This is an optimization exercise on Yosys and OpenROAD, whose aim is small area, a short achievable clock period and few clock cycles, not a production implementation.
At most, simulation tests tie the RTL to the original design; equivalence was not proved.
The series may have gaps, and a smaller design here may also do less where the tests do not look.
Only the layout flow was run in runs 1, 10 to 13 and 16 to 20; the RTL was not checked for function there.

Figure 1. Cell classes on the final placement (run 1).
Drawn at 3 px/um. Fill, decap, tap and diode cells in grey.
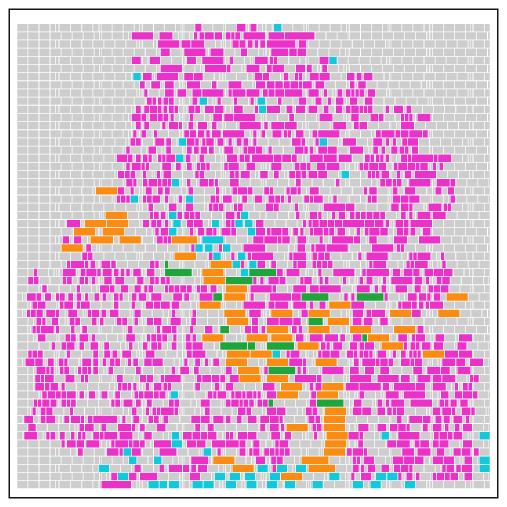
Figure 2. Zoomed window (run 1).
Region (16, 97) to (66, 147) um. Cells in grey, sequential cells in the stronger grey; small squares are vias.
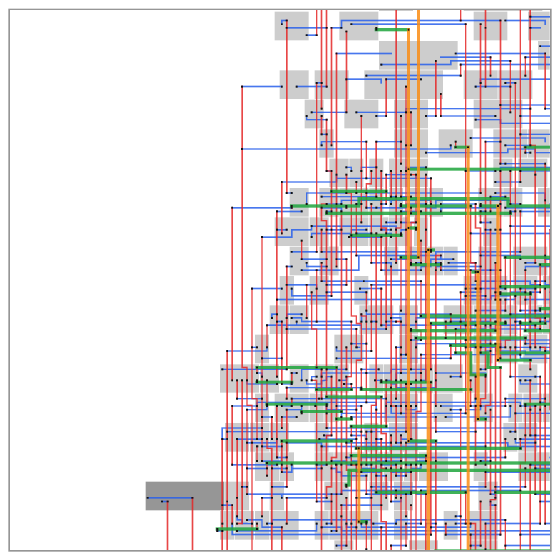
Figure 3. Routing congestion (run 1).
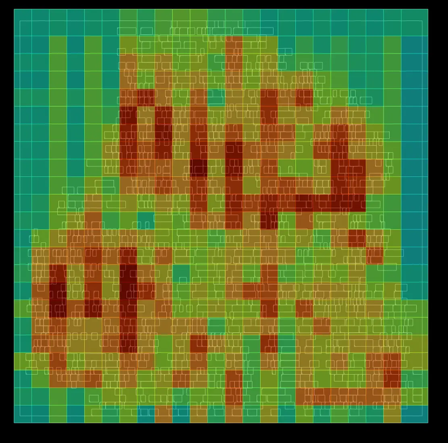
[flow/config.mk]
export PLATFORM = sky130hd
export DESIGN_NAME = goldschmidt_divider_q4_4
export DESIGN_NICKNAME = goldschmidt_divider_q4_4
export VERILOG_FILES = /design/flow/design.v
export SDC_FILE = /design/flow/constraint.sdc
export NUM_CORES = 4
export LEC_CHECK = 0
export CAP_MARGIN = 20
export CORE_MARGIN = 2
export CORE_UTILIZATION = 40
export SLEW_MARGIN = 20
[flow/constraint.sdc]
create_clock -name core_clock -period 8.0 [get_ports {clk}]
set_input_delay 1.6000 -clock core_clock [delete_from_list [all_inputs] [get_ports {clk}]]
set_output_delay 1.6000 -clock core_clock [all_outputs]
set_load 0.01 [all_outputs]
[flow/design.v]
module goldschmidt_divider_q4_4 (
    input  wire       clk,
    input  wire       rst_n,
    input  wire       start,
    input  wire [7:0] numerator,
    input  wire [7:0] denominator,
    output wire [7:0] quotient,
    output reg        valid,
    output reg        error
);
    reg busy;
    always @(posedge clk or negedge rst_n) begin
        if (!rst_n) begin
            busy  <= 1'b0;
            valid <= 1'b0;
        end else begin
            busy  <= start;
            valid <= busy;
        end
    end
    wire       sgn0 = numerator[7] ^ denominator[7];
    wire [7:0] nr0  = numerator[7]   ? -numerator   : numerator;
    wire [7:0] dr0  = denominator[7] ? -denominator : denominator;
    reg [2:0] p0, cls0;
    always @(*) begin
        casez (dr0)
            8'b1???????: begin p0 = 3'd7; cls0 = dr0[6:4]; end
            8'b01??????: begin p0 = 3'd6; cls0 = dr0[5:3]; end
            8'b001?????: begin p0 = 3'd5; cls0 = dr0[4:2]; end
            8'b0001????: begin p0 = 3'd4; cls0 = dr0[3:1]; end
            8'b00001???: begin p0 = 3'd3; cls0 = dr0[2:0]; end
            8'b000001??: begin p0 = 3'd2; cls0 = {dr0[1:0], 1'b0}; end
            8'b0000001?: begin p0 = 3'd1; cls0 = {dr0[0], 2'b0}; end
            default:     begin p0 = 3'd0; cls0 = 3'd0; end
        endcase
    end
    reg [4:0] bd0, bd1;
    reg [2:0] bd2;
    always @(*) begin
        case ({nr0[2:0], 1'b0})
            4'b0000:          bd0 = 5'b00000;
            4'b0010:          bd0 = 5'b00001;
            4'b0100:          bd0 = 5'b00010;
            4'b0110:          bd0 = 5'b00100;
            4'b1000:          bd0 = 5'b11000;
            4'b1010:          bd0 = 5'b10100;
            4'b1100:          bd0 = 5'b10010;
            default:          bd0 = 5'b10001;
        endcase
        case (nr0[5:2])
            4'b0000, 4'b1111: bd1 = 5'b00000;
            4'b0001, 4'b0010: bd1 = 5'b00001;
            4'b0011, 4'b0100: bd1 = 5'b00010;
            4'b0101, 4'b0110: bd1 = 5'b00100;
            4'b0111:          bd1 = 5'b01000;
            4'b1000:          bd1 = 5'b11000;
            4'b1001, 4'b1010: bd1 = 5'b10100;
            4'b1011, 4'b1100: bd1 = 5'b10010;
            default:          bd1 = 5'b10001;
        endcase
        bd2 = {1'b0, nr0[7] | (nr0[6] & nr0[5]), ~nr0[7] & (nr0[6] ^ nr0[5])};
    end
    reg [7:0] rom0;
    always @(*) begin
        case (nr0[6:0])
            7'd0: rom0 = 8'd0;
            7'd1: rom0 = 8'd187;
            7'd2: rom0 = 8'd229;
            7'd3: rom0 = 8'd108;
            7'd4: rom0 = 8'd242;
            7'd5: rom0 = 8'd173;
            7'd6: rom0 = 8'd215;
            7'd7: rom0 = 8'd94;
            7'd8: rom0 = 8'd229;
            7'd9: rom0 = 8'd15;
            7'd10: rom0 = 8'd202;
            7'd11: rom0 = 8'd81;
            7'd12: rom0 = 8'd122;
            7'd13: rom0 = 8'd1;
            7'd14: rom0 = 8'd188;
            7'd15: rom0 = 8'd67;
            7'd16: rom0 = 8'd109;
            7'd17: rom0 = 8'd244;
            7'd18: rom0 = 8'd123;
            7'd19: rom0 = 8'd216;
            7'd20: rom0 = 8'd95;
            7'd21: rom0 = 8'd230;
            7'd22: rom0 = 8'd16;
            7'd23: rom0 = 8'd203;
            7'd24: rom0 = 8'd82;
            7'd25: rom0 = 8'd217;
            7'd26: rom0 = 8'd3;
            7'd27: rom0 = 8'd138;
            7'd28: rom0 = 8'd68;
            7'd29: rom0 = 8'd110;
            7'd30: rom0 = 8'd245;
            7'd31: rom0 = 8'd124;
            7'd32: rom0 = 8'd166;
            7'd33: rom0 = 8'd97;
            7'd34: rom0 = 8'd232;
            7'd35: rom0 = 8'd111;
            7'd36: rom0 = 8'd153;
            7'd37: rom0 = 8'd83;
            7'd38: rom0 = 8'd218;
            7'd39: rom0 = 8'd4;
            7'd40: rom0 = 8'd139;
            7'd41: rom0 = 8'd18;
            7'd42: rom0 = 8'd112;
            7'd43: rom0 = 8'd247;
            7'd44: rom0 = 8'd125;
            7'd45: rom0 = 8'd4;
            7'd46: rom0 = 8'd98;
            7'd47: rom0 = 8'd233;
            7'd48: rom0 = 8'd112;
            7'd49: rom0 = 8'd154;
            7'd50: rom0 = 8'd33;
            7'd51: rom0 = 8'd220;
            7'd52: rom0 = 8'd5;
            7'd53: rom0 = 8'd140;
            7'd54: rom0 = 8'd19;
            7'd55: rom0 = 8'd206;
            7'd56: rom0 = 8'd248;
            7'd57: rom0 = 8'd127;
            7'd58: rom0 = 8'd6;
            7'd59: rom0 = 8'd47;
            7'd60: rom0 = 8'd234;
            7'd61: rom0 = 8'd113;
            7'd62: rom0 = 8'd155;
            7'd63: rom0 = 8'd34;
            7'd64: rom0 = 8'd169;
            7'd65: rom0 = 8'd100;
            7'd66: rom0 = 8'd141;
            7'd67: rom0 = 8'd20;
            7'd68: rom0 = 8'd155;
            7'd69: rom0 = 8'd249;
            7'd70: rom0 = 8'd128;
            7'd71: rom0 = 8'd7;
            7'd72: rom0 = 8'd49;
            7'd73: rom0 = 8'd183;
            7'd74: rom0 = 8'd114;
            7'd75: rom0 = 8'd249;
            7'd76: rom0 = 8'd35;
            7'd77: rom0 = 8'd170;
            7'd78: rom0 = 8'd101;
            7'd79: rom0 = 8'd143;
            7'd80: rom0 = 8'd21;
            7'd81: rom0 = 8'd156;
            7'd82: rom0 = 8'd198;
            7'd83: rom0 = 8'd129;
            7'd84: rom0 = 8'd8;
            7'd85: rom0 = 8'd143;
            7'd86: rom0 = 8'd58;
            7'd87: rom0 = 8'd245;
            7'd88: rom0 = 8'd30;
            7'd89: rom0 = 8'd165;
            7'd90: rom0 = 8'd44;
            7'd91: rom0 = 8'd179;
            7'd92: rom0 = 8'd17;
            7'd93: rom0 = 8'd152;
            7'd94: rom0 = 8'd31;
            7'd95: rom0 = 8'd72;
            7'd96: rom0 = 8'd207;
            7'd97: rom0 = 8'd138;
            7'd98: rom0 = 8'd180;
            7'd99: rom0 = 8'd59;
            7'd100: rom0 = 8'd194;
            7'd101: rom0 = 8'd125;
            7'd102: rom0 = 8'd166;
            7'd103: rom0 = 8'd45;
            7'd104: rom0 = 8'd180;
            7'd105: rom0 = 8'd222;
            7'd106: rom0 = 8'd153;
            7'd107: rom0 = 8'd32;
            7'd108: rom0 = 8'd74;
            7'd109: rom0 = 8'd208;
            7'd110: rom0 = 8'd139;
            7'd111: rom0 = 8'd18;
            7'd112: rom0 = 8'd60;
            7'd113: rom0 = 8'd195;
            7'd114: rom0 = 8'd74;
            7'd115: rom0 = 8'd168;
            7'd116: rom0 = 8'd47;
            7'd117: rom0 = 8'd181;
            7'd118: rom0 = 8'd223;
            7'd119: rom0 = 8'd154;
            7'd120: rom0 = 8'd33;
            7'd121: rom0 = 8'd168;
            7'd122: rom0 = 8'd210;
            7'd123: rom0 = 8'd89;
            7'd124: rom0 = 8'd19;
            7'd125: rom0 = 8'd61;
            7'd126: rom0 = 8'd196;
            7'd127: rom0 = 8'd75;
        endcase
    end
    wire dz0   = (denominator == 8'd0);
    wire eq0   = (nr0 == dr0);
    wire d160  = (dr0 == 8'h10);
    wire d1280 = (denominator == 8'h80);
    reg [7:0] spec0;
    always @(*) begin
        if (dz0)       spec0 = 8'h00;
        else if (eq0)  spec0 = 8'h10;
        else if (d160) spec0 = nr0;
        else           spec0 = rom0;
    end
    reg [4:0]  bdg0, bdg1;
    reg [2:0]  bdg2;
    reg [2:0]  pa, cls;
    reg        sgna, dza, usespa;
    reg [7:0]  speca;
    always @(posedge clk) begin
        bdg0   <= bd0;
        bdg1   <= bd1;
        bdg2   <= bd2;
        pa     <= p0;
        cls    <= cls0;
        sgna   <= sgn0;
        dza    <= dz0;
        usespa <= dz0 | eq0 | d160 | d1280;
        speca  <= spec0;
    end
    wire [12:0] k1 = ({13{cls == 3'd0}} & 13'd7224) |
        ({13{cls == 3'd1}} & 13'd6783) |
        ({13{cls == 3'd2}} & 13'd6240) |
        ({13{cls == 3'd3}} & 13'd5840) |
        ({13{cls == 3'd4}} & 13'd5328) |
        ({13{cls == 3'd5}} & 13'd5004) |
        ({13{cls == 3'd6}} & 13'd4658) |
        ({13{cls == 3'd7}} & 13'd4369);
    wire [14:0] k3 = ({15{cls == 3'd0}} & 15'd21672) |
        ({15{cls == 3'd1}} & 15'd20349) |
        ({15{cls == 3'd2}} & 15'd18720) |
        ({15{cls == 3'd3}} & 15'd17520) |
        ({15{cls == 3'd4}} & 15'd15984) |
        ({15{cls == 3'd5}} & 15'd15012) |
        ({15{cls == 3'd6}} & 15'd13974) |
        ({15{cls == 3'd7}} & 15'd13107);
    wire       bs0 = bdg0[4], bs1 = bdg1[4];
    wire [4:1] bm0 = bdg0[3:0], bm1 = bdg1[3:0];
    wire [4:1] bm2 = {2'b00, bdg2[1:0]};
    wire m1_1;
    wire m1_2;
    wire m1_3;
    wire m1_4;
    wire m1_5;
    wire m1_6;
    wire m1_7;
    wire m1_8;
    wire m1_9;
    wire m1_10;
    wire m1_11;
    wire m1_12;
    wire m1_13;
    wire m1_14;
    wire m1_15;
    wire m1_16;
    wire m1_17;
    wire m1_18;
    wire m1_19;
    wire m1_20;
    wire m1_21;
    wire m1_22;
    wire m1_23;
    wire m1_24;
    wire m1_25;
    wire m1_26;
    wire m1_27;
    wire m1_28;
    wire m1_29;
    wire m1_30;
    wire m1_31;
    wire m1_32;
    wire m1_33;
    wire m1_34;
    assign m1_1 = bs1 ^ (bs0 ^ ((bm0[1] & k1[3]) | (bm0[2] & k1[2]) | (bm0[3] & k3[3]) | (bm0[4] & k1[1])));
    assign m1_2 = bs1 & (bs0 ^ ((bm0[1] & k1[3]) | (bm0[2] & k1[2]) | (bm0[3] & k3[3]) | (bm0[4] & k1[1])));
    assign m1_3 = (bs0 ^ ((bm0[1] & k1[4]) | (bm0[2] & k1[3]) | (bm0[3] & k3[4]) | (bm0[4] & k1[2]))) ^ (bs1 ^ ((bm1[1] & k1[1]) | (bm1[2] & k1[0]) | (bm1[3] & k3[1])));
    assign m1_4 = (bs0 ^ ((bm0[1] & k1[4]) | (bm0[2] & k1[3]) | (bm0[3] & k3[4]) | (bm0[4] & k1[2]))) & (bs1 ^ ((bm1[1] & k1[1]) | (bm1[2] & k1[0]) | (bm1[3] & k3[1])));
    assign m1_5 = (bs0 ^ ((bm0[1] & k1[5]) | (bm0[2] & k1[4]) | (bm0[3] & k3[5]) | (bm0[4] & k1[3]))) ^ (bs1 ^ ((bm1[1] & k1[2]) | (bm1[2] & k1[1]) | (bm1[3] & k3[2]) | (bm1[4] & k1[0])));
    assign m1_6 = (bs0 ^ ((bm0[1] & k1[5]) | (bm0[2] & k1[4]) | (bm0[3] & k3[5]) | (bm0[4] & k1[3]))) & (bs1 ^ ((bm1[1] & k1[2]) | (bm1[2] & k1[1]) | (bm1[3] & k3[2]) | (bm1[4] & k1[0])));
    assign m1_7 = (bs0 ^ ((bm0[1] & k1[6]) | (bm0[2] & k1[5]) | (bm0[3] & k3[6]) | (bm0[4] & k1[4]))) ^ (bs1 ^ ((bm1[1] & k1[3]) | (bm1[2] & k1[2]) | (bm1[3] & k3[3]) | (bm1[4] & k1[1]))) ^ ((bm2[1] & k1[0]));
    assign m1_8 = ((bs0 ^ ((bm0[1] & k1[6]) | (bm0[2] & k1[5]) | (bm0[3] & k3[6]) | (bm0[4] & k1[4]))) & (bs1 ^ ((bm1[1] & k1[3]) | (bm1[2] & k1[2]) | (bm1[3] & k3[3]) | (bm1[4] & k1[1])))) | ((bs0 ^ ((bm0[1] & k1[6]) | (bm0[2] & k1[5]) | (bm0[3] & k3[6]) | (bm0[4] & k1[4]))) & ((bm2[1] & k1[0]))) | ((bs1 ^ ((bm1[1] & k1[3]) | (bm1[2] & k1[2]) | (bm1[3] & k3[3]) | (bm1[4] & k1[1]))) & ((bm2[1] & k1[0])));
    assign m1_9 = (bs0 ^ ((bm0[1] & k1[7]) | (bm0[2] & k1[6]) | (bm0[3] & k3[7]) | (bm0[4] & k1[5]))) ^ (bs1 ^ ((bm1[1] & k1[4]) | (bm1[2] & k1[3]) | (bm1[3] & k3[4]) | (bm1[4] & k1[2]))) ^ ((bm2[1] & k1[1]) | (bm2[2] & k1[0]));
    assign m1_10 = ((bs0 ^ ((bm0[1] & k1[7]) | (bm0[2] & k1[6]) | (bm0[3] & k3[7]) | (bm0[4] & k1[5]))) & (bs1 ^ ((bm1[1] & k1[4]) | (bm1[2] & k1[3]) | (bm1[3] & k3[4]) | (bm1[4] & k1[2])))) | ((bs0 ^ ((bm0[1] & k1[7]) | (bm0[2] & k1[6]) | (bm0[3] & k3[7]) | (bm0[4] & k1[5]))) & ((bm2[1] & k1[1]) | (bm2[2] & k1[0]))) | ((bs1 ^ ((bm1[1] & k1[4]) | (bm1[2] & k1[3]) | (bm1[3] & k3[4]) | (bm1[4] & k1[2]))) & ((bm2[1] & k1[1]) | (bm2[2] & k1[0])));
    assign m1_11 = (bs0 ^ ((bm0[1] & k1[8]) | (bm0[2] & k1[7]) | (bm0[3] & k3[8]) | (bm0[4] & k1[6]))) ^ (bs1 ^ ((bm1[1] & k1[5]) | (bm1[2] & k1[4]) | (bm1[3] & k3[5]) | (bm1[4] & k1[3]))) ^ ((bm2[1] & k1[2]) | (bm2[2] & k1[1]));
    assign m1_12 = ((bs0 ^ ((bm0[1] & k1[8]) | (bm0[2] & k1[7]) | (bm0[3] & k3[8]) | (bm0[4] & k1[6]))) & (bs1 ^ ((bm1[1] & k1[5]) | (bm1[2] & k1[4]) | (bm1[3] & k3[5]) | (bm1[4] & k1[3])))) | ((bs0 ^ ((bm0[1] & k1[8]) | (bm0[2] & k1[7]) | (bm0[3] & k3[8]) | (bm0[4] & k1[6]))) & ((bm2[1] & k1[2]) | (bm2[2] & k1[1]))) | ((bs1 ^ ((bm1[1] & k1[5]) | (bm1[2] & k1[4]) | (bm1[3] & k3[5]) | (bm1[4] & k1[3]))) & ((bm2[1] & k1[2]) | (bm2[2] & k1[1])));
    assign m1_13 = (bs0 ^ ((bm0[1] & k1[9]) | (bm0[2] & k1[8]) | (bm0[3] & k3[9]) | (bm0[4] & k1[7]))) ^ (bs1 ^ ((bm1[1] & k1[6]) | (bm1[2] & k1[5]) | (bm1[3] & k3[6]) | (bm1[4] & k1[4]))) ^ ((bm2[1] & k1[3]) | (bm2[2] & k1[2]));
    assign m1_14 = ((bs0 ^ ((bm0[1] & k1[9]) | (bm0[2] & k1[8]) | (bm0[3] & k3[9]) | (bm0[4] & k1[7]))) & (bs1 ^ ((bm1[1] & k1[6]) | (bm1[2] & k1[5]) | (bm1[3] & k3[6]) | (bm1[4] & k1[4])))) | ((bs0 ^ ((bm0[1] & k1[9]) | (bm0[2] & k1[8]) | (bm0[3] & k3[9]) | (bm0[4] & k1[7]))) & ((bm2[1] & k1[3]) | (bm2[2] & k1[2]))) | ((bs1 ^ ((bm1[1] & k1[6]) | (bm1[2] & k1[5]) | (bm1[3] & k3[6]) | (bm1[4] & k1[4]))) & ((bm2[1] & k1[3]) | (bm2[2] & k1[2])));
    assign m1_15 = (bs0 ^ ((bm0[1] & k1[10]) | (bm0[2] & k1[9]) | (bm0[3] & k3[10]) | (bm0[4] & k1[8]))) ^ (bs1 ^ ((bm1[1] & k1[7]) | (bm1[2] & k1[6]) | (bm1[3] & k3[7]) | (bm1[4] & k1[5]))) ^ ((bm2[1] & k1[4]) | (bm2[2] & k1[3]));
    assign m1_16 = ((bs0 ^ ((bm0[1] & k1[10]) | (bm0[2] & k1[9]) | (bm0[3] & k3[10]) | (bm0[4] & k1[8]))) & (bs1 ^ ((bm1[1] & k1[7]) | (bm1[2] & k1[6]) | (bm1[3] & k3[7]) | (bm1[4] & k1[5])))) | ((bs0 ^ ((bm0[1] & k1[10]) | (bm0[2] & k1[9]) | (bm0[3] & k3[10]) | (bm0[4] & k1[8]))) & ((bm2[1] & k1[4]) | (bm2[2] & k1[3]))) | ((bs1 ^ ((bm1[1] & k1[7]) | (bm1[2] & k1[6]) | (bm1[3] & k3[7]) | (bm1[4] & k1[5]))) & ((bm2[1] & k1[4]) | (bm2[2] & k1[3])));
    assign m1_17 = (bs0 ^ ((bm0[1] & k1[11]) | (bm0[2] & k1[10]) | (bm0[3] & k3[11]) | (bm0[4] & k1[9]))) ^ (bs1 ^ ((bm1[1] & k1[8]) | (bm1[2] & k1[7]) | (bm1[3] & k3[8]) | (bm1[4] & k1[6]))) ^ ((bm2[1] & k1[5]) | (bm2[2] & k1[4]));
    assign m1_18 = ((bs0 ^ ((bm0[1] & k1[11]) | (bm0[2] & k1[10]) | (bm0[3] & k3[11]) | (bm0[4] & k1[9]))) & (bs1 ^ ((bm1[1] & k1[8]) | (bm1[2] & k1[7]) | (bm1[3] & k3[8]) | (bm1[4] & k1[6])))) | ((bs0 ^ ((bm0[1] & k1[11]) | (bm0[2] & k1[10]) | (bm0[3] & k3[11]) | (bm0[4] & k1[9]))) & ((bm2[1] & k1[5]) | (bm2[2] & k1[4]))) | ((bs1 ^ ((bm1[1] & k1[8]) | (bm1[2] & k1[7]) | (bm1[3] & k3[8]) | (bm1[4] & k1[6]))) & ((bm2[1] & k1[5]) | (bm2[2] & k1[4])));
    assign m1_19 = (bs0 ^ ((bm0[1] & k1[12]) | (bm0[2] & k1[11]) | (bm0[3] & k3[12]) | (bm0[4] & k1[10]))) ^ (bs1 ^ ((bm1[1] & k1[9]) | (bm1[2] & k1[8]) | (bm1[3] & k3[9]) | (bm1[4] & k1[7]))) ^ ((bm2[1] & k1[6]) | (bm2[2] & k1[5]));
    assign m1_20 = ((bs0 ^ ((bm0[1] & k1[12]) | (bm0[2] & k1[11]) | (bm0[3] & k3[12]) | (bm0[4] & k1[10]))) & (bs1 ^ ((bm1[1] & k1[9]) | (bm1[2] & k1[8]) | (bm1[3] & k3[9]) | (bm1[4] & k1[7])))) | ((bs0 ^ ((bm0[1] & k1[12]) | (bm0[2] & k1[11]) | (bm0[3] & k3[12]) | (bm0[4] & k1[10]))) & ((bm2[1] & k1[6]) | (bm2[2] & k1[5]))) | ((bs1 ^ ((bm1[1] & k1[9]) | (bm1[2] & k1[8]) | (bm1[3] & k3[9]) | (bm1[4] & k1[7]))) & ((bm2[1] & k1[6]) | (bm2[2] & k1[5])));
    assign m1_21 = (bs0 ^ ((bm0[2] & k1[12]) | (bm0[3] & k3[13]) | (bm0[4] & k1[11]))) ^ (bs1 ^ ((bm1[1] & k1[10]) | (bm1[2] & k1[9]) | (bm1[3] & k3[10]) | (bm1[4] & k1[8]))) ^ ((bm2[1] & k1[7]) | (bm2[2] & k1[6]));
    assign m1_22 = ((bs0 ^ ((bm0[2] & k1[12]) | (bm0[3] & k3[13]) | (bm0[4] & k1[11]))) & (bs1 ^ ((bm1[1] & k1[10]) | (bm1[2] & k1[9]) | (bm1[3] & k3[10]) | (bm1[4] & k1[8])))) | ((bs0 ^ ((bm0[2] & k1[12]) | (bm0[3] & k3[13]) | (bm0[4] & k1[11]))) & ((bm2[1] & k1[7]) | (bm2[2] & k1[6]))) | ((bs1 ^ ((bm1[1] & k1[10]) | (bm1[2] & k1[9]) | (bm1[3] & k3[10]) | (bm1[4] & k1[8]))) & ((bm2[1] & k1[7]) | (bm2[2] & k1[6])));
    assign m1_23 = (bs0 ^ ((bm0[3] & k3[14]) | (bm0[4] & k1[12]))) ^ (bs1 ^ ((bm1[1] & k1[11]) | (bm1[2] & k1[10]) | (bm1[3] & k3[11]) | (bm1[4] & k1[9]))) ^ ((bm2[1] & k1[8]) | (bm2[2] & k1[7]));
    assign m1_24 = ((bs0 ^ ((bm0[3] & k3[14]) | (bm0[4] & k1[12]))) & (bs1 ^ ((bm1[1] & k1[11]) | (bm1[2] & k1[10]) | (bm1[3] & k3[11]) | (bm1[4] & k1[9])))) | ((bs0 ^ ((bm0[3] & k3[14]) | (bm0[4] & k1[12]))) & ((bm2[1] & k1[8]) | (bm2[2] & k1[7]))) | ((bs1 ^ ((bm1[1] & k1[11]) | (bm1[2] & k1[10]) | (bm1[3] & k3[11]) | (bm1[4] & k1[9]))) & ((bm2[1] & k1[8]) | (bm2[2] & k1[7])));
    assign m1_25 = bs0 ^ (bs1 ^ ((bm1[1] & k1[12]) | (bm1[2] & k1[11]) | (bm1[3] & k3[12]) | (bm1[4] & k1[10]))) ^ ((bm2[1] & k1[9]) | (bm2[2] & k1[8]));
    assign m1_26 = (bs0 & (bs1 ^ ((bm1[1] & k1[12]) | (bm1[2] & k1[11]) | (bm1[3] & k3[12]) | (bm1[4] & k1[10])))) | (bs0 & ((bm2[1] & k1[9]) | (bm2[2] & k1[8]))) | ((bs1 ^ ((bm1[1] & k1[12]) | (bm1[2] & k1[11]) | (bm1[3] & k3[12]) | (bm1[4] & k1[10]))) & ((bm2[1] & k1[9]) | (bm2[2] & k1[8])));
    assign m1_27 = bs0 ^ (bs1 ^ ((bm1[2] & k1[12]) | (bm1[3] & k3[13]) | (bm1[4] & k1[11]))) ^ ((bm2[1] & k1[10]) | (bm2[2] & k1[9]));
    assign m1_28 = (bs0 & (bs1 ^ ((bm1[2] & k1[12]) | (bm1[3] & k3[13]) | (bm1[4] & k1[11])))) | (bs0 & ((bm2[1] & k1[10]) | (bm2[2] & k1[9]))) | ((bs1 ^ ((bm1[2] & k1[12]) | (bm1[3] & k3[13]) | (bm1[4] & k1[11]))) & ((bm2[1] & k1[10]) | (bm2[2] & k1[9])));
    assign m1_29 = bs0 ^ (bs1 ^ ((bm1[3] & k3[14]) | (bm1[4] & k1[12]))) ^ ((bm2[1] & k1[11]) | (bm2[2] & k1[10]));
    assign m1_30 = (bs0 & (bs1 ^ ((bm1[3] & k3[14]) | (bm1[4] & k1[12])))) | (bs0 & ((bm2[1] & k1[11]) | (bm2[2] & k1[10]))) | ((bs1 ^ ((bm1[3] & k3[14]) | (bm1[4] & k1[12]))) & ((bm2[1] & k1[11]) | (bm2[2] & k1[10])));
    assign m1_31 = ~bs0 ^ ~bs1 ^ ((bm2[1] & k1[12]) | (bm2[2] & k1[11]));
    assign m1_32 = (~bs0 & ~bs1) | (~bs0 & ((bm2[1] & k1[12]) | (bm2[2] & k1[11]))) | (~bs1 & ((bm2[1] & k1[12]) | (bm2[2] & k1[11])));
    assign m1_33 = 1'b1 ^ ((bm2[2] & k1[12]));
    assign m1_34 = 1'b1 & ((bm2[2] & k1[12]));
    wire [19:0] x_a = {m1_33, m1_31, m1_29, m1_27, m1_25, m1_23, m1_21, m1_19, m1_17, m1_15, m1_13, m1_11, m1_9, m1_7, m1_5, m1_3, m1_1, (bs0 ^ ((bm0[1] & k1[2]) | (bm0[2] & k1[1]) | (bm0[3] & k3[2]) | (bm0[4] & k1[0]))), (bs0 ^ ((bm0[1] & k1[1]) | (bm0[2] & k1[0]) | (bm0[3] & k3[1]))), bs0};
    wire [19:0] x_b = {m1_32, m1_30, m1_28, m1_26, m1_24, m1_22, m1_20, m1_18, m1_16, m1_14, m1_12, m1_10, m1_8, m1_6, m1_4, m1_2, (bs1 ^ ((bm1[1] & k1[0]) | (bm1[3] & k3[0]))), 1'b0, 1'b0, (bs0 ^ ((bm0[1] & k1[0]) | (bm0[3] & k3[0])))};
    wire [19:0] x  = x_a + x_b;
    wire [11:0] n2 = x[19:8];
    wire [1:0] s3 = ({2{cls == 3'd1}} & 2'd1) |
        ({2{cls == 3'd2}} & 2'd2) |
        ({2{cls == 3'd3}} & 2'd2) |
        ({2{cls == 3'd4}} & 2'd2) |
        ({2{cls == 3'd5}} & 2'd2) |
        ({2{cls == 3'd6}} & 2'd2) |
        ({2{cls == 3'd7}} & 2'd2);
    wire [1:0] es = ({2{cls == 3'd0}} & 2'd1) |
        ({2{cls == 3'd2}} & 2'd2) |
        ({2{cls == 3'd4}} & 2'd1);
    wire [2:0] e1 = ({3{cls == 3'd0}} & 3'd1) |
        ({3{cls == 3'd1}} & 3'd4) |
        ({3{cls == 3'd2}} & 3'd7) |
        ({3{cls == 3'd3}} & 3'd2) |
        ({3{cls == 3'd4}} & 3'd1) |
        ({3{cls == 3'd7}} & 3'd1);
    wire [2:0] e2 = ({3{cls == 3'd0}} & 3'd4) |
        ({3{cls == 3'd1}} & 3'd1) |
        ({3{cls == 3'd3}} & 3'd1) |
        ({3{cls == 3'd4}} & 3'd2) |
        ({3{cls == 3'd5}} & 3'd1) |
        ({3{cls == 3'd6}} & 3'd1);
    wire [19:0] c2 = ({20{cls == 3'd0}} & 20'd1040385) |
        ({20{cls == 3'd2}} & 20'd1015812) |
        ({20{cls == 3'd4}} & 20'd1040385);
    wire es_0 = es[0], es_1 = es[1];
    wire e1_0 = e1[0], e1_1 = e1[1], e1_2 = e1[2];
    wire e2_0 = e2[0], e2_1 = e2[1], e2_2 = e2[2];
    wire m2_1;
    wire m2_2;
    wire m2_3;
    wire m2_4;
    wire m2_5;
    wire m2_6;
    wire m2_7;
    wire m2_8;
    wire m2_9;
    wire m2_10;
    wire m2_11;
    wire m2_12;
    wire m2_13;
    wire m2_14;
    wire m2_15;
    wire m2_16;
    wire m2_17;
    wire m2_18;
    wire m2_19;
    wire m2_20;
    wire m2_21;
    wire m2_22;
    wire m2_23;
    wire m2_24;
    wire m2_25;
    wire m2_26;
    wire m2_27;
    wire m2_28;
    wire m2_29;
    wire m2_30;
    wire m2_31;
    wire m2_32;
    wire m2_33;
    wire m2_34;
    wire m2_35;
    wire m2_36;
    wire m2_37;
    wire m2_38;
    wire m2_39;
    wire m2_40;
    wire m2_41;
    wire m2_42;
    wire m2_43;
    wire m2_44;
    wire m2_45;
    wire m2_46;
    wire m2_47;
    wire m2_48;
    wire m2_49;
    wire m2_50;
    wire m2_51;
    wire m2_52;
    wire m2_53;
    wire m2_54;
    assign m2_1 = n2[0] ^ (es_0 ^ ((e1_0 & n2[8]) | (e2_0 & n2[7])));
    assign m2_2 = n2[0] & (es_0 ^ ((e1_0 & n2[8]) | (e2_0 & n2[7])));
    assign m2_3 = n2[1] ^ (es_0 ^ ((e1_0 & n2[9]) | (e2_0 & n2[8]))) ^ (es_1 ^ ((e1_1 & n2[7]) | (e2_1 & n2[6])));
    assign m2_4 = (n2[1] & (es_0 ^ ((e1_0 & n2[9]) | (e2_0 & n2[8])))) | (n2[1] & (es_1 ^ ((e1_1 & n2[7]) | (e2_1 & n2[6])))) | ((es_0 ^ ((e1_0 & n2[9]) | (e2_0 & n2[8]))) & (es_1 ^ ((e1_1 & n2[7]) | (e2_1 & n2[6]))));
    assign m2_5 = n2[2] ^ (es_0 ^ ((e1_0 & n2[10]) | (e2_0 & n2[9]))) ^ (es_1 ^ ((e1_1 & n2[8]) | (e2_1 & n2[7])));
    assign m2_6 = (n2[2] & (es_0 ^ ((e1_0 & n2[10]) | (e2_0 & n2[9])))) | (n2[2] & (es_1 ^ ((e1_1 & n2[8]) | (e2_1 & n2[7])))) | ((es_0 ^ ((e1_0 & n2[10]) | (e2_0 & n2[9]))) & (es_1 ^ ((e1_1 & n2[8]) | (e2_1 & n2[7]))));
    assign m2_7 = n2[3] ^ (es_0 ^ ((e1_0 & n2[11]) | (e2_0 & n2[10]))) ^ (es_1 ^ ((e1_1 & n2[9]) | (e2_1 & n2[8])));
    assign m2_8 = (n2[3] & (es_0 ^ ((e1_0 & n2[11]) | (e2_0 & n2[10])))) | (n2[3] & (es_1 ^ ((e1_1 & n2[9]) | (e2_1 & n2[8])))) | ((es_0 ^ ((e1_0 & n2[11]) | (e2_0 & n2[10]))) & (es_1 ^ ((e1_1 & n2[9]) | (e2_1 & n2[8]))));
    assign m2_9 = n2[4] ^ (es_0 ^ ((e2_0 & n2[11]))) ^ (es_1 ^ ((e1_1 & n2[10]) | (e2_1 & n2[9])));
    assign m2_10 = (n2[4] & (es_0 ^ ((e2_0 & n2[11])))) | (n2[4] & (es_1 ^ ((e1_1 & n2[10]) | (e2_1 & n2[9])))) | ((es_0 ^ ((e2_0 & n2[11]))) & (es_1 ^ ((e1_1 & n2[10]) | (e2_1 & n2[9]))));
    assign m2_11 = n2[5] ^ c2[13] ^ (es_1 ^ ((e1_1 & n2[11]) | (e2_1 & n2[10])));
    assign m2_12 = (n2[5] & c2[13]) | (n2[5] & (es_1 ^ ((e1_1 & n2[11]) | (e2_1 & n2[10])))) | (c2[13] & (es_1 ^ ((e1_1 & n2[11]) | (e2_1 & n2[10]))));
    assign m2_13 = n2[6] ^ c2[14] ^ (es_1 ^ ((e2_1 & n2[11])));
    assign m2_14 = (n2[6] & c2[14]) | (n2[6] & (es_1 ^ ((e2_1 & n2[11])))) | (c2[14] & (es_1 ^ ((e2_1 & n2[11]))));
    assign m2_15 = n2[7] ^ c2[15];
    assign m2_16 = n2[7] & c2[15];
    assign m2_17 = n2[8] ^ c2[16];
    assign m2_18 = n2[8] & c2[16];
    assign m2_19 = c2[2] ^ (es_0 ^ ((e1_0 & n2[2]) | (e2_0 & n2[1])));
    assign m2_20 = c2[2] & (es_0 ^ ((e1_0 & n2[2]) | (e2_0 & n2[1])));
    assign m2_21 = (es_0 ^ ((e1_0 & n2[3]) | (e2_0 & n2[2]))) ^ (es_1 ^ ((e1_1 & n2[1]) | (e2_1 & n2[0])));
    assign m2_22 = (es_0 ^ ((e1_0 & n2[3]) | (e2_0 & n2[2]))) & (es_1 ^ ((e1_1 & n2[1]) | (e2_1 & n2[0])));
    assign m2_23 = (es_0 ^ ((e1_0 & n2[4]) | (e2_0 & n2[3]))) ^ (es_1 ^ ((e1_1 & n2[2]) | (e2_1 & n2[1]))) ^ ((e1_2 & n2[0]));
    assign m2_24 = ((es_0 ^ ((e1_0 & n2[4]) | (e2_0 & n2[3]))) & (es_1 ^ ((e1_1 & n2[2]) | (e2_1 & n2[1])))) | ((es_0 ^ ((e1_0 & n2[4]) | (e2_0 & n2[3]))) & ((e1_2 & n2[0]))) | ((es_1 ^ ((e1_1 & n2[2]) | (e2_1 & n2[1]))) & ((e1_2 & n2[0])));
    assign m2_25 = (es_0 ^ ((e1_0 & n2[5]) | (e2_0 & n2[4]))) ^ (es_1 ^ ((e1_1 & n2[3]) | (e2_1 & n2[2]))) ^ ((e1_2 & n2[1]) | (e2_2 & n2[0]));
    assign m2_26 = ((es_0 ^ ((e1_0 & n2[5]) | (e2_0 & n2[4]))) & (es_1 ^ ((e1_1 & n2[3]) | (e2_1 & n2[2])))) | ((es_0 ^ ((e1_0 & n2[5]) | (e2_0 & n2[4]))) & ((e1_2 & n2[1]) | (e2_2 & n2[0]))) | ((es_1 ^ ((e1_1 & n2[3]) | (e2_1 & n2[2]))) & ((e1_2 & n2[1]) | (e2_2 & n2[0])));
    assign m2_27 = (es_0 ^ ((e1_0 & n2[6]) | (e2_0 & n2[5]))) ^ (es_1 ^ ((e1_1 & n2[4]) | (e2_1 & n2[3]))) ^ ((e1_2 & n2[2]) | (e2_2 & n2[1]));
    assign m2_28 = ((es_0 ^ ((e1_0 & n2[6]) | (e2_0 & n2[5]))) & (es_1 ^ ((e1_1 & n2[4]) | (e2_1 & n2[3])))) | ((es_0 ^ ((e1_0 & n2[6]) | (e2_0 & n2[5]))) & ((e1_2 & n2[2]) | (e2_2 & n2[1]))) | ((es_1 ^ ((e1_1 & n2[4]) | (e2_1 & n2[3]))) & ((e1_2 & n2[2]) | (e2_2 & n2[1])));
    assign m2_29 = (es_0 ^ ((e1_0 & n2[7]) | (e2_0 & n2[6]))) ^ (es_1 ^ ((e1_1 & n2[5]) | (e2_1 & n2[4]))) ^ ((e1_2 & n2[3]) | (e2_2 & n2[2]));
    assign m2_30 = ((es_0 ^ ((e1_0 & n2[7]) | (e2_0 & n2[6]))) & (es_1 ^ ((e1_1 & n2[5]) | (e2_1 & n2[4])))) | ((es_0 ^ ((e1_0 & n2[7]) | (e2_0 & n2[6]))) & ((e1_2 & n2[3]) | (e2_2 & n2[2]))) | ((es_1 ^ ((e1_1 & n2[5]) | (e2_1 & n2[4]))) & ((e1_2 & n2[3]) | (e2_2 & n2[2])));
    assign m2_31 = (es_1 ^ ((e1_1 & n2[6]) | (e2_1 & n2[5]))) ^ ((e1_2 & n2[4]) | (e2_2 & n2[3])) ^ m2_1;
    assign m2_32 = ((es_1 ^ ((e1_1 & n2[6]) | (e2_1 & n2[5]))) & ((e1_2 & n2[4]) | (e2_2 & n2[3]))) | ((es_1 ^ ((e1_1 & n2[6]) | (e2_1 & n2[5]))) & m2_1) | (((e1_2 & n2[4]) | (e2_2 & n2[3])) & m2_1);
    assign m2_33 = ((e1_2 & n2[5]) | (e2_2 & n2[4])) ^ m2_2 ^ m2_3;
    assign m2_34 = (((e1_2 & n2[5]) | (e2_2 & n2[4])) & m2_2) | (((e1_2 & n2[5]) | (e2_2 & n2[4])) & m2_3) | (m2_2 & m2_3);
    assign m2_35 = ((e1_2 & n2[6]) | (e2_2 & n2[5])) ^ m2_4 ^ m2_5;
    assign m2_36 = (((e1_2 & n2[6]) | (e2_2 & n2[5])) & m2_4) | (((e1_2 & n2[6]) | (e2_2 & n2[5])) & m2_5) | (m2_4 & m2_5);
    assign m2_37 = ((e1_2 & n2[7]) | (e2_2 & n2[6])) ^ m2_6 ^ m2_7;
    assign m2_38 = (((e1_2 & n2[7]) | (e2_2 & n2[6])) & m2_6) | (((e1_2 & n2[7]) | (e2_2 & n2[6])) & m2_7) | (m2_6 & m2_7);
    assign m2_39 = ((e1_2 & n2[8]) | (e2_2 & n2[7])) ^ m2_8 ^ m2_9;
    assign m2_40 = (((e1_2 & n2[8]) | (e2_2 & n2[7])) & m2_8) | (((e1_2 & n2[8]) | (e2_2 & n2[7])) & m2_9) | (m2_8 & m2_9);
    assign m2_41 = ((e1_2 & n2[9]) | (e2_2 & n2[8])) ^ m2_10 ^ m2_11;
    assign m2_42 = (((e1_2 & n2[9]) | (e2_2 & n2[8])) & m2_10) | (((e1_2 & n2[9]) | (e2_2 & n2[8])) & m2_11) | (m2_10 & m2_11);
    assign m2_43 = ((e1_2 & n2[10]) | (e2_2 & n2[9])) ^ m2_12 ^ m2_13;
    assign m2_44 = (((e1_2 & n2[10]) | (e2_2 & n2[9])) & m2_12) | (((e1_2 & n2[10]) | (e2_2 & n2[9])) & m2_13) | (m2_12 & m2_13);
    assign m2_45 = m2_15 ^ ((e1_2 & n2[11]) | (e2_2 & n2[10])) ^ m2_14;
    assign m2_46 = (m2_15 & ((e1_2 & n2[11]) | (e2_2 & n2[10]))) | (m2_15 & m2_14) | (((e1_2 & n2[11]) | (e2_2 & n2[10])) & m2_14);
    assign m2_47 = m2_16 ^ m2_17 ^ ((e2_2 & n2[11]));
    assign m2_48 = (m2_16 & m2_17) | (m2_16 & ((e2_2 & n2[11]))) | (m2_17 & ((e2_2 & n2[11])));
    assign m2_49 = n2[9] ^ c2[17] ^ m2_18;
    assign m2_50 = (n2[9] & c2[17]) | (n2[9] & m2_18) | (c2[17] & m2_18);
    assign m2_51 = n2[10] ^ c2[18];
    assign m2_52 = n2[10] & c2[18];
    assign m2_53 = n2[11] ^ c2[19];
    assign m2_54 = n2[11] & c2[19];
    wire [19:0] y_a = {m2_53, m2_51, m2_49, m2_47, m2_45, m2_43, m2_41, m2_39, m2_37, m2_35, m2_33, m2_31, m2_29, m2_27, m2_25, m2_23, m2_21, m2_19, (es_0 ^ ((e1_0 & n2[1]) | (e2_0 & n2[0]))), c2[0]};
    wire [19:0] y_b = {m2_52, m2_50, m2_48, m2_46, m2_44, m2_42, m2_40, m2_38, m2_36, m2_34, m2_32, m2_30, m2_28, m2_26, m2_24, m2_22, m2_20, (es_1 ^ ((e1_1 & n2[0]))), 1'b0, (es_0 ^ ((e1_0 & n2[0])))};
    wire [14:0] ylo = {1'b0, y_a[13:0]} + {1'b0, y_b[13:0]};
    reg [5:0]  yha, yhb, n3lo;
    reg        c14, sg;
    reg [6:0]  ph;
    reg [1:0]  sb;
    always @(posedge clk) begin
        yha   <= usespa ? {3'd0, speca[7:5]} : y_a[19:14];
        yhb   <= usespa ? 6'd0 : y_b[19:14];
        n3lo  <= usespa ? {speca[4:0], 1'b0} : ylo[13:8];
        c14   <= ~usespa & ylo[14];
        ph    <= usespa ? 7'd1 : (7'd1 << pa);
        sb    <= usespa ? 2'd3 : s3;
        sg    <= sgna;
        error <= dza;
    end
    wire [11:0] n3 = {yha + yhb + {5'd0, c14}, n3lo};
    wire [11:0] n3s = (sb == 2'd0) ? {6'd0, n3[11:6]} :
                      (sb == 2'd1) ? {7'd0, n3[11:7]} :
                      (sb == 2'd2) ? {8'd0, n3[11:8]} : 12'd0;
    wire [14:0] v = ({3'd0, n3} ^ {15{sg}}) + ({3'd0, n3s} ^ {15{sg}}) +
                    {8'd0, ph} + {14'd0, sg};
    assign quotient = ({8{ph[0]}} & v[8:1])  | ({8{ph[1]}} & v[9:2])  |
                      ({8{ph[2]}} & v[10:3]) | ({8{ph[3]}} & v[11:4]) |
                      ({8{ph[4]}} & v[12:5]) | ({8{ph[5]}} & v[13:6]) |
                      ({8{ph[6]}} & v[14:7]);
endmodule
[flow/run.sh]
#!/bin/bash
# synth_recipe.tcl (not shown) runs the flow's synth.tcl, then flattens the netlist and writes it again
# the make line also repeats each setting of config.mk as NAME=value (left out here)
make -C /OpenROAD-flow-scripts/flow DESIGN_CONFIG=/design/flow/config.mk WORK_HOME=/design/flow/orfs CLKGATE_MAP_FILE= SYNTH_SCRIPT=/design/flow/synth_recipe.tcl finish
==> summary.md, run 1 <==
| Metric | Value |
|---|---|
| Largest family of logic cells by synthesized area | compound AO/OA/AOI/OAI gates |
| Vias/cell | 6.239 |
| CP bufs+invs | 4 |
| Layout Utilization | 0.4460 |
| Final ANT Viol Nets | 0 |
| Asr flop ratio synth | 0.03279 |
| Antenna violations before repair | 0 |
| Layout cell share with drive strength beyond 1 | 0.07279 |
| Synth top cells by count | nand2_1 (146), nor2_1 (120), a21oi_1 (111), o21ai_0 (111), ha_1 (75) |
| GP Congestion | 0.9279 |
| Yosys reg bits | 61 |
| CP Launch Type | flip-flop |
| Clk slew on worst S/H paths | 0.05 ns |
| Cell with the most instances after synthesis | nand2_1 |
| First-pass iteration count of the detailed router | 6 |
| Post-synth EDFFs | 0 |
| Post-Layout Cell Count | 1684 |
| Max-Cap Viols | 0 |
| Crit Path Class | flip-flop to flip-flop |
| Crit path DAT | 7.78 ns |
| Placed cell area | 0.01060 mm^2 |
| Final setup fails | 0 |
| Synth Area in Compound Gates | 0.3318 |
| DRC Markers | 0 |
| CTS tree | done |
| XOR/XNOR Fraction of Synth Area | 0.09036 |
| Worst path max stage delay | 0.50 ns |
| DP Wirelength | 23.51 mm |
| Worst-path fanout max | 22 |
| Vias | 10510 |
| Die Ht | 162.3 um |
| Overflow after GRT | 0 |
| Starting DRT DRC Count | 1489 |
| CTS H-Tree Depth | 3 |
| Clk Latency, worst-skew pair | 0.32 ns |
| Yosys cell types | 92 |
| Worst Max-Slew Pin Slew | 1.142 ns |
| CP endpoint kind | flip-flop |
| Cell area after synthesis | 0.01002 mm^2 |
| Fin. Hold Viols | 0 |
| Pin count of the biggest net entering global routing | 59 |
| Synth Flop Type | dfxtp_1 |
| Final Max Tran Viols | 0 |
| Total routed wirelength | 31.93 mm |
| Initial Util | 0.4098 |
| Core area | 0.02446 mm^2 |
| Syn_area_per_cell | 7.228 um^2 |
| Fraction of the mapped netlist area in adder cells | 0.1755 |
| Placed insts | 1668 |
| Post-cts hold buffer count | 0 |
| Synth area leader | dfxtp_1 |
| FP Rows | 57 |
| CP top delay family | compound AO/OA/AOI/OAI gates |
| Worst hold-check path type | flip-flop to flip-flop |
| IO Count | 29 |
| Yosys warns | 1 |
| CTS Buf Count | 9 |
| Gr usage total | 0.2395 |
| Post-Synth Simple-Gate Area | 0.1965 |
| Mux contribution to synthesized area | 0.01298 |
| Final setup TNS | 0 ns |
| IO buf count | 28 |
| Crit path time final | 7.543 ns |
| Final net count | 1490 |
| Area Overhead vs Synth | 8.824% |
| Clk_skew | 0.007046 ns |
| Slowest-stage cell, CP | fa_1 |
| Vias in the first global route | 9696 |
| Largest cells by area after synthesis | dfxtp_1 (12%), ha_1 (9.4%), fa_1 (8.2%) |
| Die area | 0.02634 mm^2 |
| Top-area cell type share of the netlist area | 0.1178 |
| Antenna Cells | 0 |
| Global-route wire length before repair | 51.59 mm |
| Root buffer cell | clkbuf_16 |
| Seq/Total Area, Yosys | 0.1228 |
| Run status | finished clean |
| Die W | 162.3 um |
| Unrepaired setup endpoints after global routing | false |
| Max Clk Rate | 0.1326 GHz |
| Slew Limit Headroom | 0.2358 |
| Post-route clock period utilization | 0.9429 |
| Critical Path RT | 8.23 ns |
| Wirelength per Cell | 18.96 um |
| Cells after Synth | 1387 |
| CTS sink cnt | 61 |
| CTS max path bufs | 2 |
## Picture notes: Figure 1
legend:
  other buffers and delay cells:
    colour: cyan
    cells: 67
    share_of_their_area: 5.6%
  flip-flops:
    colour: orange
    cells: 61
    share_of_their_area: 12%
  all other logic:
    colour: magenta
    cells: 1216
    share_of_their_area: 80%
  clock drivers and dummy loads:
    colour: green
    cells: 16
    share_of_their_area: 2.6%
Final Instance Area: 0.01091 mm^2
register share of the cell area: 0.1134

## Picture notes: Figure 2
legend:
  met1:
    colour: blue
  met2:
    colour: red
  met4:
    colour: orange
  met3:
    colour: green
sequential cells in the window: 1
cells with their middle in the window: 122
netlist names of flops here include: bdg0 (1)
most frequent: nand2_1 (21), o21ai_0 (20), a21oi_1 (17)

## Picture notes: Figure 3
GRT busiest layer: met2
met3 Resource Use GR: 0.03115
grt met1 use: 0.3400
met2 Use GR: 0.3768

[run 1: layer usage]
layer,vias up,global-route usage,part of all wire
met5,-,0,0
met4,0,0.07683,0.028
met3,81,0.03115,0.077
met2,550,0.3768,0.45
met1,4895,0.3400,0.44
li1,4981,-,-
[run 1: kinds of logic after synthesis]
kind of cell             Yosys count
AO/OA/AOI/OAI                    490
XOR/XNOR                         100
adder cells (fa/ha/maj)          116
buffers and inverters            178
flip-flops                        61
multiplexers                      11
AND/OR/NAND/NOR                  431
[run 1: registers in the layout, indices dropped and copies added, names as in the netlist, 3 cells and up]
| name | cells |
|---|---|
| bdg0 | 5 |
| bdg1 | 5 |
| cls | 3 |
| n3lo | 6 |
| pa | 3 |
| ph | 7 |
| speca | 8 |
| yha | 6 |
| yhb | 6 |
[run 1: metrics by stage]
step	hold slack [ns]	setup WS, ns
after floorplan	0.3096	0.9569
after global placement	0.3130	0.5045
after detailed placement	0.3154	0.3501
after CTS	0.3256	0.3330
after global routing	0.3305	0.07676
final	0.3262	0.4569
[run 1: what timing repair did]
action | 4_1_cts | 5_1_grt
buffers inserted | 0 | 0
hold endpoints to repair | 0 | 0
setup endpoints to repair | 0 | 7
gates resized for setup | 0 | 7
[run 1: final cells by class]
| class | instances | area [um^2] |
|---|---|---|
| fill | 2521 | 13550 |
| multi-input combinational | 1148 | 8148 |
| sequential | 61 | 1237 |
| timing repair buffer | 67 | 585.6 |
| tap | 324 | 405.4 |
| inverter | 68 | 255.2 |
| clock buffer | 11 | 242.7 |
| clock inverter | 5 | 35.03 |
[run 1: layout by cell type, fill, tap and decap left out, types with 7 or more instances in the layout]
cell / synthesis / final
a221oi_1: 17 / 17
or3_1: 14 / 14
o22ai_1: 20 / 20
nand3_1: 36 / 36
o211ai_1: 21 / 21
a211oi_1: 30 / 30
nand2b_1: 18 / 18
clkbuf_16: 0 / 9
dfxtp_1: 59 / 56
buf_4: 0 / 38
a222oi_1: 7 / 7
o21ai_0: 111 / 111
nand4_1: 14 / 14
xor2_1: 34 / 33
a31oi_1: 10 / 10
nor2_1: 120 / 120
o21bai_1: 7 / 7
a21o_1: 12 / 12
and2_1: 8 / 8
xnor2_1: 62 / 60
o221ai_1: 10 / 10
a311oi_1: 12 / 12
nor2b_1: 18 / 18
clkdlybuf4s50_1: 0 / 28
fa_1: 41 / 41
ha_1: 75 / 75
nand2_1: 146 / 146
a22oi_1: 20 / 20
o21a_1: 12 / 12
nor3_1: 34 / 33
o31ai_1: 9 / 9
a21oi_1: 111 / 109
inv_1: 63 / 63
[run 1: path summary, 6_finish.rpt]
check                      slack, ns  depth (start not counted)       to    from
min                             0.33                          0    error     dza
max reg2reg                     0.46                         30  n3lo[5]  cls[1]
max in group asynchronous       6.44                          1     busy   rst_n
min in group asynchronous       1.44                          1    valid   rst_n
min reg2reg                     0.33                          0    error     dza
max                             0.46                         30  n3lo[5]  cls[1]
Figure 4. Gate families picked out (run 1).
Drawn at 2 px/um.
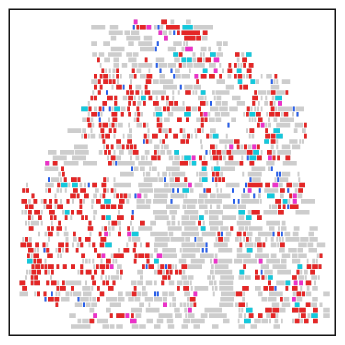

==> run 1 -> run 2 <==
--- a/flow/design.v
+++ b/flow/design.v
@@ -449,22 +449,21 @@
     assign m2_54 = n2[11] & c2[19];
     wire [19:0] y_a = {m2_53, m2_51, m2_49, m2_47, m2_45, m2_43, m2_41, m2_39, m2_37, m2_35, m2_33, m2_31, m2_29, m2_27, m2_25, m2_23, m2_21, m2_19, (es_0 ^ ((e1_0 & n2[1]) | (e2_0 & n2[0]))), c2[0]};
     wire [19:0] y_b = {m2_52, m2_50, m2_48, m2_46, m2_44, m2_42, m2_40, m2_38, m2_36, m2_34, m2_32, m2_30, m2_28, m2_26, m2_24, m2_22, m2_20, (es_1 ^ ((e1_1 & n2[0]))), 1'b0, (es_0 ^ ((e1_0 & n2[0])))};
-    wire [14:0] ylo = {1'b0, y_a[13:0]} + {1'b0, y_b[13:0]};
-    reg [5:0]  yha, yhb, n3lo;
-    reg        c14, sg;
+    wire [8:0] ylo = {1'b0, y_a[7:0]} + {1'b0, y_b[7:0]};
+    reg [11:0] ysb, ycb;
+    reg        c8b, sg;
     reg [6:0]  ph;
     reg [1:0]  sb;
     always @(posedge clk) begin
-        yha   <= usespa ? {3'd0, speca[7:5]} : y_a[19:14];
-        yhb   <= usespa ? 6'd0 : y_b[19:14];
-        n3lo  <= usespa ? {speca[4:0], 1'b0} : ylo[13:8];
-        c14   <= ~usespa & ylo[14];
+        ysb   <= usespa ? {3'd0, speca, 1'b0} : y_a[19:8];
+        ycb   <= usespa ? 12'd0 : y_b[19:8];
+        c8b   <= ~usespa & ylo[8];
         ph    <= usespa ? 7'd1 : (7'd1 << pa);
         sb    <= usespa ? 2'd3 : s3;
         sg    <= sgna;
         error <= dza;
     end
-    wire [11:0] n3 = {yha + yhb + {5'd0, c14}, n3lo};
+    wire [11:0] n3 = ysb + ycb + {11'd0, c8b};
     wire [11:0] n3s = (sb == 2'd0) ? {6'd0, n3[11:6]} :
                       (sb == 2'd1) ? {7'd0, n3[11:7]} :
                       (sb == 2'd2) ? {8'd0, n3[11:8]} : 12'd0;
Figure 5. Gate families picked out (run 2).
Drawn at 2 px/um.
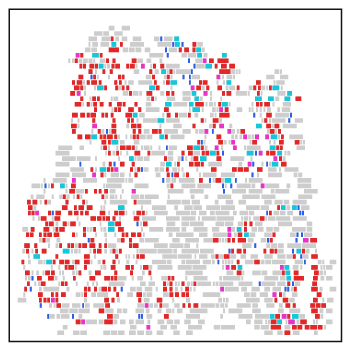
legend:
  AND and OR gates:
    colour: magenta
    cells: 40
  inverters:
    colour: blue
    cells: 66
    most_used: inv_1
    where: all over the die
  AND-OR and OR-AND gates:
    colour: cyan
    cells: 62
    most_used: a21o_1
  inverting AOI/OAI gates:
    colour: red
    cells: 442
    most_used: a21oi_1
    where: all over the die
Post-Layout Cell Count: 1712
most common cell after layout, fill and taps aside: nand2_1
multi-input combinational area share: 0.7516

Figure 6. Routing congestion (run 2).
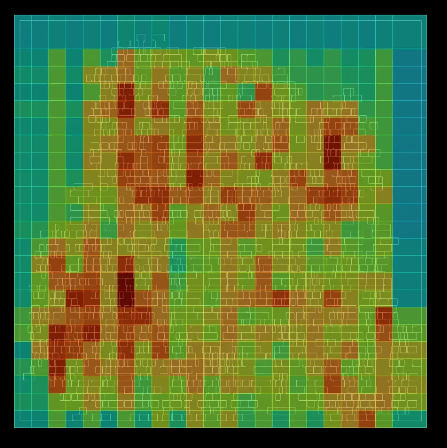
met2 Use GR: 0.3729
Wirelength per Cell: 18.20 um
met3 Resource Use GR: 0.02498
grt met1 use: 0.3201

==> summary.md, run 2 <==
| Metric | Value |
|---|---|
| Biggest regs | ycb (12), ysb (12), speca (8) |
| CTS Buf Count | 9 |
| Area Overhead vs Synth | 7.034% |
| Run status | finished clean |
| Top-area cell type share of the netlist area | 0.1248 |
| Post-cts hold buffer count | 0 |
| Post-synth EDFFs | 0 |
| DRC Markers | 0 |
| Critical Path RT | 6.40 ns |
| Reg2reg path depth | 22 |
| Fraction of the mapped netlist area in adder cells | 0.1697 |
| Seq. cell area | 0.001355 mm^2 |
| CP top delay family | compound AO/OA/AOI/OAI gates |
| Mux contribution to synthesized area | 0.02329 |
| Worst hold-check path type | flip-flop to flip-flop |
| Worst hold start | dza |
| Root buffer cell | clkbuf_16 |
| IO buf count | 28 |
| Starting DRT DRC Count | 1324 |
| Area of the multi-input gates | 0.008386 mm^2 |
| CTS tree | done |
| Gr usage total | 0.2264 |
| Initial Util | 0.4034 |
| Synth Flop Type | dfxtp_1 |
| Overflow after GRT | 0 |
| Crit Path Class | flip-flop to output port |
| Seq/Total Area, Yosys | 0.1296 |
| R2R setup slack | 1.29 ns |
| Asr flop ratio synth | 0.02985 |
| Worst r2r dst | c8b |
| IO Count | 29 |
| CTS H-Tree Depth | 3 |
| Worst setup path startpoint | ysb[0] |
| Vias in the first global route | 9651 |
| Yosys warns | 1 |
| Crit. path cell count | 25 |
| Max Clk Rate | 0.1319 GHz |
| Final Max Tran Viols | 0 |
| Clk Latency, worst-skew pair | 0.33 ns |
| Most frequent cells in the layout | nand2_1 (132), nor2_1 (118), a21oi_1 (116), o21ai_0 (110), ha_1 (75) |
| CP endpoint kind | output port |
| Clk_skew | 0.006585 ns |
| Yosys cell types | 89 |
| Die area | 0.02737 mm^2 |
| Clk slew on worst S/H paths | 0.06 ns |
| Synth Area in Compound Gates | 0.3237 |
| Crit path time final | 7.579 ns |
| Syn_area_per_cell | 7.284 um^2 |
| Worst-path fanout max | 3 |
| DP Wirelength | 22.48 mm |
| Antenna violations before repair | 0 |
| Fin. Hold Viols | 0 |
| Global-route wire length before repair | 50.72 mm |
| Worst R2R Start | cls[2] |
| CTS sink cnt | 67 |
| Pin count of the biggest net entering global routing | 61 |
| Post-route clock period utilization | 0.9474 |
| Largest cells by area after synthesis | dfxtp_1 (12%), ha_1 (9.0%), fa_1 (7.9%) |
| Synth top cells by count | nand2_1 (132), a21oi_1 (118), nor2_1 (118), o21ai_0 (112), clkbuf_1 (83) |
| CTS max path bufs | 2 |
| Hold depth | 0 |
| Antenna Cells | 0 |
| Cell with the most instances after synthesis | nand2_1 |
| XOR/XNOR Fraction of Synth Area | 0.08726 |
| Die Ht | 165.4 um |
| Final Hold Slack | 0.3407 ns |
| Worst Max-Slew Pin Slew | 0.9697 ns |
| Crit path DAT | 5.98 ns |
| Cells after Synth | 1431 |
| Max-Cap Viols | 0 |
| Die W | 165.4 um |
| CP Launch Type | flip-flop |
| Final setup TNS | 0 ns |
| Fillcell total | 2655 |
| Yosys reg bits | 67 |
| GP Congestion | 0.8623 |
| Final ANT Viol Nets | 0 |
| Final net count | 1507 |
| Largest family of logic cells by synthesized area | compound AO/OA/AOI/OAI gates |
| Post-Synth Simple-Gate Area | 0.1949 |
| Final setup fails | 0 |
| Layout cell share with drive strength beyond 1 | 0.06318 |
| Worst path max stage delay | 0.56 ns |
Testbench counts for the RTL of run 2, summed over its fixed seeds: cycles 32,000.
Figure 7. Cell classes on the final placement (run 2).
Drawn at 3 px/um. Fill, decap, tap and diode cells in grey.
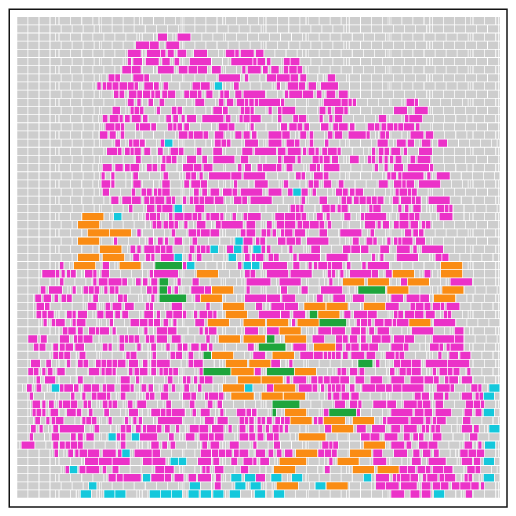
legend:
  other buffers and delay cells:
    colour: cyan
    cells: 53
    share_of_their_area: 4.4%
  all other logic:
    colour: magenta
    cells: 1241
    share_of_their_area: 80%
  flip-flops:
    colour: orange
    cells: 67
    share_of_their_area: 13%
  clock drivers and dummy loads:
    colour: green
    cells: 16
    share_of_their_area: 2.6%
core area: 0.02584 mm^2
Layout Utilization: 0.4318
Final Instance Area: 0.01116 mm^2
register share of the cell area: 0.1215
FP Rows: 59

Figure 8. Zoomed window (run 2).
Region (16, 99) to (66, 149) um. Cells in grey, sequential cells in the stronger grey; small squares are vias.
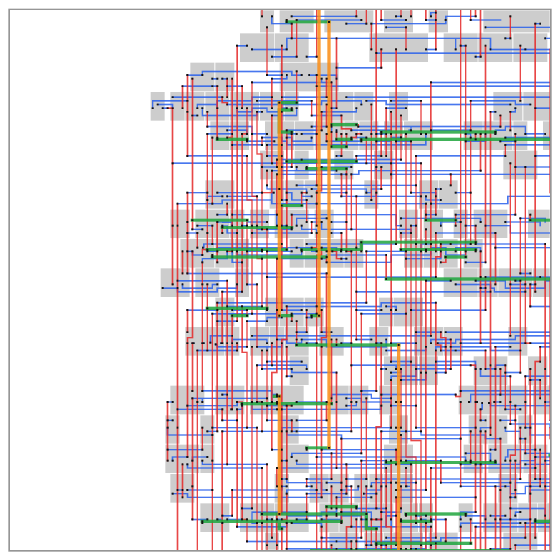
legend:
  met2:
    colour: red
  met1:
    colour: blue
  met3:
    colour: green
  met4:
    colour: orange
sequential cells in the window: 0
cells with their middle in the window: 151
most frequent: a21oi_1 (29), o21ai_0 (25), nor2_1 (17)

-- run 2: logic make-up after synthesis --
group | count (synthesis)
AOI/OAI and AO/OA | 504
xor gates and xnor gates | 99
adders and majority gates | 117
buffers and inverters | 189
DFF | 67
muxes | 19
and+or+nand+nor | 436
-- run 2: repair_timing --
item                                    in CTS  in global routing
gates resized for setup                      0                  9
buffers inserted                             0                  0
hold endpoints to repair                     0                  0
endpoints found under the setup margin       0                  8
-- run 2: worst min path at each step --
stage                  to  slack [ns]
floorplan           error        0.31
global placement    error        0.31
detailed placement  error        0.32
CTS                 error        0.34
global route        error        0.36
finish              error        0.34
-- run 2: per-stage QoR --
| stage | worst slack (ns) | cell area, um^2 |
|---|---|---|
| after global routing | -0.02300 | 11160 |
| final | 0.4210 | 11160 |
| after global placement | 0.5522 | 10840 |
| after detailed placement | 0.4621 | 10840 |
| after floorplan | 1.389 | 10420 |
| after CTS | 0.07645 | 11120 |
-- run 2: cell type report --
class | instances | share of cell area
flip-flops and latches | 67 | 0.1215
clock buffers | 11 | 0.02176
well taps | 335 | 0.03757
repair buffers | 53 | 0.04194
multi-input cells | 1175 | 0.7516
clock inverters | 5 | 0.003476
inverters | 66 | 0.02220
-- run 2: per-layer routing --
metal  track usage  vias up  routed length, um
li1              -     5123                  -
met1        0.3201     5051              14080
met2        0.3729      452              14650
met3       0.02498       49               1990
met4       0.04702        0                444
met5             0        -                  0
Figure 9. Clock distribution (run 2).
Drawn at 4 px/um.
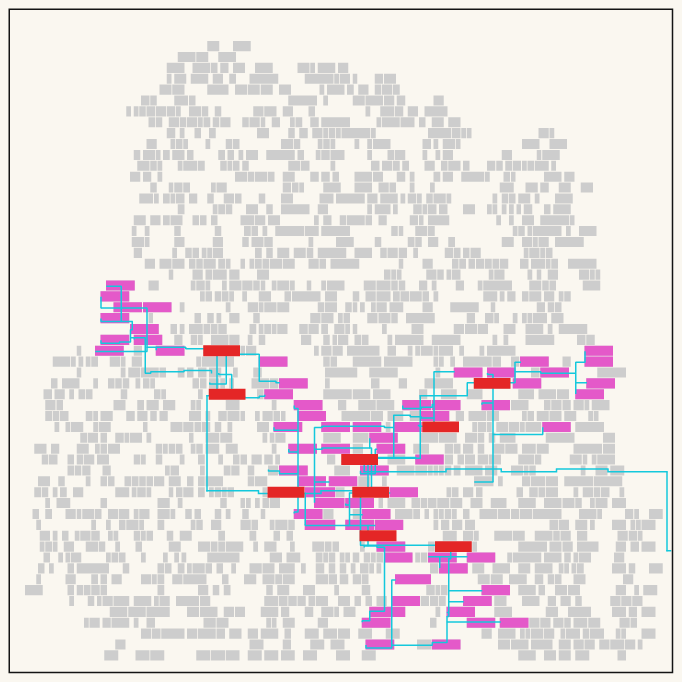

==> run 2 -> run 3 <==
--- a/flow/config.mk
+++ b/flow/config.mk
@@ -5,6 +5,7 @@
 export SDC_FILE = /design/flow/constraint.sdc
 export NUM_CORES = 4
 export LEC_CHECK = 0
+export ABC_AREA = 1
 export CAP_MARGIN = 20
 export CORE_MARGIN = 2
 export CORE_UTILIZATION = 40
Figure 10. Clock distribution (run 3).
Drawn at 4 px/um.
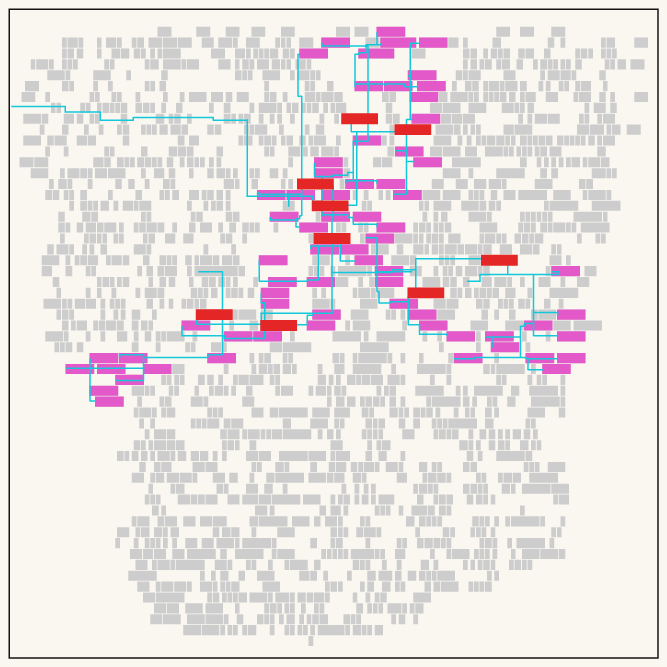
legend:
  flip-flops:
    colour: magenta
    count: 67
  clock wires:
    colour: cyan
    length: 911 um
  cells driving clock nets:
    colour: red
    count: 9
routed clock nets: 10

Figure 11. Routing congestion (run 3).
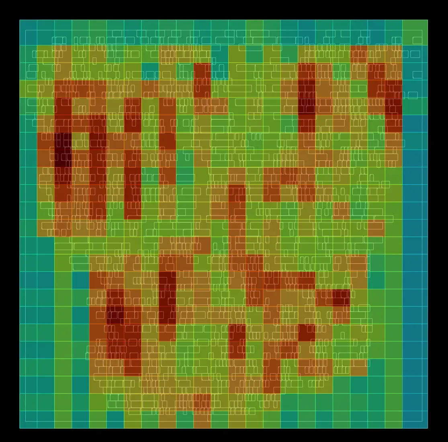
Wirelength per Cell: 16.13 um
grt met1 use: 0.3324
met2 Use GR: 0.3803

Figure 12. Gate families picked out (run 3).
Drawn at 2 px/um.
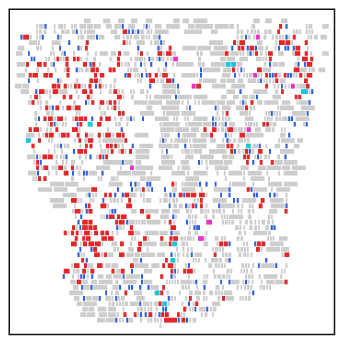
legend:
  AND-OR and OR-AND gates:
    colour: cyan
    cells: 10
    most_used: a21o_1
  inverting AOI/OAI gates:
    colour: red
    cells: 291
    most_used: o21ai_0
    where: all over the die
  inverters:
    colour: blue
    cells: 226
    most_used: inv_1
    where: all over the die
  AND and OR gates:
    colour: magenta
    cells: 9
    most_used: or2_2

Figure 13. Zoomed window (run 3).
Region (15, 96) to (65, 146) um. Cells in grey, sequential cells in the stronger grey; small squares are vias.
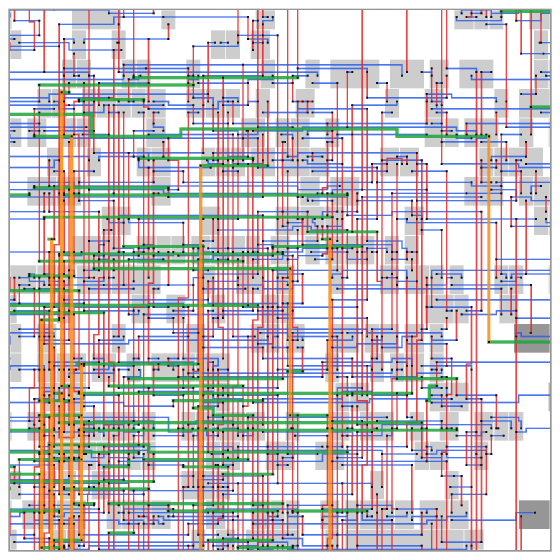
legend:
  met3:
    colour: green
  met2:
    colour: red
  met1:
    colour: blue
  met4:
    colour: orange
most frequent: nand2_1 (55), nor2_1 (40), o21ai_0 (33)
sequential cells in the window: 0
cells with their middle in the window: 223

==> summary.md, run 3 <==
| Metric | Value |
|---|---|
| CTS H-Tree Depth | 3 |
| Area Overhead vs Synth | 7.848% |
| Die W | 161.8 um |
| Final net count | 1714 |
| CTS sink cnt | 67 |
| Core area | 0.02439 mm^2 |
| Synth Flop Type | dfxtp_1 |
| Pre-CTS WS | 1.299 ns |
| Initial Util | 0.4085 |
| Cell with the most instances after synthesis | nand2_1 |
| Max Clk Rate | 0.1424 GHz |
| Asr flop ratio synth | 0.02985 |
| Fin. Hold Viols | 0 |
| Most frequent cells in the layout | nand2_1 (413), inv_1 (208), nor2_1 (133), nand3_1 (117), ha_1 (75) |
| Clk Latency, worst-skew pair | 0.33 ns |
| Final Max Tran Viols | 0 |
| Post-Layout Cell Count | 1908 |
| Antenna violations before repair | 0 |
| Antenna Cells | 0 |
| Synth area leader | nand2_1 |
| Post-synth EDFFs | 0 |
| Die area | 0.02619 mm^2 |
| Worst-path fanout max | 6 |
| CP endpoint kind | output port |
| Seq/Total Area, Yosys | 0.1356 |
| Area of the multi-input gates | 0.007513 mm^2 |
| First-pass iteration count of the detailed router | 6 |
| Placed insts | 1892 |
| Fillcell total | 2661 |
| Slowest-stage cell, CP | clkdlybuf4s50_1 |
| Post-cts hold buffer count | 0 |
| CTS tree | done |
| CTS max path bufs | 2 |
| Final setup TNS | 0 ns |
| Run status | finished clean |
| Most common cell after layout, fill and taps aside | nand2_1 |
| Biggest regs | ycb (12), ysb (12), speca (8) |
| Seq. cell area | 0.001351 mm^2 |
| Largest cells by area after synthesis | nand2_1 (16%), dfxtp_1 (13%), ha_1 (9.4%) |
| Syn_area_per_cell | 6.279 um^2 |
| Die Ht | 161.8 um |
| Vias in the first global route | 10000 |
| Worst Max-Slew Pin Slew | 1.007 ns |
| Final setup fails | 0 |
| Slew Limit Headroom | 0.3273 |
| Yosys warns | 1 |
| Starting DRT DRC Count | 1109 |
| Crit Path Class | flip-flop to output port |
| DRC Markers | 0 |
| Layout Utilization | 0.4406 |
| Global-route wire length before repair | 50.97 mm |
| Crit path time final | 7.024 ns |
| Clk slew on worst S/H paths | 0.06 ns |
| Post-route clock period utilization | 0.8780 |
| Unrepaired setup endpoints after global routing | false |
| Clk_skew | 0.008472 ns |
| Crit path DAT | 5.42 ns |
| FP Rows | 57 |
| Final ANT Viol Nets | 0 |
| Total routed wirelength | 30.77 mm |
| Synth top cells by count | nand2_1 (413), inv_1 (208), nor2_1 (133), nand3_1 (117), ha_1 (75) |
| Post-cts gate resize count | 0 |
| CTS Buf Count | 9 |
| Gr usage total | 0.2355 |
| Overflow after GRT | 0 |
| Vias/cell | 5.643 |
| Top-area cell type share of the netlist area | 0.1556 |
| Post-CTS Setup Bufs | 0 |
| CP Launch Type | flip-flop |
| GP Congestion | 0.9820 |
| DP Wirelength | 24.33 mm |
| Worst path max stage delay | 0.53 ns |
| Critical Path RT | 6.40 ns |
| Root buffer cell | clkbuf_16 |
| Worst hold-check path type | flip-flop to flip-flop |
| Cells after Synth | 1587 |
| Setup WS post-layout | 0.9760 ns |
run 3: cell type report:
class	instances	area share
multi-input cells	1241	0.6991
flip-flops and latches	67	0.1257
inverters	226	0.07917
well taps	324	0.03772
repair buffers	34	0.03027
clock buffers	9	0.02096
clock inverters	7	0.006986
run 3: path summary, 6_finish.rpt:
check | cells past startpoint | from | endpoint | slack (ns)
min in group asynchronous | 1 | rst_n | valid | 1.43
worst min-delay path | 0 | dza | error | 0.32
max in group asynchronous | 1 | rst_n | busy | 6.45
worst max register to register | 29 | cls[1] | ysb[4] | 1.50
worst max-delay path | 30 | ysb[0] | quotient[6] | 0.98
worst min register to register | 0 | dza | error | 0.32
run 3: metal layers:
metal	track usage	vias to the layer above	routed length, um
met5	0	-	0
met4	0.06838	0	897
met2	0.3803	494	13840
li1	-	5232	-
met1	0.3324	4950	13970
met3	0.02503	91	2061
run 3: logic make-up after synthesis:
group | share of synthesized area
AOI/OAI and AO/OA | 0.1890
xor gates and xnor gates | 0.06140
adders and majority gates | 0.1765
buffers and inverters | 0.1104
DFF | 0.1356
and+or+nand+nor | 0.3271
run 3: critical path: cells and delay by family, from the launching register on:
family | cells | cell delay [ns]
simple gates | 17 | 1.33
xor+xnor | 1 | 0.48
flops | 1 | 0.31
compound gates | 7 | 1.12
buf+inv | 2 | 0.59
fa+ha+maj | 3 | 1.27
run 3: per-stage QoR:
stage	hold slack [ns]	cell area [um^2]
detailed placement	0.3143	10450
global route	0.3317	10750
floorplan	0.3096	9965
finish	0.3226	10750
global placement	0.3111	10450
CTS	0.3219	10750
Figure 14. Cell classes on the final placement (run 3).
Drawn at 3 px/um. Fill, decap, tap and diode cells in grey.
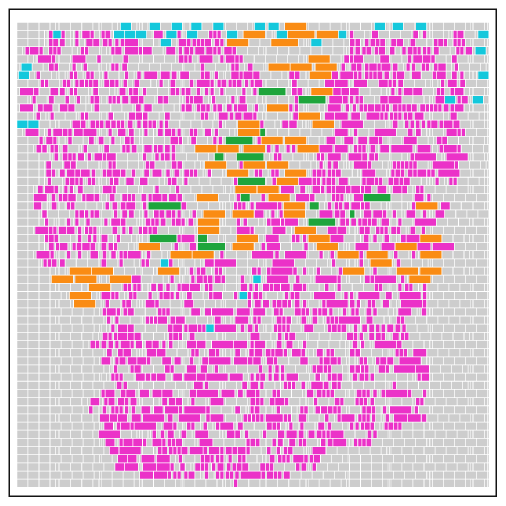

==> run 3 -> run 4 <==
==> flow/flow/run.sh (new file) <==
#!/bin/bash
set -euo pipefail
bash standard.sh MATCH_CELL_FOOTPRINT=0 finish > standard.log 2>&1
==> flow/standard.sh (new file) <==
#!/bin/bash
# synth_recipe.tcl (not shown) runs the flow's synth.tcl, then flattens the netlist and writes it again
# the make line also repeats each setting of config.mk as NAME=value (left out here)
make -C /OpenROAD-flow-scripts/flow DESIGN_CONFIG=/design/flow/config.mk WORK_HOME=/design/flow/orfs CLKGATE_MAP_FILE= SYNTH_SCRIPT=/design/flow/synth_recipe.tcl "${@:-finish}"
--- a/flow/config.mk
+++ b/flow/config.mk
@@ -5,8 +5,8 @@
 export SDC_FILE = /design/flow/constraint.sdc
 export NUM_CORES = 4
 export LEC_CHECK = 0
-export ABC_AREA = 1
 export CAP_MARGIN = 20
 export CORE_MARGIN = 2
 export CORE_UTILIZATION = 40
+export SETUP_SLACK_MARGIN = 1.5
 export SLEW_MARGIN = 20
removed: flow/run.sh
Figure 15. Cell classes on the final placement (run 4).
Drawn at 3 px/um. Fill, decap, tap and diode cells in grey.
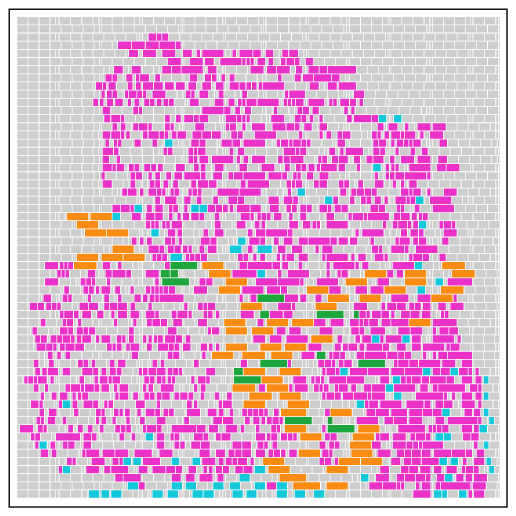
legend:
  clock drivers and dummy loads:
    colour: green
    cells: 16
    share_of_their_area: 2.5%
  all other logic:
    colour: magenta
    cells: 1241
    share_of_their_area: 80%
  other buffers and delay cells:
    colour: cyan
    cells: 77
    share_of_their_area: 5.5%
  flip-flops:
    colour: orange
    cells: 67
    share_of_their_area: 12%

Figure 16. Clock distribution (run 4).
Drawn at 4 px/um.
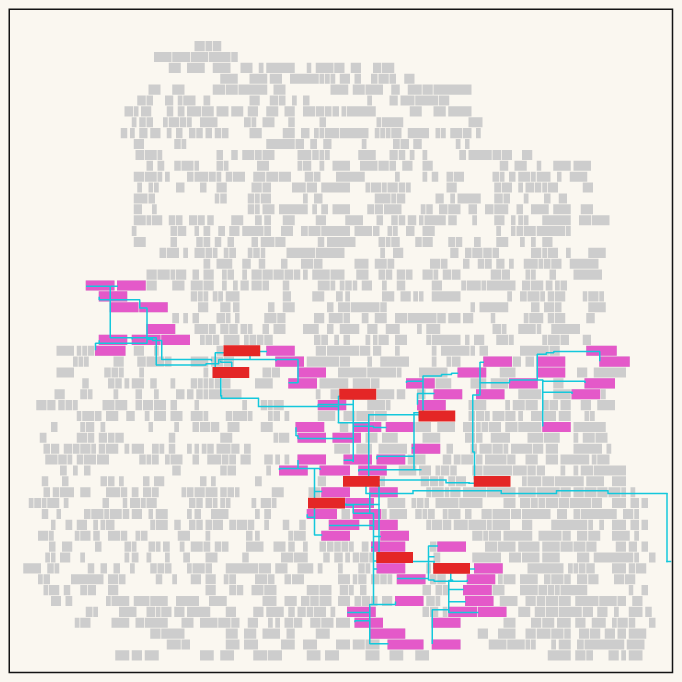
legend:
  flip-flops:
    colour: magenta
    count: 67
  cells driving clock nets:
    colour: red
    count: 9
  clock wires:
    colour: cyan
    length: 884 um
routed clock nets: 10

==> summary.md, run 4 <==
| Metric | Value |
|---|---|
| Synth top cells by count | nand2_1 (132), a21oi_1 (118), nor2_1 (118), o21ai_0 (112), clkbuf_1 (83) |
| Starting DRT DRC Count | 1224 |
| Final ANT Viol Nets | 0 |
| Fillcell total | 2602 |
| Yosys reg bits | 67 |
| Layout cell share with drive strength beyond 1 | 0.1285 |
| CP endpoint kind | output port |
| Synth Flop Type | dfxtp_1 |
| Syn_area_per_cell | 7.284 um^2 |
| Largest cells by area after synthesis | dfxtp_1 (12%), ha_1 (9.0%), fa_1 (7.9%) |
| Post-route clock period utilization | 0.8757 |
| Vias/cell | 6.186 |
| Cell area after synthesis | 0.01042 mm^2 |
| Overflow after GRT | 0 |
| Core area | 0.02584 mm^2 |
| Most common cell after layout, fill and taps aside | nand2_1 |
| Placed insts | 1695 |
| FP Rows | 59 |
| CTS max path bufs | 2 |
| Setup WS post-layout | 0.9948 ns |
| Final net count | 1531 |
| Total routed wirelength | 31.96 mm |
| Root buffer cell | clkbuf_16 |
| Slowest-stage cell, CP | fa_1 |
| Area Overhead vs Synth | 11.88% |
| Worst hold-check path type | flip-flop to flip-flop |
| IO Count | 29 |
| Slew Limit Headroom | 0.3330 |
| Initial Util | 0.4034 |
| Clk slew on worst S/H paths | 0.06 ns |
| Crit path DAT | 5.41 ns |
| Run status | finished clean |
| IO buf count | 28 |
| Most frequent cells in the layout | nand2_1 (126), nor2_1 (114), a21oi_1 (111), o21ai_0 (102), ha_1 (70) |
| Worst path max stage delay | 0.57 ns |
| Crit Path Class | flip-flop to output port |
| GP Congestion | 0.8649 |
| Cell with the most instances after synthesis | nand2_1 |
| Die area | 0.02737 mm^2 |
| DRC Markers | 0 |
| Pin count of the biggest net entering global routing | 61 |
| Cells after Synth | 1431 |
| CP top delay family | compound AO/OA/AOI/OAI gates |
| Worst-path fanout max | 3 |
| CTS sink cnt | 67 |
| Critical Path RT | 6.40 ns |
| CTS tree | done |
| Clk Latency, worst-skew pair | 0.33 ns |
| Post-Layout Cell Count | 1736 |
| Fin. Hold Viols | 0 |
| Seq/Total Area, Yosys | 0.1296 |
| Antenna violations before repair | 0 |
| Final Max Tran Viols | 0 |
| DP Wirelength | 22.46 mm |
| Die Ht | 165.4 um |
| Post-synth EDFFs | 0 |
| CP bufs+invs | 4 |
| Max Clk Rate | 0.1428 GHz |
| Global-route wire length before repair | 52.54 mm |
| Die W | 165.4 um |
| Vias in the first global route | 10050 |
| Yosys cell types | 89 |
| Clk_skew | 0.008595 ns |
| Final setup fails | 0 |
| CP Launch Type | flip-flop |
| CTS Buf Count | 9 |
| Crit path time final | 7.005 ns |
| Antenna Cells | 0 |
| Final setup TNS | 0 ns |
| Asr flop ratio synth | 0.02985 |
| Final Hold Slack | 0.3302 ns |
| Biggest regs | ycb (12), ysb (12), speca (8) |
| Pre-CTS WS | 0.6137 ns |
| Max-Cap Viols | 0 |
| Vias | 10740 |
| CTS H-Tree Depth | 3 |
| Synth area leader | dfxtp_1 |
| Worst Max-Slew Pin Slew | 0.9956 ns |
| Top-area cell type share of the netlist area | 0.1248 |
| Yosys warns | 1 |
| Unrepaired setup endpoints after global routing | true |
| First-pass iteration count of the detailed router | 6 |
Figure 17. Zoomed window (run 4).
Region (16, 99) to (66, 149) um. Cells in grey, sequential cells in the stronger grey; small squares are vias.
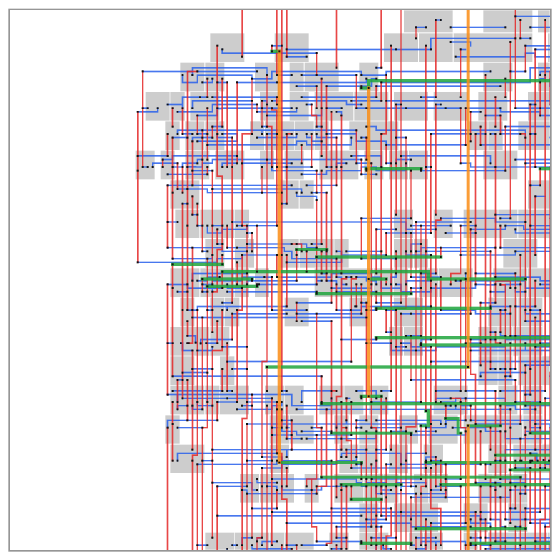
legend:
  met2:
    colour: red
  met4:
    colour: orange
  met3:
    colour: green
  met1:
    colour: blue
cells with their middle in the window: 153
sequential cells in the window: 0
most frequent: a21oi_1 (28), o21ai_0 (23), nor2_1 (18)

Figure 18. Routing congestion (run 4).
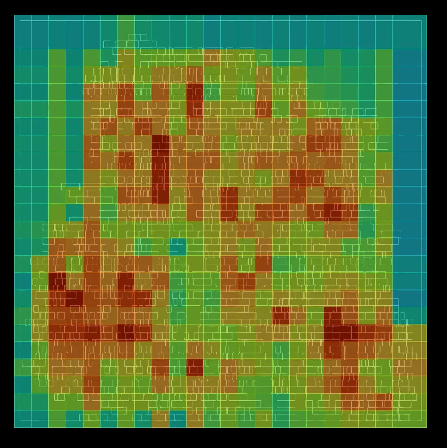
met3 Resource Use GR: 0.02697
Layout Utilization: 0.4514
gr usage total: 0.2343
Wirelength per Cell: 18.41 um

run 4: cell type report:
class,instances,area [um^2],area share
clock inverter,7,52.55,0.004506
multi-input combinational,1175,8722,0.7479
inverter,66,257.7,0.02210
clock buffer,9,225.2,0.01931
tap,335,419.2,0.03594
timing repair buffer,77,621.8,0.05332
sequential,67,1364,0.1169
run 4: worst paths after layout:
kind	cells past startpoint	endpoint	startpoint	slack (ns)
setup / recovery	27	quotient[5]	c8b	0.99
hold / removal	0	error	dza	0.33
setup reg to reg	21	ysb[3]	cls[2]	1.80
hold reg to reg	0	error	dza	0.33
max in group asynchronous	1	busy	rst_n	6.46
min in group asynchronous	1	valid	rst_n	1.43
run 4: kinds of logic after synthesis:
| group | count (synthesis) | synth area share |
|---|---|---|
| buffers and inverters | 189 | 0.07142 |
| AOI/OAI and AO/OA | 504 | 0.3237 |
| muxes | 19 | 0.02329 |
| DFF | 67 | 0.1296 |
| xor gates and xnor gates | 99 | 0.08727 |
| and+or+nand+nor | 436 | 0.1949 |
| adders and majority gates | 117 | 0.1697 |
run 4: per-layer routing:
metal | routed length (um) | part of all wire | up-vias | GRT usage
met1 | 14490 | 0.45 | 5066 | 0.3310
met3 | 2109 | 0.066 | 59 | 0.02697
met2 | 14770 | 0.46 | 455 | 0.3830
li1 | - | - | 5159 | -
met4 | 597 | 0.019 | 0 | 0.05408
met5 | 0 | 0 | - | 0
run 4: repair_timing:
action / in CTS / in global routing
resized for setup: 83 / 34
pin swaps: 36 / 27
endpoints found under the setup margin: 15 / 17
buffers inserted: 17 / 8
hold buffers: 0 / 0
run 4: stage by stage:
step                      instance area (um^2)
after global placement                   10840
after floorplan                          10430
final                                    11660
after CTS                                11500
after global routing                     11660
after detailed placement                 10840
Figure 19. Gate families picked out (run 4).
Drawn at 2 px/um.
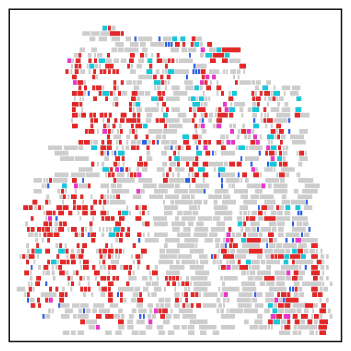

==> run 4 -> run 5 <==
--- a/flow/config.mk
+++ b/flow/config.mk
@@ -5,6 +5,7 @@
 export SDC_FILE = /design/flow/constraint.sdc
 export NUM_CORES = 4
 export LEC_CHECK = 0
+export ABC_AREA = 1
 export CAP_MARGIN = 20
 export CORE_MARGIN = 2
 export CORE_UTILIZATION = 40
Figure 20. Gate families picked out (run 5).
Drawn at 2 px/um.
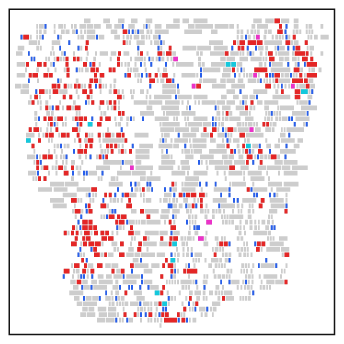
legend:
  inverting AOI/OAI gates:
    colour: red
    cells: 291
    most_used: o21ai_0
    where: all over the die
  inverters:
    colour: blue
    cells: 226
    most_used: inv_1
    where: all over the die
  AND-OR and OR-AND gates:
    colour: cyan
    cells: 10
    most_used: a21o_1
  AND and OR gates:
    colour: magenta
    cells: 9
    most_used: or2_2

Figure 21. Zoomed window (run 5).
Region (15, 96) to (65, 146) um. Cells in grey, sequential cells in the stronger grey; small squares are vias.
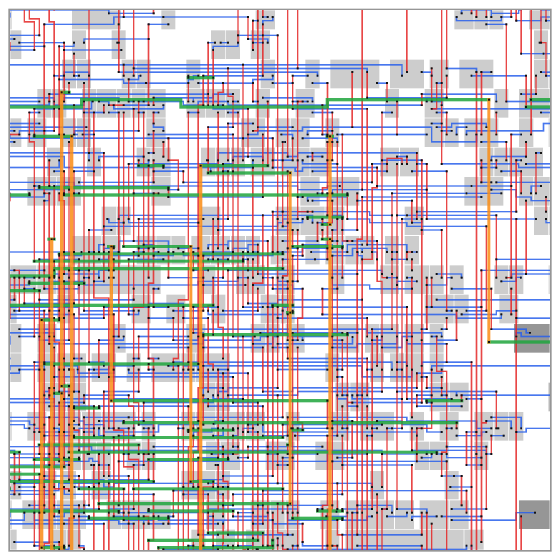
legend:
  met4:
    colour: orange
  met3:
    colour: green
  met2:
    colour: red
  met1:
    colour: blue
cells with their middle in the window: 223
most frequent: nand2_1 (55), nor2_1 (40), o21ai_0 (33)
sequential cells in the window: 0

==> summary.md, run 5 <==
| Metric | Value |
|---|---|
| Synth area leader | nand2_1 |
| Slew Limit Headroom | 0.3399 |
| Setup WS post-layout | 1.718 ns |
| Synth Flop Type | dfxtp_1 |
| Critical Path RT | 6.40 ns |
| FP Rows | 57 |
| Post-synth EDFFs | 0 |
| Total routed wirelength | 31.25 mm |
| Cell area after synthesis | 0.009965 mm^2 |
| Fin. Hold Viols | 0 |
| Antenna Cells | 0 |
| Final setup TNS | 0 ns |
| Most common cell after layout, fill and taps aside | nand2_1 |
| Starting DRT DRC Count | 1138 |
| IO Count | 29 |
| Asr flop ratio synth | 0.02985 |
| Synth top cells by count | nand2_1 (413), inv_1 (208), nor2_1 (133), nand3_1 (117), ha_1 (75) |
| Seq/Total Area, Yosys | 0.1356 |
| Final net count | 1731 |
| Vias in the first global route | 10060 |
| Slowest-stage cell, CP | fa_1 |
| Worst hold start | dza |
| Max-Cap Viols | 0 |
| Yosys reg bits | 67 |
| Clk slew on worst S/H paths | 0.06 ns |
| Final Max Tran Viols | 0 |
| Pin count of the biggest net entering global routing | 53 |
| Root buffer cell | clkbuf_16 |
| DRC Markers | 0 |
| Run status | finished clean |
| Global-route wire length before repair | 51.21 mm |
| Largest cells by area after synthesis | nand2_1 (16%), dfxtp_1 (13%), ha_1 (9.4%) |
| Worst path max stage delay | 0.58 ns |
| DP Wirelength | 24.33 mm |
| Area Overhead vs Synth | 11.50% |
| Post-Layout Cell Count | 1925 |
| Overflow after GRT | 0 |
| CTS Buf Count | 9 |
| Worst r2r dst | ysb[1] |
| Post-cts hold buffer count | 0 |
| Reg2reg path depth | 29 |
| Die Ht | 161.8 um |
| Clk Latency, worst-skew pair | 0.33 ns |
| CTS sink cnt | 67 |
| GP Congestion | 0.9820 |
| Hold Path Sink | error |
| Cells after Synth | 1587 |
| Antenna violations before repair | 0 |
| R2R setup slack | 1.98 ns |
| CTS H-Tree Depth | 3 |
| CP endpoint kind | output port |
| Vias/cell | 5.588 |
| Placed insts | 1892 |
| Crit path time final | 6.282 ns |
| Clk_skew | 0.008135 ns |
| Crit path DAT | 4.68 ns |
| Post-route clock period utilization | 0.7852 |
| Core area | 0.02439 mm^2 |
| Layout cell share with drive strength beyond 1 | 0.1031 |
| Yosys warns | 1 |
| Most frequent cells in the layout | nand2_1 (409), inv_1 (201), nor2_1 (133), nand3_1 (117), ha_1 (72) |
| Die W | 161.8 um |
| Crit Path Class | flip-flop to output port |
| Worst Max-Slew Pin Slew | 0.9877 ns |
| CP Launch Type | flip-flop |
| Fillcell total | 2618 |
Figure 22. Routing congestion (run 5).
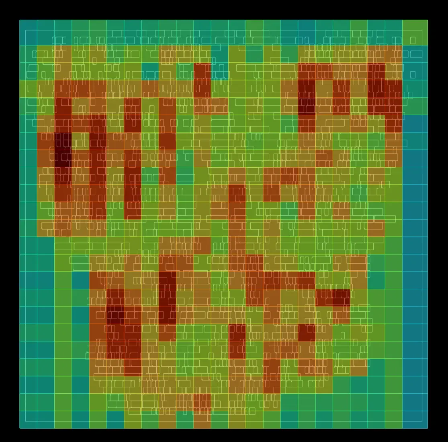
met3 Resource Use GR: 0.02605
gr usage total: 0.2366
Wirelength per Cell: 16.23 um
met2 Use GR: 0.3838
Layout Utilization: 0.4555

Figure 23. Clock distribution (run 5).
Drawn at 4 px/um.
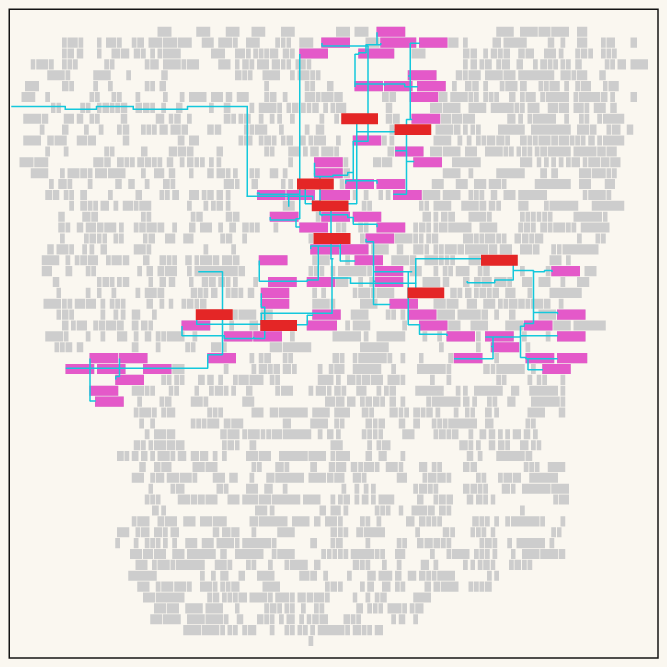
legend:
  cells driving clock nets:
    colour: red
    count: 9
  flip-flops:
    colour: magenta
    count: 67
  clock wires:
    colour: cyan
    length: 894 um
routed clock nets: 10

run 5: per-stage QoR:
step                      hold slack (ns)  instance area, um^2
after floorplan                    0.3096                 9965
after global placement             0.3111                10450
after detailed placement           0.3143                10450
after CTS                          0.3219                10890
after global routing               0.3316                11110
final                              0.3219                11110
run 5: logic make-up (layout without fill, tap and decap cells):
group	count (synthesis)	in the layout	share of synthesized area
flip-flops	67	67	0.1356
AO/OA/AOI/OAI	301	301	0.1890
AND/OR/NAND/NOR	755	755	0.3271
XOR/XNOR	69	69	0.06140
buffers and inverters	279	293	0.1104
adder cells (fa/ha/maj)	116	116	0.1765
run 5: how the worst max path moves through the flow:
stage,from,end,cells after the start
final,c8b,quotient[4],24
after global routing,c8b,quotient[3],31
after CTS,ysb[0],quotient[6],27
after detailed placement,ysb[0],quotient[6],30
after global placement,ysb[0],quotient[0],26
after floorplan,ysb[0],quotient[6],27
run 5: routing by layer:
layer / global-route usage / vias to the layer above / routed length (um)
met5: 0 / - / 0
met4: 0.06879 / 0 / 887
met3: 0.02605 / 78 / 1923
met2: 0.3838 / 464 / 14220
met1: 0.3321 / 4949 / 14220
li1: - / 5265 / -
run 5: area by class of cell:
class                           instances  area, um^2  area share
Tap cell                              324       405.4     0.03649
Timing Repair Buffer                   51       442.9     0.03986
Multi-Input combinational cell       1241        7752      0.6977
Sequential cell                        67        1355      0.1220
Clock buffer                            9       225.2     0.02027
Inverter                              226       854.6     0.07691
Clock inverter                          7       75.07    0.006757
run 5: critical path: cells and delay by family, from the launching register on:
kind	cells	cell delay (ns)
xor gates and xnor gates	2	0.29
DFF	1	0.32
and+or+nand+nor	3	0.52
AOI/OAI and AO/OA	8	1.07
adders and majority gates	4	1.43
buffers and inverters	7	0.72
run 5: timing repair:
action                                  in CTS  in global routing
gates resized for setup                     27                 43
endpoints found under the setup margin       8                 21
pin swaps                                    2                 17
setup buffers                                3                 14
Figure 24. Cell classes on the final placement (run 5).
Drawn at 3 px/um. Fill, decap, tap and diode cells in grey.
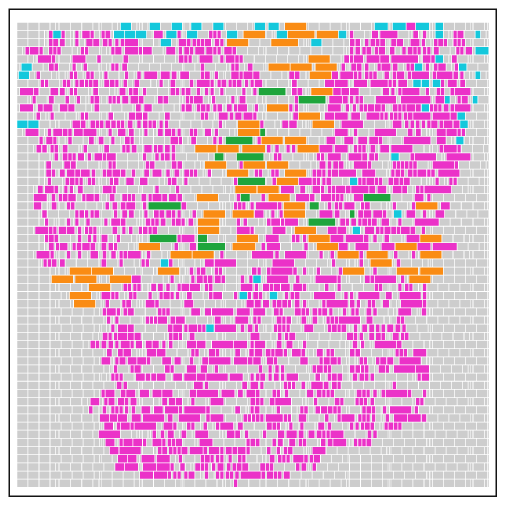

==> run 5 -> run 6 <==
--- a/flow/config.mk
+++ b/flow/config.mk
@@ -8,6 +8,6 @@
 export ABC_AREA = 1
 export CAP_MARGIN = 20
 export CORE_MARGIN = 2
-export CORE_UTILIZATION = 40
-export SETUP_SLACK_MARGIN = 1.5
+export CORE_UTILIZATION = 60
+export SETUP_SLACK_MARGIN = 2.5
 export SLEW_MARGIN = 20
Figure 25. Cell classes on the final placement (run 6).
Drawn at 4 px/um. Fill, decap, tap and diode cells in grey.
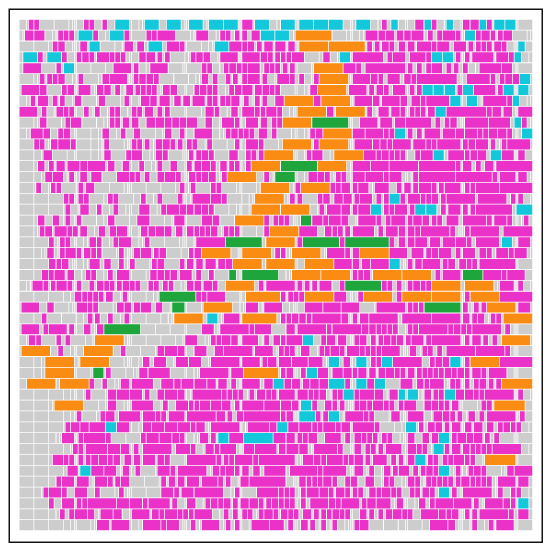
legend:
  clock drivers and dummy loads:
    colour: green
    cells: 16
    share_of_their_area: 2.7%
  flip-flops:
    colour: orange
    cells: 67
    share_of_their_area: 12%
  other buffers and delay cells:
    colour: cyan
    cells: 87
    share_of_their_area: 6.2%
  all other logic:
    colour: magenta
    cells: 1468
    share_of_their_area: 79%
Final Instance Area: 0.01171 mm^2
core area: 0.01641 mm^2
Layout Utilization: 0.7139
FP Rows: 47
register share of the cell area: 0.1166

Figure 26. Routing congestion (run 6).
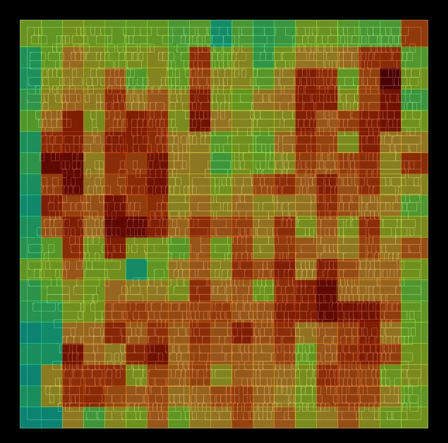
met3 Resource Use GR: 0.06130
met2 Use GR: 0.5581
Wirelength per Cell: 17.71 um

==> summary.md, run 6 <==
| Metric | Value |
|---|---|
| Cells after Synth | 1587 |
| Crit path time final | 6.296 ns |
| Post-route clock period utilization | 0.7870 |
| Die Ht | 132.9 um |
| Synth top cells by count | nand2_1 (413), inv_1 (208), nor2_1 (133), nand3_1 (117), ha_1 (75) |
| Synth area leader | nand2_1 |
| Most common cell after layout, fill and taps aside | nand2_1 |
| Final setup TNS | 0 ns |
| Syn_area_per_cell | 6.279 um^2 |
| Placed insts | 1789 |
| GP Congestion | 1.009 |
| CTS sink cnt | 67 |
| Vias in the first global route | 10360 |
| Most frequent cells in the layout | nand2_1 (394), inv_1 (188), nor2_1 (119), nand3_1 (111), o21ai_0 (67) |
| Gr usage total | 0.3571 |
| Layout cell share with drive strength beyond 1 | 0.1758 |
| Crit path DAT | 4.70 ns |
| Antenna Cells | 0 |
| Vias | 11420 |
| First-pass iteration count of the detailed router | 9 |
| Most used cell, CP | nand3_1 |
| Ordered cell list for the critical path | fa_2 > inv_2 > fa_2 > inv_2 > nand3_1 > o2111ai_2 > or2_2 > nand2_1 > o21ai_0 > nand3_1 > xor2_1 > fa_1 > ha_4 > nand2_1 > nor2_4 > nand3_1 > nand3_4 > inv_2 > o31ai_4 > or2_4 > nand3_1 > o2111ai_1 > buf_2 |
| Critical Path RT | 6.40 ns |
| Starting DRT DRC Count | 1216 |
| CP endpoint kind | output port |
| Total routed wirelength | 32.91 mm |
| Root buffer cell | clkbuf_16 |
| DRC Markers | 0 |
| Clk slew on worst S/H paths | 0.06 ns |
| Final ANT Viol Nets | 0 |
| Post-cts hold buffer count | 0 |
| Die area | 0.01765 mm^2 |
| Yosys warns | 1 |
| Seq/Total Area, Yosys | 0.1356 |
| Worst Max-Slew Pin Slew | 0.9523 ns |
| Max-Cap Viols | 0 |
| Vias/cell | 6.149 |
| CTS tree | done |
| Worst hold-check path type | flip-flop to flip-flop |
| Worst-path fanout max | 6 |
| IO Count | 29 |
| Worst path max stage delay | 0.48 ns |
| Final net count | 1768 |
| Final setup fails | 0 |
| IO buf count | 28 |
| Overflow after GRT | 0 |
| Cell with the most instances after synthesis | nand2_1 |
| Global-route wire length before repair | 51.65 mm |
| DP Wirelength | 24.08 mm |
| Max Clk Rate | 0.1588 GHz |
| Slowest-stage cell, CP | fa_1 |
| Fin. Hold Viols | 0 |
| Clk_skew | 0.006691 ns |
| Antenna violations before repair | 0 |
| Biggest regs | ycb (12), ysb (12), speca (8) |
| Initial Util | 0.6073 |
| Top-area cell type share of the netlist area | 0.1556 |
| Area Overhead vs Synth | 17.55% |
| Run status | finished clean |
| Clk Latency, worst-skew pair | 0.33 ns |
| Post-synth EDFFs | 0 |
| CP Launch Type | flip-flop |
| Cell area after synthesis | 0.009965 mm^2 |
| Post-Layout Cell Count | 1858 |
| CP bufs+invs | 4 |
| Unrepaired setup endpoints after global routing | true |
| CTS Buf Count | 9 |
| Placed cell area | 0.01039 mm^2 |
| Asr flop ratio synth | 0.02985 |
| Die W | 132.9 um |
| Largest cells by area after synthesis | nand2_1 (16%), dfxtp_1 (13%), ha_1 (9.4%) |
| Pin count of the biggest net entering global routing | 53 |
| Final Max Tran Viols | 0 |
| Slew Limit Headroom | 0.3643 |
| Yosys reg bits | 67 |
| Synth Flop Type | dfxtp_1 |
| Crit Path Class | flip-flop to output port |
| CP top delay family | simple AND/OR/NAND/NOR gates |
| CTS H-Tree Depth | 3 |
| CTS max path bufs | 2 |
| Yosys cell types | 54 |
Figure 27. Gate families picked out (run 6).
Drawn at 3 px/um.
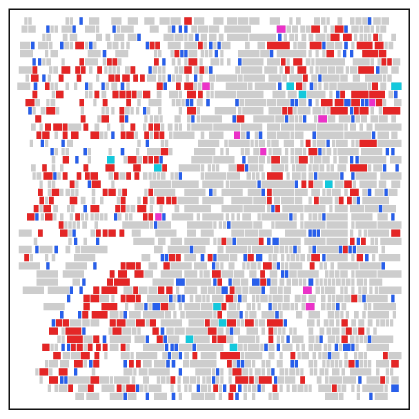
legend:
  AND-OR and OR-AND gates:
    colour: cyan
    cells: 10
    most_used: a21o_1
  inverting AOI/OAI gates:
    colour: red
    cells: 291
    most_used: o21ai_0
    where: all over the die
  AND and OR gates:
    colour: magenta
    cells: 9
    most_used: or2_2
  inverters:
    colour: blue
    cells: 227
    most_used: inv_1
    where: all over the die

Figure 28. Zoomed window (run 6).
Region (8, 75) to (58, 125) um. Cells in grey, sequential cells in the stronger grey; small squares are vias.
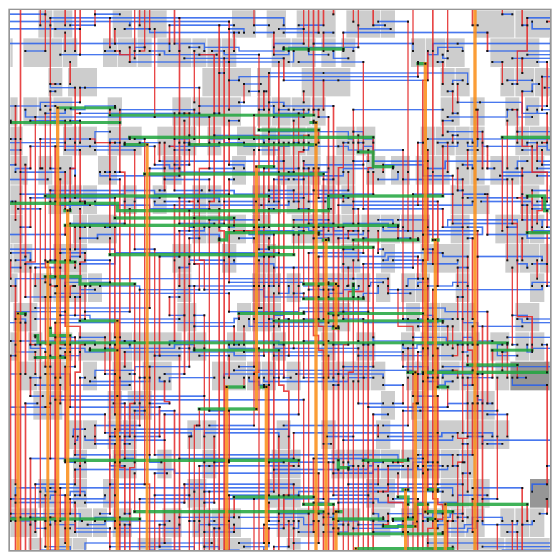
legend:
  met1:
    colour: blue
  met3:
    colour: green
  met4:
    colour: orange
  met2:
    colour: red
most frequent: nand2_1 (61), nor2_1 (37), o21ai_0 (31)
netlist names of flops here include: speca (1)
cells with their middle in the window: 258
sequential cells in the window: 1

## run 6: cell counts after synthesis
Identical to the previous run, type by type.
## run 6: worst reg2reg max path, delay by kind of cell (launching register included)
family	cells	cell delay, ns
flops	1	0.38
xor+xnor	1	0.15
buf+inv	7	0.67
fa+ha+maj	4	1.74
compound gates	5	0.90
simple gates	16	1.33
## run 6: logic make-up (layout without fill, tap and decap cells)
group           Yosys count  in the layout  share of synthesized area
flops                    67             67                     0.1356
simple gates            755            755                     0.3271
compound gates          301            301                     0.1890
fa+ha+maj               116            116                     0.1765
buf+inv                 279            330                     0.1104
xor+xnor                 69             69                    0.06140
## run 6: cell type report
type | instances | area, um^2
inverter | 226 | 878.3
fill | 1339 | 4693
timing repair buffer | 87 | 704.4
multi-input combinational | 1241 | 8173
sequential | 67 | 1366
clock inverter | 5 | 58.81
clock buffer | 11 | 252.7
tap | 220 | 275.3
timing repair inverter | 1 | 5.005
## run 6: final timing paths
kind                         from     endpoint  slack, ns  depth (start not counted)
max in group asynchronous   rst_n        valid       6.45                          1
hold / removal               sgna           sg       0.33                          0
hold reg to reg              sgna           sg       0.33                          0
setup reg to reg           cls[0]          c8b       2.69                         33
min in group asynchronous   rst_n         busy       1.43                          1
setup / recovery           ysb[0]  quotient[5]       1.70                         23
## run 6: what timing repair did
item                       in CTS  in global routing
gates cloned                    0                  2
setup endpoints to repair      27                 26
setup buffers                  17                 34
pin swaps                      28                 43
resized for setup              77                111
## run 6: routing by layer
| metal | share of wire | GRT usage | vias up |
|---|---|---|---|
| met2 | 0.45 | 0.5581 | 731 |
| met3 | 0.10 | 0.06130 | 114 |
| met4 | 0.038 | 0.1338 | 0 |
| li1 | - | - | 5361 |
| met5 | 0 | 0 | - |
| met1 | 0.41 | 0.4944 | 5218 |
## run 6: stage by stage
stage	worst slack, ns	hold slack [ns]
detailed placement	1.395	0.3207
finish	1.704	0.3301
floorplan	2.517	0.3096
global route	1.478	0.3349
global placement	1.506	0.3127
CTS	1.689	0.3331
==> run 6 -> run 7 <==
==> flow/flow/run.sh (replaced) <==
#!/bin/bash
# Standard layout, but let timing repair swap cells across footprints
# (sky130hd's platform default restricts it to same-footprint sizes).
set -euo pipefail
bash standard.sh MATCH_CELL_FOOTPRINT=0 finish > standard.log 2>&1
--- a/flow/config.mk
+++ b/flow/config.mk
@@ -5,9 +5,7 @@
 export SDC_FILE = /design/flow/constraint.sdc
 export NUM_CORES = 4
 export LEC_CHECK = 0
-export ABC_AREA = 1
 export CAP_MARGIN = 20
 export CORE_MARGIN = 2
-export CORE_UTILIZATION = 60
-export SETUP_SLACK_MARGIN = 2.5
+export CORE_UTILIZATION = 40
 export SLEW_MARGIN = 20
==> summary.md, run 7 <==
| Metric | Value |
|---|---|
| Run status | finished clean |
| Antenna Cells | 0 |
| Area Overhead vs Synth | 7.034% |
| Clk_skew | 0.006585 ns |
| Critical Path RT | 6.40 ns |
| Cell area after synthesis | 0.01042 mm^2 |
| Synth Flop Type | dfxtp_1 |
| DP Wirelength | 22.48 mm |
| Pre-CTS WS | 0.4621 ns |
| Seq/Total Area, Yosys | 0.1296 |
| Slew Limit Headroom | 0.3527 |
| FP Rows | 59 |
| Post-route clock period utilization | 0.9474 |
| CTS max path bufs | 2 |
| Final Instance Area | 0.01116 mm^2 |
| CTS H-Tree Depth | 3 |
| Die W | 165.4 um |
| Final Max Tran Viols | 0 |
| Reg2reg path depth | 22 |
| Yosys warns | 1 |
| Overflow after GRT | 0 |
| Top-area cell type share of the netlist area | 0.1248 |
| Crit Path Class | flip-flop to output port |
| CTS Buf Count | 9 |
| Largest cells by area after synthesis | dfxtp_1 (12%), ha_1 (9.0%), fa_1 (7.9%) |
| Yosys cell types | 89 |
| IO Count | 29 |
| Pin count of the biggest net entering global routing | 61 |
| Gr usage total | 0.2264 |
| Final setup TNS | 0 ns |
| Worst hold-check path type | flip-flop to flip-flop |
| Clk Latency, worst-skew pair | 0.33 ns |
| Initial Util | 0.4034 |
| Worst R2R Start | cls[2] |
| Cells after Synth | 1431 |
| Synth top cells by count | nand2_1 (132), a21oi_1 (118), nor2_1 (118), o21ai_0 (112), clkbuf_1 (83) |
| Post-synth EDFFs | 0 |
| Max Clk Rate | 0.1319 GHz |
| Clk slew on worst S/H paths | 0.06 ns |
| Wirelength per Cell | 18.20 um |
| Cell with the most instances after synthesis | nand2_1 |
| Total routed wirelength | 31.17 mm |
| Worst Max-Slew Pin Slew | 0.9697 ns |
| Vias | 10680 |
| CTS tree | done |
| Fin. Hold Viols | 0 |
| Worst-path fanout max | 3 |
| First-pass iteration count of the detailed router | 8 |
| Most common cell after layout, fill and taps aside | nand2_1 |
| Final setup fails | 0 |
| CP endpoint kind | output port |
| IO buf count | 28 |
| Starting DRT DRC Count | 1324 |
| Syn_area_per_cell | 7.284 um^2 |
| Post-cts hold buffer count | 0 |
| CTS sink cnt | 67 |
| Most frequent cells in the layout | nand2_1 (132), nor2_1 (118), a21oi_1 (116), o21ai_0 (110), ha_1 (75) |
| Die Ht | 165.4 um |
| Vias/cell | 6.235 |
| Post-CTS Setup Bufs | 0 |
| Global-route wire length before repair | 50.72 mm |
| Antenna violations before repair | 0 |
| Root buffer cell | clkbuf_16 |
| Seq. cell area | 0.001355 mm^2 |
| Worst setup path startpoint | ysb[0] |
| Crit path DAT | 5.98 ns |
| CP Launch Type | flip-flop |
| Crit path time final | 7.579 ns |
| Setup WS post-layout | 0.4210 ns |
| Max-Cap Viols | 0 |
| Fillcell total | 2655 |
| DRC Markers | 0 |
| GP Congestion | 0.8623 |
| Final ANT Viol Nets | 0 |
| Final net count | 1507 |
| Yosys reg bits | 67 |
| Vias in the first global route | 9651 |
| Asr flop ratio synth | 0.02985 |
| Worst hold start | dza |
| Hold depth | 0 |
| Layout cell share with drive strength beyond 1 | 0.06318 |
| Die area | 0.02737 mm^2 |
| Biggest regs | ycb (12), ysb (12), speca (8) |
| Area of the multi-input gates | 0.008386 mm^2 |
| Placed cell area | 0.01084 mm^2 |
| Synth area leader | dfxtp_1 |
| Core area | 0.02584 mm^2 |
run 7: path summary, 6_finish.rpt:
check                              endpoint  slack (ns)
worst max-delay path            quotient[5]        0.42
worst max register to register          c8b        1.29
min in group asynchronous             valid        1.43
worst min register to register        error        0.34
worst min-delay path                  error        0.34
max in group asynchronous              busy        6.44
run 7: metrics by stage:
stage	util	instances	hold WS, ns
2_1_floorplan	-	1431	0.3096
3_3_place_gp	0.4196	1696	0.3104
3_5_place_dp	0.4196	1696	0.3183
4_1_cts	0.4305	1712	0.3441
5_1_grt	0.4318	1712	0.3612
6_report	0.4318	1712	0.3407
run 7: per-layer routing:
metal | vias to the layer above | wire (um) | GRT usage
met1 | 5051 | 14080 | 0.3201
met2 | 452 | 14650 | 0.3729
met5 | - | 0 | 0
li1 | 5123 | - | -
met4 | 0 | 444 | 0.04702
met3 | 49 | 1990 | 0.02498
run 7: worst max-delay path, cell delays in order, from the launching register on:
cell and delay, ns:
dfxtp_1 0.31, fa_1 0.44, inv_1 0.08, fa_1 0.20, nor2b_1 0.06, o21ai_1 0.16, a21boi_0 0.12, o21ai_1 0.23
nor2b_2 0.19, xnor2_1 0.11, mux2_2 0.27, o21ai_0 0.20, xor2_1 0.12, fa_1 0.56, nor2b_1 0.06, fa_1 0.40
a21o_1 0.22, a221oi_2 0.27, o21ai_0 0.15, a21oi_2 0.19, o21ai_0 0.10, o211a_1 0.17, xor2_1 0.25, a22oi_1 0.14
nand3_1 0.11, clkdlybuf4s50_1 0.54
run 7: repair_timing:
| item | 4_1_cts | 5_1_grt |
|---|---|---|
| gates resized for setup | 0 | 9 |
| setup endpoints to repair | 0 | 8 |
| endpoints found under the hold margin | 0 | 0 |
run 7: logic make-up (layout without fill, tap and decap cells):
kind of cell,Yosys count,count (layout),synth area share
compound gates,504,504,0.3237
simple gates,436,436,0.1949
buf+inv,189,135,0.07142
fa+ha+maj,117,117,0.1697
xor+xnor,99,99,0.08727
flops,67,67,0.1296
mux,19,19,0.02329
run 7: cell type report:
cell class,instances,share of cell area
inverter,66,0.02220
multi-input combinational,1175,0.7516
sequential,67,0.1215
clock buffer,11,0.02176
timing repair buffer,53,0.04194
tap,335,0.03757
clock inverter,5,0.003476
==> run 7 -> run 8 <==
==> flow/flow/run.sh (replaced) <==
#!/bin/bash
set -euo pipefail
bash standard.sh MATCH_CELL_FOOTPRINT=0 'BUFFER_PORTS_ARGS=-buffer_cell sky130_fd_sc_hd__buf_2' finish > standard.log 2>&1
--- a/flow/config.mk
+++ b/flow/config.mk
@@ -5,7 +5,9 @@
 export SDC_FILE = /design/flow/constraint.sdc
 export NUM_CORES = 4
 export LEC_CHECK = 0
+export ABC_AREA = 1
 export CAP_MARGIN = 20
 export CORE_MARGIN = 2
 export CORE_UTILIZATION = 40
+export SETUP_SLACK_MARGIN = 1.5
 export SLEW_MARGIN = 20
Figure 29. Routing congestion (run 8).
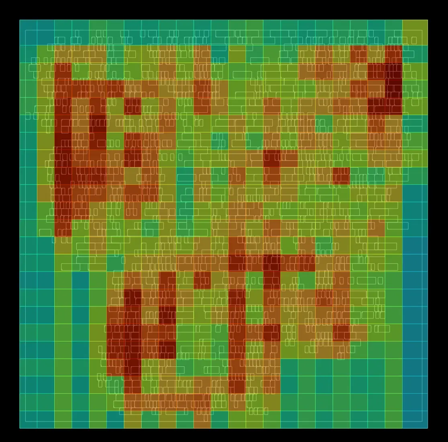
met3 Resource Use GR: 0.03396
gr usage total: 0.2361
met2 Use GR: 0.3810

Figure 30. Gate families picked out (run 8).
Drawn at 2 px/um.
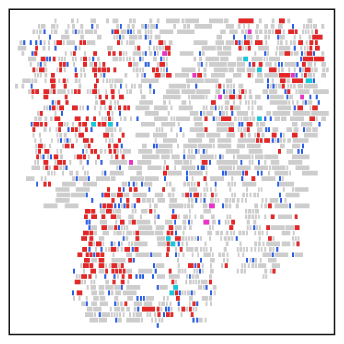
legend:
  AND and OR gates:
    colour: magenta
    cells: 9
    most_used: or2_2
  inverting AOI/OAI gates:
    colour: red
    cells: 291
    most_used: o21ai_0
    where: all over the die
  AND-OR and OR-AND gates:
    colour: cyan
    cells: 10
    most_used: a21o_1
  inverters:
    colour: blue
    cells: 226
    most_used: inv_1
    where: all over the die
Post-Layout Cell Count: 1926
multi-input combinational area share: 0.7085

Figure 31. Cell classes on the final placement (run 8).
Drawn at 3 px/um. Fill, decap, tap and diode cells in grey.
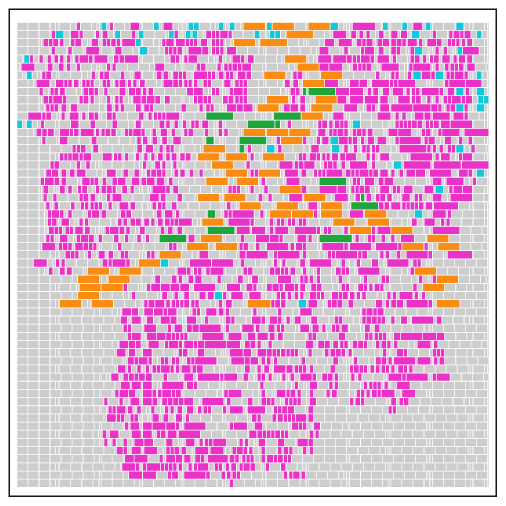
legend:
  other buffers and delay cells:
    colour: cyan
    cells: 52
    share_of_their_area: 3.0%
  all other logic:
    colour: magenta
    cells: 1467
    share_of_their_area: 82%
  flip-flops:
    colour: orange
    cells: 67
    share_of_their_area: 13%
  clock drivers and dummy loads:
    colour: green
    cells: 16
    share_of_their_area: 2.7%
FP Rows: 57
register share of the cell area: 0.1226
Final Instance Area: 0.01104 mm^2

Figure 32. Clock distribution (run 8).
Drawn at 4 px/um.
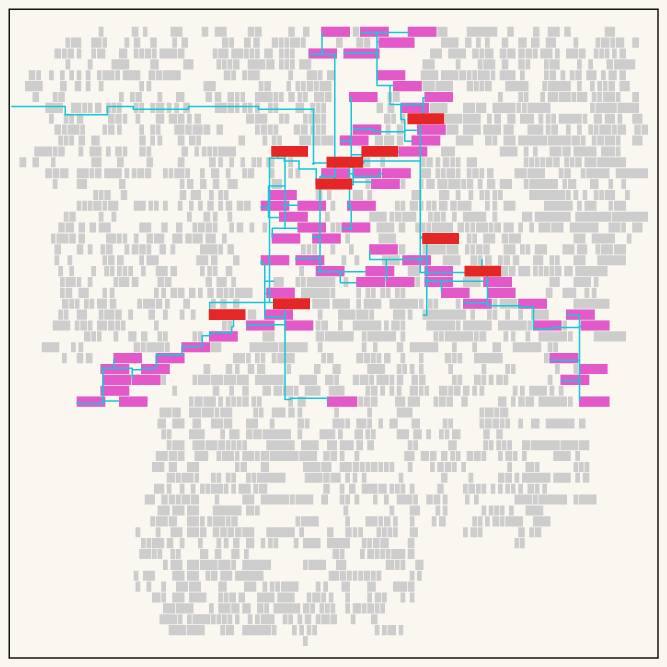
legend:
  cells driving clock nets:
    colour: red
    count: 9
  flip-flops:
    colour: magenta
    count: 67
  clock wires:
    colour: cyan
    length: 867 um
routed clock nets: 10
clk_skew: 0.005872 ns

==> summary.md, run 8 <==
| Metric | Value |
|---|---|
| Run status | finished clean |
| Pre-CTS WS | 1.286 ns |
| Worst hold-check path type | flip-flop to flip-flop |
| CP endpoint kind | output port |
| Worst Max-Slew Pin Slew | 0.9841 ns |
| Synth top cells by count | nand2_1 (413), inv_1 (208), nor2_1 (133), nand3_1 (117), ha_1 (75) |
| Overflow after GRT | 0 |
| Final setup fails | 0 |
| Worst setup path startpoint | c8b |
| Syn_area_per_cell | 6.279 um^2 |
| Die Ht | 161.8 um |
| Hold Path Sink | error |
| Synth area leader | nand2_1 |
| Most used cell, CP | nand2_1 |
| Vias | 10800 |
| Global-route wire length before repair | 51.69 mm |
| Clk slew on worst S/H paths | 0.05 ns |
| Initial Util | 0.4085 |
| Max Clk Rate | 0.1597 GHz |
| Root buffer cell | clkbuf_16 |
| Crit path time final | 6.262 ns |
| Worst path max stage delay | 0.50 ns |
| First-pass iteration count of the detailed router | 5 |
| Die W | 161.8 um |
| Worst r2r dst | c8b |
| Die area | 0.02619 mm^2 |
| Slew Limit Headroom | 0.3424 |
| Fin. Hold Viols | 0 |
| Yosys cell types | 54 |
| Vias in the first global route | 10350 |
| IO buf count | 28 |
| Crit path DAT | 4.66 ns |
| Core area | 0.02439 mm^2 |
| IO Count | 29 |
| Top-area cell type share of the netlist area | 0.1556 |
| Layout cell share with drive strength beyond 1 | 0.1242 |
| CTS H-Tree Depth | 3 |
| Total routed wirelength | 31.03 mm |
| Layout Utilization | 0.4526 |
| Worst hold start | dza |
| Clk Latency, worst-skew pair | 0.32 ns |
| Biggest regs | ycb (12), ysb (12), speca (8) |
| Critical Path RT | 6.40 ns |
| Final ANT Viol Nets | 0 |
| Vias/cell | 5.605 |
| Crit Path Class | flip-flop to output port |
| Max-Cap Viols | 0 |
| CTS sink cnt | 67 |
| Yosys warns | 1 |
| Antenna Cells | 0 |
| Final Max Tran Viols | 0 |
| Starting DRT DRC Count | 1181 |
| Seq/Total Area, Yosys | 0.1356 |
| Post-synth EDFFs | 0 |
| Synth Flop Type | dfxtp_1 |
| Cell with the most instances after synthesis | nand2_1 |
| Post-route clock period utilization | 0.7827 |
| CTS tree | done |
| Final setup TNS | 0 ns |
| Worst R2R Start | cls[0] |
| DP Wirelength | 24.09 mm |
| Slowest-stage cell, CP | fa_1 |
| CTS max path bufs | 2 |
| Reg2reg path depth | 27 |
| Final net count | 1732 |
| GP Congestion | 1.037 |
| Hold depth | 0 |
| Cells after Synth | 1587 |
| Antenna violations before repair | 0 |
| CTS Buf Count | 9 |
| Cell area after synthesis | 0.009965 mm^2 |
| Area Overhead vs Synth | 10.79% |
| R2R setup slack | 1.95 ns |
| Worst-path fanout max | 3 |
| Unrepaired setup endpoints after global routing | true |
| Asr flop ratio synth | 0.02985 |
| CP Launch Type | flip-flop |
| Yosys reg bits | 67 |
| Pin count of the biggest net entering global routing | 53 |
| Setup WS post-layout | 1.738 ns |
| Placed insts | 1893 |
| Most common cell after layout, fill and taps aside | nand2_1 |
| Largest cells by area after synthesis | nand2_1 (16%), dfxtp_1 (13%), ha_1 (9.4%) |
| DRC Markers | 0 |
| Wirelength per Cell | 16.11 um |
| Most frequent cells in the layout | nand2_1 (408), inv_1 (201), nor2_1 (130), nand3_1 (113), ha_1 (70) |
| Fillcell total | 2631 |
-- run 8: kinds of logic (layout without fill, tap and decap cells) --
logic type,count (synthesis),count (layout),synth area share
simple gates,755,755,0.3271
compound gates,301,301,0.1890
buf+inv,279,294,0.1104
fa+ha+maj,116,116,0.1765
xor+xnor,69,69,0.06140
flops,67,67,0.1356
-- run 8: through the flow --
step                hold slack [ns]  area, um^2
floorplan                    0.3096        9965
global placement             0.3105       10310
detailed placement           0.3192       10310
CTS                          0.3325       10670
global route                 0.3396       11040
finish                       0.3303       11040
-- run 8: final cells by class --
cell class              instances  area [um^2]  area share
well taps                     324        405.4     0.03672
repair buffers                 52        320.3     0.02902
multi-input cells            1241         7821      0.7085
flip-flops and latches         67         1354      0.1226
clock buffers                  11        232.7     0.02108
clock inverters                 5        55.05    0.004987
inverters                     226        850.8     0.07707
-- run 8: metal layers --
metal,vias up,track usage,part of all wire
met1,4958,0.3261,0.45
li1,5263,-,-
met5,-,0,0
met3,74,0.03396,0.073
met2,500,0.3810,0.45
met4,0,0.07361,0.025
-- run 8: worst max path at each step --
| stage | slack, ns | cells after the start | endpoint |
|---|---|---|---|
| after global routing | 1.44 | 30 | quotient[7] |
| after CTS | 1.50 | 25 | quotient[5] |
| after detailed placement | 1.29 | 26 | ysb[4] |
| after global placement | 1.09 | 26 | ysb[4] |
| final | 1.74 | 28 | quotient[7] |
| after floorplan | 2.37 | 27 | quotient[6] |
-- run 8: timing repair --
action | in CTS | in global routing
setup endpoints to repair | 20 | 21
setup buffers | 1 | 16
hold buffers | 0 | 0
gates resized for setup | 13 | 60
pin swaps | 1 | 24
-- run 8: worst max-delay path, delay by kind of cell (launching register included) --
kind / cells / cell delay (ns)
AOI/OAI and AO/OA: 7 / 1.11
xor gates and xnor gates: 2 / 0.39
adders and majority gates: 4 / 1.37
buffers and inverters: 6 / 0.50
DFF: 1 / 0.32
and+or+nand+nor: 9 / 0.61
==> run 8 -> run 9 <==
==> flow/flow/run.sh (replaced) <==
#!/bin/bash
# The standard layout (standard.sh: ORFS synthesis to the final
# layout, unchanged), with one setting changed: timing repair may swap a cell
# for one of another footprint (sky130hd's platform config restricts repair to
# same-footprint sizes). The whole ORFS run's output goes to standard.log.
set -euo pipefail
bash standard.sh MATCH_CELL_FOOTPRINT=0 finish > standard.log 2>&1
==> summary.md, run 9 <==
| Metric | Value |
|---|---|
| FP Rows | 57 |
| Final Max Tran Viols | 0 |
| Clk Latency, worst-skew pair | 0.33 ns |
| Critical Path RT | 6.40 ns |
| Cell with the most instances after synthesis | nand2_1 |
| Pre-CTS WS | 1.299 ns |
| IO Count | 29 |
| Mux contribution to synthesized area | 0 |
| Seq/Total Area, Yosys | 0.1356 |
| Post-Synth Simple-Gate Area | 0.3271 |
| Vias | 10760 |
| Antenna Cells | 0 |
| Antenna violations before repair | 0 |
| Asr flop ratio synth | 0.02985 |
| Total routed wirelength | 31.25 mm |
| Setup WS post-layout | 1.718 ns |
| Post-synth EDFFs | 0 |
| Wirelength per Cell | 16.23 um |
| Biggest regs | ycb (12), ysb (12), speca (8) |
| Slew Limit Headroom | 0.3399 |
| Largest family of logic cells by synthesized area | simple AND/OR/NAND/NOR gates |
| Placed insts | 1892 |
| Unrepaired setup endpoints after global routing | true |
| Synth Area in Compound Gates | 0.1890 |
| Yosys reg bits | 67 |
| Pin count of the biggest net entering global routing | 53 |
| Max Clk Rate | 0.1592 GHz |
| Worst-path fanout max | 4 |
| CP endpoint kind | output port |
| Top-area cell type share of the netlist area | 0.1556 |
| Post-route clock period utilization | 0.7852 |
| CTS Buf Count | 9 |
| Core area | 0.02439 mm^2 |
| Cells after Synth | 1587 |
| DP Wirelength | 24.33 mm |
| IO buf count | 28 |
| Final setup TNS | 0 ns |
| Post-Layout Cell Count | 1925 |
| First-pass iteration count of the detailed router | 6 |
| Gr usage total | 0.2366 |
| Starting DRT DRC Count | 1138 |
| Synth area leader | nand2_1 |
| Die area | 0.02619 mm^2 |
| Final net count | 1731 |
| DRC Markers | 0 |
| Overflow after GRT | 0 |
| Worst R2R Start | cls[0] |
| Worst hold-check path type | flip-flop to flip-flop |
| Yosys warns | 1 |
| Run status | finished clean |
| GP Congestion | 0.9820 |
| Fin. Hold Viols | 0 |
| Clk slew on worst S/H paths | 0.06 ns |
## run 9: layout make-up
class / instances / area [um^2]
clock buffers: 9 / 225.2
inverters: 226 / 854.6
clock inverters: 7 / 75.07
well taps: 324 / 405.4
repair buffers: 51 / 442.9
flip-flops and latches: 67 / 1355
multi-input cells: 1241 / 7752
fillers: 2618 / 13280
## run 9: path summary, 6_finish.rpt
check | cells after the start | slack (ns) | to
worst max-delay path | 24 | 1.72 | quotient[4]
worst min-delay path | 0 | 0.32 | error
worst max register to register | 29 | 1.98 | ysb[1]
worst min register to register | 0 | 0.32 | error
max in group asynchronous | 1 | 6.45 | busy
min in group asynchronous | 1 | 1.43 | valid
## run 9: per-layer routing
| metal | track usage | part of all wire |
|---|---|---|
| met1 | 0.3321 | 0.45 |
| met2 | 0.3838 | 0.46 |
| met3 | 0.02605 | 0.062 |
| met4 | 0.06879 | 0.028 |
| met5 | 0 | 0 |
## run 9: cell families after synthesis
family	after synthesis
adders and majority gates	116
buffers and inverters	279
and+or+nand+nor	755
DFF	67
xor gates and xnor gates	69
AOI/OAI and AO/OA	301
## run 9: through the flow
step,hold WS (ns),instance area [um^2]
global route,0.3316,11110
finish,0.3219,11110
detailed placement,0.3143,10450
floorplan,0.3096,9965
global placement,0.3111,10450
CTS,0.3219,10890
## run 9: timing repair
| item | 4_1_cts | 5_1_grt |
|---|---|---|
| hold buffers | 0 | 0 |
| pin swaps | 2 | 17 |
| setup buffers | 3 | 14 |
| setup endpoints to repair | 8 | 21 |
| gates resized for setup | 27 | 43 |
## run 9: critical path, cell delays in order (launching register included)
cell       delay [ns]
dfxtp_2          0.32
fa_2             0.39
inv_2            0.07
fa_2             0.22
inv_1            0.06
nand3_1          0.08
o2111ai_1        0.13
or2_2            0.31
nand3b_1         0.13
a21oi_1          0.09
xor2_1           0.13
inv_1            0.07
fa_1             0.58
ha_4             0.24
inv_1            0.10
o21ai_0          0.12
a21oi_2          0.21
o21ai_4          0.10
a21boi_4         0.19
o21ai_2          0.07
xor2_1           0.16
buf_4            0.14
buf_4            0.12
o211ai_1         0.16
clkbuf_2         0.16
==> run 9 -> run 10 <==
--- a/flow/design.v
+++ b/flow/design.v
@@ -463,14 +463,26 @@
         sg    <= sgna;
         error <= dza;
     end
-    wire [11:0] n3 = ysb + ycb + {11'd0, c8b};
-    wire [11:0] n3s = (sb == 2'd0) ? {6'd0, n3[11:6]} :
-                      (sb == 2'd1) ? {7'd0, n3[11:7]} :
-                      (sb == 2'd2) ? {8'd0, n3[11:8]} : 12'd0;
-    wire [14:0] v = ({3'd0, n3} ^ {15{sg}}) + ({3'd0, n3s} ^ {15{sg}}) +
-                    {8'd0, ph} + {14'd0, sg};
-    assign quotient = ({8{ph[0]}} & v[8:1])  | ({8{ph[1]}} & v[9:2])  |
-                      ({8{ph[2]}} & v[10:3]) | ({8{ph[3]}} & v[11:4]) |
-                      ({8{ph[4]}} & v[12:5]) | ({8{ph[5]}} & v[13:6]) |
-                      ({8{ph[6]}} & v[14:7]);
+    wire [11:0] a = ysb + ycb + {11'd0, c8b};
+    wire [5:0]  b = (sb == 2'd0) ? a[11:6] :
+                    (sb == 2'd1) ? {1'b0, a[11:7]} :
+                    (sb == 2'd2) ? {2'b0, a[11:8]} : 6'd0;
+    wire [7:0]  lo = {1'b0, a[6:0]} + {2'b0, b};
+    wire [7:0]  cin = {lo[7], lo[6:1] ^ a[6:1] ^ {1'b0, b[5:1]}};   
+    reg  [7:0]  t1, t2;
+    reg         c, r;
+    always @(*) begin
+        t1 = 8'd0; t2 = 8'd0; c = 1'b0; r = 1'b0;
+        case (1'b1)  
+            ph[0]: begin t1 = a[8:1];          t2 = {3'd0, b[5:1]}; c = cin[0]; r = lo[0]; end
+            ph[1]: begin t1 = a[9:2];          t2 = {4'd0, b[5:2]}; c = cin[1]; r = lo[1]; end
+            ph[2]: begin t1 = a[10:3];         t2 = {5'd0, b[5:3]}; c = cin[2]; r = lo[2]; end
+            ph[3]: begin t1 = a[11:4];         t2 = {6'd0, b[5:4]}; c = cin[3]; r = lo[3]; end
+            ph[4]: begin t1 = {1'd0, a[11:5]}; t2 = {7'd0, b[5]};   c = cin[4]; r = lo[4]; end
+            ph[5]: begin t1 = {2'd0, a[11:6]}; t2 = 8'd0;           c = cin[5]; r = lo[5]; end
+            ph[6]: begin t1 = {3'd0, a[11:7]}; t2 = 8'd0;           c = cin[6]; r = lo[6]; end
+            default: ;
+        endcase
+    end
+    assign quotient = (t1 ^ {8{sg}}) + (t2 ^ {8{sg}}) + {7'd0, c ^ sg} + {7'd0, r ^ sg};
 endmodule
==> flow/flow/run.sh (replaced) <==
#!/bin/bash
set -euo pipefail
bash standard.sh MATCH_CELL_FOOTPRINT=0 finish > standard.log 2>&1
Figure 33. Clock distribution (run 10).
Drawn at 4 px/um.
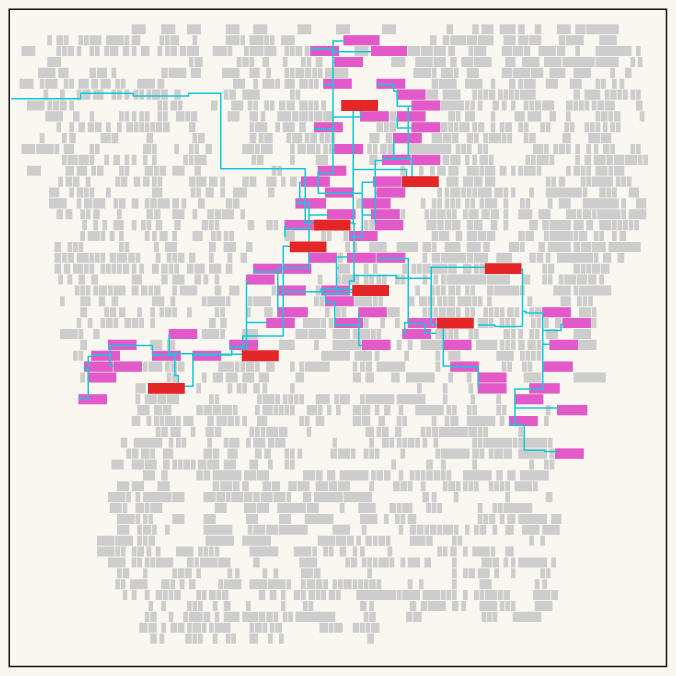
legend:
  clock wires:
    colour: cyan
    length: 910 um
  flip-flops:
    colour: magenta
    count: 67
  cells driving clock nets:
    colour: red
    count: 9
routed clock nets: 10

Figure 34. Gate families picked out (run 10).
Drawn at 2 px/um.
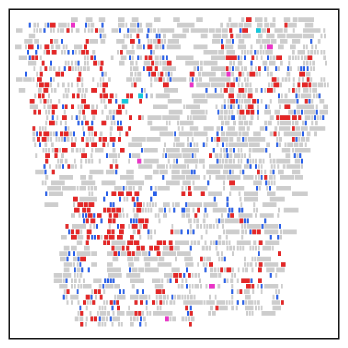
legend:
  AND-OR and OR-AND gates:
    colour: cyan
    cells: 3
  inverters:
    colour: blue
    cells: 249
    most_used: inv_1
    where: all over the die
  inverting AOI/OAI gates:
    colour: red
    cells: 287
    most_used: o21ai_0
    where: all over the die
  AND and OR gates:
    colour: magenta
    cells: 7
    most_used: or2_2

Figure 35. Routing congestion (run 10).
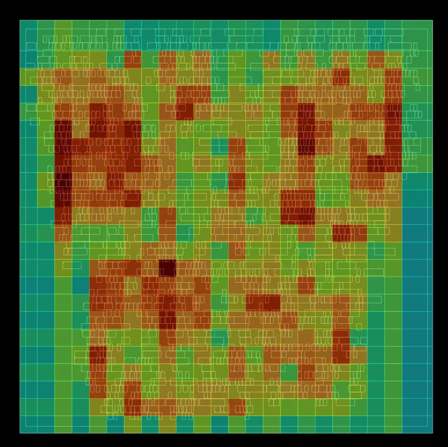
gr usage total: 0.2447
Wirelength per Cell: 16.07 um
Layout Utilization: 0.4591

Figure 36. Zoomed window (run 10).
Region (16, 98) to (66, 148) um. Cells in grey, sequential cells in the stronger grey; small squares are vias.
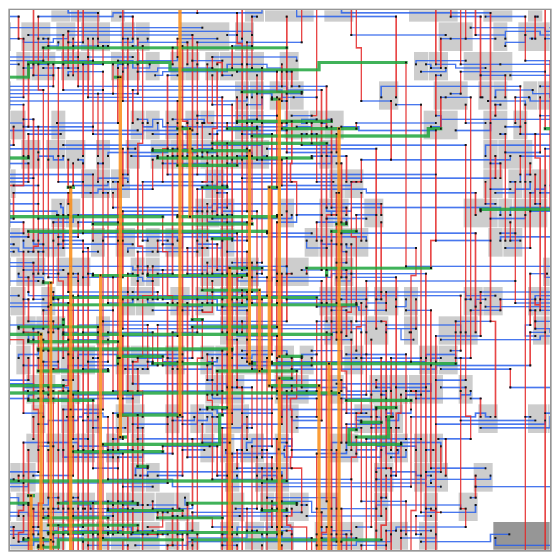
legend:
  met4:
    colour: orange
  met1:
    colour: blue
  met3:
    colour: green
  met2:
    colour: red
most frequent: nand2_1 (76), nand3_1 (25), inv_1 (23)
sequential cells in the window: 1
netlist names of flops here include: speca (1)
cells with their middle in the window: 231

==> summary.md, run 10 <==
| Metric | Value |
|---|---|
| Run status | finished clean |
| Final setup fails | 0 |
| Clk Latency, worst-skew pair | 0.34 ns |
| GP Congestion | 0.9757 |
| Most common cell after layout, fill and taps aside | nand2_1 |
| IO buf count | 28 |
| Unrepaired setup endpoints after global routing | true |
| Initial Util | 0.4064 |
| Yosys cell types | 57 |
| Biggest regs | ycb (12), ysb (12), speca (8) |
| CTS tree | done |
| Synth area leader | nand2_1 |
| Final setup TNS | 0 ns |
| Yosys warns | 1 |
| Largest cells by area after synthesis | nand2_1 (18%), dfxtp_1 (13%), ha_1 (9.4%) |
| Fillcell total | 2599 |
| Core area | 0.02518 mm^2 |
| Layout cell share with drive strength beyond 1 | 0.1131 |
| Clk slew on worst S/H paths | 0.06 ns |
| Synth Flop Type | dfxtp_1 |
| Post-cts hold buffer count | 0 |
| Asr flop ratio synth | 0.02985 |
| Synth top cells by count | nand2_1 (483), inv_1 (221), nand3_1 (134), nor2_1 (122), ha_1 (77) |
| FP Rows | 58 |
| Slew Limit Headroom | 0.3694 |
| Area Overhead vs Synth | 12.96% |
| Vias in the first global route | 10600 |
| CTS H-Tree Depth | 3 |
| CP Launch Type | flip-flop |
| Die W | 164.0 um |
| CTS max path bufs | 2 |
| Worst hold-check path type | flip-flop to flip-flop |
| Pre-CTS WS | 0.4123 ns |
| Worst Max-Slew Pin Slew | 0.9446 ns |
| Cell with the most instances after synthesis | nand2_1 |
| Antenna Cells | 0 |
| Slowest-stage cell, CP | fa_2 |
| CP endpoint kind | output port |
| Crit path DAT | 5.52 ns |
| Syn_area_per_cell | 6.135 um^2 |
| Worst-path fanout max | 5 |
| Fin. Hold Viols | 0 |
| Starting DRT DRC Count | 1206 |
| Total routed wirelength | 32.57 mm |
| Die Ht | 164.0 um |
| Final Hold Slack | 0.3271 ns |
| Final ANT Viol Nets | 0 |
| Yosys reg bits | 67 |
| Vias | 11350 |
| Critical Path RT | 6.40 ns |
| Crit Path Class | flip-flop to output port |
| Die area | 0.02688 mm^2 |
| Global-route wire length before repair | 53.46 mm |
| CP top delay family | adder cells |
| Antenna violations before repair | 0 |
| Max-Cap Viols | 0 |
| Cells after Synth | 1668 |
| Most frequent cells in the layout | nand2_1 (466), inv_1 (213), nand3_1 (124), nor2_1 (122), ha_1 (69) |
| First-pass iteration count of the detailed router | 7 |
| Worst path max stage delay | 0.47 ns |
| Setup WS post-layout | 0.8824 ns |
| DRC Markers | 0 |
| Seq. cell area | 0.001358 mm^2 |
| Area of the multi-input gates | 0.007970 mm^2 |
| CP bufs+invs | 4 |
| DP Wirelength | 25.01 mm |
| Max Clk Rate | 0.1405 GHz |
| Overflow after GRT | 0 |
| CTS sink cnt | 67 |
| Clk_skew | 0.006295 ns |
| Pin count of the biggest net entering global routing | 49 |
| Cell area after synthesis | 0.01023 mm^2 |
| Vias/cell | 5.601 |
| Seq/Total Area, Yosys | 0.1320 |
| Final Max Tran Viols | 0 |
| IO Count | 29 |
| CTS Buf Count | 9 |
| Crit path time final | 7.118 ns |
| Top-area cell type share of the netlist area | 0.1772 |
| Final net count | 1825 |
| Root buffer cell | clkbuf_16 |
run 10: per-stage QoR:
| stage | std cells | util | area, um^2 |
|---|---|---|---|
| after CTS | 2017 | 0.4521 | 11380 |
| after global placement | 1980 | 0.4288 | 10800 |
| final | 2027 | 0.4591 | 11560 |
| after global routing | 2027 | 0.4591 | 11560 |
| after detailed placement | 1980 | 0.4288 | 10800 |
| after floorplan | 1668 | - | 10290 |
run 10: final timing paths:
kind                         from          end  slack (ns)  cells after the start
max                        ysb[0]  quotient[7]        0.88                     33
min                           dza        error        0.33                      0
max reg2reg                cls[1]          c8b        1.87                     31
min reg2reg                   dza        error        0.33                      0
max in group asynchronous   rst_n         busy        6.46                      1
min in group asynchronous   rst_n        valid        1.42                      1
run 10: logic make-up after synthesis:
group	synth area share
AO/OA/AOI/OAI	0.1769
XOR/XNOR	0.06590
flip-flops	0.1320
adder cells (fa/ha/maj)	0.1665
AND/OR/NAND/NOR	0.3423
buffers and inverters	0.1163
run 10: worst register-to-register path: cells and delay by family, from the launching register on:
family,cells,cell delay [ns]
xor gates and xnor gates,1,0.18
DFF,1,0.58
AOI/OAI and AO/OA,7,1.10
adders and majority gates,4,1.73
buffers and inverters,8,0.95
and+or+nand+nor,11,1.41
run 10: what timing repair did:
item                       in CTS  in global routing
pin swaps                      30                 23
hold endpoints to repair        0                  0
setup buffers                  21                 10
resized for setup              56                 34
setup endpoints to repair       8                 20
run 10: metal layers:
metal  vias to the layer above  share of wire  global-route usage
met2                       507           0.46              0.3948
met5                         -              0                   0
met1                      5203           0.44              0.3377
met4                         0          0.027             0.08413
met3                        84          0.065             0.02904
li1                       5560              -                   -
run 10: layout make-up:
class                   count  share of cell area
clock buffers               9             0.01948
clock inverters             7            0.007144
inverters                 249             0.08150
multi-input cells        1298              0.6895
flip-flops and latches     67              0.1174
well taps                 330             0.03572
repair buffers             67             0.04925
Figure 37. Cell classes on the final placement (run 10).
Drawn at 3 px/um. Fill, decap, tap and diode cells in grey.
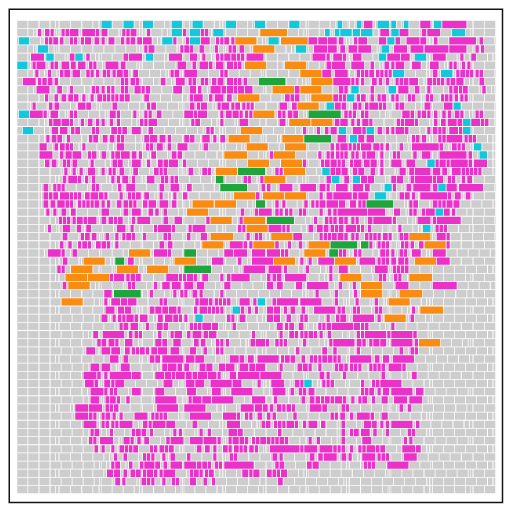

==> run 10 -> run 11 <==
--- a/flow/design.v
+++ b/flow/design.v
@@ -195,13 +195,13 @@
     end
     wire dz0   = (denominator == 8'd0);
     wire eq0   = (nr0 == dr0);
-    wire d160  = (dr0 == 8'h10);
+    wire d160  = (dr0 == 8'h10) & nr0[7];
     wire d1280 = (denominator == 8'h80);
     reg [7:0] spec0;
     always @(*) begin
         if (dz0)       spec0 = 8'h00;
         else if (eq0)  spec0 = 8'h10;
-        else if (d160) spec0 = nr0;
+        else if (d160) spec0 = 8'h80;
         else           spec0 = rom0;
     end
     reg [4:0]  bdg0, bdg1;
@@ -452,37 +452,26 @@
     wire [8:0] ylo = {1'b0, y_a[7:0]} + {1'b0, y_b[7:0]};
     reg [11:0] ysb, ycb;
     reg        c8b, sg;
-    reg [6:0]  ph;
+    reg [2:0]  pb;
     reg [1:0]  sb;
     always @(posedge clk) begin
         ysb   <= usespa ? {3'd0, speca, 1'b0} : y_a[19:8];
         ycb   <= usespa ? 12'd0 : y_b[19:8];
         c8b   <= ~usespa & ylo[8];
-        ph    <= usespa ? 7'd1 : (7'd1 << pa);
+        pb    <= usespa ? 3'd0 : pa;
         sb    <= usespa ? 2'd3 : s3;
         sg    <= sgna;
         error <= dza;
     end
-    wire [11:0] a = ysb + ycb + {11'd0, c8b};
-    wire [5:0]  b = (sb == 2'd0) ? a[11:6] :
-                    (sb == 2'd1) ? {1'b0, a[11:7]} :
-                    (sb == 2'd2) ? {2'b0, a[11:8]} : 6'd0;
-    wire [7:0]  lo = {1'b0, a[6:0]} + {2'b0, b};
-    wire [7:0]  cin = {lo[7], lo[6:1] ^ a[6:1] ^ {1'b0, b[5:1]}};   
-    reg  [7:0]  t1, t2;
-    reg         c, r;
-    always @(*) begin
-        t1 = 8'd0; t2 = 8'd0; c = 1'b0; r = 1'b0;
-        case (1'b1)  
-            ph[0]: begin t1 = a[8:1];          t2 = {3'd0, b[5:1]}; c = cin[0]; r = lo[0]; end
-            ph[1]: begin t1 = a[9:2];          t2 = {4'd0, b[5:2]}; c = cin[1]; r = lo[1]; end
-            ph[2]: begin t1 = a[10:3];         t2 = {5'd0, b[5:3]}; c = cin[2]; r = lo[2]; end
-            ph[3]: begin t1 = a[11:4];         t2 = {6'd0, b[5:4]}; c = cin[3]; r = lo[3]; end
-            ph[4]: begin t1 = {1'd0, a[11:5]}; t2 = {7'd0, b[5]};   c = cin[4]; r = lo[4]; end
-            ph[5]: begin t1 = {2'd0, a[11:6]}; t2 = 8'd0;           c = cin[5]; r = lo[5]; end
-            ph[6]: begin t1 = {3'd0, a[11:7]}; t2 = 8'd0;           c = cin[6]; r = lo[6]; end
-            default: ;
-        endcase
-    end
-    assign quotient = (t1 ^ {8{sg}}) + (t2 ^ {8{sg}}) + {7'd0, c ^ sg} + {7'd0, r ^ sg};
+    wire [11:0] n3  = ysb + ycb + {11'd0, c8b};
+    wire [5:0]  n3s = (sb == 2'd0) ? n3[11:6] :
+                      (sb == 2'd1) ? {1'b0, n3[11:7]} :
+                      (sb == 2'd2) ? {2'b0, n3[11:8]} : 6'd0;
+    wire [12:0] n4  = {1'b0, n3} + {7'd0, n3s};
+    wire [6:0]  ph = 7'd1 << pb;
+    wire [8:0]  t = ({9{ph[0]}} & n4[8:0])  | ({9{ph[1]}} & n4[9:1])  |
+                    ({9{ph[2]}} & n4[10:2]) | ({9{ph[3]}} & n4[11:3]) |
+                    ({9{ph[4]}} & n4[12:4]) | ({9{ph[5]}} & {1'b0, n4[12:5]}) |
+                    ({9{ph[6]}} & {2'b0, n4[12:6]});
+    assign quotient = (t[8:1] ^ {8{sg}}) + {7'd0, t[0] ^ sg};
 endmodule
==> flow/flow/run.sh (replaced) <==
#!/bin/bash
set -euo pipefail
bash standard.sh MATCH_CELL_FOOTPRINT=0 'BUFFER_PORTS_ARGS=-buffer_cell sky130_fd_sc_hd__buf_2' finish > standard.log 2>&1
Figure 38. Cell classes on the final placement (run 11).
Drawn at 3 px/um. Fill, decap, tap and diode cells in grey.
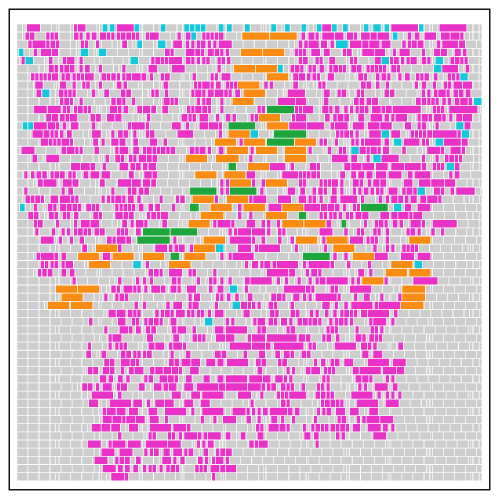
legend:
  flip-flops:
    colour: orange
    cells: 63
    share_of_their_area: 12%
  clock drivers and dummy loads:
    colour: green
    cells: 16
    share_of_their_area: 3.1%
  all other logic:
    colour: magenta
    cells: 1436
    share_of_their_area: 81%
  other buffers and delay cells:
    colour: cyan
    cells: 58
    share_of_their_area: 3.5%

Figure 39. Zoomed window (run 11).
Region (15, 95) to (65, 145) um. Cells in grey, sequential cells in the stronger grey; small squares are vias.
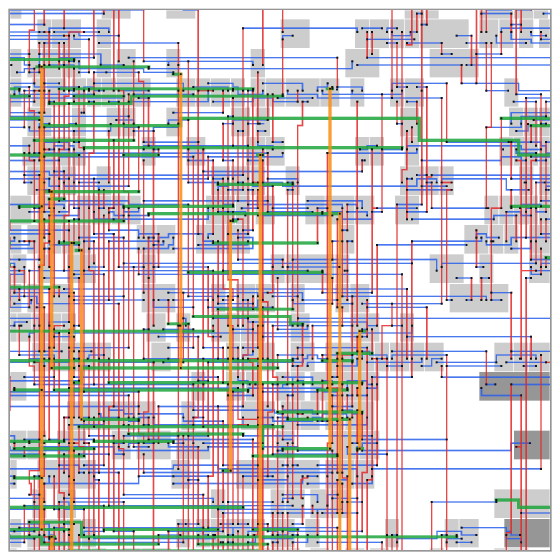
legend:
  met3:
    colour: green
  met4:
    colour: orange
  met1:
    colour: blue
  met2:
    colour: red
most frequent: nand2_1 (39), nor2_1 (36), o21ai_0 (27)
netlist names of flops here include: speca (2)
cells with their middle in the window: 213
sequential cells in the window: 2

==> summary.md, run 11 <==
| Metric | Value |
|---|---|
| Vias | 10340 |
| Final net count | 1688 |
| Root buffer cell | clkbuf_16 |
| First-pass iteration count of the detailed router | 6 |
| Most used cell, CP | nand2_2 |
| Synth area leader | nand2_1 |
| Asr flop ratio synth | 0.03175 |
| Global-route wire length before repair | 48.56 mm |
| Crit Path Class | flip-flop to output port |
| Worst-path fanout max | 6 |
| Run status | finished clean |
| Final setup fails | 0 |
| Wirelength per Cell | 15.59 um |
| Synth Flop Type | dfxtp_1 |
| Critical Path RT | 6.40 ns |
| Placed insts | 1858 |
| Die Ht | 159.7 um |
| Antenna violations before repair | 0 |
| Die W | 159.7 um |
| Final setup TNS | 0 ns |
| Pin count of the biggest net entering global routing | 46 |
| DP Wirelength | 22.96 mm |
| Clk slew on worst S/H paths | 0.06 ns |
| Vias/cell | 5.465 |
| Largest cells by area after synthesis | nand2_1 (13%), dfxtp_1 (13%), inv_1 (8.6%) |
| Vias in the first global route | 9562 |
| Starting DRT DRC Count | 988 |
| CTS H-Tree Depth | 3 |
| Yosys reg bits | 63 |
| Post-Layout Cell Count | 1892 |
| CTS sink cnt | 63 |
| CTS max path bufs | 2 |
| Final Max Tran Viols | 0 |
| Clk_skew | 0.006565 ns |
| Most frequent cells in the layout | nand2_1 (339), inv_1 (215), nor2_1 (144), nand3_1 (117), o21ai_0 (85) |
| Area Overhead vs Synth | 11.54% |
| Overflow after GRT | 0 |
| Slowest-stage cell, CP | fa_2 |
| Worst hold-check path type | flip-flop to flip-flop |
| Post-route clock period utilization | 0.8049 |
| Seq/Total Area, Yosys | 0.1312 |
| Fin. Hold Viols | 0 |
| Crit path DAT | 4.84 ns |
Figure 40. Routing congestion (run 11).
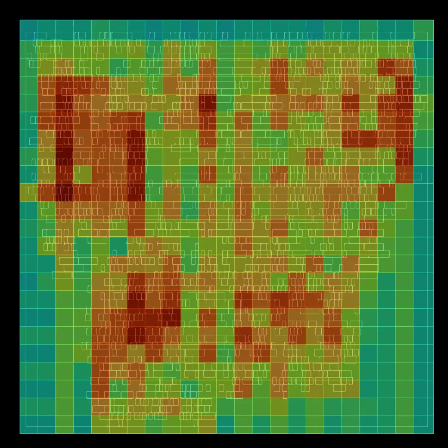
grt met1 use: 0.3136
gr usage total: 0.2274
met2 Use GR: 0.3764
Layout Utilization: 0.4578

Figure 41. Clock distribution (run 11).
Drawn at 4 px/um.
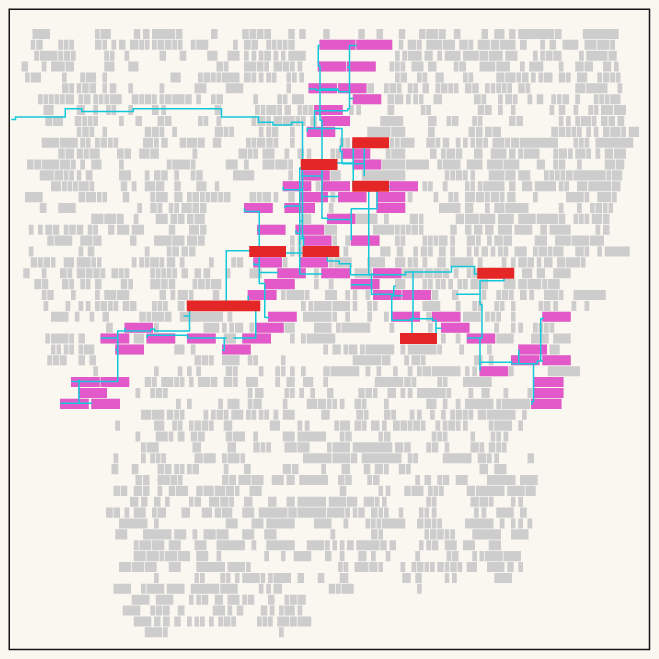
legend:
  cells driving clock nets:
    colour: red
    count: 9
  clock wires:
    colour: cyan
    length: 788 um
  flip-flops:
    colour: magenta
    count: 63
routed clock nets: 10

-- run 11: cell count changes after synthesis, sizes merged, moves of 6 or more --
cell | before | now
o211ai | 28 | 22
o21ai | 86 | 92
nand2 | 500 | 386
nand3 | 139 | 130
xor2 | 56 | 49
nor2 | 126 | 157
a22oi | 11 | 5
a21oi | 67 | 73
clkbuf | 29 | 19
ha | 77 | 66
-- run 11: per-layer routing --
metal  global-route usage  vias to the layer above  routed length (um)
met5                    0                        -                   0
met4              0.06157                        0                 790
met3              0.02597                       71                1751
met2               0.3764                      372               13540
met1               0.3136                     4724               13420
li1                     -                     5173                   -
-- run 11: area by class of cell --
type	instances	area, um^2
fillers	2456	12800
clock buffers	9	225.2
clock inverters	7	97.59
inverters	251	944.7
multi-input cells	1185	7497
flip-flops and latches	63	1277
well taps	319	399.1
repair buffers	58	369.1
-- run 11: metrics by stage --
stage / cell area (um^2) / setup slack, ns / hold WS, ns
after floorplan: 9692 / 1.859 / 0.3096
after global placement: 10130 / 1.356 / 0.3103
after detailed placement: 10130 / 1.204 / 0.3121
after CTS: 10560 / 1.506 / 0.3208
after global routing: 10810 / 1.241 / 0.3451
final: 10810 / 1.560 / 0.3243
-- run 11: cell families after synthesis --
| kind of cell | after synthesis | synth area share |
|---|---|---|
| buffers and inverters | 293 | 0.1170 |
| adders and majority gates | 101 | 0.1575 |
| xor gates and xnor gates | 60 | 0.05926 |
| AOI/OAI and AO/OA | 300 | 0.1937 |
| DFF | 63 | 0.1312 |
| and+or+nand+nor | 724 | 0.3415 |
-- run 11: what timing repair did --
| item | 4_1_cts | 5_1_grt |
|---|---|---|
| endpoints found under the setup margin | 7 | 10 |
| pin swaps | 12 | 28 |
| setup buffers | 6 | 12 |
| hold endpoints to repair | 0 | 0 |
| gates resized for setup | 20 | 41 |
-- run 11: worst max-delay path, delay by kind of cell (launching register included) --
kind | cells | cell delay [ns]
AO/OA/AOI/OAI | 6 | 0.88
XOR/XNOR | 1 | 0.24
adder cells (fa/ha/maj) | 5 | 1.33
buffers and inverters | 3 | 0.26
flip-flops | 1 | 0.30
AND/OR/NAND/NOR | 15 | 1.49
-- run 11: path summary, 6_finish.rpt --
path,end,startpoint,cells past startpoint,slack [ns]
max,quotient[6],ysb[2],30,1.56
min,sg,sgna,0,0.32
max reg2reg,c8b,cls[1],26,2.12
min reg2reg,sg,sgna,0,0.32
max in group asynchronous,busy,rst_n,1,6.86
min in group asynchronous,valid,rst_n,1,1.05
Figure 42. Gate families picked out (run 11).
Drawn at 2 px/um.
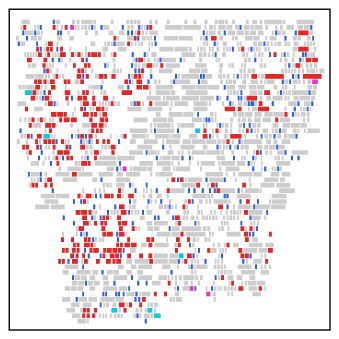

==> run 11 -> run 12 <==
--- a/flow/design.v
+++ b/flow/design.v
@@ -60,6 +60,22 @@
         endcase
         bd2 = {1'b0, nr0[7] | (nr0[6] & nr0[5]), ~nr0[7] & (nr0[6] ^ nr0[5])};
     end
+    wire [12:0] k1a0 = ({13{cls0 == 3'd0}} & 13'd7224) |
+        ({13{cls0 == 3'd1}} & 13'd6783) |
+        ({13{cls0 == 3'd2}} & 13'd6240) |
+        ({13{cls0 == 3'd3}} & 13'd5840) |
+        ({13{cls0 == 3'd4}} & 13'd5328) |
+        ({13{cls0 == 3'd5}} & 13'd5004) |
+        ({13{cls0 == 3'd6}} & 13'd4658) |
+        ({13{cls0 == 3'd7}} & 13'd4369);
+    wire [14:0] k3a0 = ({15{cls0 == 3'd0}} & 15'd21672) |
+        ({15{cls0 == 3'd1}} & 15'd20349) |
+        ({15{cls0 == 3'd2}} & 15'd18720) |
+        ({15{cls0 == 3'd3}} & 15'd17520) |
+        ({15{cls0 == 3'd4}} & 15'd15984) |
+        ({15{cls0 == 3'd5}} & 15'd15012) |
+        ({15{cls0 == 3'd6}} & 15'd13974) |
+        ({15{cls0 == 3'd7}} & 15'd13107);
     reg [7:0] rom0;
     always @(*) begin
         case (nr0[6:0])
@@ -207,6 +223,8 @@
     reg [4:0]  bdg0, bdg1;
     reg [2:0]  bdg2;
     reg [2:0]  pa, cls;
+    reg [11:0] k1r;
+    reg [14:0] k3;
     reg        sgna, dza, usespa;
     reg [7:0]  speca;
     always @(posedge clk) begin
@@ -215,27 +233,14 @@
         bdg2   <= bd2;
         pa     <= p0;
         cls    <= cls0;
+        k1r    <= k1a0[11:0];
+        k3     <= k3a0;
         sgna   <= sgn0;
         dza    <= dz0;
         usespa <= dz0 | eq0 | d160 | d1280;
         speca  <= spec0;
     end
-    wire [12:0] k1 = ({13{cls == 3'd0}} & 13'd7224) |
-        ({13{cls == 3'd1}} & 13'd6783) |
-        ({13{cls == 3'd2}} & 13'd6240) |
-        ({13{cls == 3'd3}} & 13'd5840) |
-        ({13{cls == 3'd4}} & 13'd5328) |
-        ({13{cls == 3'd5}} & 13'd5004) |
-        ({13{cls == 3'd6}} & 13'd4658) |
-        ({13{cls == 3'd7}} & 13'd4369);
-    wire [14:0] k3 = ({15{cls == 3'd0}} & 15'd21672) |
-        ({15{cls == 3'd1}} & 15'd20349) |
-        ({15{cls == 3'd2}} & 15'd18720) |
-        ({15{cls == 3'd3}} & 15'd17520) |
-        ({15{cls == 3'd4}} & 15'd15984) |
-        ({15{cls == 3'd5}} & 15'd15012) |
-        ({15{cls == 3'd6}} & 15'd13974) |
-        ({15{cls == 3'd7}} & 15'd13107);
+    wire [12:0] k1 = {1'b1, k1r};
     wire       bs0 = bdg0[4], bs1 = bdg1[4];
     wire [4:1] bm0 = bdg0[3:0], bm1 = bdg1[3:0];
     wire [4:1] bm2 = {2'b00, bdg2[1:0]};
Figure 43. Gate families picked out (run 12).
Drawn at 2 px/um.
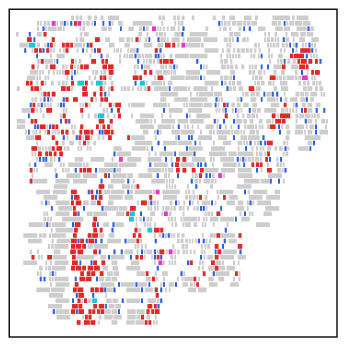
legend:
  inverters:
    colour: blue
    cells: 248
    most_used: inv_1
    where: all over the die
  AND and OR gates:
    colour: magenta
    cells: 11
    most_used: or2_2
  AND-OR and OR-AND gates:
    colour: cyan
    cells: 9
  inverting AOI/OAI gates:
    colour: red
    cells: 271
    most_used: o21ai_0
    where: all over the die
multi-input combinational area share: 0.6604
Post-Layout Cell Count: 1930

Figure 44. Routing congestion (run 12).
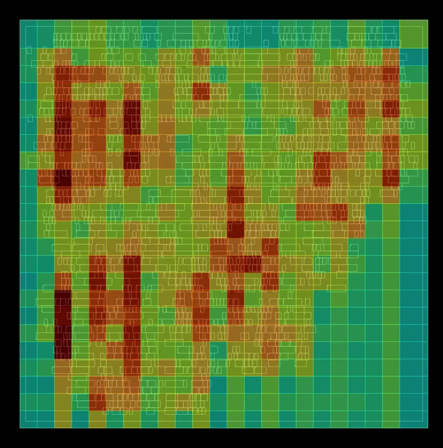
gr usage total: 0.2184
grt met1 use: 0.2889

==> summary.md, run 12 <==
| Metric | Value |
|---|---|
| Global-route wire length before repair | 47.69 mm |
| DP Wirelength | 22.58 mm |
| Cells after Synth | 1576 |
| Worst hold start | sgna |
| CP Launch Type | flip-flop |
| Largest family of logic cells by synthesized area | simple AND/OR/NAND/NOR gates |
| Layout Utilization | 0.4453 |
| Final setup TNS | 0 ns |
| Max Clk Rate | 0.1564 GHz |
| Fin. Hold Viols | 0 |
| Fillcell total | 2627 |
| Die area | 0.02659 mm^2 |
| Post-route clock period utilization | 0.7995 |
| Die Ht | 163.1 um |
| CTS sink cnt | 89 |
| Biggest regs | k3 (15), ycb (12), ysb (12) |
| Critical Path RT | 6.40 ns |
| XOR/XNOR Fraction of Synth Area | 0.05797 |
| DRC Markers | 0 |
| Max-Cap Viols | 0 |
| Initial Util | 0.4043 |
| Antenna violations before repair | 0 |
| FP Rows | 58 |
| Crit path time final | 6.396 ns |
| Worst Max-Slew Pin Slew | 1.021 ns |
| R2R setup slack | 2.50 ns |
| Worst setup path startpoint | c8b |
| Run status | finished clean |
| Root buffer cell | clkbuf_16 |
| Final setup fails | 0 |
| Synth top cells by count | nand2_1 (372), inv_1 (231), nor2_1 (135), nand3_1 (129), dfxtp_1 (87) |
| Yosys reg bits | 89 |
| Cell with the most instances after synthesis | nand2_1 |
| GP Congestion | 0.9695 |
| Clk slew on worst S/H paths | 0.06 ns |
| Final net count | 1716 |
| Pin count of the biggest net entering global routing | 45 |
| Antenna Cells | 0 |
| Largest cells by area after synthesis | dfxtp_1 (17%), nand2_1 (14%), inv_1 (8.6%) |
| Hold Path Sink | sg |
| CTS H-Tree Depth | 3 |
| Synth Area in Compound Gates | 0.1733 |
| CP endpoint kind | output port |
| Most common cell after layout, fill and taps aside | nand2_1 |
| Final Hold Slack | 0.3286 ns |
| Synth area leader | dfxtp_1 |
| Worst R2R Start | bdg0[0] |
| Yosys warns | 1 |
| Post-Synth Simple-Gate Area | 0.3269 |
| Post-cts hold buffer count | 0 |
| Seq/Total Area, Yosys | 0.1770 |
| IO Count | 29 |
| Asr flop ratio synth | 0.02247 |
| Crit path DAT | 4.80 ns |
Figure 45. Clock distribution (run 12).
Drawn at 4 px/um.
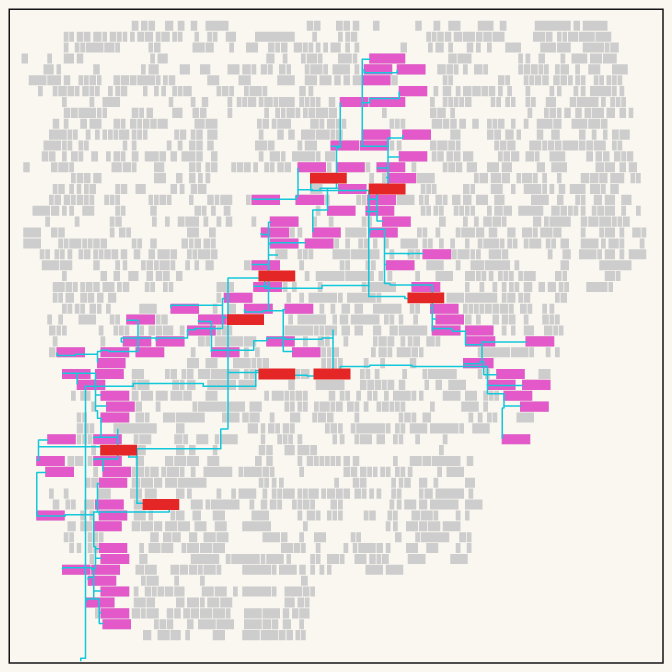
legend:
  flip-flops:
    colour: magenta
    count: 89
  clock wires:
    colour: cyan
    length: 1080 um
  cells driving clock nets:
    colour: red
    count: 9
routed clock nets: 10
Clk Latency, worst-skew pair: 0.34 ns

Figure 46. Zoomed window (run 12).
Region (16, 97) to (66, 147) um. Cells in grey, sequential cells in the stronger grey; small squares are vias.
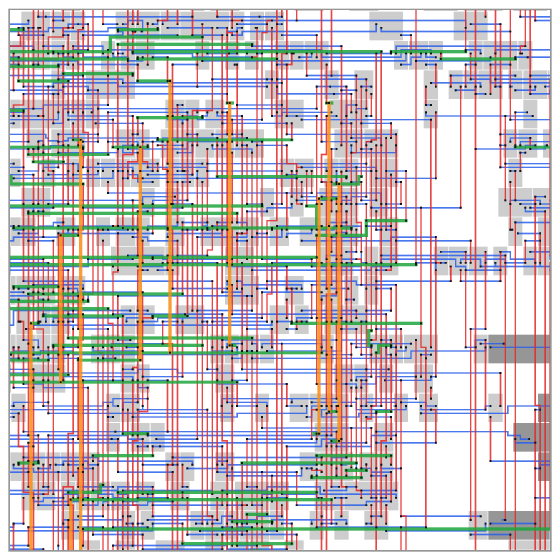
legend:
  met4:
    colour: orange
  met3:
    colour: green
  met1:
    colour: blue
  met2:
    colour: red
most frequent: nand2_1 (53), o21ai_0 (34), nor2_1 (31)
sequential cells in the window: 2
cells with their middle in the window: 222
netlist names of flops here include: speca (2)

run 12: per-stage QoR:
stage                     instances  area (um^2)  worst slack, ns
after floorplan                1576        10120            2.116
after global placement         1899        10560            1.615
after detailed placement       1899        10560            1.492
after CTS                      1918        10920            1.526
after global routing           1930        11150            1.302
final                          1930        11150            1.604
run 12: cells by family after synthesis:
family	after synthesis
compound gates	280
xor+xnor	64
fa+ha+maj	102
buf+inv	296
flops	89
simple gates	745
run 12: layer usage:
| layer | global-route usage | part of all wire | vias to the layer above |
|---|---|---|---|
| li1 | - | - | 5247 |
| met1 | 0.2889 | 0.45 | 4731 |
| met2 | 0.3656 | 0.47 | 371 |
| met3 | 0.02920 | 0.052 | 66 |
| met4 | 0.07643 | 0.028 | 0 |
| met5 | 0 | 0 | - |
run 12: critical path, delay by kind of cell (launching register included):
family | cells | cell delay, ns
AOI/OAI and AO/OA | 3 | 0.48
and+or+nand+nor | 17 | 1.52
adders and majority gates | 6 | 1.58
xor gates and xnor gates | 1 | 0.18
DFF | 1 | 0.33
buffers and inverters | 5 | 0.37
run 12: layout make-up:
cell class | instances | area [um^2] | area share
clock buffer | 10 | 229.0 | 0.02054
clock inverter | 6 | 68.82 | 0.006173
inverter | 248 | 930.9 | 0.08350
multi-input combinational | 1191 | 7362 | 0.6604
sequential | 89 | 1794 | 0.1609
tap | 330 | 412.9 | 0.03704
timing repair buffer | 56 | 350.3 | 0.03143
run 12: worst max-delay path by stage:
| stage | slack [ns] | to | cells past startpoint |
|---|---|---|---|
| after detailed placement | 1.49 | quotient[6] | 32 |
| after floorplan | 2.12 | quotient[6] | 29 |
| after global routing | 1.30 | quotient[6] | 32 |
| after global placement | 1.62 | quotient[6] | 31 |
| final | 1.60 | quotient[6] | 32 |
| after CTS | 1.53 | quotient[6] | 31 |
run 12: timing repair:
| action | in CTS | in global routing |
|---|---|---|
| pin swaps | 6 | 31 |
| endpoints found under the setup margin | 5 | 6 |
| setup buffers | 3 | 12 |
| resized for setup | 12 | 40 |
Figure 47. Cell classes on the final placement (run 12).
Drawn at 3 px/um. Fill, decap, tap and diode cells in grey.
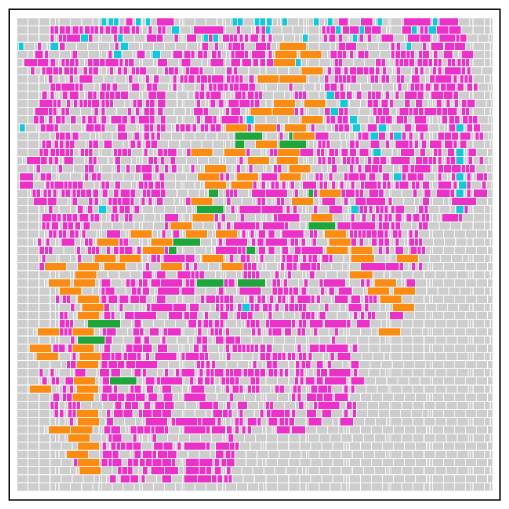

==> run 12 -> run 13 <==
--- a/flow/design.v
+++ b/flow/design.v
@@ -468,7 +468,8 @@
         sg    <= sgna;
         error <= dza;
     end
-    wire [11:0] n3  = ysb + ycb + {11'd0, c8b};
+    wire [12:0] n3c = {ysb, 1'b1} + {ycb, c8b};    
+    wire [11:0] n3  = n3c[12:1];
     wire [5:0]  n3s = (sb == 2'd0) ? n3[11:6] :
                       (sb == 2'd1) ? {1'b0, n3[11:7]} :
                       (sb == 2'd2) ? {2'b0, n3[11:8]} : 6'd0;
Figure 48. Cell classes on the final placement (run 13).
Drawn at 3 px/um. Fill, decap, tap and diode cells in grey.
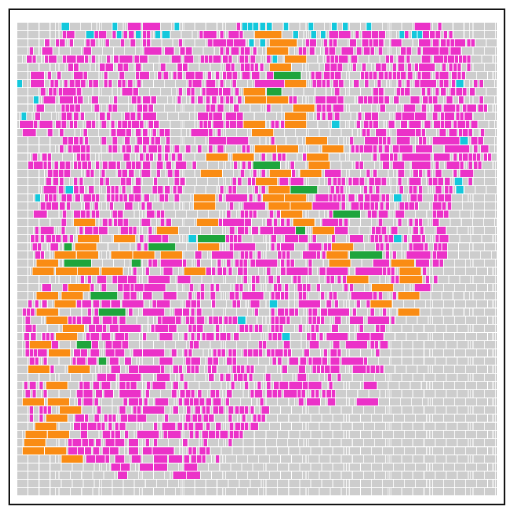
legend:
  other buffers and delay cells:
    colour: cyan
    cells: 43
    share_of_their_area: 2.3%
  clock drivers and dummy loads:
    colour: green
    cells: 16
    share_of_their_area: 2.9%
  flip-flops:
    colour: orange
    cells: 89
    share_of_their_area: 17%
  all other logic:
    colour: magenta
    cells: 1481
    share_of_their_area: 78%

Figure 49. Gate families picked out (run 13).
Drawn at 2 px/um.
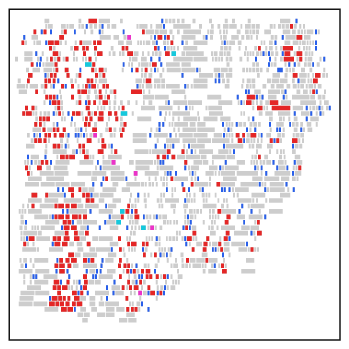
legend:
  inverting AOI/OAI gates:
    colour: red
    cells: 308
    most_used: o21ai_0
  inverters:
    colour: blue
    cells: 251
    most_used: inv_1
    where: all over the die
  AND and OR gates:
    colour: magenta
    cells: 6
    most_used: or2_2
  AND-OR and OR-AND gates:
    colour: cyan
    cells: 6

==> summary.md, run 13 <==
| Metric | Value |
|---|---|
| Run status | finished clean |
| Layout cell share with drive strength beyond 1 | 0.1130 |
| Worst path max stage delay | 0.43 ns |
| FP Rows | 58 |
| GP Congestion | 0.9553 |
| Cell with the most instances after synthesis | nand2_1 |
| Clk Latency, worst-skew pair | 0.34 ns |
| Worst hold-check path type | flip-flop to flip-flop |
| Cells after Synth | 1618 |
| Total routed wirelength | 29.34 mm |
| Die Ht | 164.6 um |
| Vias in the first global route | 9921 |
| CTS sink cnt | 89 |
| IO buf count | 28 |
| Post-synth EDFFs | 0 |
| Antenna Cells | 0 |
| Synth area leader | dfxtp_1 |
| Asr flop ratio synth | 0.02247 |
| Yosys reg bits | 89 |
| Synth Flop Type | dfxtp_1 |
| Synth top cells by count | nand2_1 (369), inv_1 (226), nor2_1 (143), nand3_1 (128), o21ai_0 (102) |
| Slowest-stage cell, CP | fa_2 |
| Worst-path fanout max | 5 |
| Biggest regs | k3 (15), ycb (12), ysb (12) |
| Number of flip-flops under the largest register name | 15 |
| Vias | 10710 |
| CTS H-Tree Depth | 3 |
| Post-route clock period utilization | 0.7866 |
| Fillcell total | 2701 |
| Final setup TNS | 0 ns |
| Unrepaired setup endpoints after global routing | false |
| CTS max path bufs | 2 |
| Clk_skew | 0.008643 ns |
| Initial Util | 0.4086 |
| Seq. cell area | 0.001794 mm^2 |
| Clk slew on worst S/H paths | 0.06 ns |
| Final setup fails | 0 |
| Starting DRT DRC Count | 842 |
| Max-Cap Viols | 0 |
| Met3 Resource Use GR | 0.02361 |
| Final net count | 1744 |
| CP endpoint kind | output port |
| Root buffer cell | clkbuf_16 |
| Most frequent cells in the layout | nand2_1 (363), inv_1 (225), nor2_1 (139), nand3_1 (128), o21ai_0 (102) |
| CP Launch Type | flip-flop |
| Yosys cell types | 57 |
| GRT busiest layer | met2 |
| IO Count | 29 |
| Global-route wire length before repair | 48.43 mm |
| Area Overhead vs Synth | 9.300% |
| Cell area after synthesis | 0.01032 mm^2 |
| Yosys warns | 1 |
| Slew Limit Headroom | 0.3398 |
| Largest cells by area after synthesis | dfxtp_1 (17%), nand2_1 (13%), inv_1 (8.2%) |
| Top-area cell type share of the netlist area | 0.1688 |
| Most common cell after layout, fill and taps aside | nand2_1 |
| Pin count of the biggest net entering global routing | 62 |
| Vias/cell | 5.465 |
| First-pass iteration count of the detailed router | 6 |
| Die W | 164.6 um |
| CTS Buf Count | 9 |
| Overflow after GRT | 0 |
| Crit path DAT | 4.69 ns |
| Crit Path Class | flip-flop to output port |
| Fin. Hold Viols | 0 |
| Final Max Tran Viols | 0 |
| Crit path time final | 6.292 ns |
| Most used cell, CP | nand2_2 |
| Syn_area_per_cell | 6.378 um^2 |
| Critical Path RT | 6.40 ns |
| Core area | 0.02525 mm^2 |
| DRC Markers | 0 |
| Seq/Total Area, Yosys | 0.1736 |
| Top reg by flops | k3 |
| Antenna violations before repair | 0 |
| CTS tree | done |
| Worst Max-Slew Pin Slew | 0.9843 ns |
| DP Wirelength | 23.12 mm |
| Met2 Use GR | 0.3600 |
| Die area | 0.02710 mm^2 |
| Area of the multi-input gates | 0.007557 mm^2 |
| Final ANT Viol Nets | 0 |
| Max Clk Rate | 0.1589 GHz |
Figure 50. Zoomed window (run 13).
Region (16, 98) to (66, 148) um. Cells in grey, sequential cells in the stronger grey; small squares are vias.
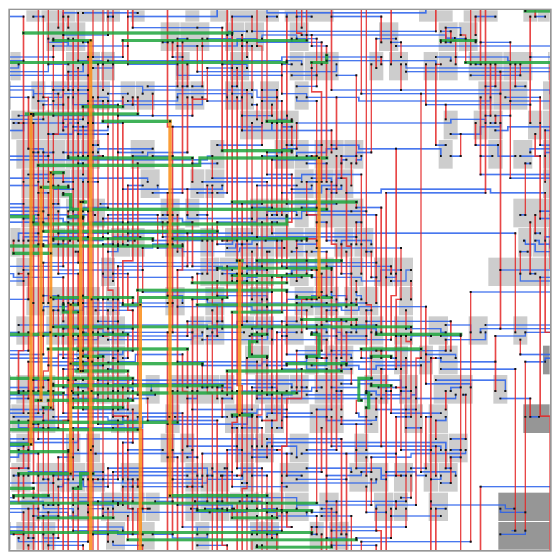
legend:
  met1:
    colour: blue
  met4:
    colour: orange
  met2:
    colour: red
  met3:
    colour: green
most frequent: o21ai_0 (47), nand2_1 (44), nor2_1 (32)
sequential cells in the window: 2
netlist names of flops here include: speca (2)
cells with their middle in the window: 231

Figure 51. Routing congestion (run 13).
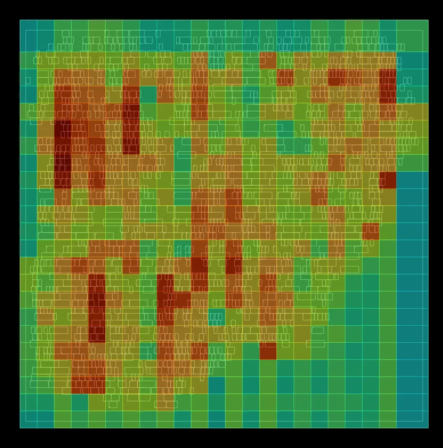
gr usage total: 0.2173
Wirelength per Cell: 14.97 um
Layout Utilization: 0.4466
grt met1 use: 0.3008

==> run 13: cell types whose count changed in the layout (fill, tap and decap cells not counted), moves of 5 or more <==
cell and change:
o211ai_1 +8, ha_2 +5, buf_4 -13, nand2_4 -5, ha_1 -7, nand2_1 +6
o21ai_0 +28, nor2_1 +6, o22ai_1 -7, xnor2_1 -5
==> run 13: final timing paths <==
kind | start | end | slack, ns | cells past startpoint
worst max-delay path | c8b | quotient[6] | 1.71 | 32
worst min-delay path | dza | error | 0.33 | 0
worst max register to register | bdg0[0] | c8b | 2.63 | 23
worst min register to register | dza | error | 0.33 | 0
max in group asynchronous | rst_n | valid | 6.87 | 1
min in group asynchronous | rst_n | busy | 1.03 | 1
==> run 13: metal layers <==
layer | up-vias | part of all wire
met5 | - | 0
met4 | 0 | 0.020
met3 | 51 | 0.058
met2 | 375 | 0.46
met1 | 4894 | 0.46
li1 | 5386 | -
==> run 13: cell families (layout without fill, tap and decap cells) <==
family,after synthesis,count (layout),share of synthesized area
compound gates,314,314,0.1868
xor+xnor,57,57,0.05092
fa+ha+maj,101,101,0.1472
buf+inv,299,310,0.1113
flops,89,89,0.1736
simple gates,758,758,0.3301
==> run 13: metrics by stage <==
step	cell area, um^2	instances	setup slack, ns	hold slack (ns)
2_1_floorplan	10320	1618	2.352	0.3096
3_3_place_gp	10740	1937	1.877	0.3123
3_5_place_dp	10740	1937	1.791	0.3136
4_1_cts	11080	1954	1.506	0.3295
5_1_grt	11280	1959	1.420	0.3402
6_report	11280	1959	1.708	0.3267
==> run 13: layout make-up <==
class,count,share of cell area
clock buffers,11,0.02241
inverters,251,0.08397
flip-flops and latches,89,0.1591
multi-input cells,1230,0.6700
clock inverters,5,0.005546
repair buffers,43,0.02241
well taps,330,0.03661
==> run 13: repair_timing <==
item,in CTS,in global routing
hold buffers,0,0
resized for setup,4,37
pin swaps,3,20
endpoints found under the setup margin,1,6
setup buffers,1,5
==> run 13: worst max-delay path, delay by kind of cell (launching register included) <==
kind,cells,cell delay (ns)
simple gates,16,1.34
flops,1,0.34
xor+xnor,1,0.17
compound gates,3,0.55
fa+ha+maj,5,1.41
buf+inv,7,0.51
Figure 52. Clock distribution (run 13).
Drawn at 4 px/um.
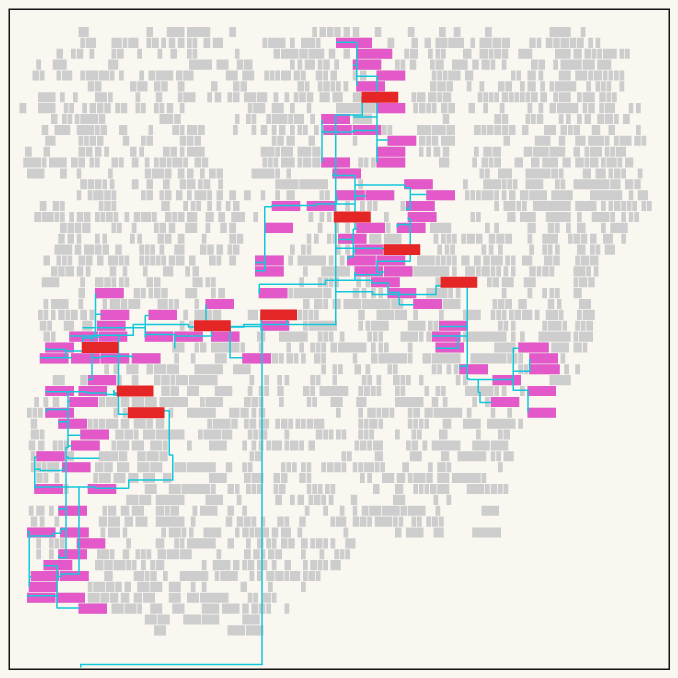

==> run 13 -> run 14 <==
--- a/flow/design.v
+++ b/flow/design.v
@@ -454,22 +454,23 @@
     assign m2_54 = n2[11] & c2[19];
     wire [19:0] y_a = {m2_53, m2_51, m2_49, m2_47, m2_45, m2_43, m2_41, m2_39, m2_37, m2_35, m2_33, m2_31, m2_29, m2_27, m2_25, m2_23, m2_21, m2_19, (es_0 ^ ((e1_0 & n2[1]) | (e2_0 & n2[0]))), c2[0]};
     wire [19:0] y_b = {m2_52, m2_50, m2_48, m2_46, m2_44, m2_42, m2_40, m2_38, m2_36, m2_34, m2_32, m2_30, m2_28, m2_26, m2_24, m2_22, m2_20, (es_1 ^ ((e1_1 & n2[0]))), 1'b0, (es_0 ^ ((e1_0 & n2[0])))};
-    wire [8:0] ylo = {1'b0, y_a[7:0]} + {1'b0, y_b[7:0]};
-    reg [11:0] ysb, ycb;
-    reg        c8b, sg;
+    wire [12:0] ylo = {1'b0, y_a[11:0]} + {1'b0, y_b[11:0]};
+    reg [7:0]  yha, yhb;
+    reg [3:0]  n3lo;
+    reg        cy, sg;
     reg [2:0]  pb;
     reg [1:0]  sb;
     always @(posedge clk) begin
-        ysb   <= usespa ? {3'd0, speca, 1'b0} : y_a[19:8];
-        ycb   <= usespa ? 12'd0 : y_b[19:8];
-        c8b   <= ~usespa & ylo[8];
+        {yha, n3lo} <= usespa ? {3'd0, speca, 1'b0} : {y_a[19:12], ylo[11:8]};
+        yhb   <= usespa ? 8'd0 : y_b[19:12];
+        cy    <= ~usespa & ylo[12];
         pb    <= usespa ? 3'd0 : pa;
         sb    <= usespa ? 2'd3 : s3;
         sg    <= sgna;
         error <= dza;
     end
-    wire [12:0] n3c = {ysb, 1'b1} + {ycb, c8b};    
-    wire [11:0] n3  = n3c[12:1];
+    wire [8:0]  n3c = {yha, 1'b1} + {yhb, cy};    
+    wire [11:0] n3  = {n3c[8:1], n3lo};
     wire [5:0]  n3s = (sb == 2'd0) ? n3[11:6] :
                       (sb == 2'd1) ? {1'b0, n3[11:7]} :
                       (sb == 2'd2) ? {2'b0, n3[11:8]} : 6'd0;
Figure 53. Clock distribution (run 14).
Drawn at 4 px/um.
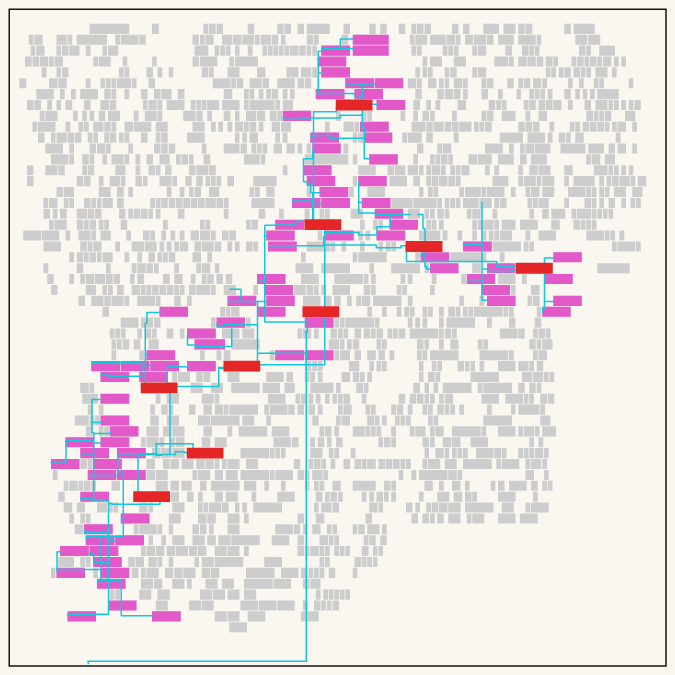
legend:
  cells driving clock nets:
    colour: red
    count: 9
  clock wires:
    colour: cyan
    length: 1120 um
  flip-flops:
    colour: magenta
    count: 85
routed clock nets: 10

Figure 54. Cell classes on the final placement (run 14).
Drawn at 3 px/um. Fill, decap, tap and diode cells in grey.
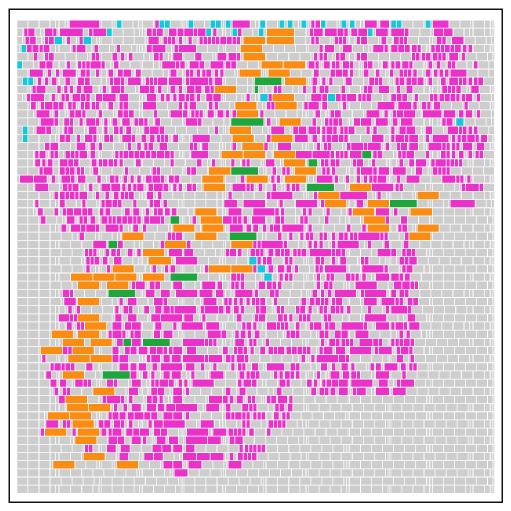
legend:
  flip-flops:
    colour: orange
    cells: 85
    share_of_their_area: 16%
  other buffers and delay cells:
    colour: cyan
    cells: 36
    share_of_their_area: 1.9%
  clock drivers and dummy loads:
    colour: green
    cells: 16
    share_of_their_area: 2.9%
  all other logic:
    colour: magenta
    cells: 1427
    share_of_their_area: 79%
FP Rows: 58
register share of the cell area: 0.1559

Figure 55. Routing congestion (run 14).
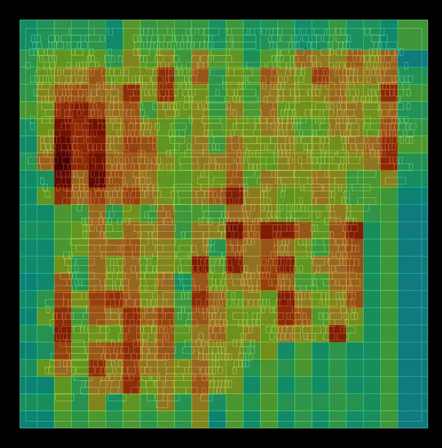
Wirelength per Cell: 14.96 um
met3 Resource Use GR: 0.02904
grt met1 use: 0.2928
Layout Utilization: 0.4375
gr usage total: 0.2151

Figure 56. Gate families picked out (run 14).
Drawn at 2 px/um.
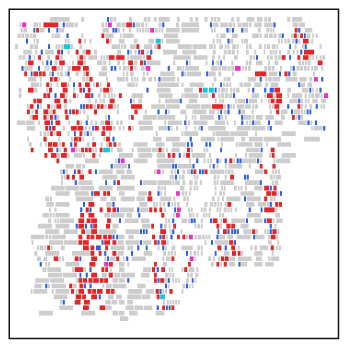
legend:
  AND-OR and OR-AND gates:
    colour: cyan
    cells: 6
    most_used: o21a_1
  inverters:
    colour: blue
    cells: 231
    most_used: inv_1
    where: all over the die
  inverting AOI/OAI gates:
    colour: red
    cells: 290
    most_used: o21ai_0
    where: all over the die
  AND and OR gates:
    colour: magenta
    cells: 16
    most_used: or2_2

==> summary.md, run 14 <==
| Metric | Value |
|---|---|
| GP Congestion | 0.9614 |
| Placed insts | 1877 |
| Vias/cell | 5.410 |
| DP Wirelength | 22.47 mm |
| Synth top cells by count | nand2_1 (379), inv_1 (199), nand3_1 (119), nor2_1 (111), dfxtp_1 (83) |
| CTS tree | done |
| Final setup fails | 0 |
| Most frequent cells in the layout | nand2_1 (378), inv_1 (198), nand3_1 (119), nor2_1 (110), dfxtp_1 (82) |
| IO Count | 29 |
| Seq/Total Area, Yosys | 0.1675 |
| Worst-path fanout max | 7 |
| Final ANT Viol Nets | 0 |
| Area of the multi-input gates | 0.007483 mm^2 |
| Root buffer cell | clkbuf_16 |
| Antenna Cells | 0 |
| Worst setup path startpoint | yha[0] |
| Worst hold start | sgna |
| Largest cells by area after synthesis | dfxtp_1 (16%), nand2_1 (14%), ha_1 (8.2%) |
| Worst Max-Slew Pin Slew | 0.9850 ns |
| Die W | 163.8 um |
| Top-area cell type share of the netlist area | 0.1626 |
| CP endpoint kind | output port |
| Core area | 0.02511 mm^2 |
| Post-synth EDFFs | 0 |
| Clk slew on worst S/H paths | 0.06 ns |
| Post-cts hold buffer count | 0 |
| First-pass iteration count of the detailed router | 5 |
| Die Ht | 163.8 um |
| Cell with the most instances after synthesis | nand2_1 |
| Global-route wire length before repair | 47.39 mm |
| Layout cell share with drive strength beyond 1 | 0.1151 |
| Unrepaired setup endpoints after global routing | false |
| Vias | 10250 |
| Initial Util | 0.4070 |
| Crit path time final | 6.121 ns |
| Post-route clock period utilization | 0.7651 |
| Clk_skew | 0.009970 ns |
| Final Instance Area | 0.01098 mm^2 |
| Slowest-stage cell, CP | fa_1 |
| Total routed wirelength | 28.33 mm |
| Clk Latency, worst-skew pair | 0.35 ns |
| Slew Limit Headroom | 0.3383 |
| Post-Layout Cell Count | 1894 |
| CTS max path bufs | 2 |
| Run status | finished clean |
| Crit path DAT | 4.52 ns |
| Syn_area_per_cell | 6.550 um^2 |
| CTS sink cnt | 85 |
| DRC Markers | 0 |
| Max Clk Rate | 0.1634 GHz |
| Most common cell after layout, fill and taps aside | nand2_1 |
| Seq. cell area | 0.001713 mm^2 |
| CTS Buf Count | 9 |
| Cell area after synthesis | 0.01022 mm^2 |
| Die area | 0.02684 mm^2 |
| Yosys warns | 1 |
| Most used cell, CP | nand2_1 |
| Critical Path RT | 6.40 ns |
| Overflow after GRT | 0 |
| CTS H-Tree Depth | 3 |
| Placed cell area | 0.01061 mm^2 |
| Top reg by flops | k3 |
| Synth area leader | dfxtp_1 |
| Yosys cell types | 67 |
| IO buf count | 28 |
| Starting DRT DRC Count | 1043 |
| Vias in the first global route | 9667 |
| Max-Cap Viols | 0 |
| Synth Flop Type | dfxtp_1 |
| CP Launch Type | flip-flop |
| Number of flip-flops under the largest register name | 15 |
| Final Max Tran Viols | 0 |
| Biggest regs | k3 (15), k1r (11) |
| Worst path max stage delay | 0.49 ns |
| Final net count | 1679 |
| Worst hold-check path type | flip-flop to flip-flop |
| Crit Path Class | flip-flop to output port |
| Final setup TNS | 0 ns |
| Fillcell total | 2694 |
| Asr flop ratio synth | 0.02353 |
| Fin. Hold Viols | 0 |
| Area Overhead vs Synth | 7.494% |
| Pin count of the biggest net entering global routing | 50 |
| Worst R2R Start | bdg0[0] |
| Cells after Synth | 1560 |
| Antenna violations before repair | 0 |
| Yosys reg bits | 85 |
Testbench counts for the RTL of run 14, summed over its fixed seeds: cycles 32,000.
run 14: area by class of cell:
cell class	count	share of cell area
clock buffers	10	0.02085
well taps	330	0.03759
clock inverters	6	0.006607
repair buffers	36	0.01823
multi-input cells	1196	0.6813
inverters	231	0.07951
flip-flops and latches	85	0.1559
run 14: cells by family after synthesis:
| logic type | share of synthesized area |
|---|---|
| xor gates and xnor gates | 0.05706 |
| and+or+nand+nor | 0.3349 |
| adders and majority gates | 0.1486 |
| DFF | 0.1675 |
| AOI/OAI and AO/OA | 0.1864 |
| buffers and inverters | 0.1055 |
run 14: layer usage:
layer,GRT usage,wire (um)
met5,0,0
met4,0.07217,673
met3,0.02904,1437
met2,0.3506,12950
met1,0.2928,13280
run 14: worst max-delay path, delay by kind of cell (launching register included):
kind / cells / cell delay (ns)
xor+xnor: 1 / 0.17
flops: 1 / 0.33
compound gates: 2 / 0.31
buf+inv: 2 / 0.21
simple gates: 20 / 1.88
fa+ha+maj: 4 / 1.27
run 14: worst paths after layout:
kind	slack [ns]	cells after the start	to
min reg2reg	0.33	0	sg
min	0.33	0	sg
max in group asynchronous	6.88	1	busy
max reg2reg	2.11	30	n3lo[3]
min in group asynchronous	1.03	1	valid
max	1.88	29	quotient[6]
run 14: repair_timing:
| item | CTS | global route |
|---|---|---|
| endpoints found under the setup margin | 0 | 7 |
| resized for setup | 0 | 16 |
| setup buffers | 0 | 1 |
run 14: through the flow:
step | hold WS [ns] | setup WS [ns]
detailed placement | 0.3121 | 1.966
global placement | 0.3108 | 2.084
global route | 0.3503 | 1.466
finish | 0.3270 | 1.879
CTS | 0.3275 | 1.636
floorplan | 0.3096 | 2.482
==> run 14 -> run 15 <==
==> flow/flow/run.sh (replaced) <==
#!/bin/bash
# The standard layout (standard.sh: ORFS synthesis to the final
# layout, unchanged), with two settings changed: timing repair may swap a cell
# for one of another footprint (sky130hd's platform config restricts repair to
# same-footprint sizes), and the buffer put on every input and output port is
# a buf_2 rather than the resizer's default pick. The whole ORFS run's output
# goes to standard.log.
set -euo pipefail
bash standard.sh MATCH_CELL_FOOTPRINT=0 'BUFFER_PORTS_ARGS=-buffer_cell sky130_fd_sc_hd__buf_2' finish > standard.log 2>&1
Figure 57. Zoomed window (run 15).
Region (16, 98) to (66, 148) um. Cells in grey, sequential cells in the stronger grey; small squares are vias.
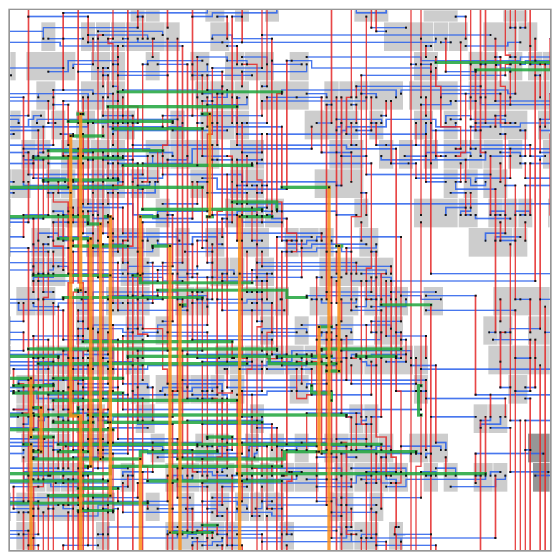
legend:
  met4:
    colour: orange
  met2:
    colour: red
  met1:
    colour: blue
  met3:
    colour: green
cells with their middle in the window: 243
most frequent: nand2_1 (59), o21ai_0 (29), nand3_1 (29)
sequential cells in the window: 0

==> summary.md, run 15 <==
| Metric | Value |
|---|---|
| Vias | 10250 |
| Post-synth EDFFs | 0 |
| R2R setup slack | 2.11 ns |
| Run status | finished clean |
| Reg2reg path depth | 30 |
| Number of flip-flops under the largest register name | 15 |
| DP Wirelength | 22.47 mm |
| Layout cell share with drive strength beyond 1 | 0.1151 |
| Fillcell total | 2694 |
| Global-route wire length before repair | 47.39 mm |
| Final net count | 1679 |
| Syn_area_per_cell | 6.550 um^2 |
| Synth top cells by count | nand2_1 (379), inv_1 (199), nand3_1 (119), nor2_1 (111), dfxtp_1 (83) |
| CP top delay family | simple AND/OR/NAND/NOR gates |
| Starting DRT DRC Count | 1043 |
| Most used cell, CP | nand2_1 |
| Worst R2R Start | bdg0[0] |
| CTS Buf Count | 9 |
| Antenna violations before repair | 0 |
| Asr flop ratio synth | 0.02353 |
| Crit Path Class | flip-flop to output port |
| Worst r2r dst | n3lo[3] |
| Worst-path fanout max | 7 |
| CTS H-Tree Depth | 3 |
| Vias in the first global route | 9667 |
| GP Congestion | 0.9614 |
| Most frequent cells in the layout | nand2_1 (378), inv_1 (198), nand3_1 (119), nor2_1 (110), dfxtp_1 (82) |
| Top reg by flops | k3 |
| Die W | 163.8 um |
| Die Ht | 163.8 um |
| Yosys reg bits | 85 |
| CP bufs+invs | 2 |
| Yosys warns | 1 |
| IO Count | 29 |
| Cell area after synthesis | 0.01022 mm^2 |
| Most common cell after layout, fill and taps aside | nand2_1 |
| Final setup TNS | 0 ns |
| Clk Latency, worst-skew pair | 0.35 ns |
| Total routed wirelength | 28.33 mm |
| Cells after Synth | 1560 |
| Slew Limit Headroom | 0.3383 |
-- run 15: layout make-up --
class / count / area (um^2) / area share
inverters: 231 / 873.3 / 0.07951
clock inverters: 6 / 72.57 / 0.006607
repair buffers: 36 / 200.2 / 0.01823
flip-flops and latches: 85 / 1713 / 0.1559
well taps: 330 / 412.9 / 0.03759
clock buffers: 10 / 229.0 / 0.02085
multi-input cells: 1196 / 7483 / 0.6813
-- run 15: how the worst max path moves through the flow --
| stage | start | end | slack, ns | cells past startpoint |
|---|---|---|---|---|
| detailed placement | bdg0[4] | n3lo[3] | 1.97 | 31 |
| floorplan | bdg0[1] | n3lo[3] | 2.48 | 35 |
| global route | yha[0] | quotient[6] | 1.47 | 29 |
| CTS | yha[3] | quotient[6] | 1.64 | 29 |
| finish | yha[0] | quotient[6] | 1.88 | 29 |
| global placement | bdg0[4] | n3lo[3] | 2.08 | 26 |
-- run 15: through the flow --
stage	instance area, um^2	std cells	worst slack [ns]
3_5_place_dp	10610	1877	1.966
2_1_floorplan	10220	1560	2.482
5_1_grt	10980	1894	1.466
3_3_place_gp	10610	1877	2.084
6_report	10980	1894	1.879
4_1_cts	10910	1893	1.636
-- run 15: per-layer routing --
| metal | vias up | global-route usage | part of all wire |
|---|---|---|---|
| met5 | - | 0 | 0 |
| met4 | 0 | 0.07217 | 0.024 |
| met3 | 63 | 0.02904 | 0.051 |
| met2 | 334 | 0.3506 | 0.46 |
| met1 | 4640 | 0.2928 | 0.47 |
| li1 | 5210 | - | - |
-- run 15: cell families after synthesis --
group / synth area share
AO/OA/AOI/OAI: 0.1864
XOR/XNOR: 0.05706
adder cells (fa/ha/maj): 0.1486
buffers and inverters: 0.1055
flip-flops: 0.1675
AND/OR/NAND/NOR: 0.3349
-- run 15: repair_timing --
action                                  CTS  global route
hold buffers                              0             0
endpoints found under the setup margin    0             7
setup buffers                             0             1
gates resized for setup                   0            16
==> run 15 -> run 16 <==
--- a/flow/design.v
+++ b/flow/design.v
@@ -454,23 +454,23 @@
     assign m2_54 = n2[11] & c2[19];
     wire [19:0] y_a = {m2_53, m2_51, m2_49, m2_47, m2_45, m2_43, m2_41, m2_39, m2_37, m2_35, m2_33, m2_31, m2_29, m2_27, m2_25, m2_23, m2_21, m2_19, (es_0 ^ ((e1_0 & n2[1]) | (e2_0 & n2[0]))), c2[0]};
     wire [19:0] y_b = {m2_52, m2_50, m2_48, m2_46, m2_44, m2_42, m2_40, m2_38, m2_36, m2_34, m2_32, m2_30, m2_28, m2_26, m2_24, m2_22, m2_20, (es_1 ^ ((e1_1 & n2[0]))), 1'b0, (es_0 ^ ((e1_0 & n2[0])))};
-    wire [12:0] ylo = {1'b0, y_a[11:0]} + {1'b0, y_b[11:0]};
-    reg [7:0]  yha, yhb;
-    reg [3:0]  n3lo;
+    wire [14:0] ylo = {1'b0, y_a[13:0]} + {1'b0, y_b[13:0]};
+    reg [5:0]  yha, yhb;
+    reg [5:0]  n3lo;
     reg        cy, sg;
     reg [2:0]  pb;
     reg [1:0]  sb;
     always @(posedge clk) begin
-        {yha, n3lo} <= usespa ? {3'd0, speca, 1'b0} : {y_a[19:12], ylo[11:8]};
-        yhb   <= usespa ? 8'd0 : y_b[19:12];
-        cy    <= ~usespa & ylo[12];
+        {yha, n3lo} <= usespa ? {3'd0, speca, 1'b0} : {y_a[19:14], ylo[13:8]};
+        yhb   <= usespa ? 6'd0 : y_b[19:14];
+        cy    <= ~usespa & ylo[14];
         pb    <= usespa ? 3'd0 : pa;
         sb    <= usespa ? 2'd3 : s3;
         sg    <= sgna;
         error <= dza;
     end
-    wire [8:0]  n3c = {yha, 1'b1} + {yhb, cy};    
-    wire [11:0] n3  = {n3c[8:1], n3lo};
+    wire [6:0]  n3c = {yha, 1'b1} + {yhb, cy};    
+    wire [11:0] n3  = {n3c[6:1], n3lo};
     wire [5:0]  n3s = (sb == 2'd0) ? n3[11:6] :
                       (sb == 2'd1) ? {1'b0, n3[11:7]} :
                       (sb == 2'd2) ? {2'b0, n3[11:8]} : 6'd0;
==> flow/flow/run.sh (replaced) <==
#!/bin/bash
set -euo pipefail
bash standard.sh MATCH_CELL_FOOTPRINT=0 'BUFFER_PORTS_ARGS=-buffer_cell sky130_fd_sc_hd__buf_2' finish > standard.log 2>&1
Figure 58. Routing congestion (run 16).
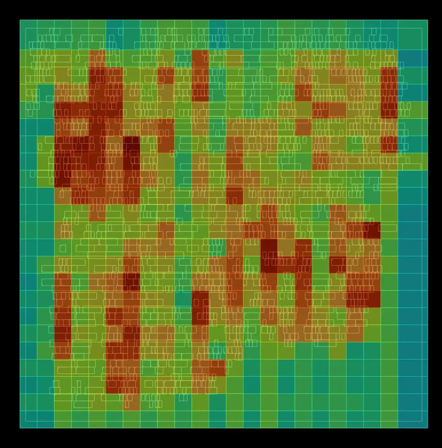
Wirelength per Cell: 14.93 um
met3 Resource Use GR: 0.02778
met2 Use GR: 0.3592

Figure 59. Clock distribution (run 16).
Drawn at 4 px/um.
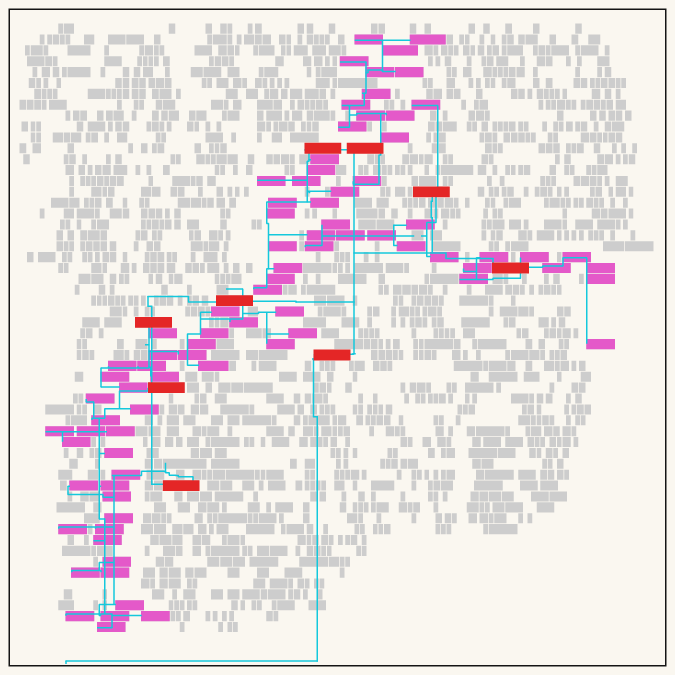
legend:
  clock wires:
    colour: cyan
    length: 1080 um
  flip-flops:
    colour: magenta
    count: 83
  cells driving clock nets:
    colour: red
    count: 9
routed clock nets: 10

Figure 60. Cell classes on the final placement (run 16).
Drawn at 3 px/um. Fill, decap, tap and diode cells in grey.
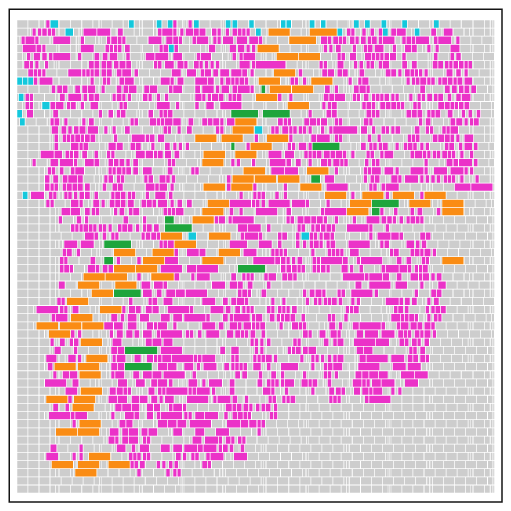
legend:
  clock drivers and dummy loads:
    colour: green
    cells: 16
    share_of_their_area: 2.8%
  other buffers and delay cells:
    colour: cyan
    cells: 34
    share_of_their_area: 1.8%
  all other logic:
    colour: magenta
    cells: 1474
    share_of_their_area: 80%
  flip-flops:
    colour: orange
    cells: 83
    share_of_their_area: 16%
register share of the cell area: 0.1529
core area: 0.02511 mm^2
Layout Utilization: 0.4357

Figure 61. Zoomed window (run 16).
Region (16, 98) to (66, 148) um. Cells in grey, sequential cells in the stronger grey; small squares are vias.
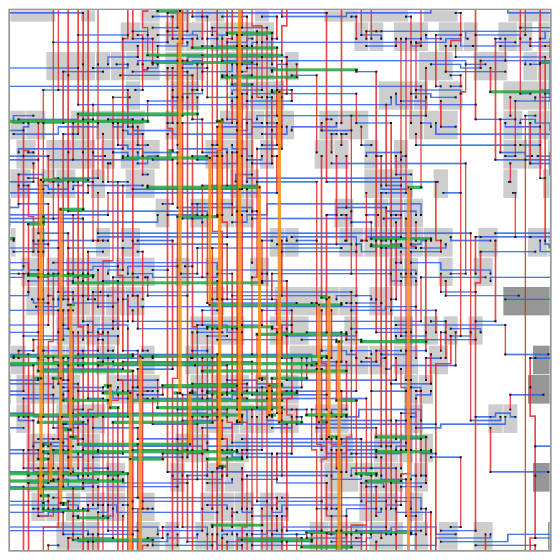
legend:
  met1:
    colour: blue
  met4:
    colour: orange
  met3:
    colour: green
  met2:
    colour: red
sequential cells in the window: 1
netlist names of flops here include: speca (1)
most frequent: nand2_1 (60), nand3_1 (37), o21ai_0 (24)
cells with their middle in the window: 224

==> summary.md, run 16 <==
| Metric | Value |
|---|---|
| Final net count | 1723 |
| Crit Path Class | flip-flop to output port |
| Cells after Synth | 1604 |
| Largest cells by area after synthesis | dfxtp_1 (16%), nand2_1 (15%), ha_1 (8.3%) |
| Clk slew on worst S/H paths | 0.06 ns |
| Top-area cell type share of the netlist area | 0.1588 |
| First-pass iteration count of the detailed router | 6 |
| Yosys warns | 1 |
| Run status | finished clean |
| Synth top cells by count | nand2_1 (407), inv_1 (217), nand3_1 (155), nor2_1 (111), dfxtp_1 (81) |
| Pre-CTS WS | 1.928 ns |
| Post-route clock period utilization | 0.7510 |
| Vias in the first global route | 9991 |
| Final ANT Viol Nets | 0 |
| Seq. cell area | 0.001673 mm^2 |
| Initial Util | 0.4067 |
| Antenna Cells | 0 |
| DRC Markers | 0 |
| Worst hold-check path type | flip-flop to flip-flop |
| Cell area after synthesis | 0.01021 mm^2 |
| Fin. Hold Viols | 0 |
| Starting DRT DRC Count | 941 |
| Final Max Tran Viols | 0 |
| FP Rows | 58 |
| Vias/cell | 5.489 |
| Slowest-stage cell, CP | fa_2 |
| Gr usage total | 0.2197 |
| Most used cell, CP | nand2_1 |
| Area of the multi-input gates | 0.007431 mm^2 |
| Area Overhead vs Synth | 7.131% |
| Clk Latency, worst-skew pair | 0.35 ns |
| Biggest regs | k3 (15), k1r (11), speca (8) |
| Clk_skew | 0.01355 ns |
| Crit path DAT | 4.41 ns |
| GP Congestion | 0.9468 |
| CTS tree | done |
| Worst path max stage delay | 0.42 ns |
| Seq/Total Area, Yosys | 0.1637 |
| CP Launch Type | flip-flop |
| Post-synth EDFFs | 0 |
| Total routed wirelength | 28.92 mm |
| Vias | 10630 |
| Post-cts hold buffer count | 0 |
| CTS max path bufs | 2 |
| CTS Buf Count | 9 |
| Syn_area_per_cell | 6.366 um^2 |
| Top reg by flops | k3 |
| CTS H-Tree Depth | 3 |
| Fillcell total | 2729 |
| Asr flop ratio synth | 0.02410 |
| Yosys reg bits | 83 |
| Max-Cap Viols | 0 |
| Overflow after GRT | 0 |
| IO Count | 29 |
| Worst Max-Slew Pin Slew | 0.9187 ns |
| Final setup fails | 0 |
| Crit path time final | 6.008 ns |
| CP endpoint kind | output port |
| DP Wirelength | 23.12 mm |
| Critical Path RT | 6.40 ns |
| Antenna violations before repair | 0 |
| Most common cell after layout, fill and taps aside | nand2_1 |
| Root buffer cell | clkbuf_16 |
| Post-CTS Setup Bufs | 0 |
| Max Clk Rate | 0.1665 GHz |
| Synth Flop Type | dfxtp_1 |
| Final setup TNS | 0 ns |
| Most frequent cells in the layout | nand2_1 (406), inv_1 (214), nand3_1 (155), nor2_1 (111), dfxtp_1 (80) |
| Layout cell share with drive strength beyond 1 | 0.08339 |
| Cell with the most instances after synthesis | nand2_1 |
| Yosys cell types | 62 |
| Number of flip-flops under the largest register name | 15 |
| CTS sink cnt | 83 |
| Setup WS post-layout | 1.992 ns |
| Unrepaired setup endpoints after global routing | false |
| IO buf count | 28 |
| Synth area leader | dfxtp_1 |
| Slew Limit Headroom | 0.3828 |
| Worst-path fanout max | 4 |
| Die W | 163.8 um |
| Die area | 0.02682 mm^2 |
| Global-route wire length before repair | 48.37 mm |
| Pin count of the biggest net entering global routing | 50 |
| Die Ht | 163.8 um |
-- run 16: cell count changes after synthesis, moves of 4 or more --
cell,before,now
nand3_1,119,155
nand2_1,379,407
inv_1,199,217
o21ai_0,76,66
inv_2,26,17
nand2_2,18,9
nand4_1,22,31
nor2_2,15,6
nor3_1,15,22
a21oi_1,58,64
inv_4,0,4
nand4_2,4,0
nor4_1,0,4
-- run 16: area by class of cell --
| class | count | share of cell area |
|---|---|---|
| tap | 330 | 0.03774 |
| clock buffer | 11 | 0.02127 |
| multi-input combinational | 1229 | 0.6793 |
| inverter | 245 | 0.08601 |
| timing repair buffer | 34 | 0.01693 |
| sequential | 83 | 0.1529 |
| clock inverter | 5 | 0.005833 |
-- run 16: logic make-up (layout without fill, tap and decap cells) --
group	after synthesis	in the layout	synth area share
and+or+nand+nor	787	787	0.3487
adders and majority gates	102	102	0.1500
xor gates and xnor gates	56	56	0.05134
AOI/OAI and AO/OA	284	284	0.1738
DFF	83	83	0.1637
buffers and inverters	292	295	0.1125
-- run 16: path summary, 6_finish.rpt --
kind	start	to	slack, ns	cells after the start
setup / recovery	yha[0]	quotient[6]	1.99	27
hold / removal	sgna	sg	0.33	0
max in group asynchronous	rst_n	busy	6.88	1
hold reg to reg	sgna	sg	0.33	0
min in group asynchronous	rst_n	valid	1.03	1
setup reg to reg	bdg1[1]	n3lo[5]	2.01	30
-- run 16: repair_timing --
action,4_1_cts,5_1_grt
endpoints found under the setup margin,0,10
endpoints found under the hold margin,0,0
gates resized for setup,0,15
-- run 16: per-stage QoR --
step | instance area [um^2] | utilization | hold slack (ns) | std cells
after detailed placement | 10600 | 0.4221 | 0.3121 | 1921
after floorplan | 10210 | - | 0.3096 | 1604
after global placement | 10600 | 0.4221 | 0.3101 | 1921
after CTS | 10890 | 0.4339 | 0.3269 | 1937
after global routing | 10940 | 0.4357 | 0.3438 | 1937
final | 10940 | 0.4357 | 0.3257 | 1937
-- run 16: critical path, delay by kind of cell, from the launching register on --
kind | cells | cell delay [ns]
fa+ha+maj | 5 | 1.42
simple gates | 11 | 1.08
compound gates | 6 | 0.71
buf+inv | 4 | 0.37
flops | 1 | 0.34
xor+xnor | 1 | 0.14
-- run 16: per-layer routing --
layer	vias to the layer above	track usage	wire (um)	part of all wire
li1	5354	-	-	-
met1	4806	0.2934	13520	0.47
met2	392	0.3592	12960	0.45
met3	81	0.02778	1543	0.053
met4	0	0.08852	903	0.031
met5	-	0	0	0
Figure 62. Gate families picked out (run 16).
Drawn at 2 px/um.
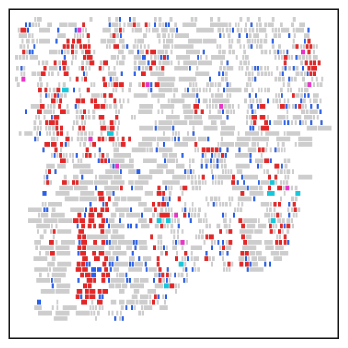

==> run 16 -> run 17 <==
--- a/flow/design.v
+++ b/flow/design.v
@@ -60,22 +60,6 @@
         endcase
         bd2 = {1'b0, nr0[7] | (nr0[6] & nr0[5]), ~nr0[7] & (nr0[6] ^ nr0[5])};
     end
-    wire [12:0] k1a0 = ({13{cls0 == 3'd0}} & 13'd7224) |
-        ({13{cls0 == 3'd1}} & 13'd6783) |
-        ({13{cls0 == 3'd2}} & 13'd6240) |
-        ({13{cls0 == 3'd3}} & 13'd5840) |
-        ({13{cls0 == 3'd4}} & 13'd5328) |
-        ({13{cls0 == 3'd5}} & 13'd5004) |
-        ({13{cls0 == 3'd6}} & 13'd4658) |
-        ({13{cls0 == 3'd7}} & 13'd4369);
-    wire [14:0] k3a0 = ({15{cls0 == 3'd0}} & 15'd21672) |
-        ({15{cls0 == 3'd1}} & 15'd20349) |
-        ({15{cls0 == 3'd2}} & 15'd18720) |
-        ({15{cls0 == 3'd3}} & 15'd17520) |
-        ({15{cls0 == 3'd4}} & 15'd15984) |
-        ({15{cls0 == 3'd5}} & 15'd15012) |
-        ({15{cls0 == 3'd6}} & 15'd13974) |
-        ({15{cls0 == 3'd7}} & 15'd13107);
     reg [7:0] rom0;
     always @(*) begin
         case (nr0[6:0])
@@ -222,9 +206,8 @@
     end
     reg [4:0]  bdg0, bdg1;
     reg [2:0]  bdg2;
-    reg [2:0]  pa, cls;
-    reg [11:0] k1r;
-    reg [14:0] k3;
+    reg [2:0]  pa;
+    reg [7:0]  clsoh;    
     reg        sgna, dza, usespa;
     reg [7:0]  speca;
     always @(posedge clk) begin
@@ -232,15 +215,28 @@
         bdg1   <= bd1;
         bdg2   <= bd2;
         pa     <= p0;
-        cls    <= cls0;
-        k1r    <= k1a0[11:0];
-        k3     <= k3a0;
+        clsoh  <= 8'd1 << cls0;
         sgna   <= sgn0;
         dza    <= dz0;
         usespa <= dz0 | eq0 | d160 | d1280;
         speca  <= spec0;
     end
-    wire [12:0] k1 = {1'b1, k1r};
+    wire [12:0] k1 = ({13{clsoh[0]}} & 13'd7224) |
+        ({13{clsoh[1]}} & 13'd6783) |
+        ({13{clsoh[2]}} & 13'd6240) |
+        ({13{clsoh[3]}} & 13'd5840) |
+        ({13{clsoh[4]}} & 13'd5328) |
+        ({13{clsoh[5]}} & 13'd5004) |
+        ({13{clsoh[6]}} & 13'd4658) |
+        ({13{clsoh[7]}} & 13'd4369);
+    wire [14:0] k3 = ({15{clsoh[0]}} & 15'd21672) |
+        ({15{clsoh[1]}} & 15'd20349) |
+        ({15{clsoh[2]}} & 15'd18720) |
+        ({15{clsoh[3]}} & 15'd17520) |
+        ({15{clsoh[4]}} & 15'd15984) |
+        ({15{clsoh[5]}} & 15'd15012) |
+        ({15{clsoh[6]}} & 15'd13974) |
+        ({15{clsoh[7]}} & 15'd13107);
     wire       bs0 = bdg0[4], bs1 = bdg1[4];
     wire [4:1] bm0 = bdg0[3:0], bm1 = bdg1[3:0];
     wire [4:1] bm2 = {2'b00, bdg2[1:0]};
@@ -316,31 +312,31 @@
     wire [19:0] x_b = {m1_32, m1_30, m1_28, m1_26, m1_24, m1_22, m1_20, m1_18, m1_16, m1_14, m1_12, m1_10, m1_8, m1_6, m1_4, m1_2, (bs1 ^ ((bm1[1] & k1[0]) | (bm1[3] & k3[0]))), 1'b0, 1'b0, (bs0 ^ ((bm0[1] & k1[0]) | (bm0[3] & k3[0])))};
     wire [19:0] x  = x_a + x_b;
     wire [11:0] n2 = x[19:8];
-    wire [1:0] s3 = ({2{cls == 3'd1}} & 2'd1) |
-        ({2{cls == 3'd2}} & 2'd2) |
-        ({2{cls == 3'd3}} & 2'd2) |
-        ({2{cls == 3'd4}} & 2'd2) |
-        ({2{cls == 3'd5}} & 2'd2) |
-        ({2{cls == 3'd6}} & 2'd2) |
-        ({2{cls == 3'd7}} & 2'd2);
-    wire [1:0] es = ({2{cls == 3'd0}} & 2'd1) |
-        ({2{cls == 3'd2}} & 2'd2) |
-        ({2{cls == 3'd4}} & 2'd1);
-    wire [2:0] e1 = ({3{cls == 3'd0}} & 3'd1) |
-        ({3{cls == 3'd1}} & 3'd4) |
-        ({3{cls == 3'd2}} & 3'd7) |
-        ({3{cls == 3'd3}} & 3'd2) |
-        ({3{cls == 3'd4}} & 3'd1) |
-        ({3{cls == 3'd7}} & 3'd1);
-    wire [2:0] e2 = ({3{cls == 3'd0}} & 3'd4) |
-        ({3{cls == 3'd1}} & 3'd1) |
-        ({3{cls == 3'd3}} & 3'd1) |
-        ({3{cls == 3'd4}} & 3'd2) |
-        ({3{cls == 3'd5}} & 3'd1) |
-        ({3{cls == 3'd6}} & 3'd1);
-    wire [19:0] c2 = ({20{cls == 3'd0}} & 20'd1040385) |
-        ({20{cls == 3'd2}} & 20'd1015812) |
-        ({20{cls == 3'd4}} & 20'd1040385);
+    wire [1:0] s3 = ({2{clsoh[1]}} & 2'd1) |
+        ({2{clsoh[2]}} & 2'd2) |
+        ({2{clsoh[3]}} & 2'd2) |
+        ({2{clsoh[4]}} & 2'd2) |
+        ({2{clsoh[5]}} & 2'd2) |
+        ({2{clsoh[6]}} & 2'd2) |
+        ({2{clsoh[7]}} & 2'd2);
+    wire [1:0] es = ({2{clsoh[0]}} & 2'd1) |
+        ({2{clsoh[2]}} & 2'd2) |
+        ({2{clsoh[4]}} & 2'd1);
+    wire [2:0] e1 = ({3{clsoh[0]}} & 3'd1) |
+        ({3{clsoh[1]}} & 3'd4) |
+        ({3{clsoh[2]}} & 3'd7) |
+        ({3{clsoh[3]}} & 3'd2) |
+        ({3{clsoh[4]}} & 3'd1) |
+        ({3{clsoh[7]}} & 3'd1);
+    wire [2:0] e2 = ({3{clsoh[0]}} & 3'd4) |
+        ({3{clsoh[1]}} & 3'd1) |
+        ({3{clsoh[3]}} & 3'd1) |
+        ({3{clsoh[4]}} & 3'd2) |
+        ({3{clsoh[5]}} & 3'd1) |
+        ({3{clsoh[6]}} & 3'd1);
+    wire [19:0] c2 = ({20{clsoh[0]}} & 20'd1040385) |
+        ({20{clsoh[2]}} & 20'd1015812) |
+        ({20{clsoh[4]}} & 20'd1040385);
     wire es_0 = es[0], es_1 = es[1];
     wire e1_0 = e1[0], e1_1 = e1[1], e1_2 = e1[2];
     wire e2_0 = e2[0], e2_1 = e2[1], e2_2 = e2[2];
@@ -454,23 +450,22 @@
     assign m2_54 = n2[11] & c2[19];
     wire [19:0] y_a = {m2_53, m2_51, m2_49, m2_47, m2_45, m2_43, m2_41, m2_39, m2_37, m2_35, m2_33, m2_31, m2_29, m2_27, m2_25, m2_23, m2_21, m2_19, (es_0 ^ ((e1_0 & n2[1]) | (e2_0 & n2[0]))), c2[0]};
     wire [19:0] y_b = {m2_52, m2_50, m2_48, m2_46, m2_44, m2_42, m2_40, m2_38, m2_36, m2_34, m2_32, m2_30, m2_28, m2_26, m2_24, m2_22, m2_20, (es_1 ^ ((e1_1 & n2[0]))), 1'b0, (es_0 ^ ((e1_0 & n2[0])))};
-    wire [14:0] ylo = {1'b0, y_a[13:0]} + {1'b0, y_b[13:0]};
-    reg [5:0]  yha, yhb;
-    reg [5:0]  n3lo;
-    reg        cy, sg;
+    wire [8:0] ylo = {1'b0, y_a[7:0]} + {1'b0, y_b[7:0]};
+    reg [11:0] ysb, ycb;
+    reg        c8b, sg;
     reg [2:0]  pb;
     reg [1:0]  sb;
     always @(posedge clk) begin
-        {yha, n3lo} <= usespa ? {3'd0, speca, 1'b0} : {y_a[19:14], ylo[13:8]};
-        yhb   <= usespa ? 6'd0 : y_b[19:14];
-        cy    <= ~usespa & ylo[14];
+        ysb   <= usespa ? {3'd0, speca, 1'b0} : y_a[19:8];
+        ycb   <= usespa ? 12'd0 : y_b[19:8];
+        c8b   <= ~usespa & ylo[8];
         pb    <= usespa ? 3'd0 : pa;
         sb    <= usespa ? 2'd3 : s3;
         sg    <= sgna;
         error <= dza;
     end
-    wire [6:0]  n3c = {yha, 1'b1} + {yhb, cy};    
-    wire [11:0] n3  = {n3c[6:1], n3lo};
+    wire [12:0] n3c = {ysb, 1'b1} + {ycb, c8b};    
+    wire [11:0] n3  = n3c[12:1];
     wire [5:0]  n3s = (sb == 2'd0) ? n3[11:6] :
                       (sb == 2'd1) ? {1'b0, n3[11:7]} :
                       (sb == 2'd2) ? {2'b0, n3[11:8]} : 6'd0;
Figure 63. Gate families picked out (run 17).
Drawn at 2 px/um.
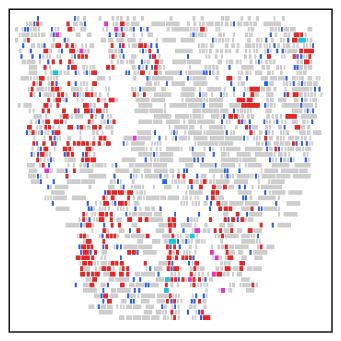
legend:
  inverting AOI/OAI gates:
    colour: red
    cells: 275
    most_used: o21ai_0
  AND-OR and OR-AND gates:
    colour: cyan
    cells: 6
  AND and OR gates:
    colour: magenta
    cells: 12
    most_used: or2_2
  inverters:
    colour: blue
    cells: 251
    most_used: inv_1
    where: all over the die
multi-input combinational area share: 0.6915
Post-Layout Cell Count: 1917

Figure 64. Cell classes on the final placement (run 17).
Drawn at 3 px/um. Fill, decap, tap and diode cells in grey.
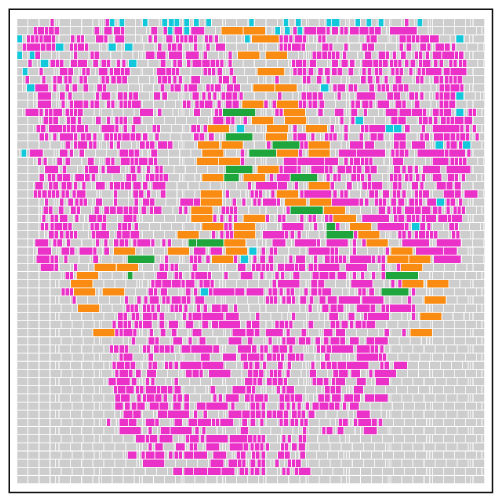
legend:
  other buffers and delay cells:
    colour: cyan
    cells: 50
    share_of_their_area: 2.9%
  all other logic:
    colour: magenta
    cells: 1459
    share_of_their_area: 81%
  flip-flops:
    colour: orange
    cells: 68
    share_of_their_area: 13%
  clock drivers and dummy loads:
    colour: green
    cells: 16
    share_of_their_area: 3.3%
register share of the cell area: 0.1252
Final Instance Area: 0.01096 mm^2
core area: 0.02418 mm^2
Layout Utilization: 0.4534

Figure 65. Routing congestion (run 17).
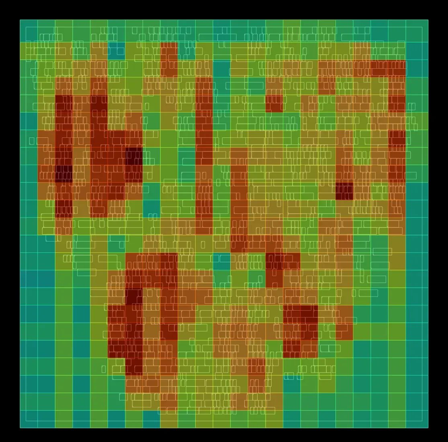
grt met1 use: 0.2917
Wirelength per Cell: 15.71 um
gr usage total: 0.2278
met2 Use GR: 0.3864
met3 Resource Use GR: 0.03409

Figure 66. Zoomed window (run 17).
Region (15, 95) to (65, 145) um. Cells in grey, sequential cells in the stronger grey; small squares are vias.
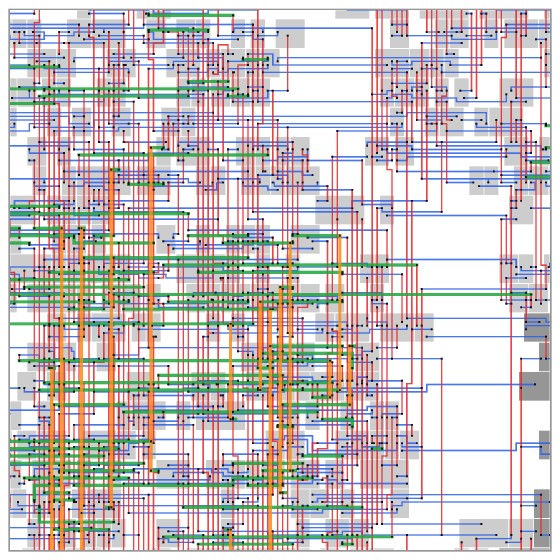
legend:
  met2:
    colour: red
  met1:
    colour: blue
  met3:
    colour: green
  met4:
    colour: orange
cells with their middle in the window: 217
sequential cells in the window: 0
most frequent: nand2_1 (55), nor2_1 (27)

==> summary.md, run 17 <==
| Metric | Value |
|---|---|
| Most used cell, CP | nand2_1 |
| Most frequent cells in the layout | nand2_1 (351), inv_1 (233), nor2_1 (157), nand3_1 (102), o21ai_0 (74) |
| Post-cts hold buffer count | 0 |
| Worst-path fanout max | 4 |
| Max-Cap Viols | 0 |
| CTS tree | done |
| CP bufs+invs | 4 |
| CP top delay family | simple AND/OR/NAND/NOR gates |
| CTS Buf Count | 9 |
| Die Ht | 160.6 um |
| Overflow after GRT | 0 |
| GP Congestion | 0.9756 |
| Top-area cell type share of the netlist area | 0.1366 |
| Asr flop ratio synth | 0.02941 |
| Biggest regs | ycb (12), ysb (12) |
| First-pass iteration count of the detailed router | 6 |
| Cells after Synth | 1566 |
| Seq/Total Area, Yosys | 0.1398 |
| Cell with the most instances after synthesis | nand2_1 |
| Area Overhead vs Synth | 11.75% |
| Final setup fails | 0 |
| Yosys cell types | 62 |
| Max Clk Rate | 0.1616 GHz |
| CP Launch Type | flip-flop |
| Clk_skew | 0.004383 ns |
| Worst hold-check path type | flip-flop to flip-flop |
| Fillcell total | 2498 |
| Yosys warns | 1 |
| Slew Limit Headroom | 0.3454 |
| Unrepaired setup endpoints after global routing | true |
| Total routed wirelength | 30.12 mm |
| Final ANT Viol Nets | 0 |
| R2R setup slack | 1.95 ns |
| CP endpoint kind | output port |
| Post-synth EDFFs | 0 |
| IO Count | 29 |
| Antenna violations before repair | 0 |
| CTS H-Tree Depth | 3 |
| Vias | 10540 |
| Crit path DAT | 4.59 ns |
| FP Rows | 57 |
| Critical Path RT | 6.40 ns |
| Initial Util | 0.4057 |
| Starting DRT DRC Count | 1216 |
| IO buf count | 28 |
| Crit Path Class | flip-flop to output port |
| Vias/cell | 5.500 |
| Global-route wire length before repair | 48.46 mm |
| Run status | finished clean |
| Final net count | 1716 |
| CTS sink cnt | 68 |
| Pin count of the biggest net entering global routing | 47 |
| Most common cell after layout, fill and taps aside | nand2_1 |
| DP Wirelength | 23.86 mm |
| Final Hold Slack | 0.3256 ns |
| Vias in the first global route | 9885 |
| Synth area leader | nand2_1 |
| CTS max path bufs | 2 |
| Largest cells by area after synthesis | nand2_1 (14%), dfxtp_1 (13%), ha_1 (9.6%) |
| Worst path max stage delay | 0.40 ns |
| Slowest-stage cell, CP | fa_2 |
| Syn_area_per_cell | 6.264 um^2 |
| Worst Max-Slew Pin Slew | 0.9743 ns |
| Crit path time final | 6.188 ns |
| Die W | 160.6 um |
| Clk Latency, worst-skew pair | 0.33 ns |
| Antenna Cells | 0 |
| Synth top cells by count | nand2_1 (357), inv_1 (235), nor2_1 (163), nand3_1 (104), ha_1 (75) |
| DRC Markers | 0 |
| GRT busiest layer | met2 |
| Cell area after synthesis | 0.009809 mm^2 |
| Die area | 0.02579 mm^2 |
| Fin. Hold Viols | 0 |
| Synth Flop Type | dfxtp_1 |
| Root buffer cell | clkbuf_16 |
| Final Max Tran Viols | 0 |
| Layout cell share with drive strength beyond 1 | 0.1155 |
| Post-route clock period utilization | 0.7735 |
| Clk slew on worst S/H paths | 0.05 ns |
| Final setup TNS | 0 ns |
| Yosys reg bits | 68 |
-- run 17: per-stage QoR --
stage	setup slack, ns	area [um^2]	utilization	std cells
2_1_floorplan	2.293	9809	-	1566
3_3_place_gp	1.587	10260	0.4245	1889
3_5_place_dp	1.555	10260	0.4245	1889
4_1_cts	1.509	10690	0.4422	1907
5_1_grt	1.479	10960	0.4534	1917
6_report	1.812	10960	0.4534	1917
-- run 17: cells by family after synthesis --
group	after synthesis	share of synthesized area
buffers and inverters	290	0.1134
XOR/XNOR	74	0.06837
AND/OR/NAND/NOR	744	0.3352
AO/OA/AOI/OAI	281	0.1782
flip-flops	68	0.1398
adder cells (fa/ha/maj)	109	0.1651
-- run 17: worst paths after layout --
path                           from          end  depth (start not counted)
min in group asynchronous     rst_n         busy                          1
max in group asynchronous     rst_n        valid                          1
min                             dza        error                          0
max                          ysb[5]  quotient[7]                         31
max reg2reg                clsoh[2]       ysb[1]                         26
min reg2reg                     dza        error                          0
-- run 17: cell type report --
type	count	area, um^2	area share
clock inverter	6	111.4	0.01016
multi-input combinational	1208	7580	0.6915
timing repair buffer	50	305.3	0.02785
sequential	68	1373	0.1252
clock buffer	10	239.0	0.02180
tap	324	405.4	0.03698
inverter	251	948.4	0.08652
-- run 17: routing by layer --
layer | part of all wire | vias to the layer above
li1 | - | 5215
met1 | 0.43 | 4774
met2 | 0.47 | 475
met3 | 0.068 | 80
met4 | 0.029 | 0
met5 | 0 | -
-- run 17: worst reg2reg max path, delay by kind of cell, from the launching register on --
family                   cells  cell delay [ns]
XOR/XNOR                     2             0.44
AND/OR/NAND/NOR             11             1.60
flip-flops                   1             0.57
AO/OA/AOI/OAI                6             1.00
adder cells (fa/ha/maj)      4             1.88
buffers and inverters        3             0.45
-- run 17: repair_timing --
| item | 4_1_cts | 5_1_grt |
|---|---|---|
| setup endpoints to repair | 4 | 14 |
| resized for setup | 13 | 35 |
| setup buffers | 2 | 10 |
| pin swaps | 3 | 15 |
| hold endpoints to repair | 0 | 0 |
Figure 67. Clock distribution (run 17).
Drawn at 4 px/um.
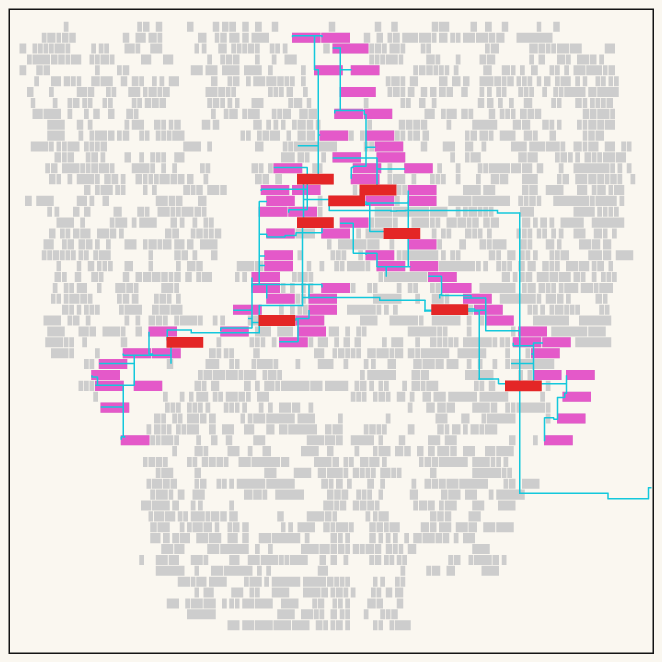

==> run 18: too many edits to list; what changed since run 17 <==
flow/design.v: 479 -> 703 lines; modules unchanged: 0
  goldschmidt_divider_q4_4: edited, 479 -> 703 lines
==> flow/run.sh (new file) <==
#!/bin/bash
# synth_recipe.tcl (not shown) runs the flow's synth.tcl, then flattens the netlist and writes it again
# the make line also repeats each setting of config.mk as NAME=value (left out here)
make -C /OpenROAD-flow-scripts/flow DESIGN_CONFIG=/design/flow/config.mk WORK_HOME=/design/flow/orfs CLKGATE_MAP_FILE= SYNTH_SCRIPT=/design/flow/synth_recipe.tcl finish
--- a/flow/config.mk
+++ b/flow/config.mk
@@ -6,8 +6,6 @@
 export NUM_CORES = 4
 export LEC_CHECK = 0
-export ABC_AREA = 1
 export CAP_MARGIN = 20
 export CORE_MARGIN = 2
 export CORE_UTILIZATION = 40
-export SETUP_SLACK_MARGIN = 1.5
 export SLEW_MARGIN = 20
removed: flow/flow/run.sh
removed: flow/standard.sh
Figure 68. Clock distribution (run 18).
Drawn at 4 px/um.
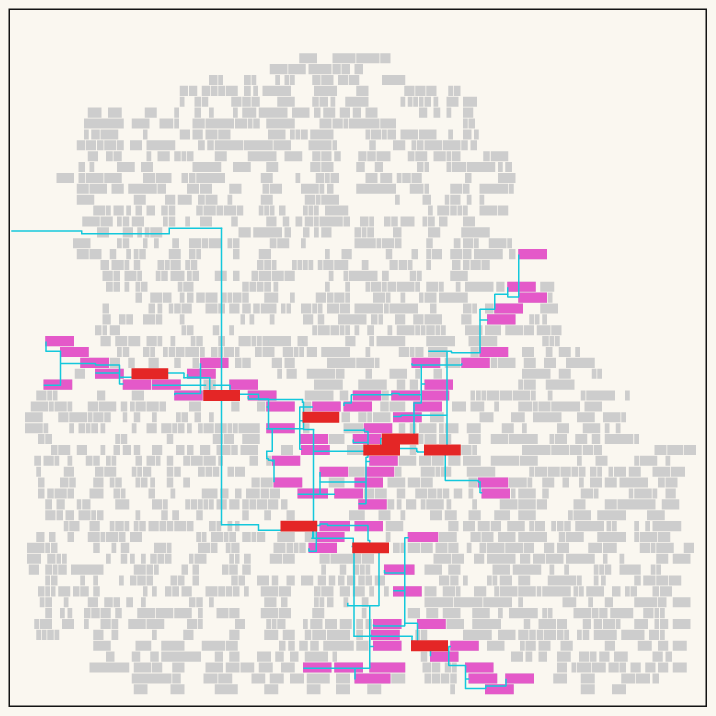
legend:
  flip-flops:
    colour: magenta
    count: 66
  cells driving clock nets:
    colour: red
    count: 9
  clock wires:
    colour: cyan
    length: 889 um
routed clock nets: 10

Figure 69. Gate families picked out (run 18).
Drawn at 2 px/um.
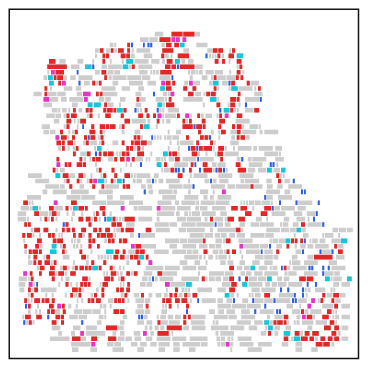
legend:
  inverting AOI/OAI gates:
    colour: red
    cells: 449
    most_used: a21oi_1
    where: all over the die
  AND-OR and OR-AND gates:
    colour: cyan
    cells: 48
    most_used: o21a_1
    where: all over the die
  inverters:
    colour: blue
    cells: 96
    most_used: inv_1
    where: all over the die
  AND and OR gates:
    colour: magenta
    cells: 36
    most_used: and2_1
multi-input combinational area share: 0.7593
Post-Layout Cell Count: 1872

Figure 70. Cell classes on the final placement (run 18).
Drawn at 3 px/um. Fill, decap, tap and diode cells in grey.
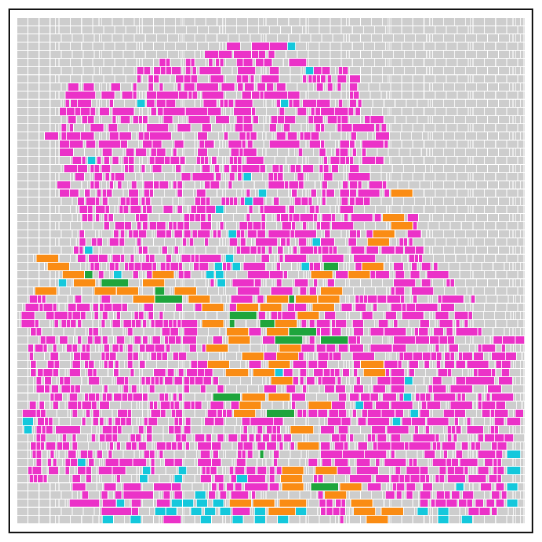
legend:
  other buffers and delay cells:
    colour: cyan
    cells: 63
    share_of_their_area: 4.6%
  clock drivers and dummy loads:
    colour: green
    cells: 16
    share_of_their_area: 2.4%
  all other logic:
    colour: magenta
    cells: 1343
    share_of_their_area: 82%
  flip-flops:
    colour: orange
    cells: 66
    share_of_their_area: 11%

Figure 71. Routing congestion (run 18).
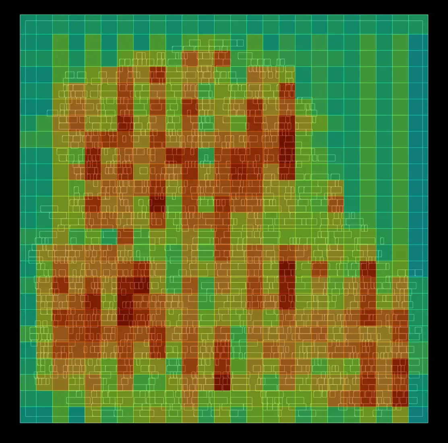
met2 Use GR: 0.3674
Wirelength per Cell: 18.39 um
grt met1 use: 0.3054
met3 Resource Use GR: 0.03171
gr usage total: 0.2236

==> summary.md, run 18 <==
| Metric | Value |
|---|---|
| Worst Max-Slew Pin Slew | 0.9711 ns |
| Crit Path Class | flip-flop to output port |
| Max Clk Rate | 0.1290 GHz |
| Asr flop ratio synth | 0.03030 |
| Vias/cell | 6.018 |
| Vias | 11270 |
| Worst hold start | dza |
| Die area | 0.03024 mm^2 |
| Die W | 173.9 um |
| DP Wirelength | 25.07 mm |
| Final net count | 1660 |
| Pin count of the biggest net entering global routing | 47 |
| DRC Markers | 0 |
| Core area | 0.02855 mm^2 |
| Hold depth | 0 |
| Cell with the most instances after synthesis | nand2_1 |
| Post-cts hold buffer count | 0 |
| Fillcell total | 2967 |
| Global-route wire length before repair | 55.95 mm |
| Most common cell after layout, fill and taps aside | nand2_1 |
| Worst-path fanout max | 5 |
| IO buf count | 28 |
| Antenna Cells | 0 |
| Overflow after GRT | 0 |
| First-pass iteration count of the detailed router | 8 |
| Pre-CTS WS | 0.2019 ns |
| Die Ht | 173.9 um |
| Final setup TNS | 0 ns |
| Worst hold-check path type | flip-flop to flip-flop |
| Slew Limit Headroom | 0.3526 |
| Biggest regs | ysb (12), ycb (11), speca (8) |
| Initial Util | 0.4045 |
| CP Launch Type | flip-flop |
| Final Hold Slack | 0.3265 ns |
| Max-Cap Viols | 0 |
| Run status | finished clean |
| CP endpoint kind | output port |
| Crit path time final | 7.749 ns |
| Total routed wirelength | 34.42 mm |
| CTS Buf Count | 9 |
| Yosys warns | 1 |
| Final Max Tran Viols | 0 |
| Reg2reg path depth | 22 |
| Top-area cell type share of the netlist area | 0.1110 |
| CTS max path bufs | 2 |
| Yosys reg bits | 66 |
| CTS H-Tree Depth | 3 |
| Fin. Hold Viols | 0 |
| Critical Path RT | 6.40 ns |
| Cells after Synth | 1524 |
| Largest cells by area after synthesis | dfxtp_1 (11%), ha_1 (11%), fa_1 (10%) |
| Seq/Total Area, Yosys | 0.1153 |
## run 18: logic make-up after synthesis
kind of cell	Yosys count	share of synthesized area
compound gates	497	0.2961
simple gates	431	0.1710
buf+inv	212	0.07379
fa+ha+maj	162	0.2137
xor+xnor	134	0.1091
flops	66	0.1153
mux	21	0.02070
other cells	1	0.0003248
## run 18: repair_timing
item,CTS,global route
cloned,0,0
endpoints found under the setup margin,4,7
gates resized for setup,5,15
setup buffers,0,1
hold endpoints to repair,0,0
pin swaps,0,6
## run 18: layout make-up
type / instances / area, um^2 / area share
clock inverters: 4 / 26.28 / 0.002102
clock buffers: 12 / 256.5 / 0.02052
well taps: 384 / 480.5 / 0.03843
inverters: 96 / 360.3 / 0.02882
flip-flops and latches: 66 / 1338 / 0.1070
multi-input cells: 1247 / 9493 / 0.7593
repair buffers: 63 / 548.0 / 0.04384
## run 18: layer usage
metal	routed length, um	up-vias	GRT usage	share of wire
li1	-	5384	-	-
met1	14810	5293	0.3054	0.43
met2	16220	524	0.3674	0.47
met3	2602	64	0.03171	0.076
met4	782	0	0.06478	0.023
met5	0	-	0	0
## run 18: path summary, 6_finish.rpt
path,to,slack (ns)
worst max-delay path,quotient[4],0.25
worst min-delay path,error,0.33
worst max register to register,ysb[2],1.21
worst min register to register,error,0.33
max in group asynchronous,valid,6.45
min in group asynchronous,busy,1.43
## run 18: worst max-delay path: stages, from the launching register on
cell	delay (ns)
dfxtp_2	0.36
inv_1	0.08
ha_1	0.23
fa_1	0.41
fa_1	0.41
a21o_1	0.19
a21oi_2	0.17
o21bai_1	0.09
a21o_1	0.22
a21oi_2	0.18
buf_4	0.14
nor3_1	0.04
ha_1	0.29
xnor2_1	0.15
fa_1	0.51
inv_1	0.05
fa_1	0.47
inv_1	0.04
ha_2	0.29
and2_1	0.19
a311oi_4	0.35
xnor2_2	0.20
a22oi_1	0.10
nand3_1	0.11
clkdlybuf4s50_1	0.53
## run 18: metrics by stage
stage	util	instance area, um^2
after floorplan	-	11550
after global placement	0.4249	12130
after detailed placement	0.4249	12130
after CTS	0.4354	12430
after global routing	0.4379	12500
final	0.4379	12500
Figure 72. Zoomed window (run 18).
Region (18, 105) to (68, 155) um. Cells in grey, sequential cells in the stronger grey; small squares are vias.
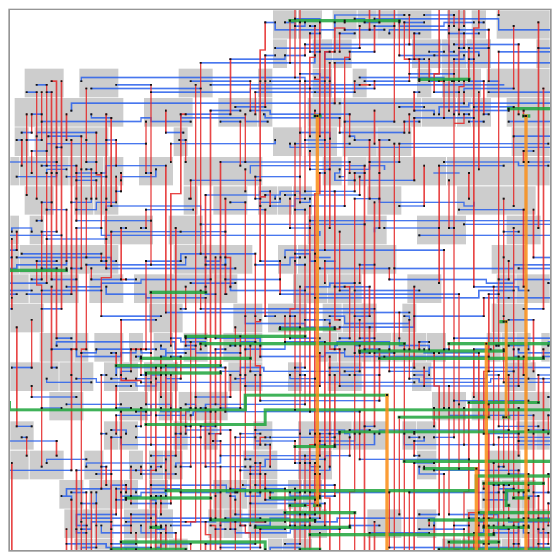

==> run 18 -> run 19 <==
==> flow/flow/run.sh (new file) <==
#!/bin/bash
set -euo pipefail
bash standard.sh MATCH_CELL_FOOTPRINT=0 finish > standard.log 2>&1
==> flow/standard.sh (new file) <==
#!/bin/bash
# synth_recipe.tcl (not shown) runs the flow's synth.tcl, then flattens the netlist and writes it again
# the make line also repeats each setting of config.mk as NAME=value (left out here)
make -C /OpenROAD-flow-scripts/flow DESIGN_CONFIG=/design/flow/config.mk WORK_HOME=/design/flow/orfs CLKGATE_MAP_FILE= SYNTH_SCRIPT=/design/flow/synth_recipe.tcl "${@:-finish}"
--- a/flow/config.mk
+++ b/flow/config.mk
@@ -8,4 +8,5 @@
 export CAP_MARGIN = 20
 export CORE_MARGIN = 2
 export CORE_UTILIZATION = 40
+export SETUP_SLACK_MARGIN = 1.5
 export SLEW_MARGIN = 20
removed: flow/run.sh
Figure 73. Zoomed window (run 19).
Region (18, 105) to (68, 155) um. Cells in grey, sequential cells in the stronger grey; small squares are vias.
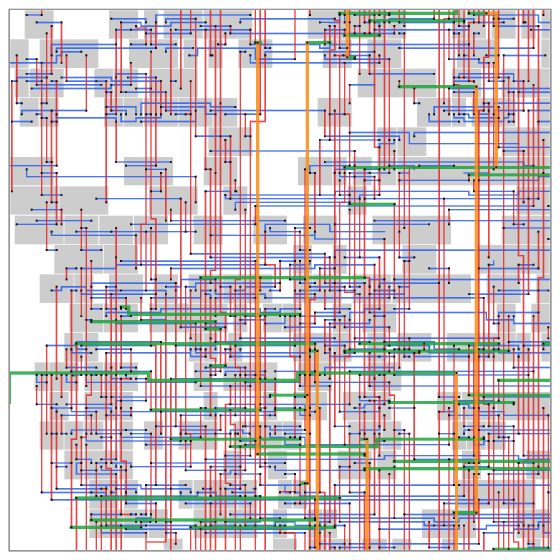
legend:
  met3:
    colour: green
  met1:
    colour: blue
  met4:
    colour: orange
  met2:
    colour: red
sequential cells in the window: 0
most frequent: o21ai_0 (24), nor2_1 (21), a21oi_1 (17)
cells with their middle in the window: 179

Figure 74. Gate families picked out (run 19).
Drawn at 2 px/um.
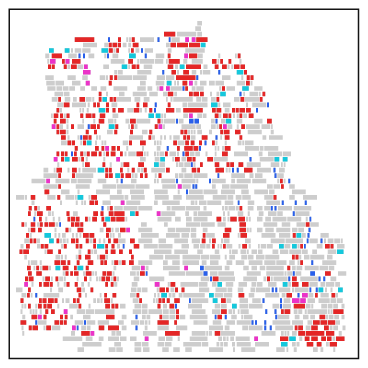
legend:
  inverting AOI/OAI gates:
    colour: red
    cells: 449
    most_used: a21oi_1
    where: all over the die
  inverters:
    colour: blue
    cells: 96
    most_used: inv_1
    where: all over the die
  AND-OR and OR-AND gates:
    colour: cyan
    cells: 48
    most_used: o21a_1
    where: all over the die
  AND and OR gates:
    colour: magenta
    cells: 36
multi-input combinational area share: 0.7463
Post-Layout Cell Count: 1909

==> summary.md, run 19 <==
| Metric | Value |
|---|---|
| Final setup TNS | 0 ns |
| Worst R2R Start | cls[0] |
| Post-cts hold buffer count | 0 |
| Cell area after synthesis | 0.01155 mm^2 |
| IO Count | 29 |
| Yosys warns | 1 |
| Met3 wire length | 2.545 mm |
| DRC Markers | 0 |
| Hold depth | 0 |
| Layout cell share with drive strength beyond 1 | 0.1580 |
| Max-Cap Viols | 0 |
| Vias/cell | 6.057 |
| Worst Max-Slew Pin Slew | 0.9756 ns |
| Worst hold start | sgna |
| Total routed wirelength | 35.65 mm |
| First-pass iteration count of the detailed router | 6 |
| Antenna violations before repair | 0 |
| Vias | 11560 |
| CTS tree | done |
| Pre-CTS WS | 0.4904 ns |
| Vias in the first global route | 11030 |
| Final net count | 1697 |
| Initial Util | 0.4045 |
| Run status | finished clean |
| Fraction of the mapped netlist area in adder cells | 0.2137 |
| Fin. Hold Viols | 0 |
| Synth area leader | dfxtp_1 |
| Final setup fails | 0 |
| Crit Path Class | flip-flop to output port |
| Wirelength per Cell | 18.68 um |
| Number of flip-flops under the largest register name | 12 |
| Asr flop ratio synth | 0.03030 |
| Critical Path RT | 6.40 ns |
| Slowest-stage cell, CP | fa_1 |
| Met2 WL | 17.07 mm |
| CTS max path bufs | 2 |
| Pin count of the biggest net entering global routing | 75 |
| Setup WS post-layout | 0.6695 ns |
| Seq/Total Area, Yosys | 0.1153 |
| Uppermost layer routed | met4 |
| Overflow after GRT | 0 |
| CP endpoint kind | output port |
| Synth top cells by count | nand2_1 (147), a21oi_1 (128), nor2_1 (128), o21ai_0 (101), ha_1 (98) |
| Metal-1 WL | 15.13 mm |
| Biggest regs | ysb (12), ycb (11), speca (8) |
| GP Congestion | 0.9454 |
| Root buffer cell | clkbuf_16 |
| Die Ht | 173.9 um |
| Largest cells by area after synthesis | dfxtp_1 (11%), ha_1 (11%), fa_1 (10%) |
| Reg2reg path depth | 23 |
| Top reg by flops | ysb |
| Crit path DAT | 5.73 ns |
| Clk slew on worst S/H paths | 0.06 ns |
| Die area | 0.03024 mm^2 |
| Area Overhead vs Synth | 14.26% |
| CP Launch Type | flip-flop |
| Hold Path Sink | sg |
| Final Max Tran Viols | 0 |
| Crit path time final | 7.330 ns |
| Die W | 173.9 um |
| Unrepaired setup endpoints after global routing | true |
| DP Wirelength | 25.53 mm |
| XOR/XNOR Fraction of Synth Area | 0.1091 |
| Worst path max stage delay | 0.57 ns |
| Syn_area_per_cell | 7.577 um^2 |
| Yosys reg bits | 66 |
| Gr usage total | 0.2304 |
| Starting DRT DRC Count | 1162 |
| CTS sink cnt | 66 |
| Worst-path fanout max | 4 |
| Final Hold Slack | 0.3276 ns |
| Post-Synth Simple-Gate Area | 0.1710 |
| Cell with the most instances after synthesis | nand2_1 |
| Synth Flop Type | dfxtp_1 |
| Worst r2r dst | ysb[3] |
| Max Clk Rate | 0.1364 GHz |
| CTS H-Tree Depth | 3 |
| IO buf count | 28 |
| Slew Limit Headroom | 0.3486 |
| Global-route wire length before repair | 57.75 mm |
| Ordered cell list for the critical path | inv_4 > ha_4 > fa_2 > fa_2 > a21o_1 > a21oi_2 > o21bai_1 > a21o_1 > xnor2_1 > ha_1 > fa_1 > fa_1 > ha_4 > nand3_4 > o211ai_1 > nand2_1 > xnor2_1 > buf_4 > a222oi_1 > a21boi_2 > o2111ai_2 > buf_2 |
| Most common cell after layout, fill and taps aside | nand2_1 |
| R2R setup slack | 1.76 ns |
| Top-area cell type share of the netlist area | 0.1110 |
| Worst hold-check path type | flip-flop to flip-flop |
| Cells after Synth | 1524 |
| Largest family of logic cells by synthesized area | compound AO/OA/AOI/OAI gates |
| CTS Buf Count | 9 |
| Post-synth EDFFs | 0 |
| Synth Area in Compound Gates | 0.2961 |
| Area of the multi-input gates | 0.009847 mm^2 |
| Yosys cell types | 96 |
| Antenna Cells | 0 |
| Final ANT Viol Nets | 0 |
| Post-route clock period utilization | 0.9163 |
| Seq. cell area | 0.001351 mm^2 |
| Mux contribution to synthesized area | 0.02070 |
| Most frequent cells in the layout | nand2_1 (145), a21oi_1 (121), nor2_1 (121), o21ai_0 (96) |
| Fillcell total | 2908 |
Figure 75. Clock distribution (run 19).
Drawn at 4 px/um.
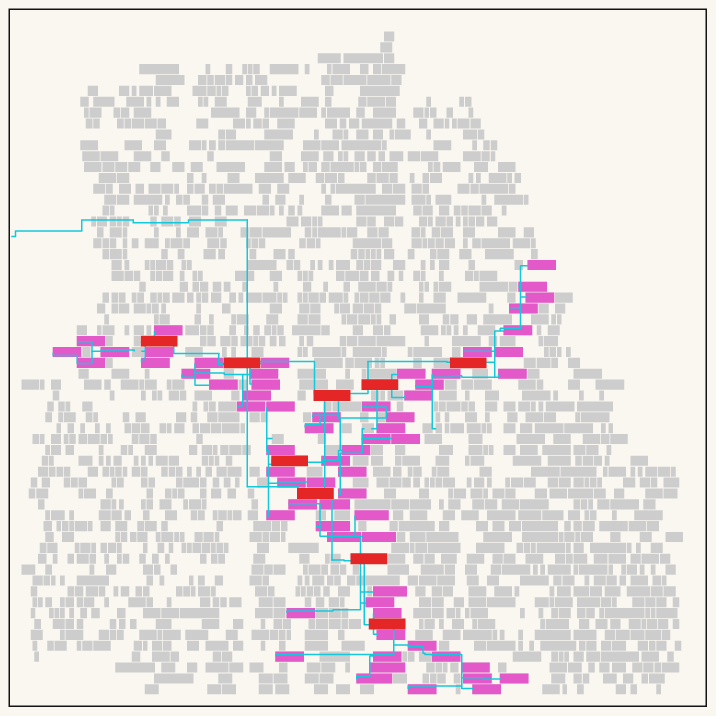
legend:
  clock wires:
    colour: cyan
    length: 864 um
  cells driving clock nets:
    colour: red
    count: 9
  flip-flops:
    colour: magenta
    count: 66
routed clock nets: 10
clk_skew: 0.006377 ns
Clk Latency, worst-skew pair: 0.33 ns

Figure 76. Cell classes on the final placement (run 19).
Drawn at 3 px/um. Fill, decap, tap and diode cells in grey.
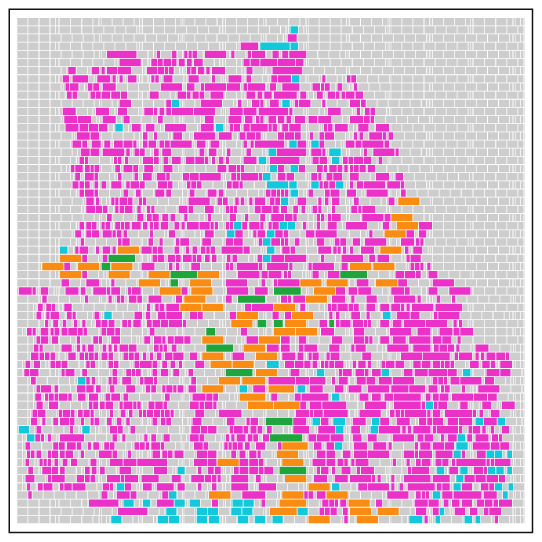
legend:
  other buffers and delay cells:
    colour: cyan
    cells: 100
    share_of_their_area: 6.6%
  clock drivers and dummy loads:
    colour: green
    cells: 16
    share_of_their_area: 2.4%
  flip-flops:
    colour: orange
    cells: 66
    share_of_their_area: 11%
  all other logic:
    colour: magenta
    cells: 1343
    share_of_their_area: 80%
core area: 0.02855 mm^2
Layout Utilization: 0.4622
Final Instance Area: 0.01319 mm^2
register share of the cell area: 0.1024
FP Rows: 62

-- run 19: final cells by class --
class | count | area share
sequential | 66 | 0.1024
inverter | 96 | 0.02854
tap | 384 | 0.03642
clock inverter | 7 | 0.005880
clock buffer | 9 | 0.01707
multi-input combinational | 1247 | 0.7463
timing repair buffer | 100 | 0.06335
-- run 19: critical path, delay by kind of cell, from the launching register on --
kind	cells	cell delay, ns
AOI/OAI and AO/OA	8	1.61
adders and majority gates	7	2.63
and+or+nand+nor	2	0.20
buffers and inverters	3	0.33
DFF	1	0.37
xor gates and xnor gates	2	0.27
-- run 19: worst max path at each step --
| stage | startpoint | endpoint | slack (ns) | cells after the start |
|---|---|---|---|---|
| 2_1_floorplan | sg | quotient[7] | 1.41 | 22 |
| 3_3_place_gp | sb[0] | quotient[7] | 0.62 | 24 |
| 6_report | sb[0] | quotient[7] | 0.67 | 22 |
| 4_1_cts | sb[0] | quotient[7] | 0.67 | 24 |
| 3_5_place_dp | sb[0] | quotient[7] | 0.49 | 24 |
| 5_1_grt | sb[0] | quotient[7] | 0.36 | 22 |
-- run 19: layer usage --
metal / track usage / vias to the layer above
li1: - / 5453
met1: 0.3082 / 5491
met2: 0.3868 / 541
met3: 0.03215 / 78
met4: 0.06723 / 0
met5: 0 / -
-- run 19: logic make-up (layout without fill, tap and decap cells) --
logic type / Yosys count / count (layout)
buffers and inverters: 212 / 212
other: 1 / 2
adder cells (fa/ha/maj): 162 / 162
AO/OA/AOI/OAI: 497 / 497
flip-flops: 66 / 66
XOR/XNOR: 134 / 134
multiplexers: 21 / 21
AND/OR/NAND/NOR: 431 / 431
-- run 19: through the flow --
step / area (um^2) / cells / util
floorplan: 11640 / 1525 / -
global placement: 12170 / 1849 / 0.4261
detailed placement: 12170 / 1849 / 0.4261
CTS: 12860 / 1891 / 0.4506
global route: 13190 / 1909 / 0.4622
finish: 13190 / 1909 / 0.4622
-- run 19: timing repair --
item	CTS	global route
resized for setup	63	41
setup buffers	26	18
setup endpoints to repair	14	18
cloned	0	0
pin swaps	38	37
Figure 77. Routing congestion (run 19).
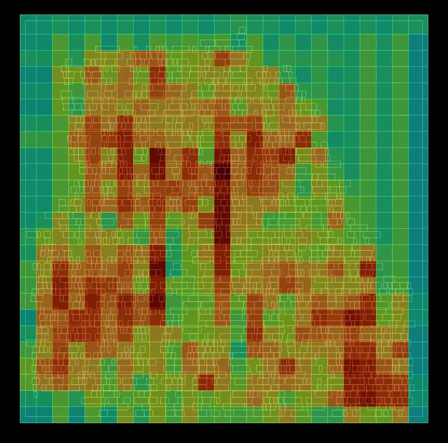

## Run 20: large edit since run 19, in outline
flow/design.v: 703 -> 529 lines; modules unchanged: 0
  goldschmidt_divider_q4_4: edited, 703 -> 529 lines
==> flow/flow/run.sh (replaced) <==
#!/bin/bash
set -euo pipefail
bash standard.sh MATCH_CELL_FOOTPRINT=0 'BUFFER_PORTS_ARGS=-buffer_cell sky130_fd_sc_hd__buf_2' finish > standard.log 2>&1
--- a/flow/config.mk
+++ b/flow/config.mk
@@ -6,4 +6,5 @@
 export NUM_CORES = 4
 export LEC_CHECK = 0
+export ABC_AREA = 1
 export CAP_MARGIN = 20
 export CORE_MARGIN = 2
Figure 78. Routing congestion (run 20).
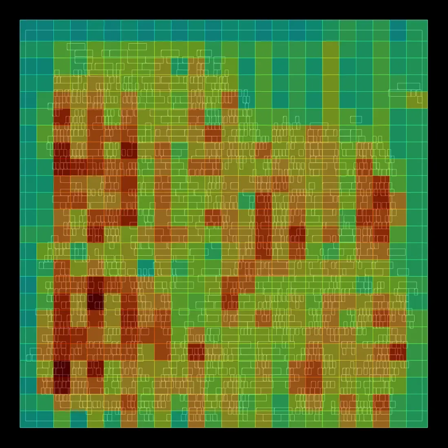
Wirelength per Cell: 15.27 um
met2 Use GR: 0.3540
grt met1 use: 0.3102
gr usage total: 0.2221

Figure 79. Clock distribution (run 20).
Drawn at 4 px/um.
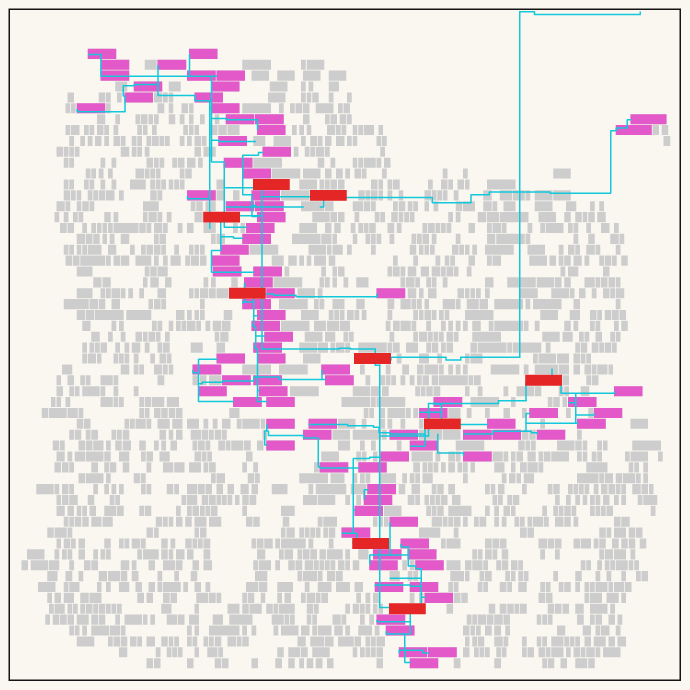
legend:
  cells driving clock nets:
    colour: red
    count: 9
  flip-flops:
    colour: magenta
    count: 91
  clock wires:
    colour: cyan
    length: 1280 um
routed clock nets: 10
clk_skew: 0.009975 ns
Clk Latency, worst-skew pair: 0.36 ns

Figure 80. Cell classes on the final placement (run 20).
Drawn at 3 px/um. Fill, decap, tap and diode cells in grey.
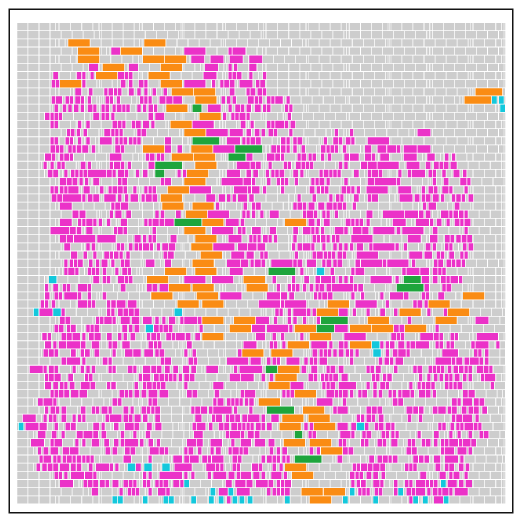
legend:
  other buffers and delay cells:
    colour: cyan
    cells: 39
    share_of_their_area: 2.0%
  all other logic:
    colour: magenta
    cells: 1574
    share_of_their_area: 79%
  flip-flops:
    colour: orange
    cells: 91
    share_of_their_area: 17%
  clock drivers and dummy loads:
    colour: green
    cells: 16
    share_of_their_area: 2.8%

Figure 81. Gate families picked out (run 20).
Drawn at 2 px/um.
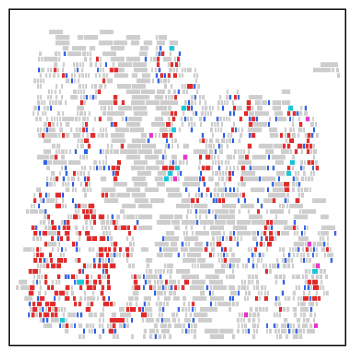
legend:
  inverting AOI/OAI gates:
    colour: red
    cells: 272
    most_used: o21ai_0
  inverters:
    colour: blue
    cells: 226
    most_used: inv_1
    where: all over the die
  AND-OR and OR-AND gates:
    colour: cyan
    cells: 12
    most_used: a21o_1
  AND and OR gates:
    colour: magenta
    cells: 8
multi-input combinational area share: 0.6823
Post-Layout Cell Count: 2055

==> summary.md, run 20 <==
| Metric | Value |
|---|---|
| Pin count of the biggest net entering global routing | 36 |
| Most frequent cells in the layout | nand2_1 (492), inv_1 (205), nand3_1 (173), nor2_1 (124), o21ai_0 (92) |
| GRT busiest layer | met2 |
| Asr flop ratio synth | 0.02198 |
| Worst hold-check path type | flip-flop to flip-flop |
| Slew Limit Headroom | 0.4125 |
| Run status | finished clean |
| Starting DRT DRC Count | 1118 |
| Reg2reg path depth | 19 |
| IO Count | 29 |
| Worst Max-Slew Pin Slew | 0.8745 ns |
| Synth Flop Type | dfxtp_1 |
| Clk slew on worst S/H paths | 0.07 ns |
| Final Hold Slack | 0.3278 ns |
| Met3 Resource Use GR | 0.02813 |
| Die area | 0.02801 mm^2 |
| First-pass iteration count of the detailed router | 6 |
| GP Congestion | 0.9520 |
| R2R setup slack | 2.38 ns |
| Yosys warns | 1 |
| Final Max Tran Viols | 0 |
| Seq/Total Area, Yosys | 0.1716 |
| CTS tree | done |
| CTS max path bufs | 2 |
| Area of the multi-input gates | 0.007810 mm^2 |
| CP Launch Type | flip-flop |
| Unrepaired setup endpoints after global routing | false |
| Final setup fails | 0 |
| CP endpoint kind | output port |
| Biggest regs | pp0 (15), pp1 (15), pp2 (14) |
| Fin. Hold Viols | 0 |
| Overflow after GRT | 0 |
| Top-area cell type share of the netlist area | 0.1730 |
| Worst hold start | sgna |
| Synth area leader | nand2_1 |
| FP Rows | 59 |
| Root buffer cell | clkbuf_16 |
| Seq. cell area | 0.001832 mm^2 |
| Critical Path RT | 6.40 ns |
| Max-Cap Viols | 0 |
| Max Clk Rate | 0.1641 GHz |
| Cell area after synthesis | 0.01068 mm^2 |
| Vias in the first global route | 10270 |
| Final net count | 1835 |
| Post-route clock period utilization | 0.7618 |
| Antenna Cells | 0 |
| Worst r2r dst | n3lo[5] |
| Total routed wirelength | 31.37 mm |
| Most common cell after layout, fill and taps aside | nand2_1 |
| Final ANT Viol Nets | 0 |
| Core area | 0.02613 mm^2 |
| Yosys reg bits | 91 |
| Initial Util | 0.4086 |
| Crit path time final | 6.094 ns |
| Vias/cell | 5.493 |
| Hold Path Sink | sg |
| Syn_area_per_cell | 6.240 um^2 |
| Hold depth | 0 |
| Fillcell total | 2806 |
| Layout cell share with drive strength beyond 1 | 0.08837 |
| Final setup TNS | 0 ns |
| Global-route wire length before repair | 51.36 mm |
==> run 20: cell types whose count changed after synthesis, moves of 25 or more <==
cell,change
fa_1,-26
ha_1,-31
nand4_1,+33
inv_1,+117
nand3_1,+145
a21oi_1,-54
xnor2_1,-87
nand2_1,+345
clkbuf_1,-50
dfxtp_1,+25
==> run 20: worst max-delay path, cell delays in order, from the launching register on <==
cell	delay (ns)
dfxtp_1	0.33
fa_1	0.48
nand3_1	0.13
nand2_1	0.06
nand2_1	0.06
nand2_1	0.12
inv_1	0.13
o21ai_0	0.09
a22oi_1	0.18
ha_2	0.35
or2_2	0.33
nand3_1	0.12
nand2_1	0.08
nand2_1	0.06
nand2_1	0.09
inv_1	0.16
nand2_1	0.08
o2111ai_1	0.14
xor2_1	0.17
ha_1	0.19
ha_1	0.19
nand3_1	0.10
nor2_2	0.15
nand3_1	0.09
nand2_1	0.06
nand2_1	0.04
buf_2	0.13
==> run 20: cells by family (layout without fill, tap and decap cells) <==
logic type,count (synthesis),in the layout,share of synthesized area
and+or+nand+nor,927,927,0.3968
AOI/OAI and AO/OA,284,284,0.1596
buffers and inverters,272,281,0.09950
adders and majority gates,101,101,0.1423
DFF,91,91,0.1716
xor gates and xnor gates,36,36,0.03024
==> run 20: cell type report <==
| cell class | count | share of cell area |
|---|---|---|
| repair buffers | 39 | 0.01946 |
| flip-flops and latches | 91 | 0.1600 |
| clock buffers | 9 | 0.01967 |
| multi-input cells | 1348 | 0.6823 |
| clock inverters | 7 | 0.007433 |
| well taps | 335 | 0.03662 |
| inverters | 226 | 0.07454 |
==> run 20: worst max-delay path by stage <==
| stage | from | slack, ns | to | cells past startpoint |
|---|---|---|---|---|
| finish | yha[0] | 1.91 | quotient[6] | 26 |
| global route | yha[2] | 1.50 | quotient[6] | 28 |
| CTS | yha[2] | 1.72 | quotient[6] | 27 |
| detailed placement | yha[2] | 2.11 | quotient[6] | 27 |
| global placement | yha[2] | 2.27 | quotient[6] | 27 |
| floorplan | yha[2] | 2.65 | quotient[5] | 25 |
==> run 20: metal layers <==
layer  wire length [um]  up-vias
met3               1787       55
met2              13910      378
met4                741        0
met5                  0        -
li1                   -     5703
met1              14940     5153
==> run 20: repair_timing <==
| item | in CTS | in global routing |
|---|---|---|
| endpoints found under the setup margin | 0 | 6 |
| resized for setup | 0 | 8 |
| hold buffers | 0 | 0 |
| buffers inserted | 0 | 2 |
==> run 20: stage by stage <==
| stage | util | cell area [um^2] | cells | setup WS [ns] |
|---|---|---|---|---|
| after floorplan | - | 10680 | 1711 | 2.651 |
| after global placement | 0.4245 | 11090 | 2037 | 2.268 |
| after detailed placement | 0.4245 | 11090 | 2037 | 2.114 |
| after CTS | 0.4364 | 11400 | 2053 | 1.724 |
| after global routing | 0.4380 | 11450 | 2055 | 1.501 |
| final | 0.4380 | 11450 | 2055 | 1.906 |

-- what the ideal ports hide --
The flow's constraints put no driver on any port. The routed layouts listed below were extracted and timed again, unchanged, in two steps. Step 1 (the two cells are an assumption about what drives the block):
set clk [get_ports {clk}]
set_driving_cell -lib_cell sky130_fd_sc_hd__clkbuf_16 $clk
set_driving_cell -lib_cell sky130_fd_sc_hd__buf_2 [delete_from_list [all_inputs] $clk]
Step 2 moves the port delays by t, midway between the first and last clock arrival at a register: inputs arrive t later, outputs are due t later. That takes back most of the time a late clock gives input paths. Three values: ideal ports, drivers, drivers and shift; two values: the first two.
run	t, ns	setup WS [ns]	worst register clock-pin slew, ns
run 1	0.357	0.457 / 0.457 / 0.457	0.05 / 0.05
run 2	0.365	0.421 / 0.381 / 0.746	0.06 / 0.06
run 3	0.364	0.976 / 0.935 / 1.299	0.06 / 0.06
run 4	0.365	0.995 / 0.955 / 1.320	0.06 / 0.06
run 5	0.365	1.718 / 1.676 / 1.950	0.06 / 0.06
run 6	0.371	1.704 / 1.660 / 2.032	0.06 / 0.06
run 7	0.365	0.421 / 0.381 / 0.746	0.06 / 0.06
run 8	0.361	1.738 / 1.696 / 1.949	0.06 / 0.06
run 9	0.365	1.718 / 1.676 / 1.950	0.06 / 0.06
run 10	0.373	0.882 / 0.843 / 1.216	0.06 / 0.06
run 11	0.365	1.560 / 1.517 / 1.883	0.06 / 0.06
run 12	0.383	1.604 / 1.558 / 1.941	0.07 / 0.07
run 13	0.383	1.708 / 1.664 / 2.047	0.07 / 0.07
run 14	0.386	1.879 / 1.835 / 2.106	0.07 / 0.07
run 15	0.386	1.879 / 1.835 / 2.106	0.07 / 0.07
run 16	0.387	1.992 / 1.950 / 2.006	0.07 / 0.07
run 17	0.371	1.812 / 1.763 / 1.949	0.05 / 0.05
run 18	0.371	0.251 / 0.202 / 0.573	0.06 / 0.06
run 19	0.376	0.670 / 0.620 / 0.996	0.06 / 0.06
run 20	0.398	1.906 / 1.859 / 2.256	0.08 / 0.08
After both steps setup and hold are still met in every run listed.
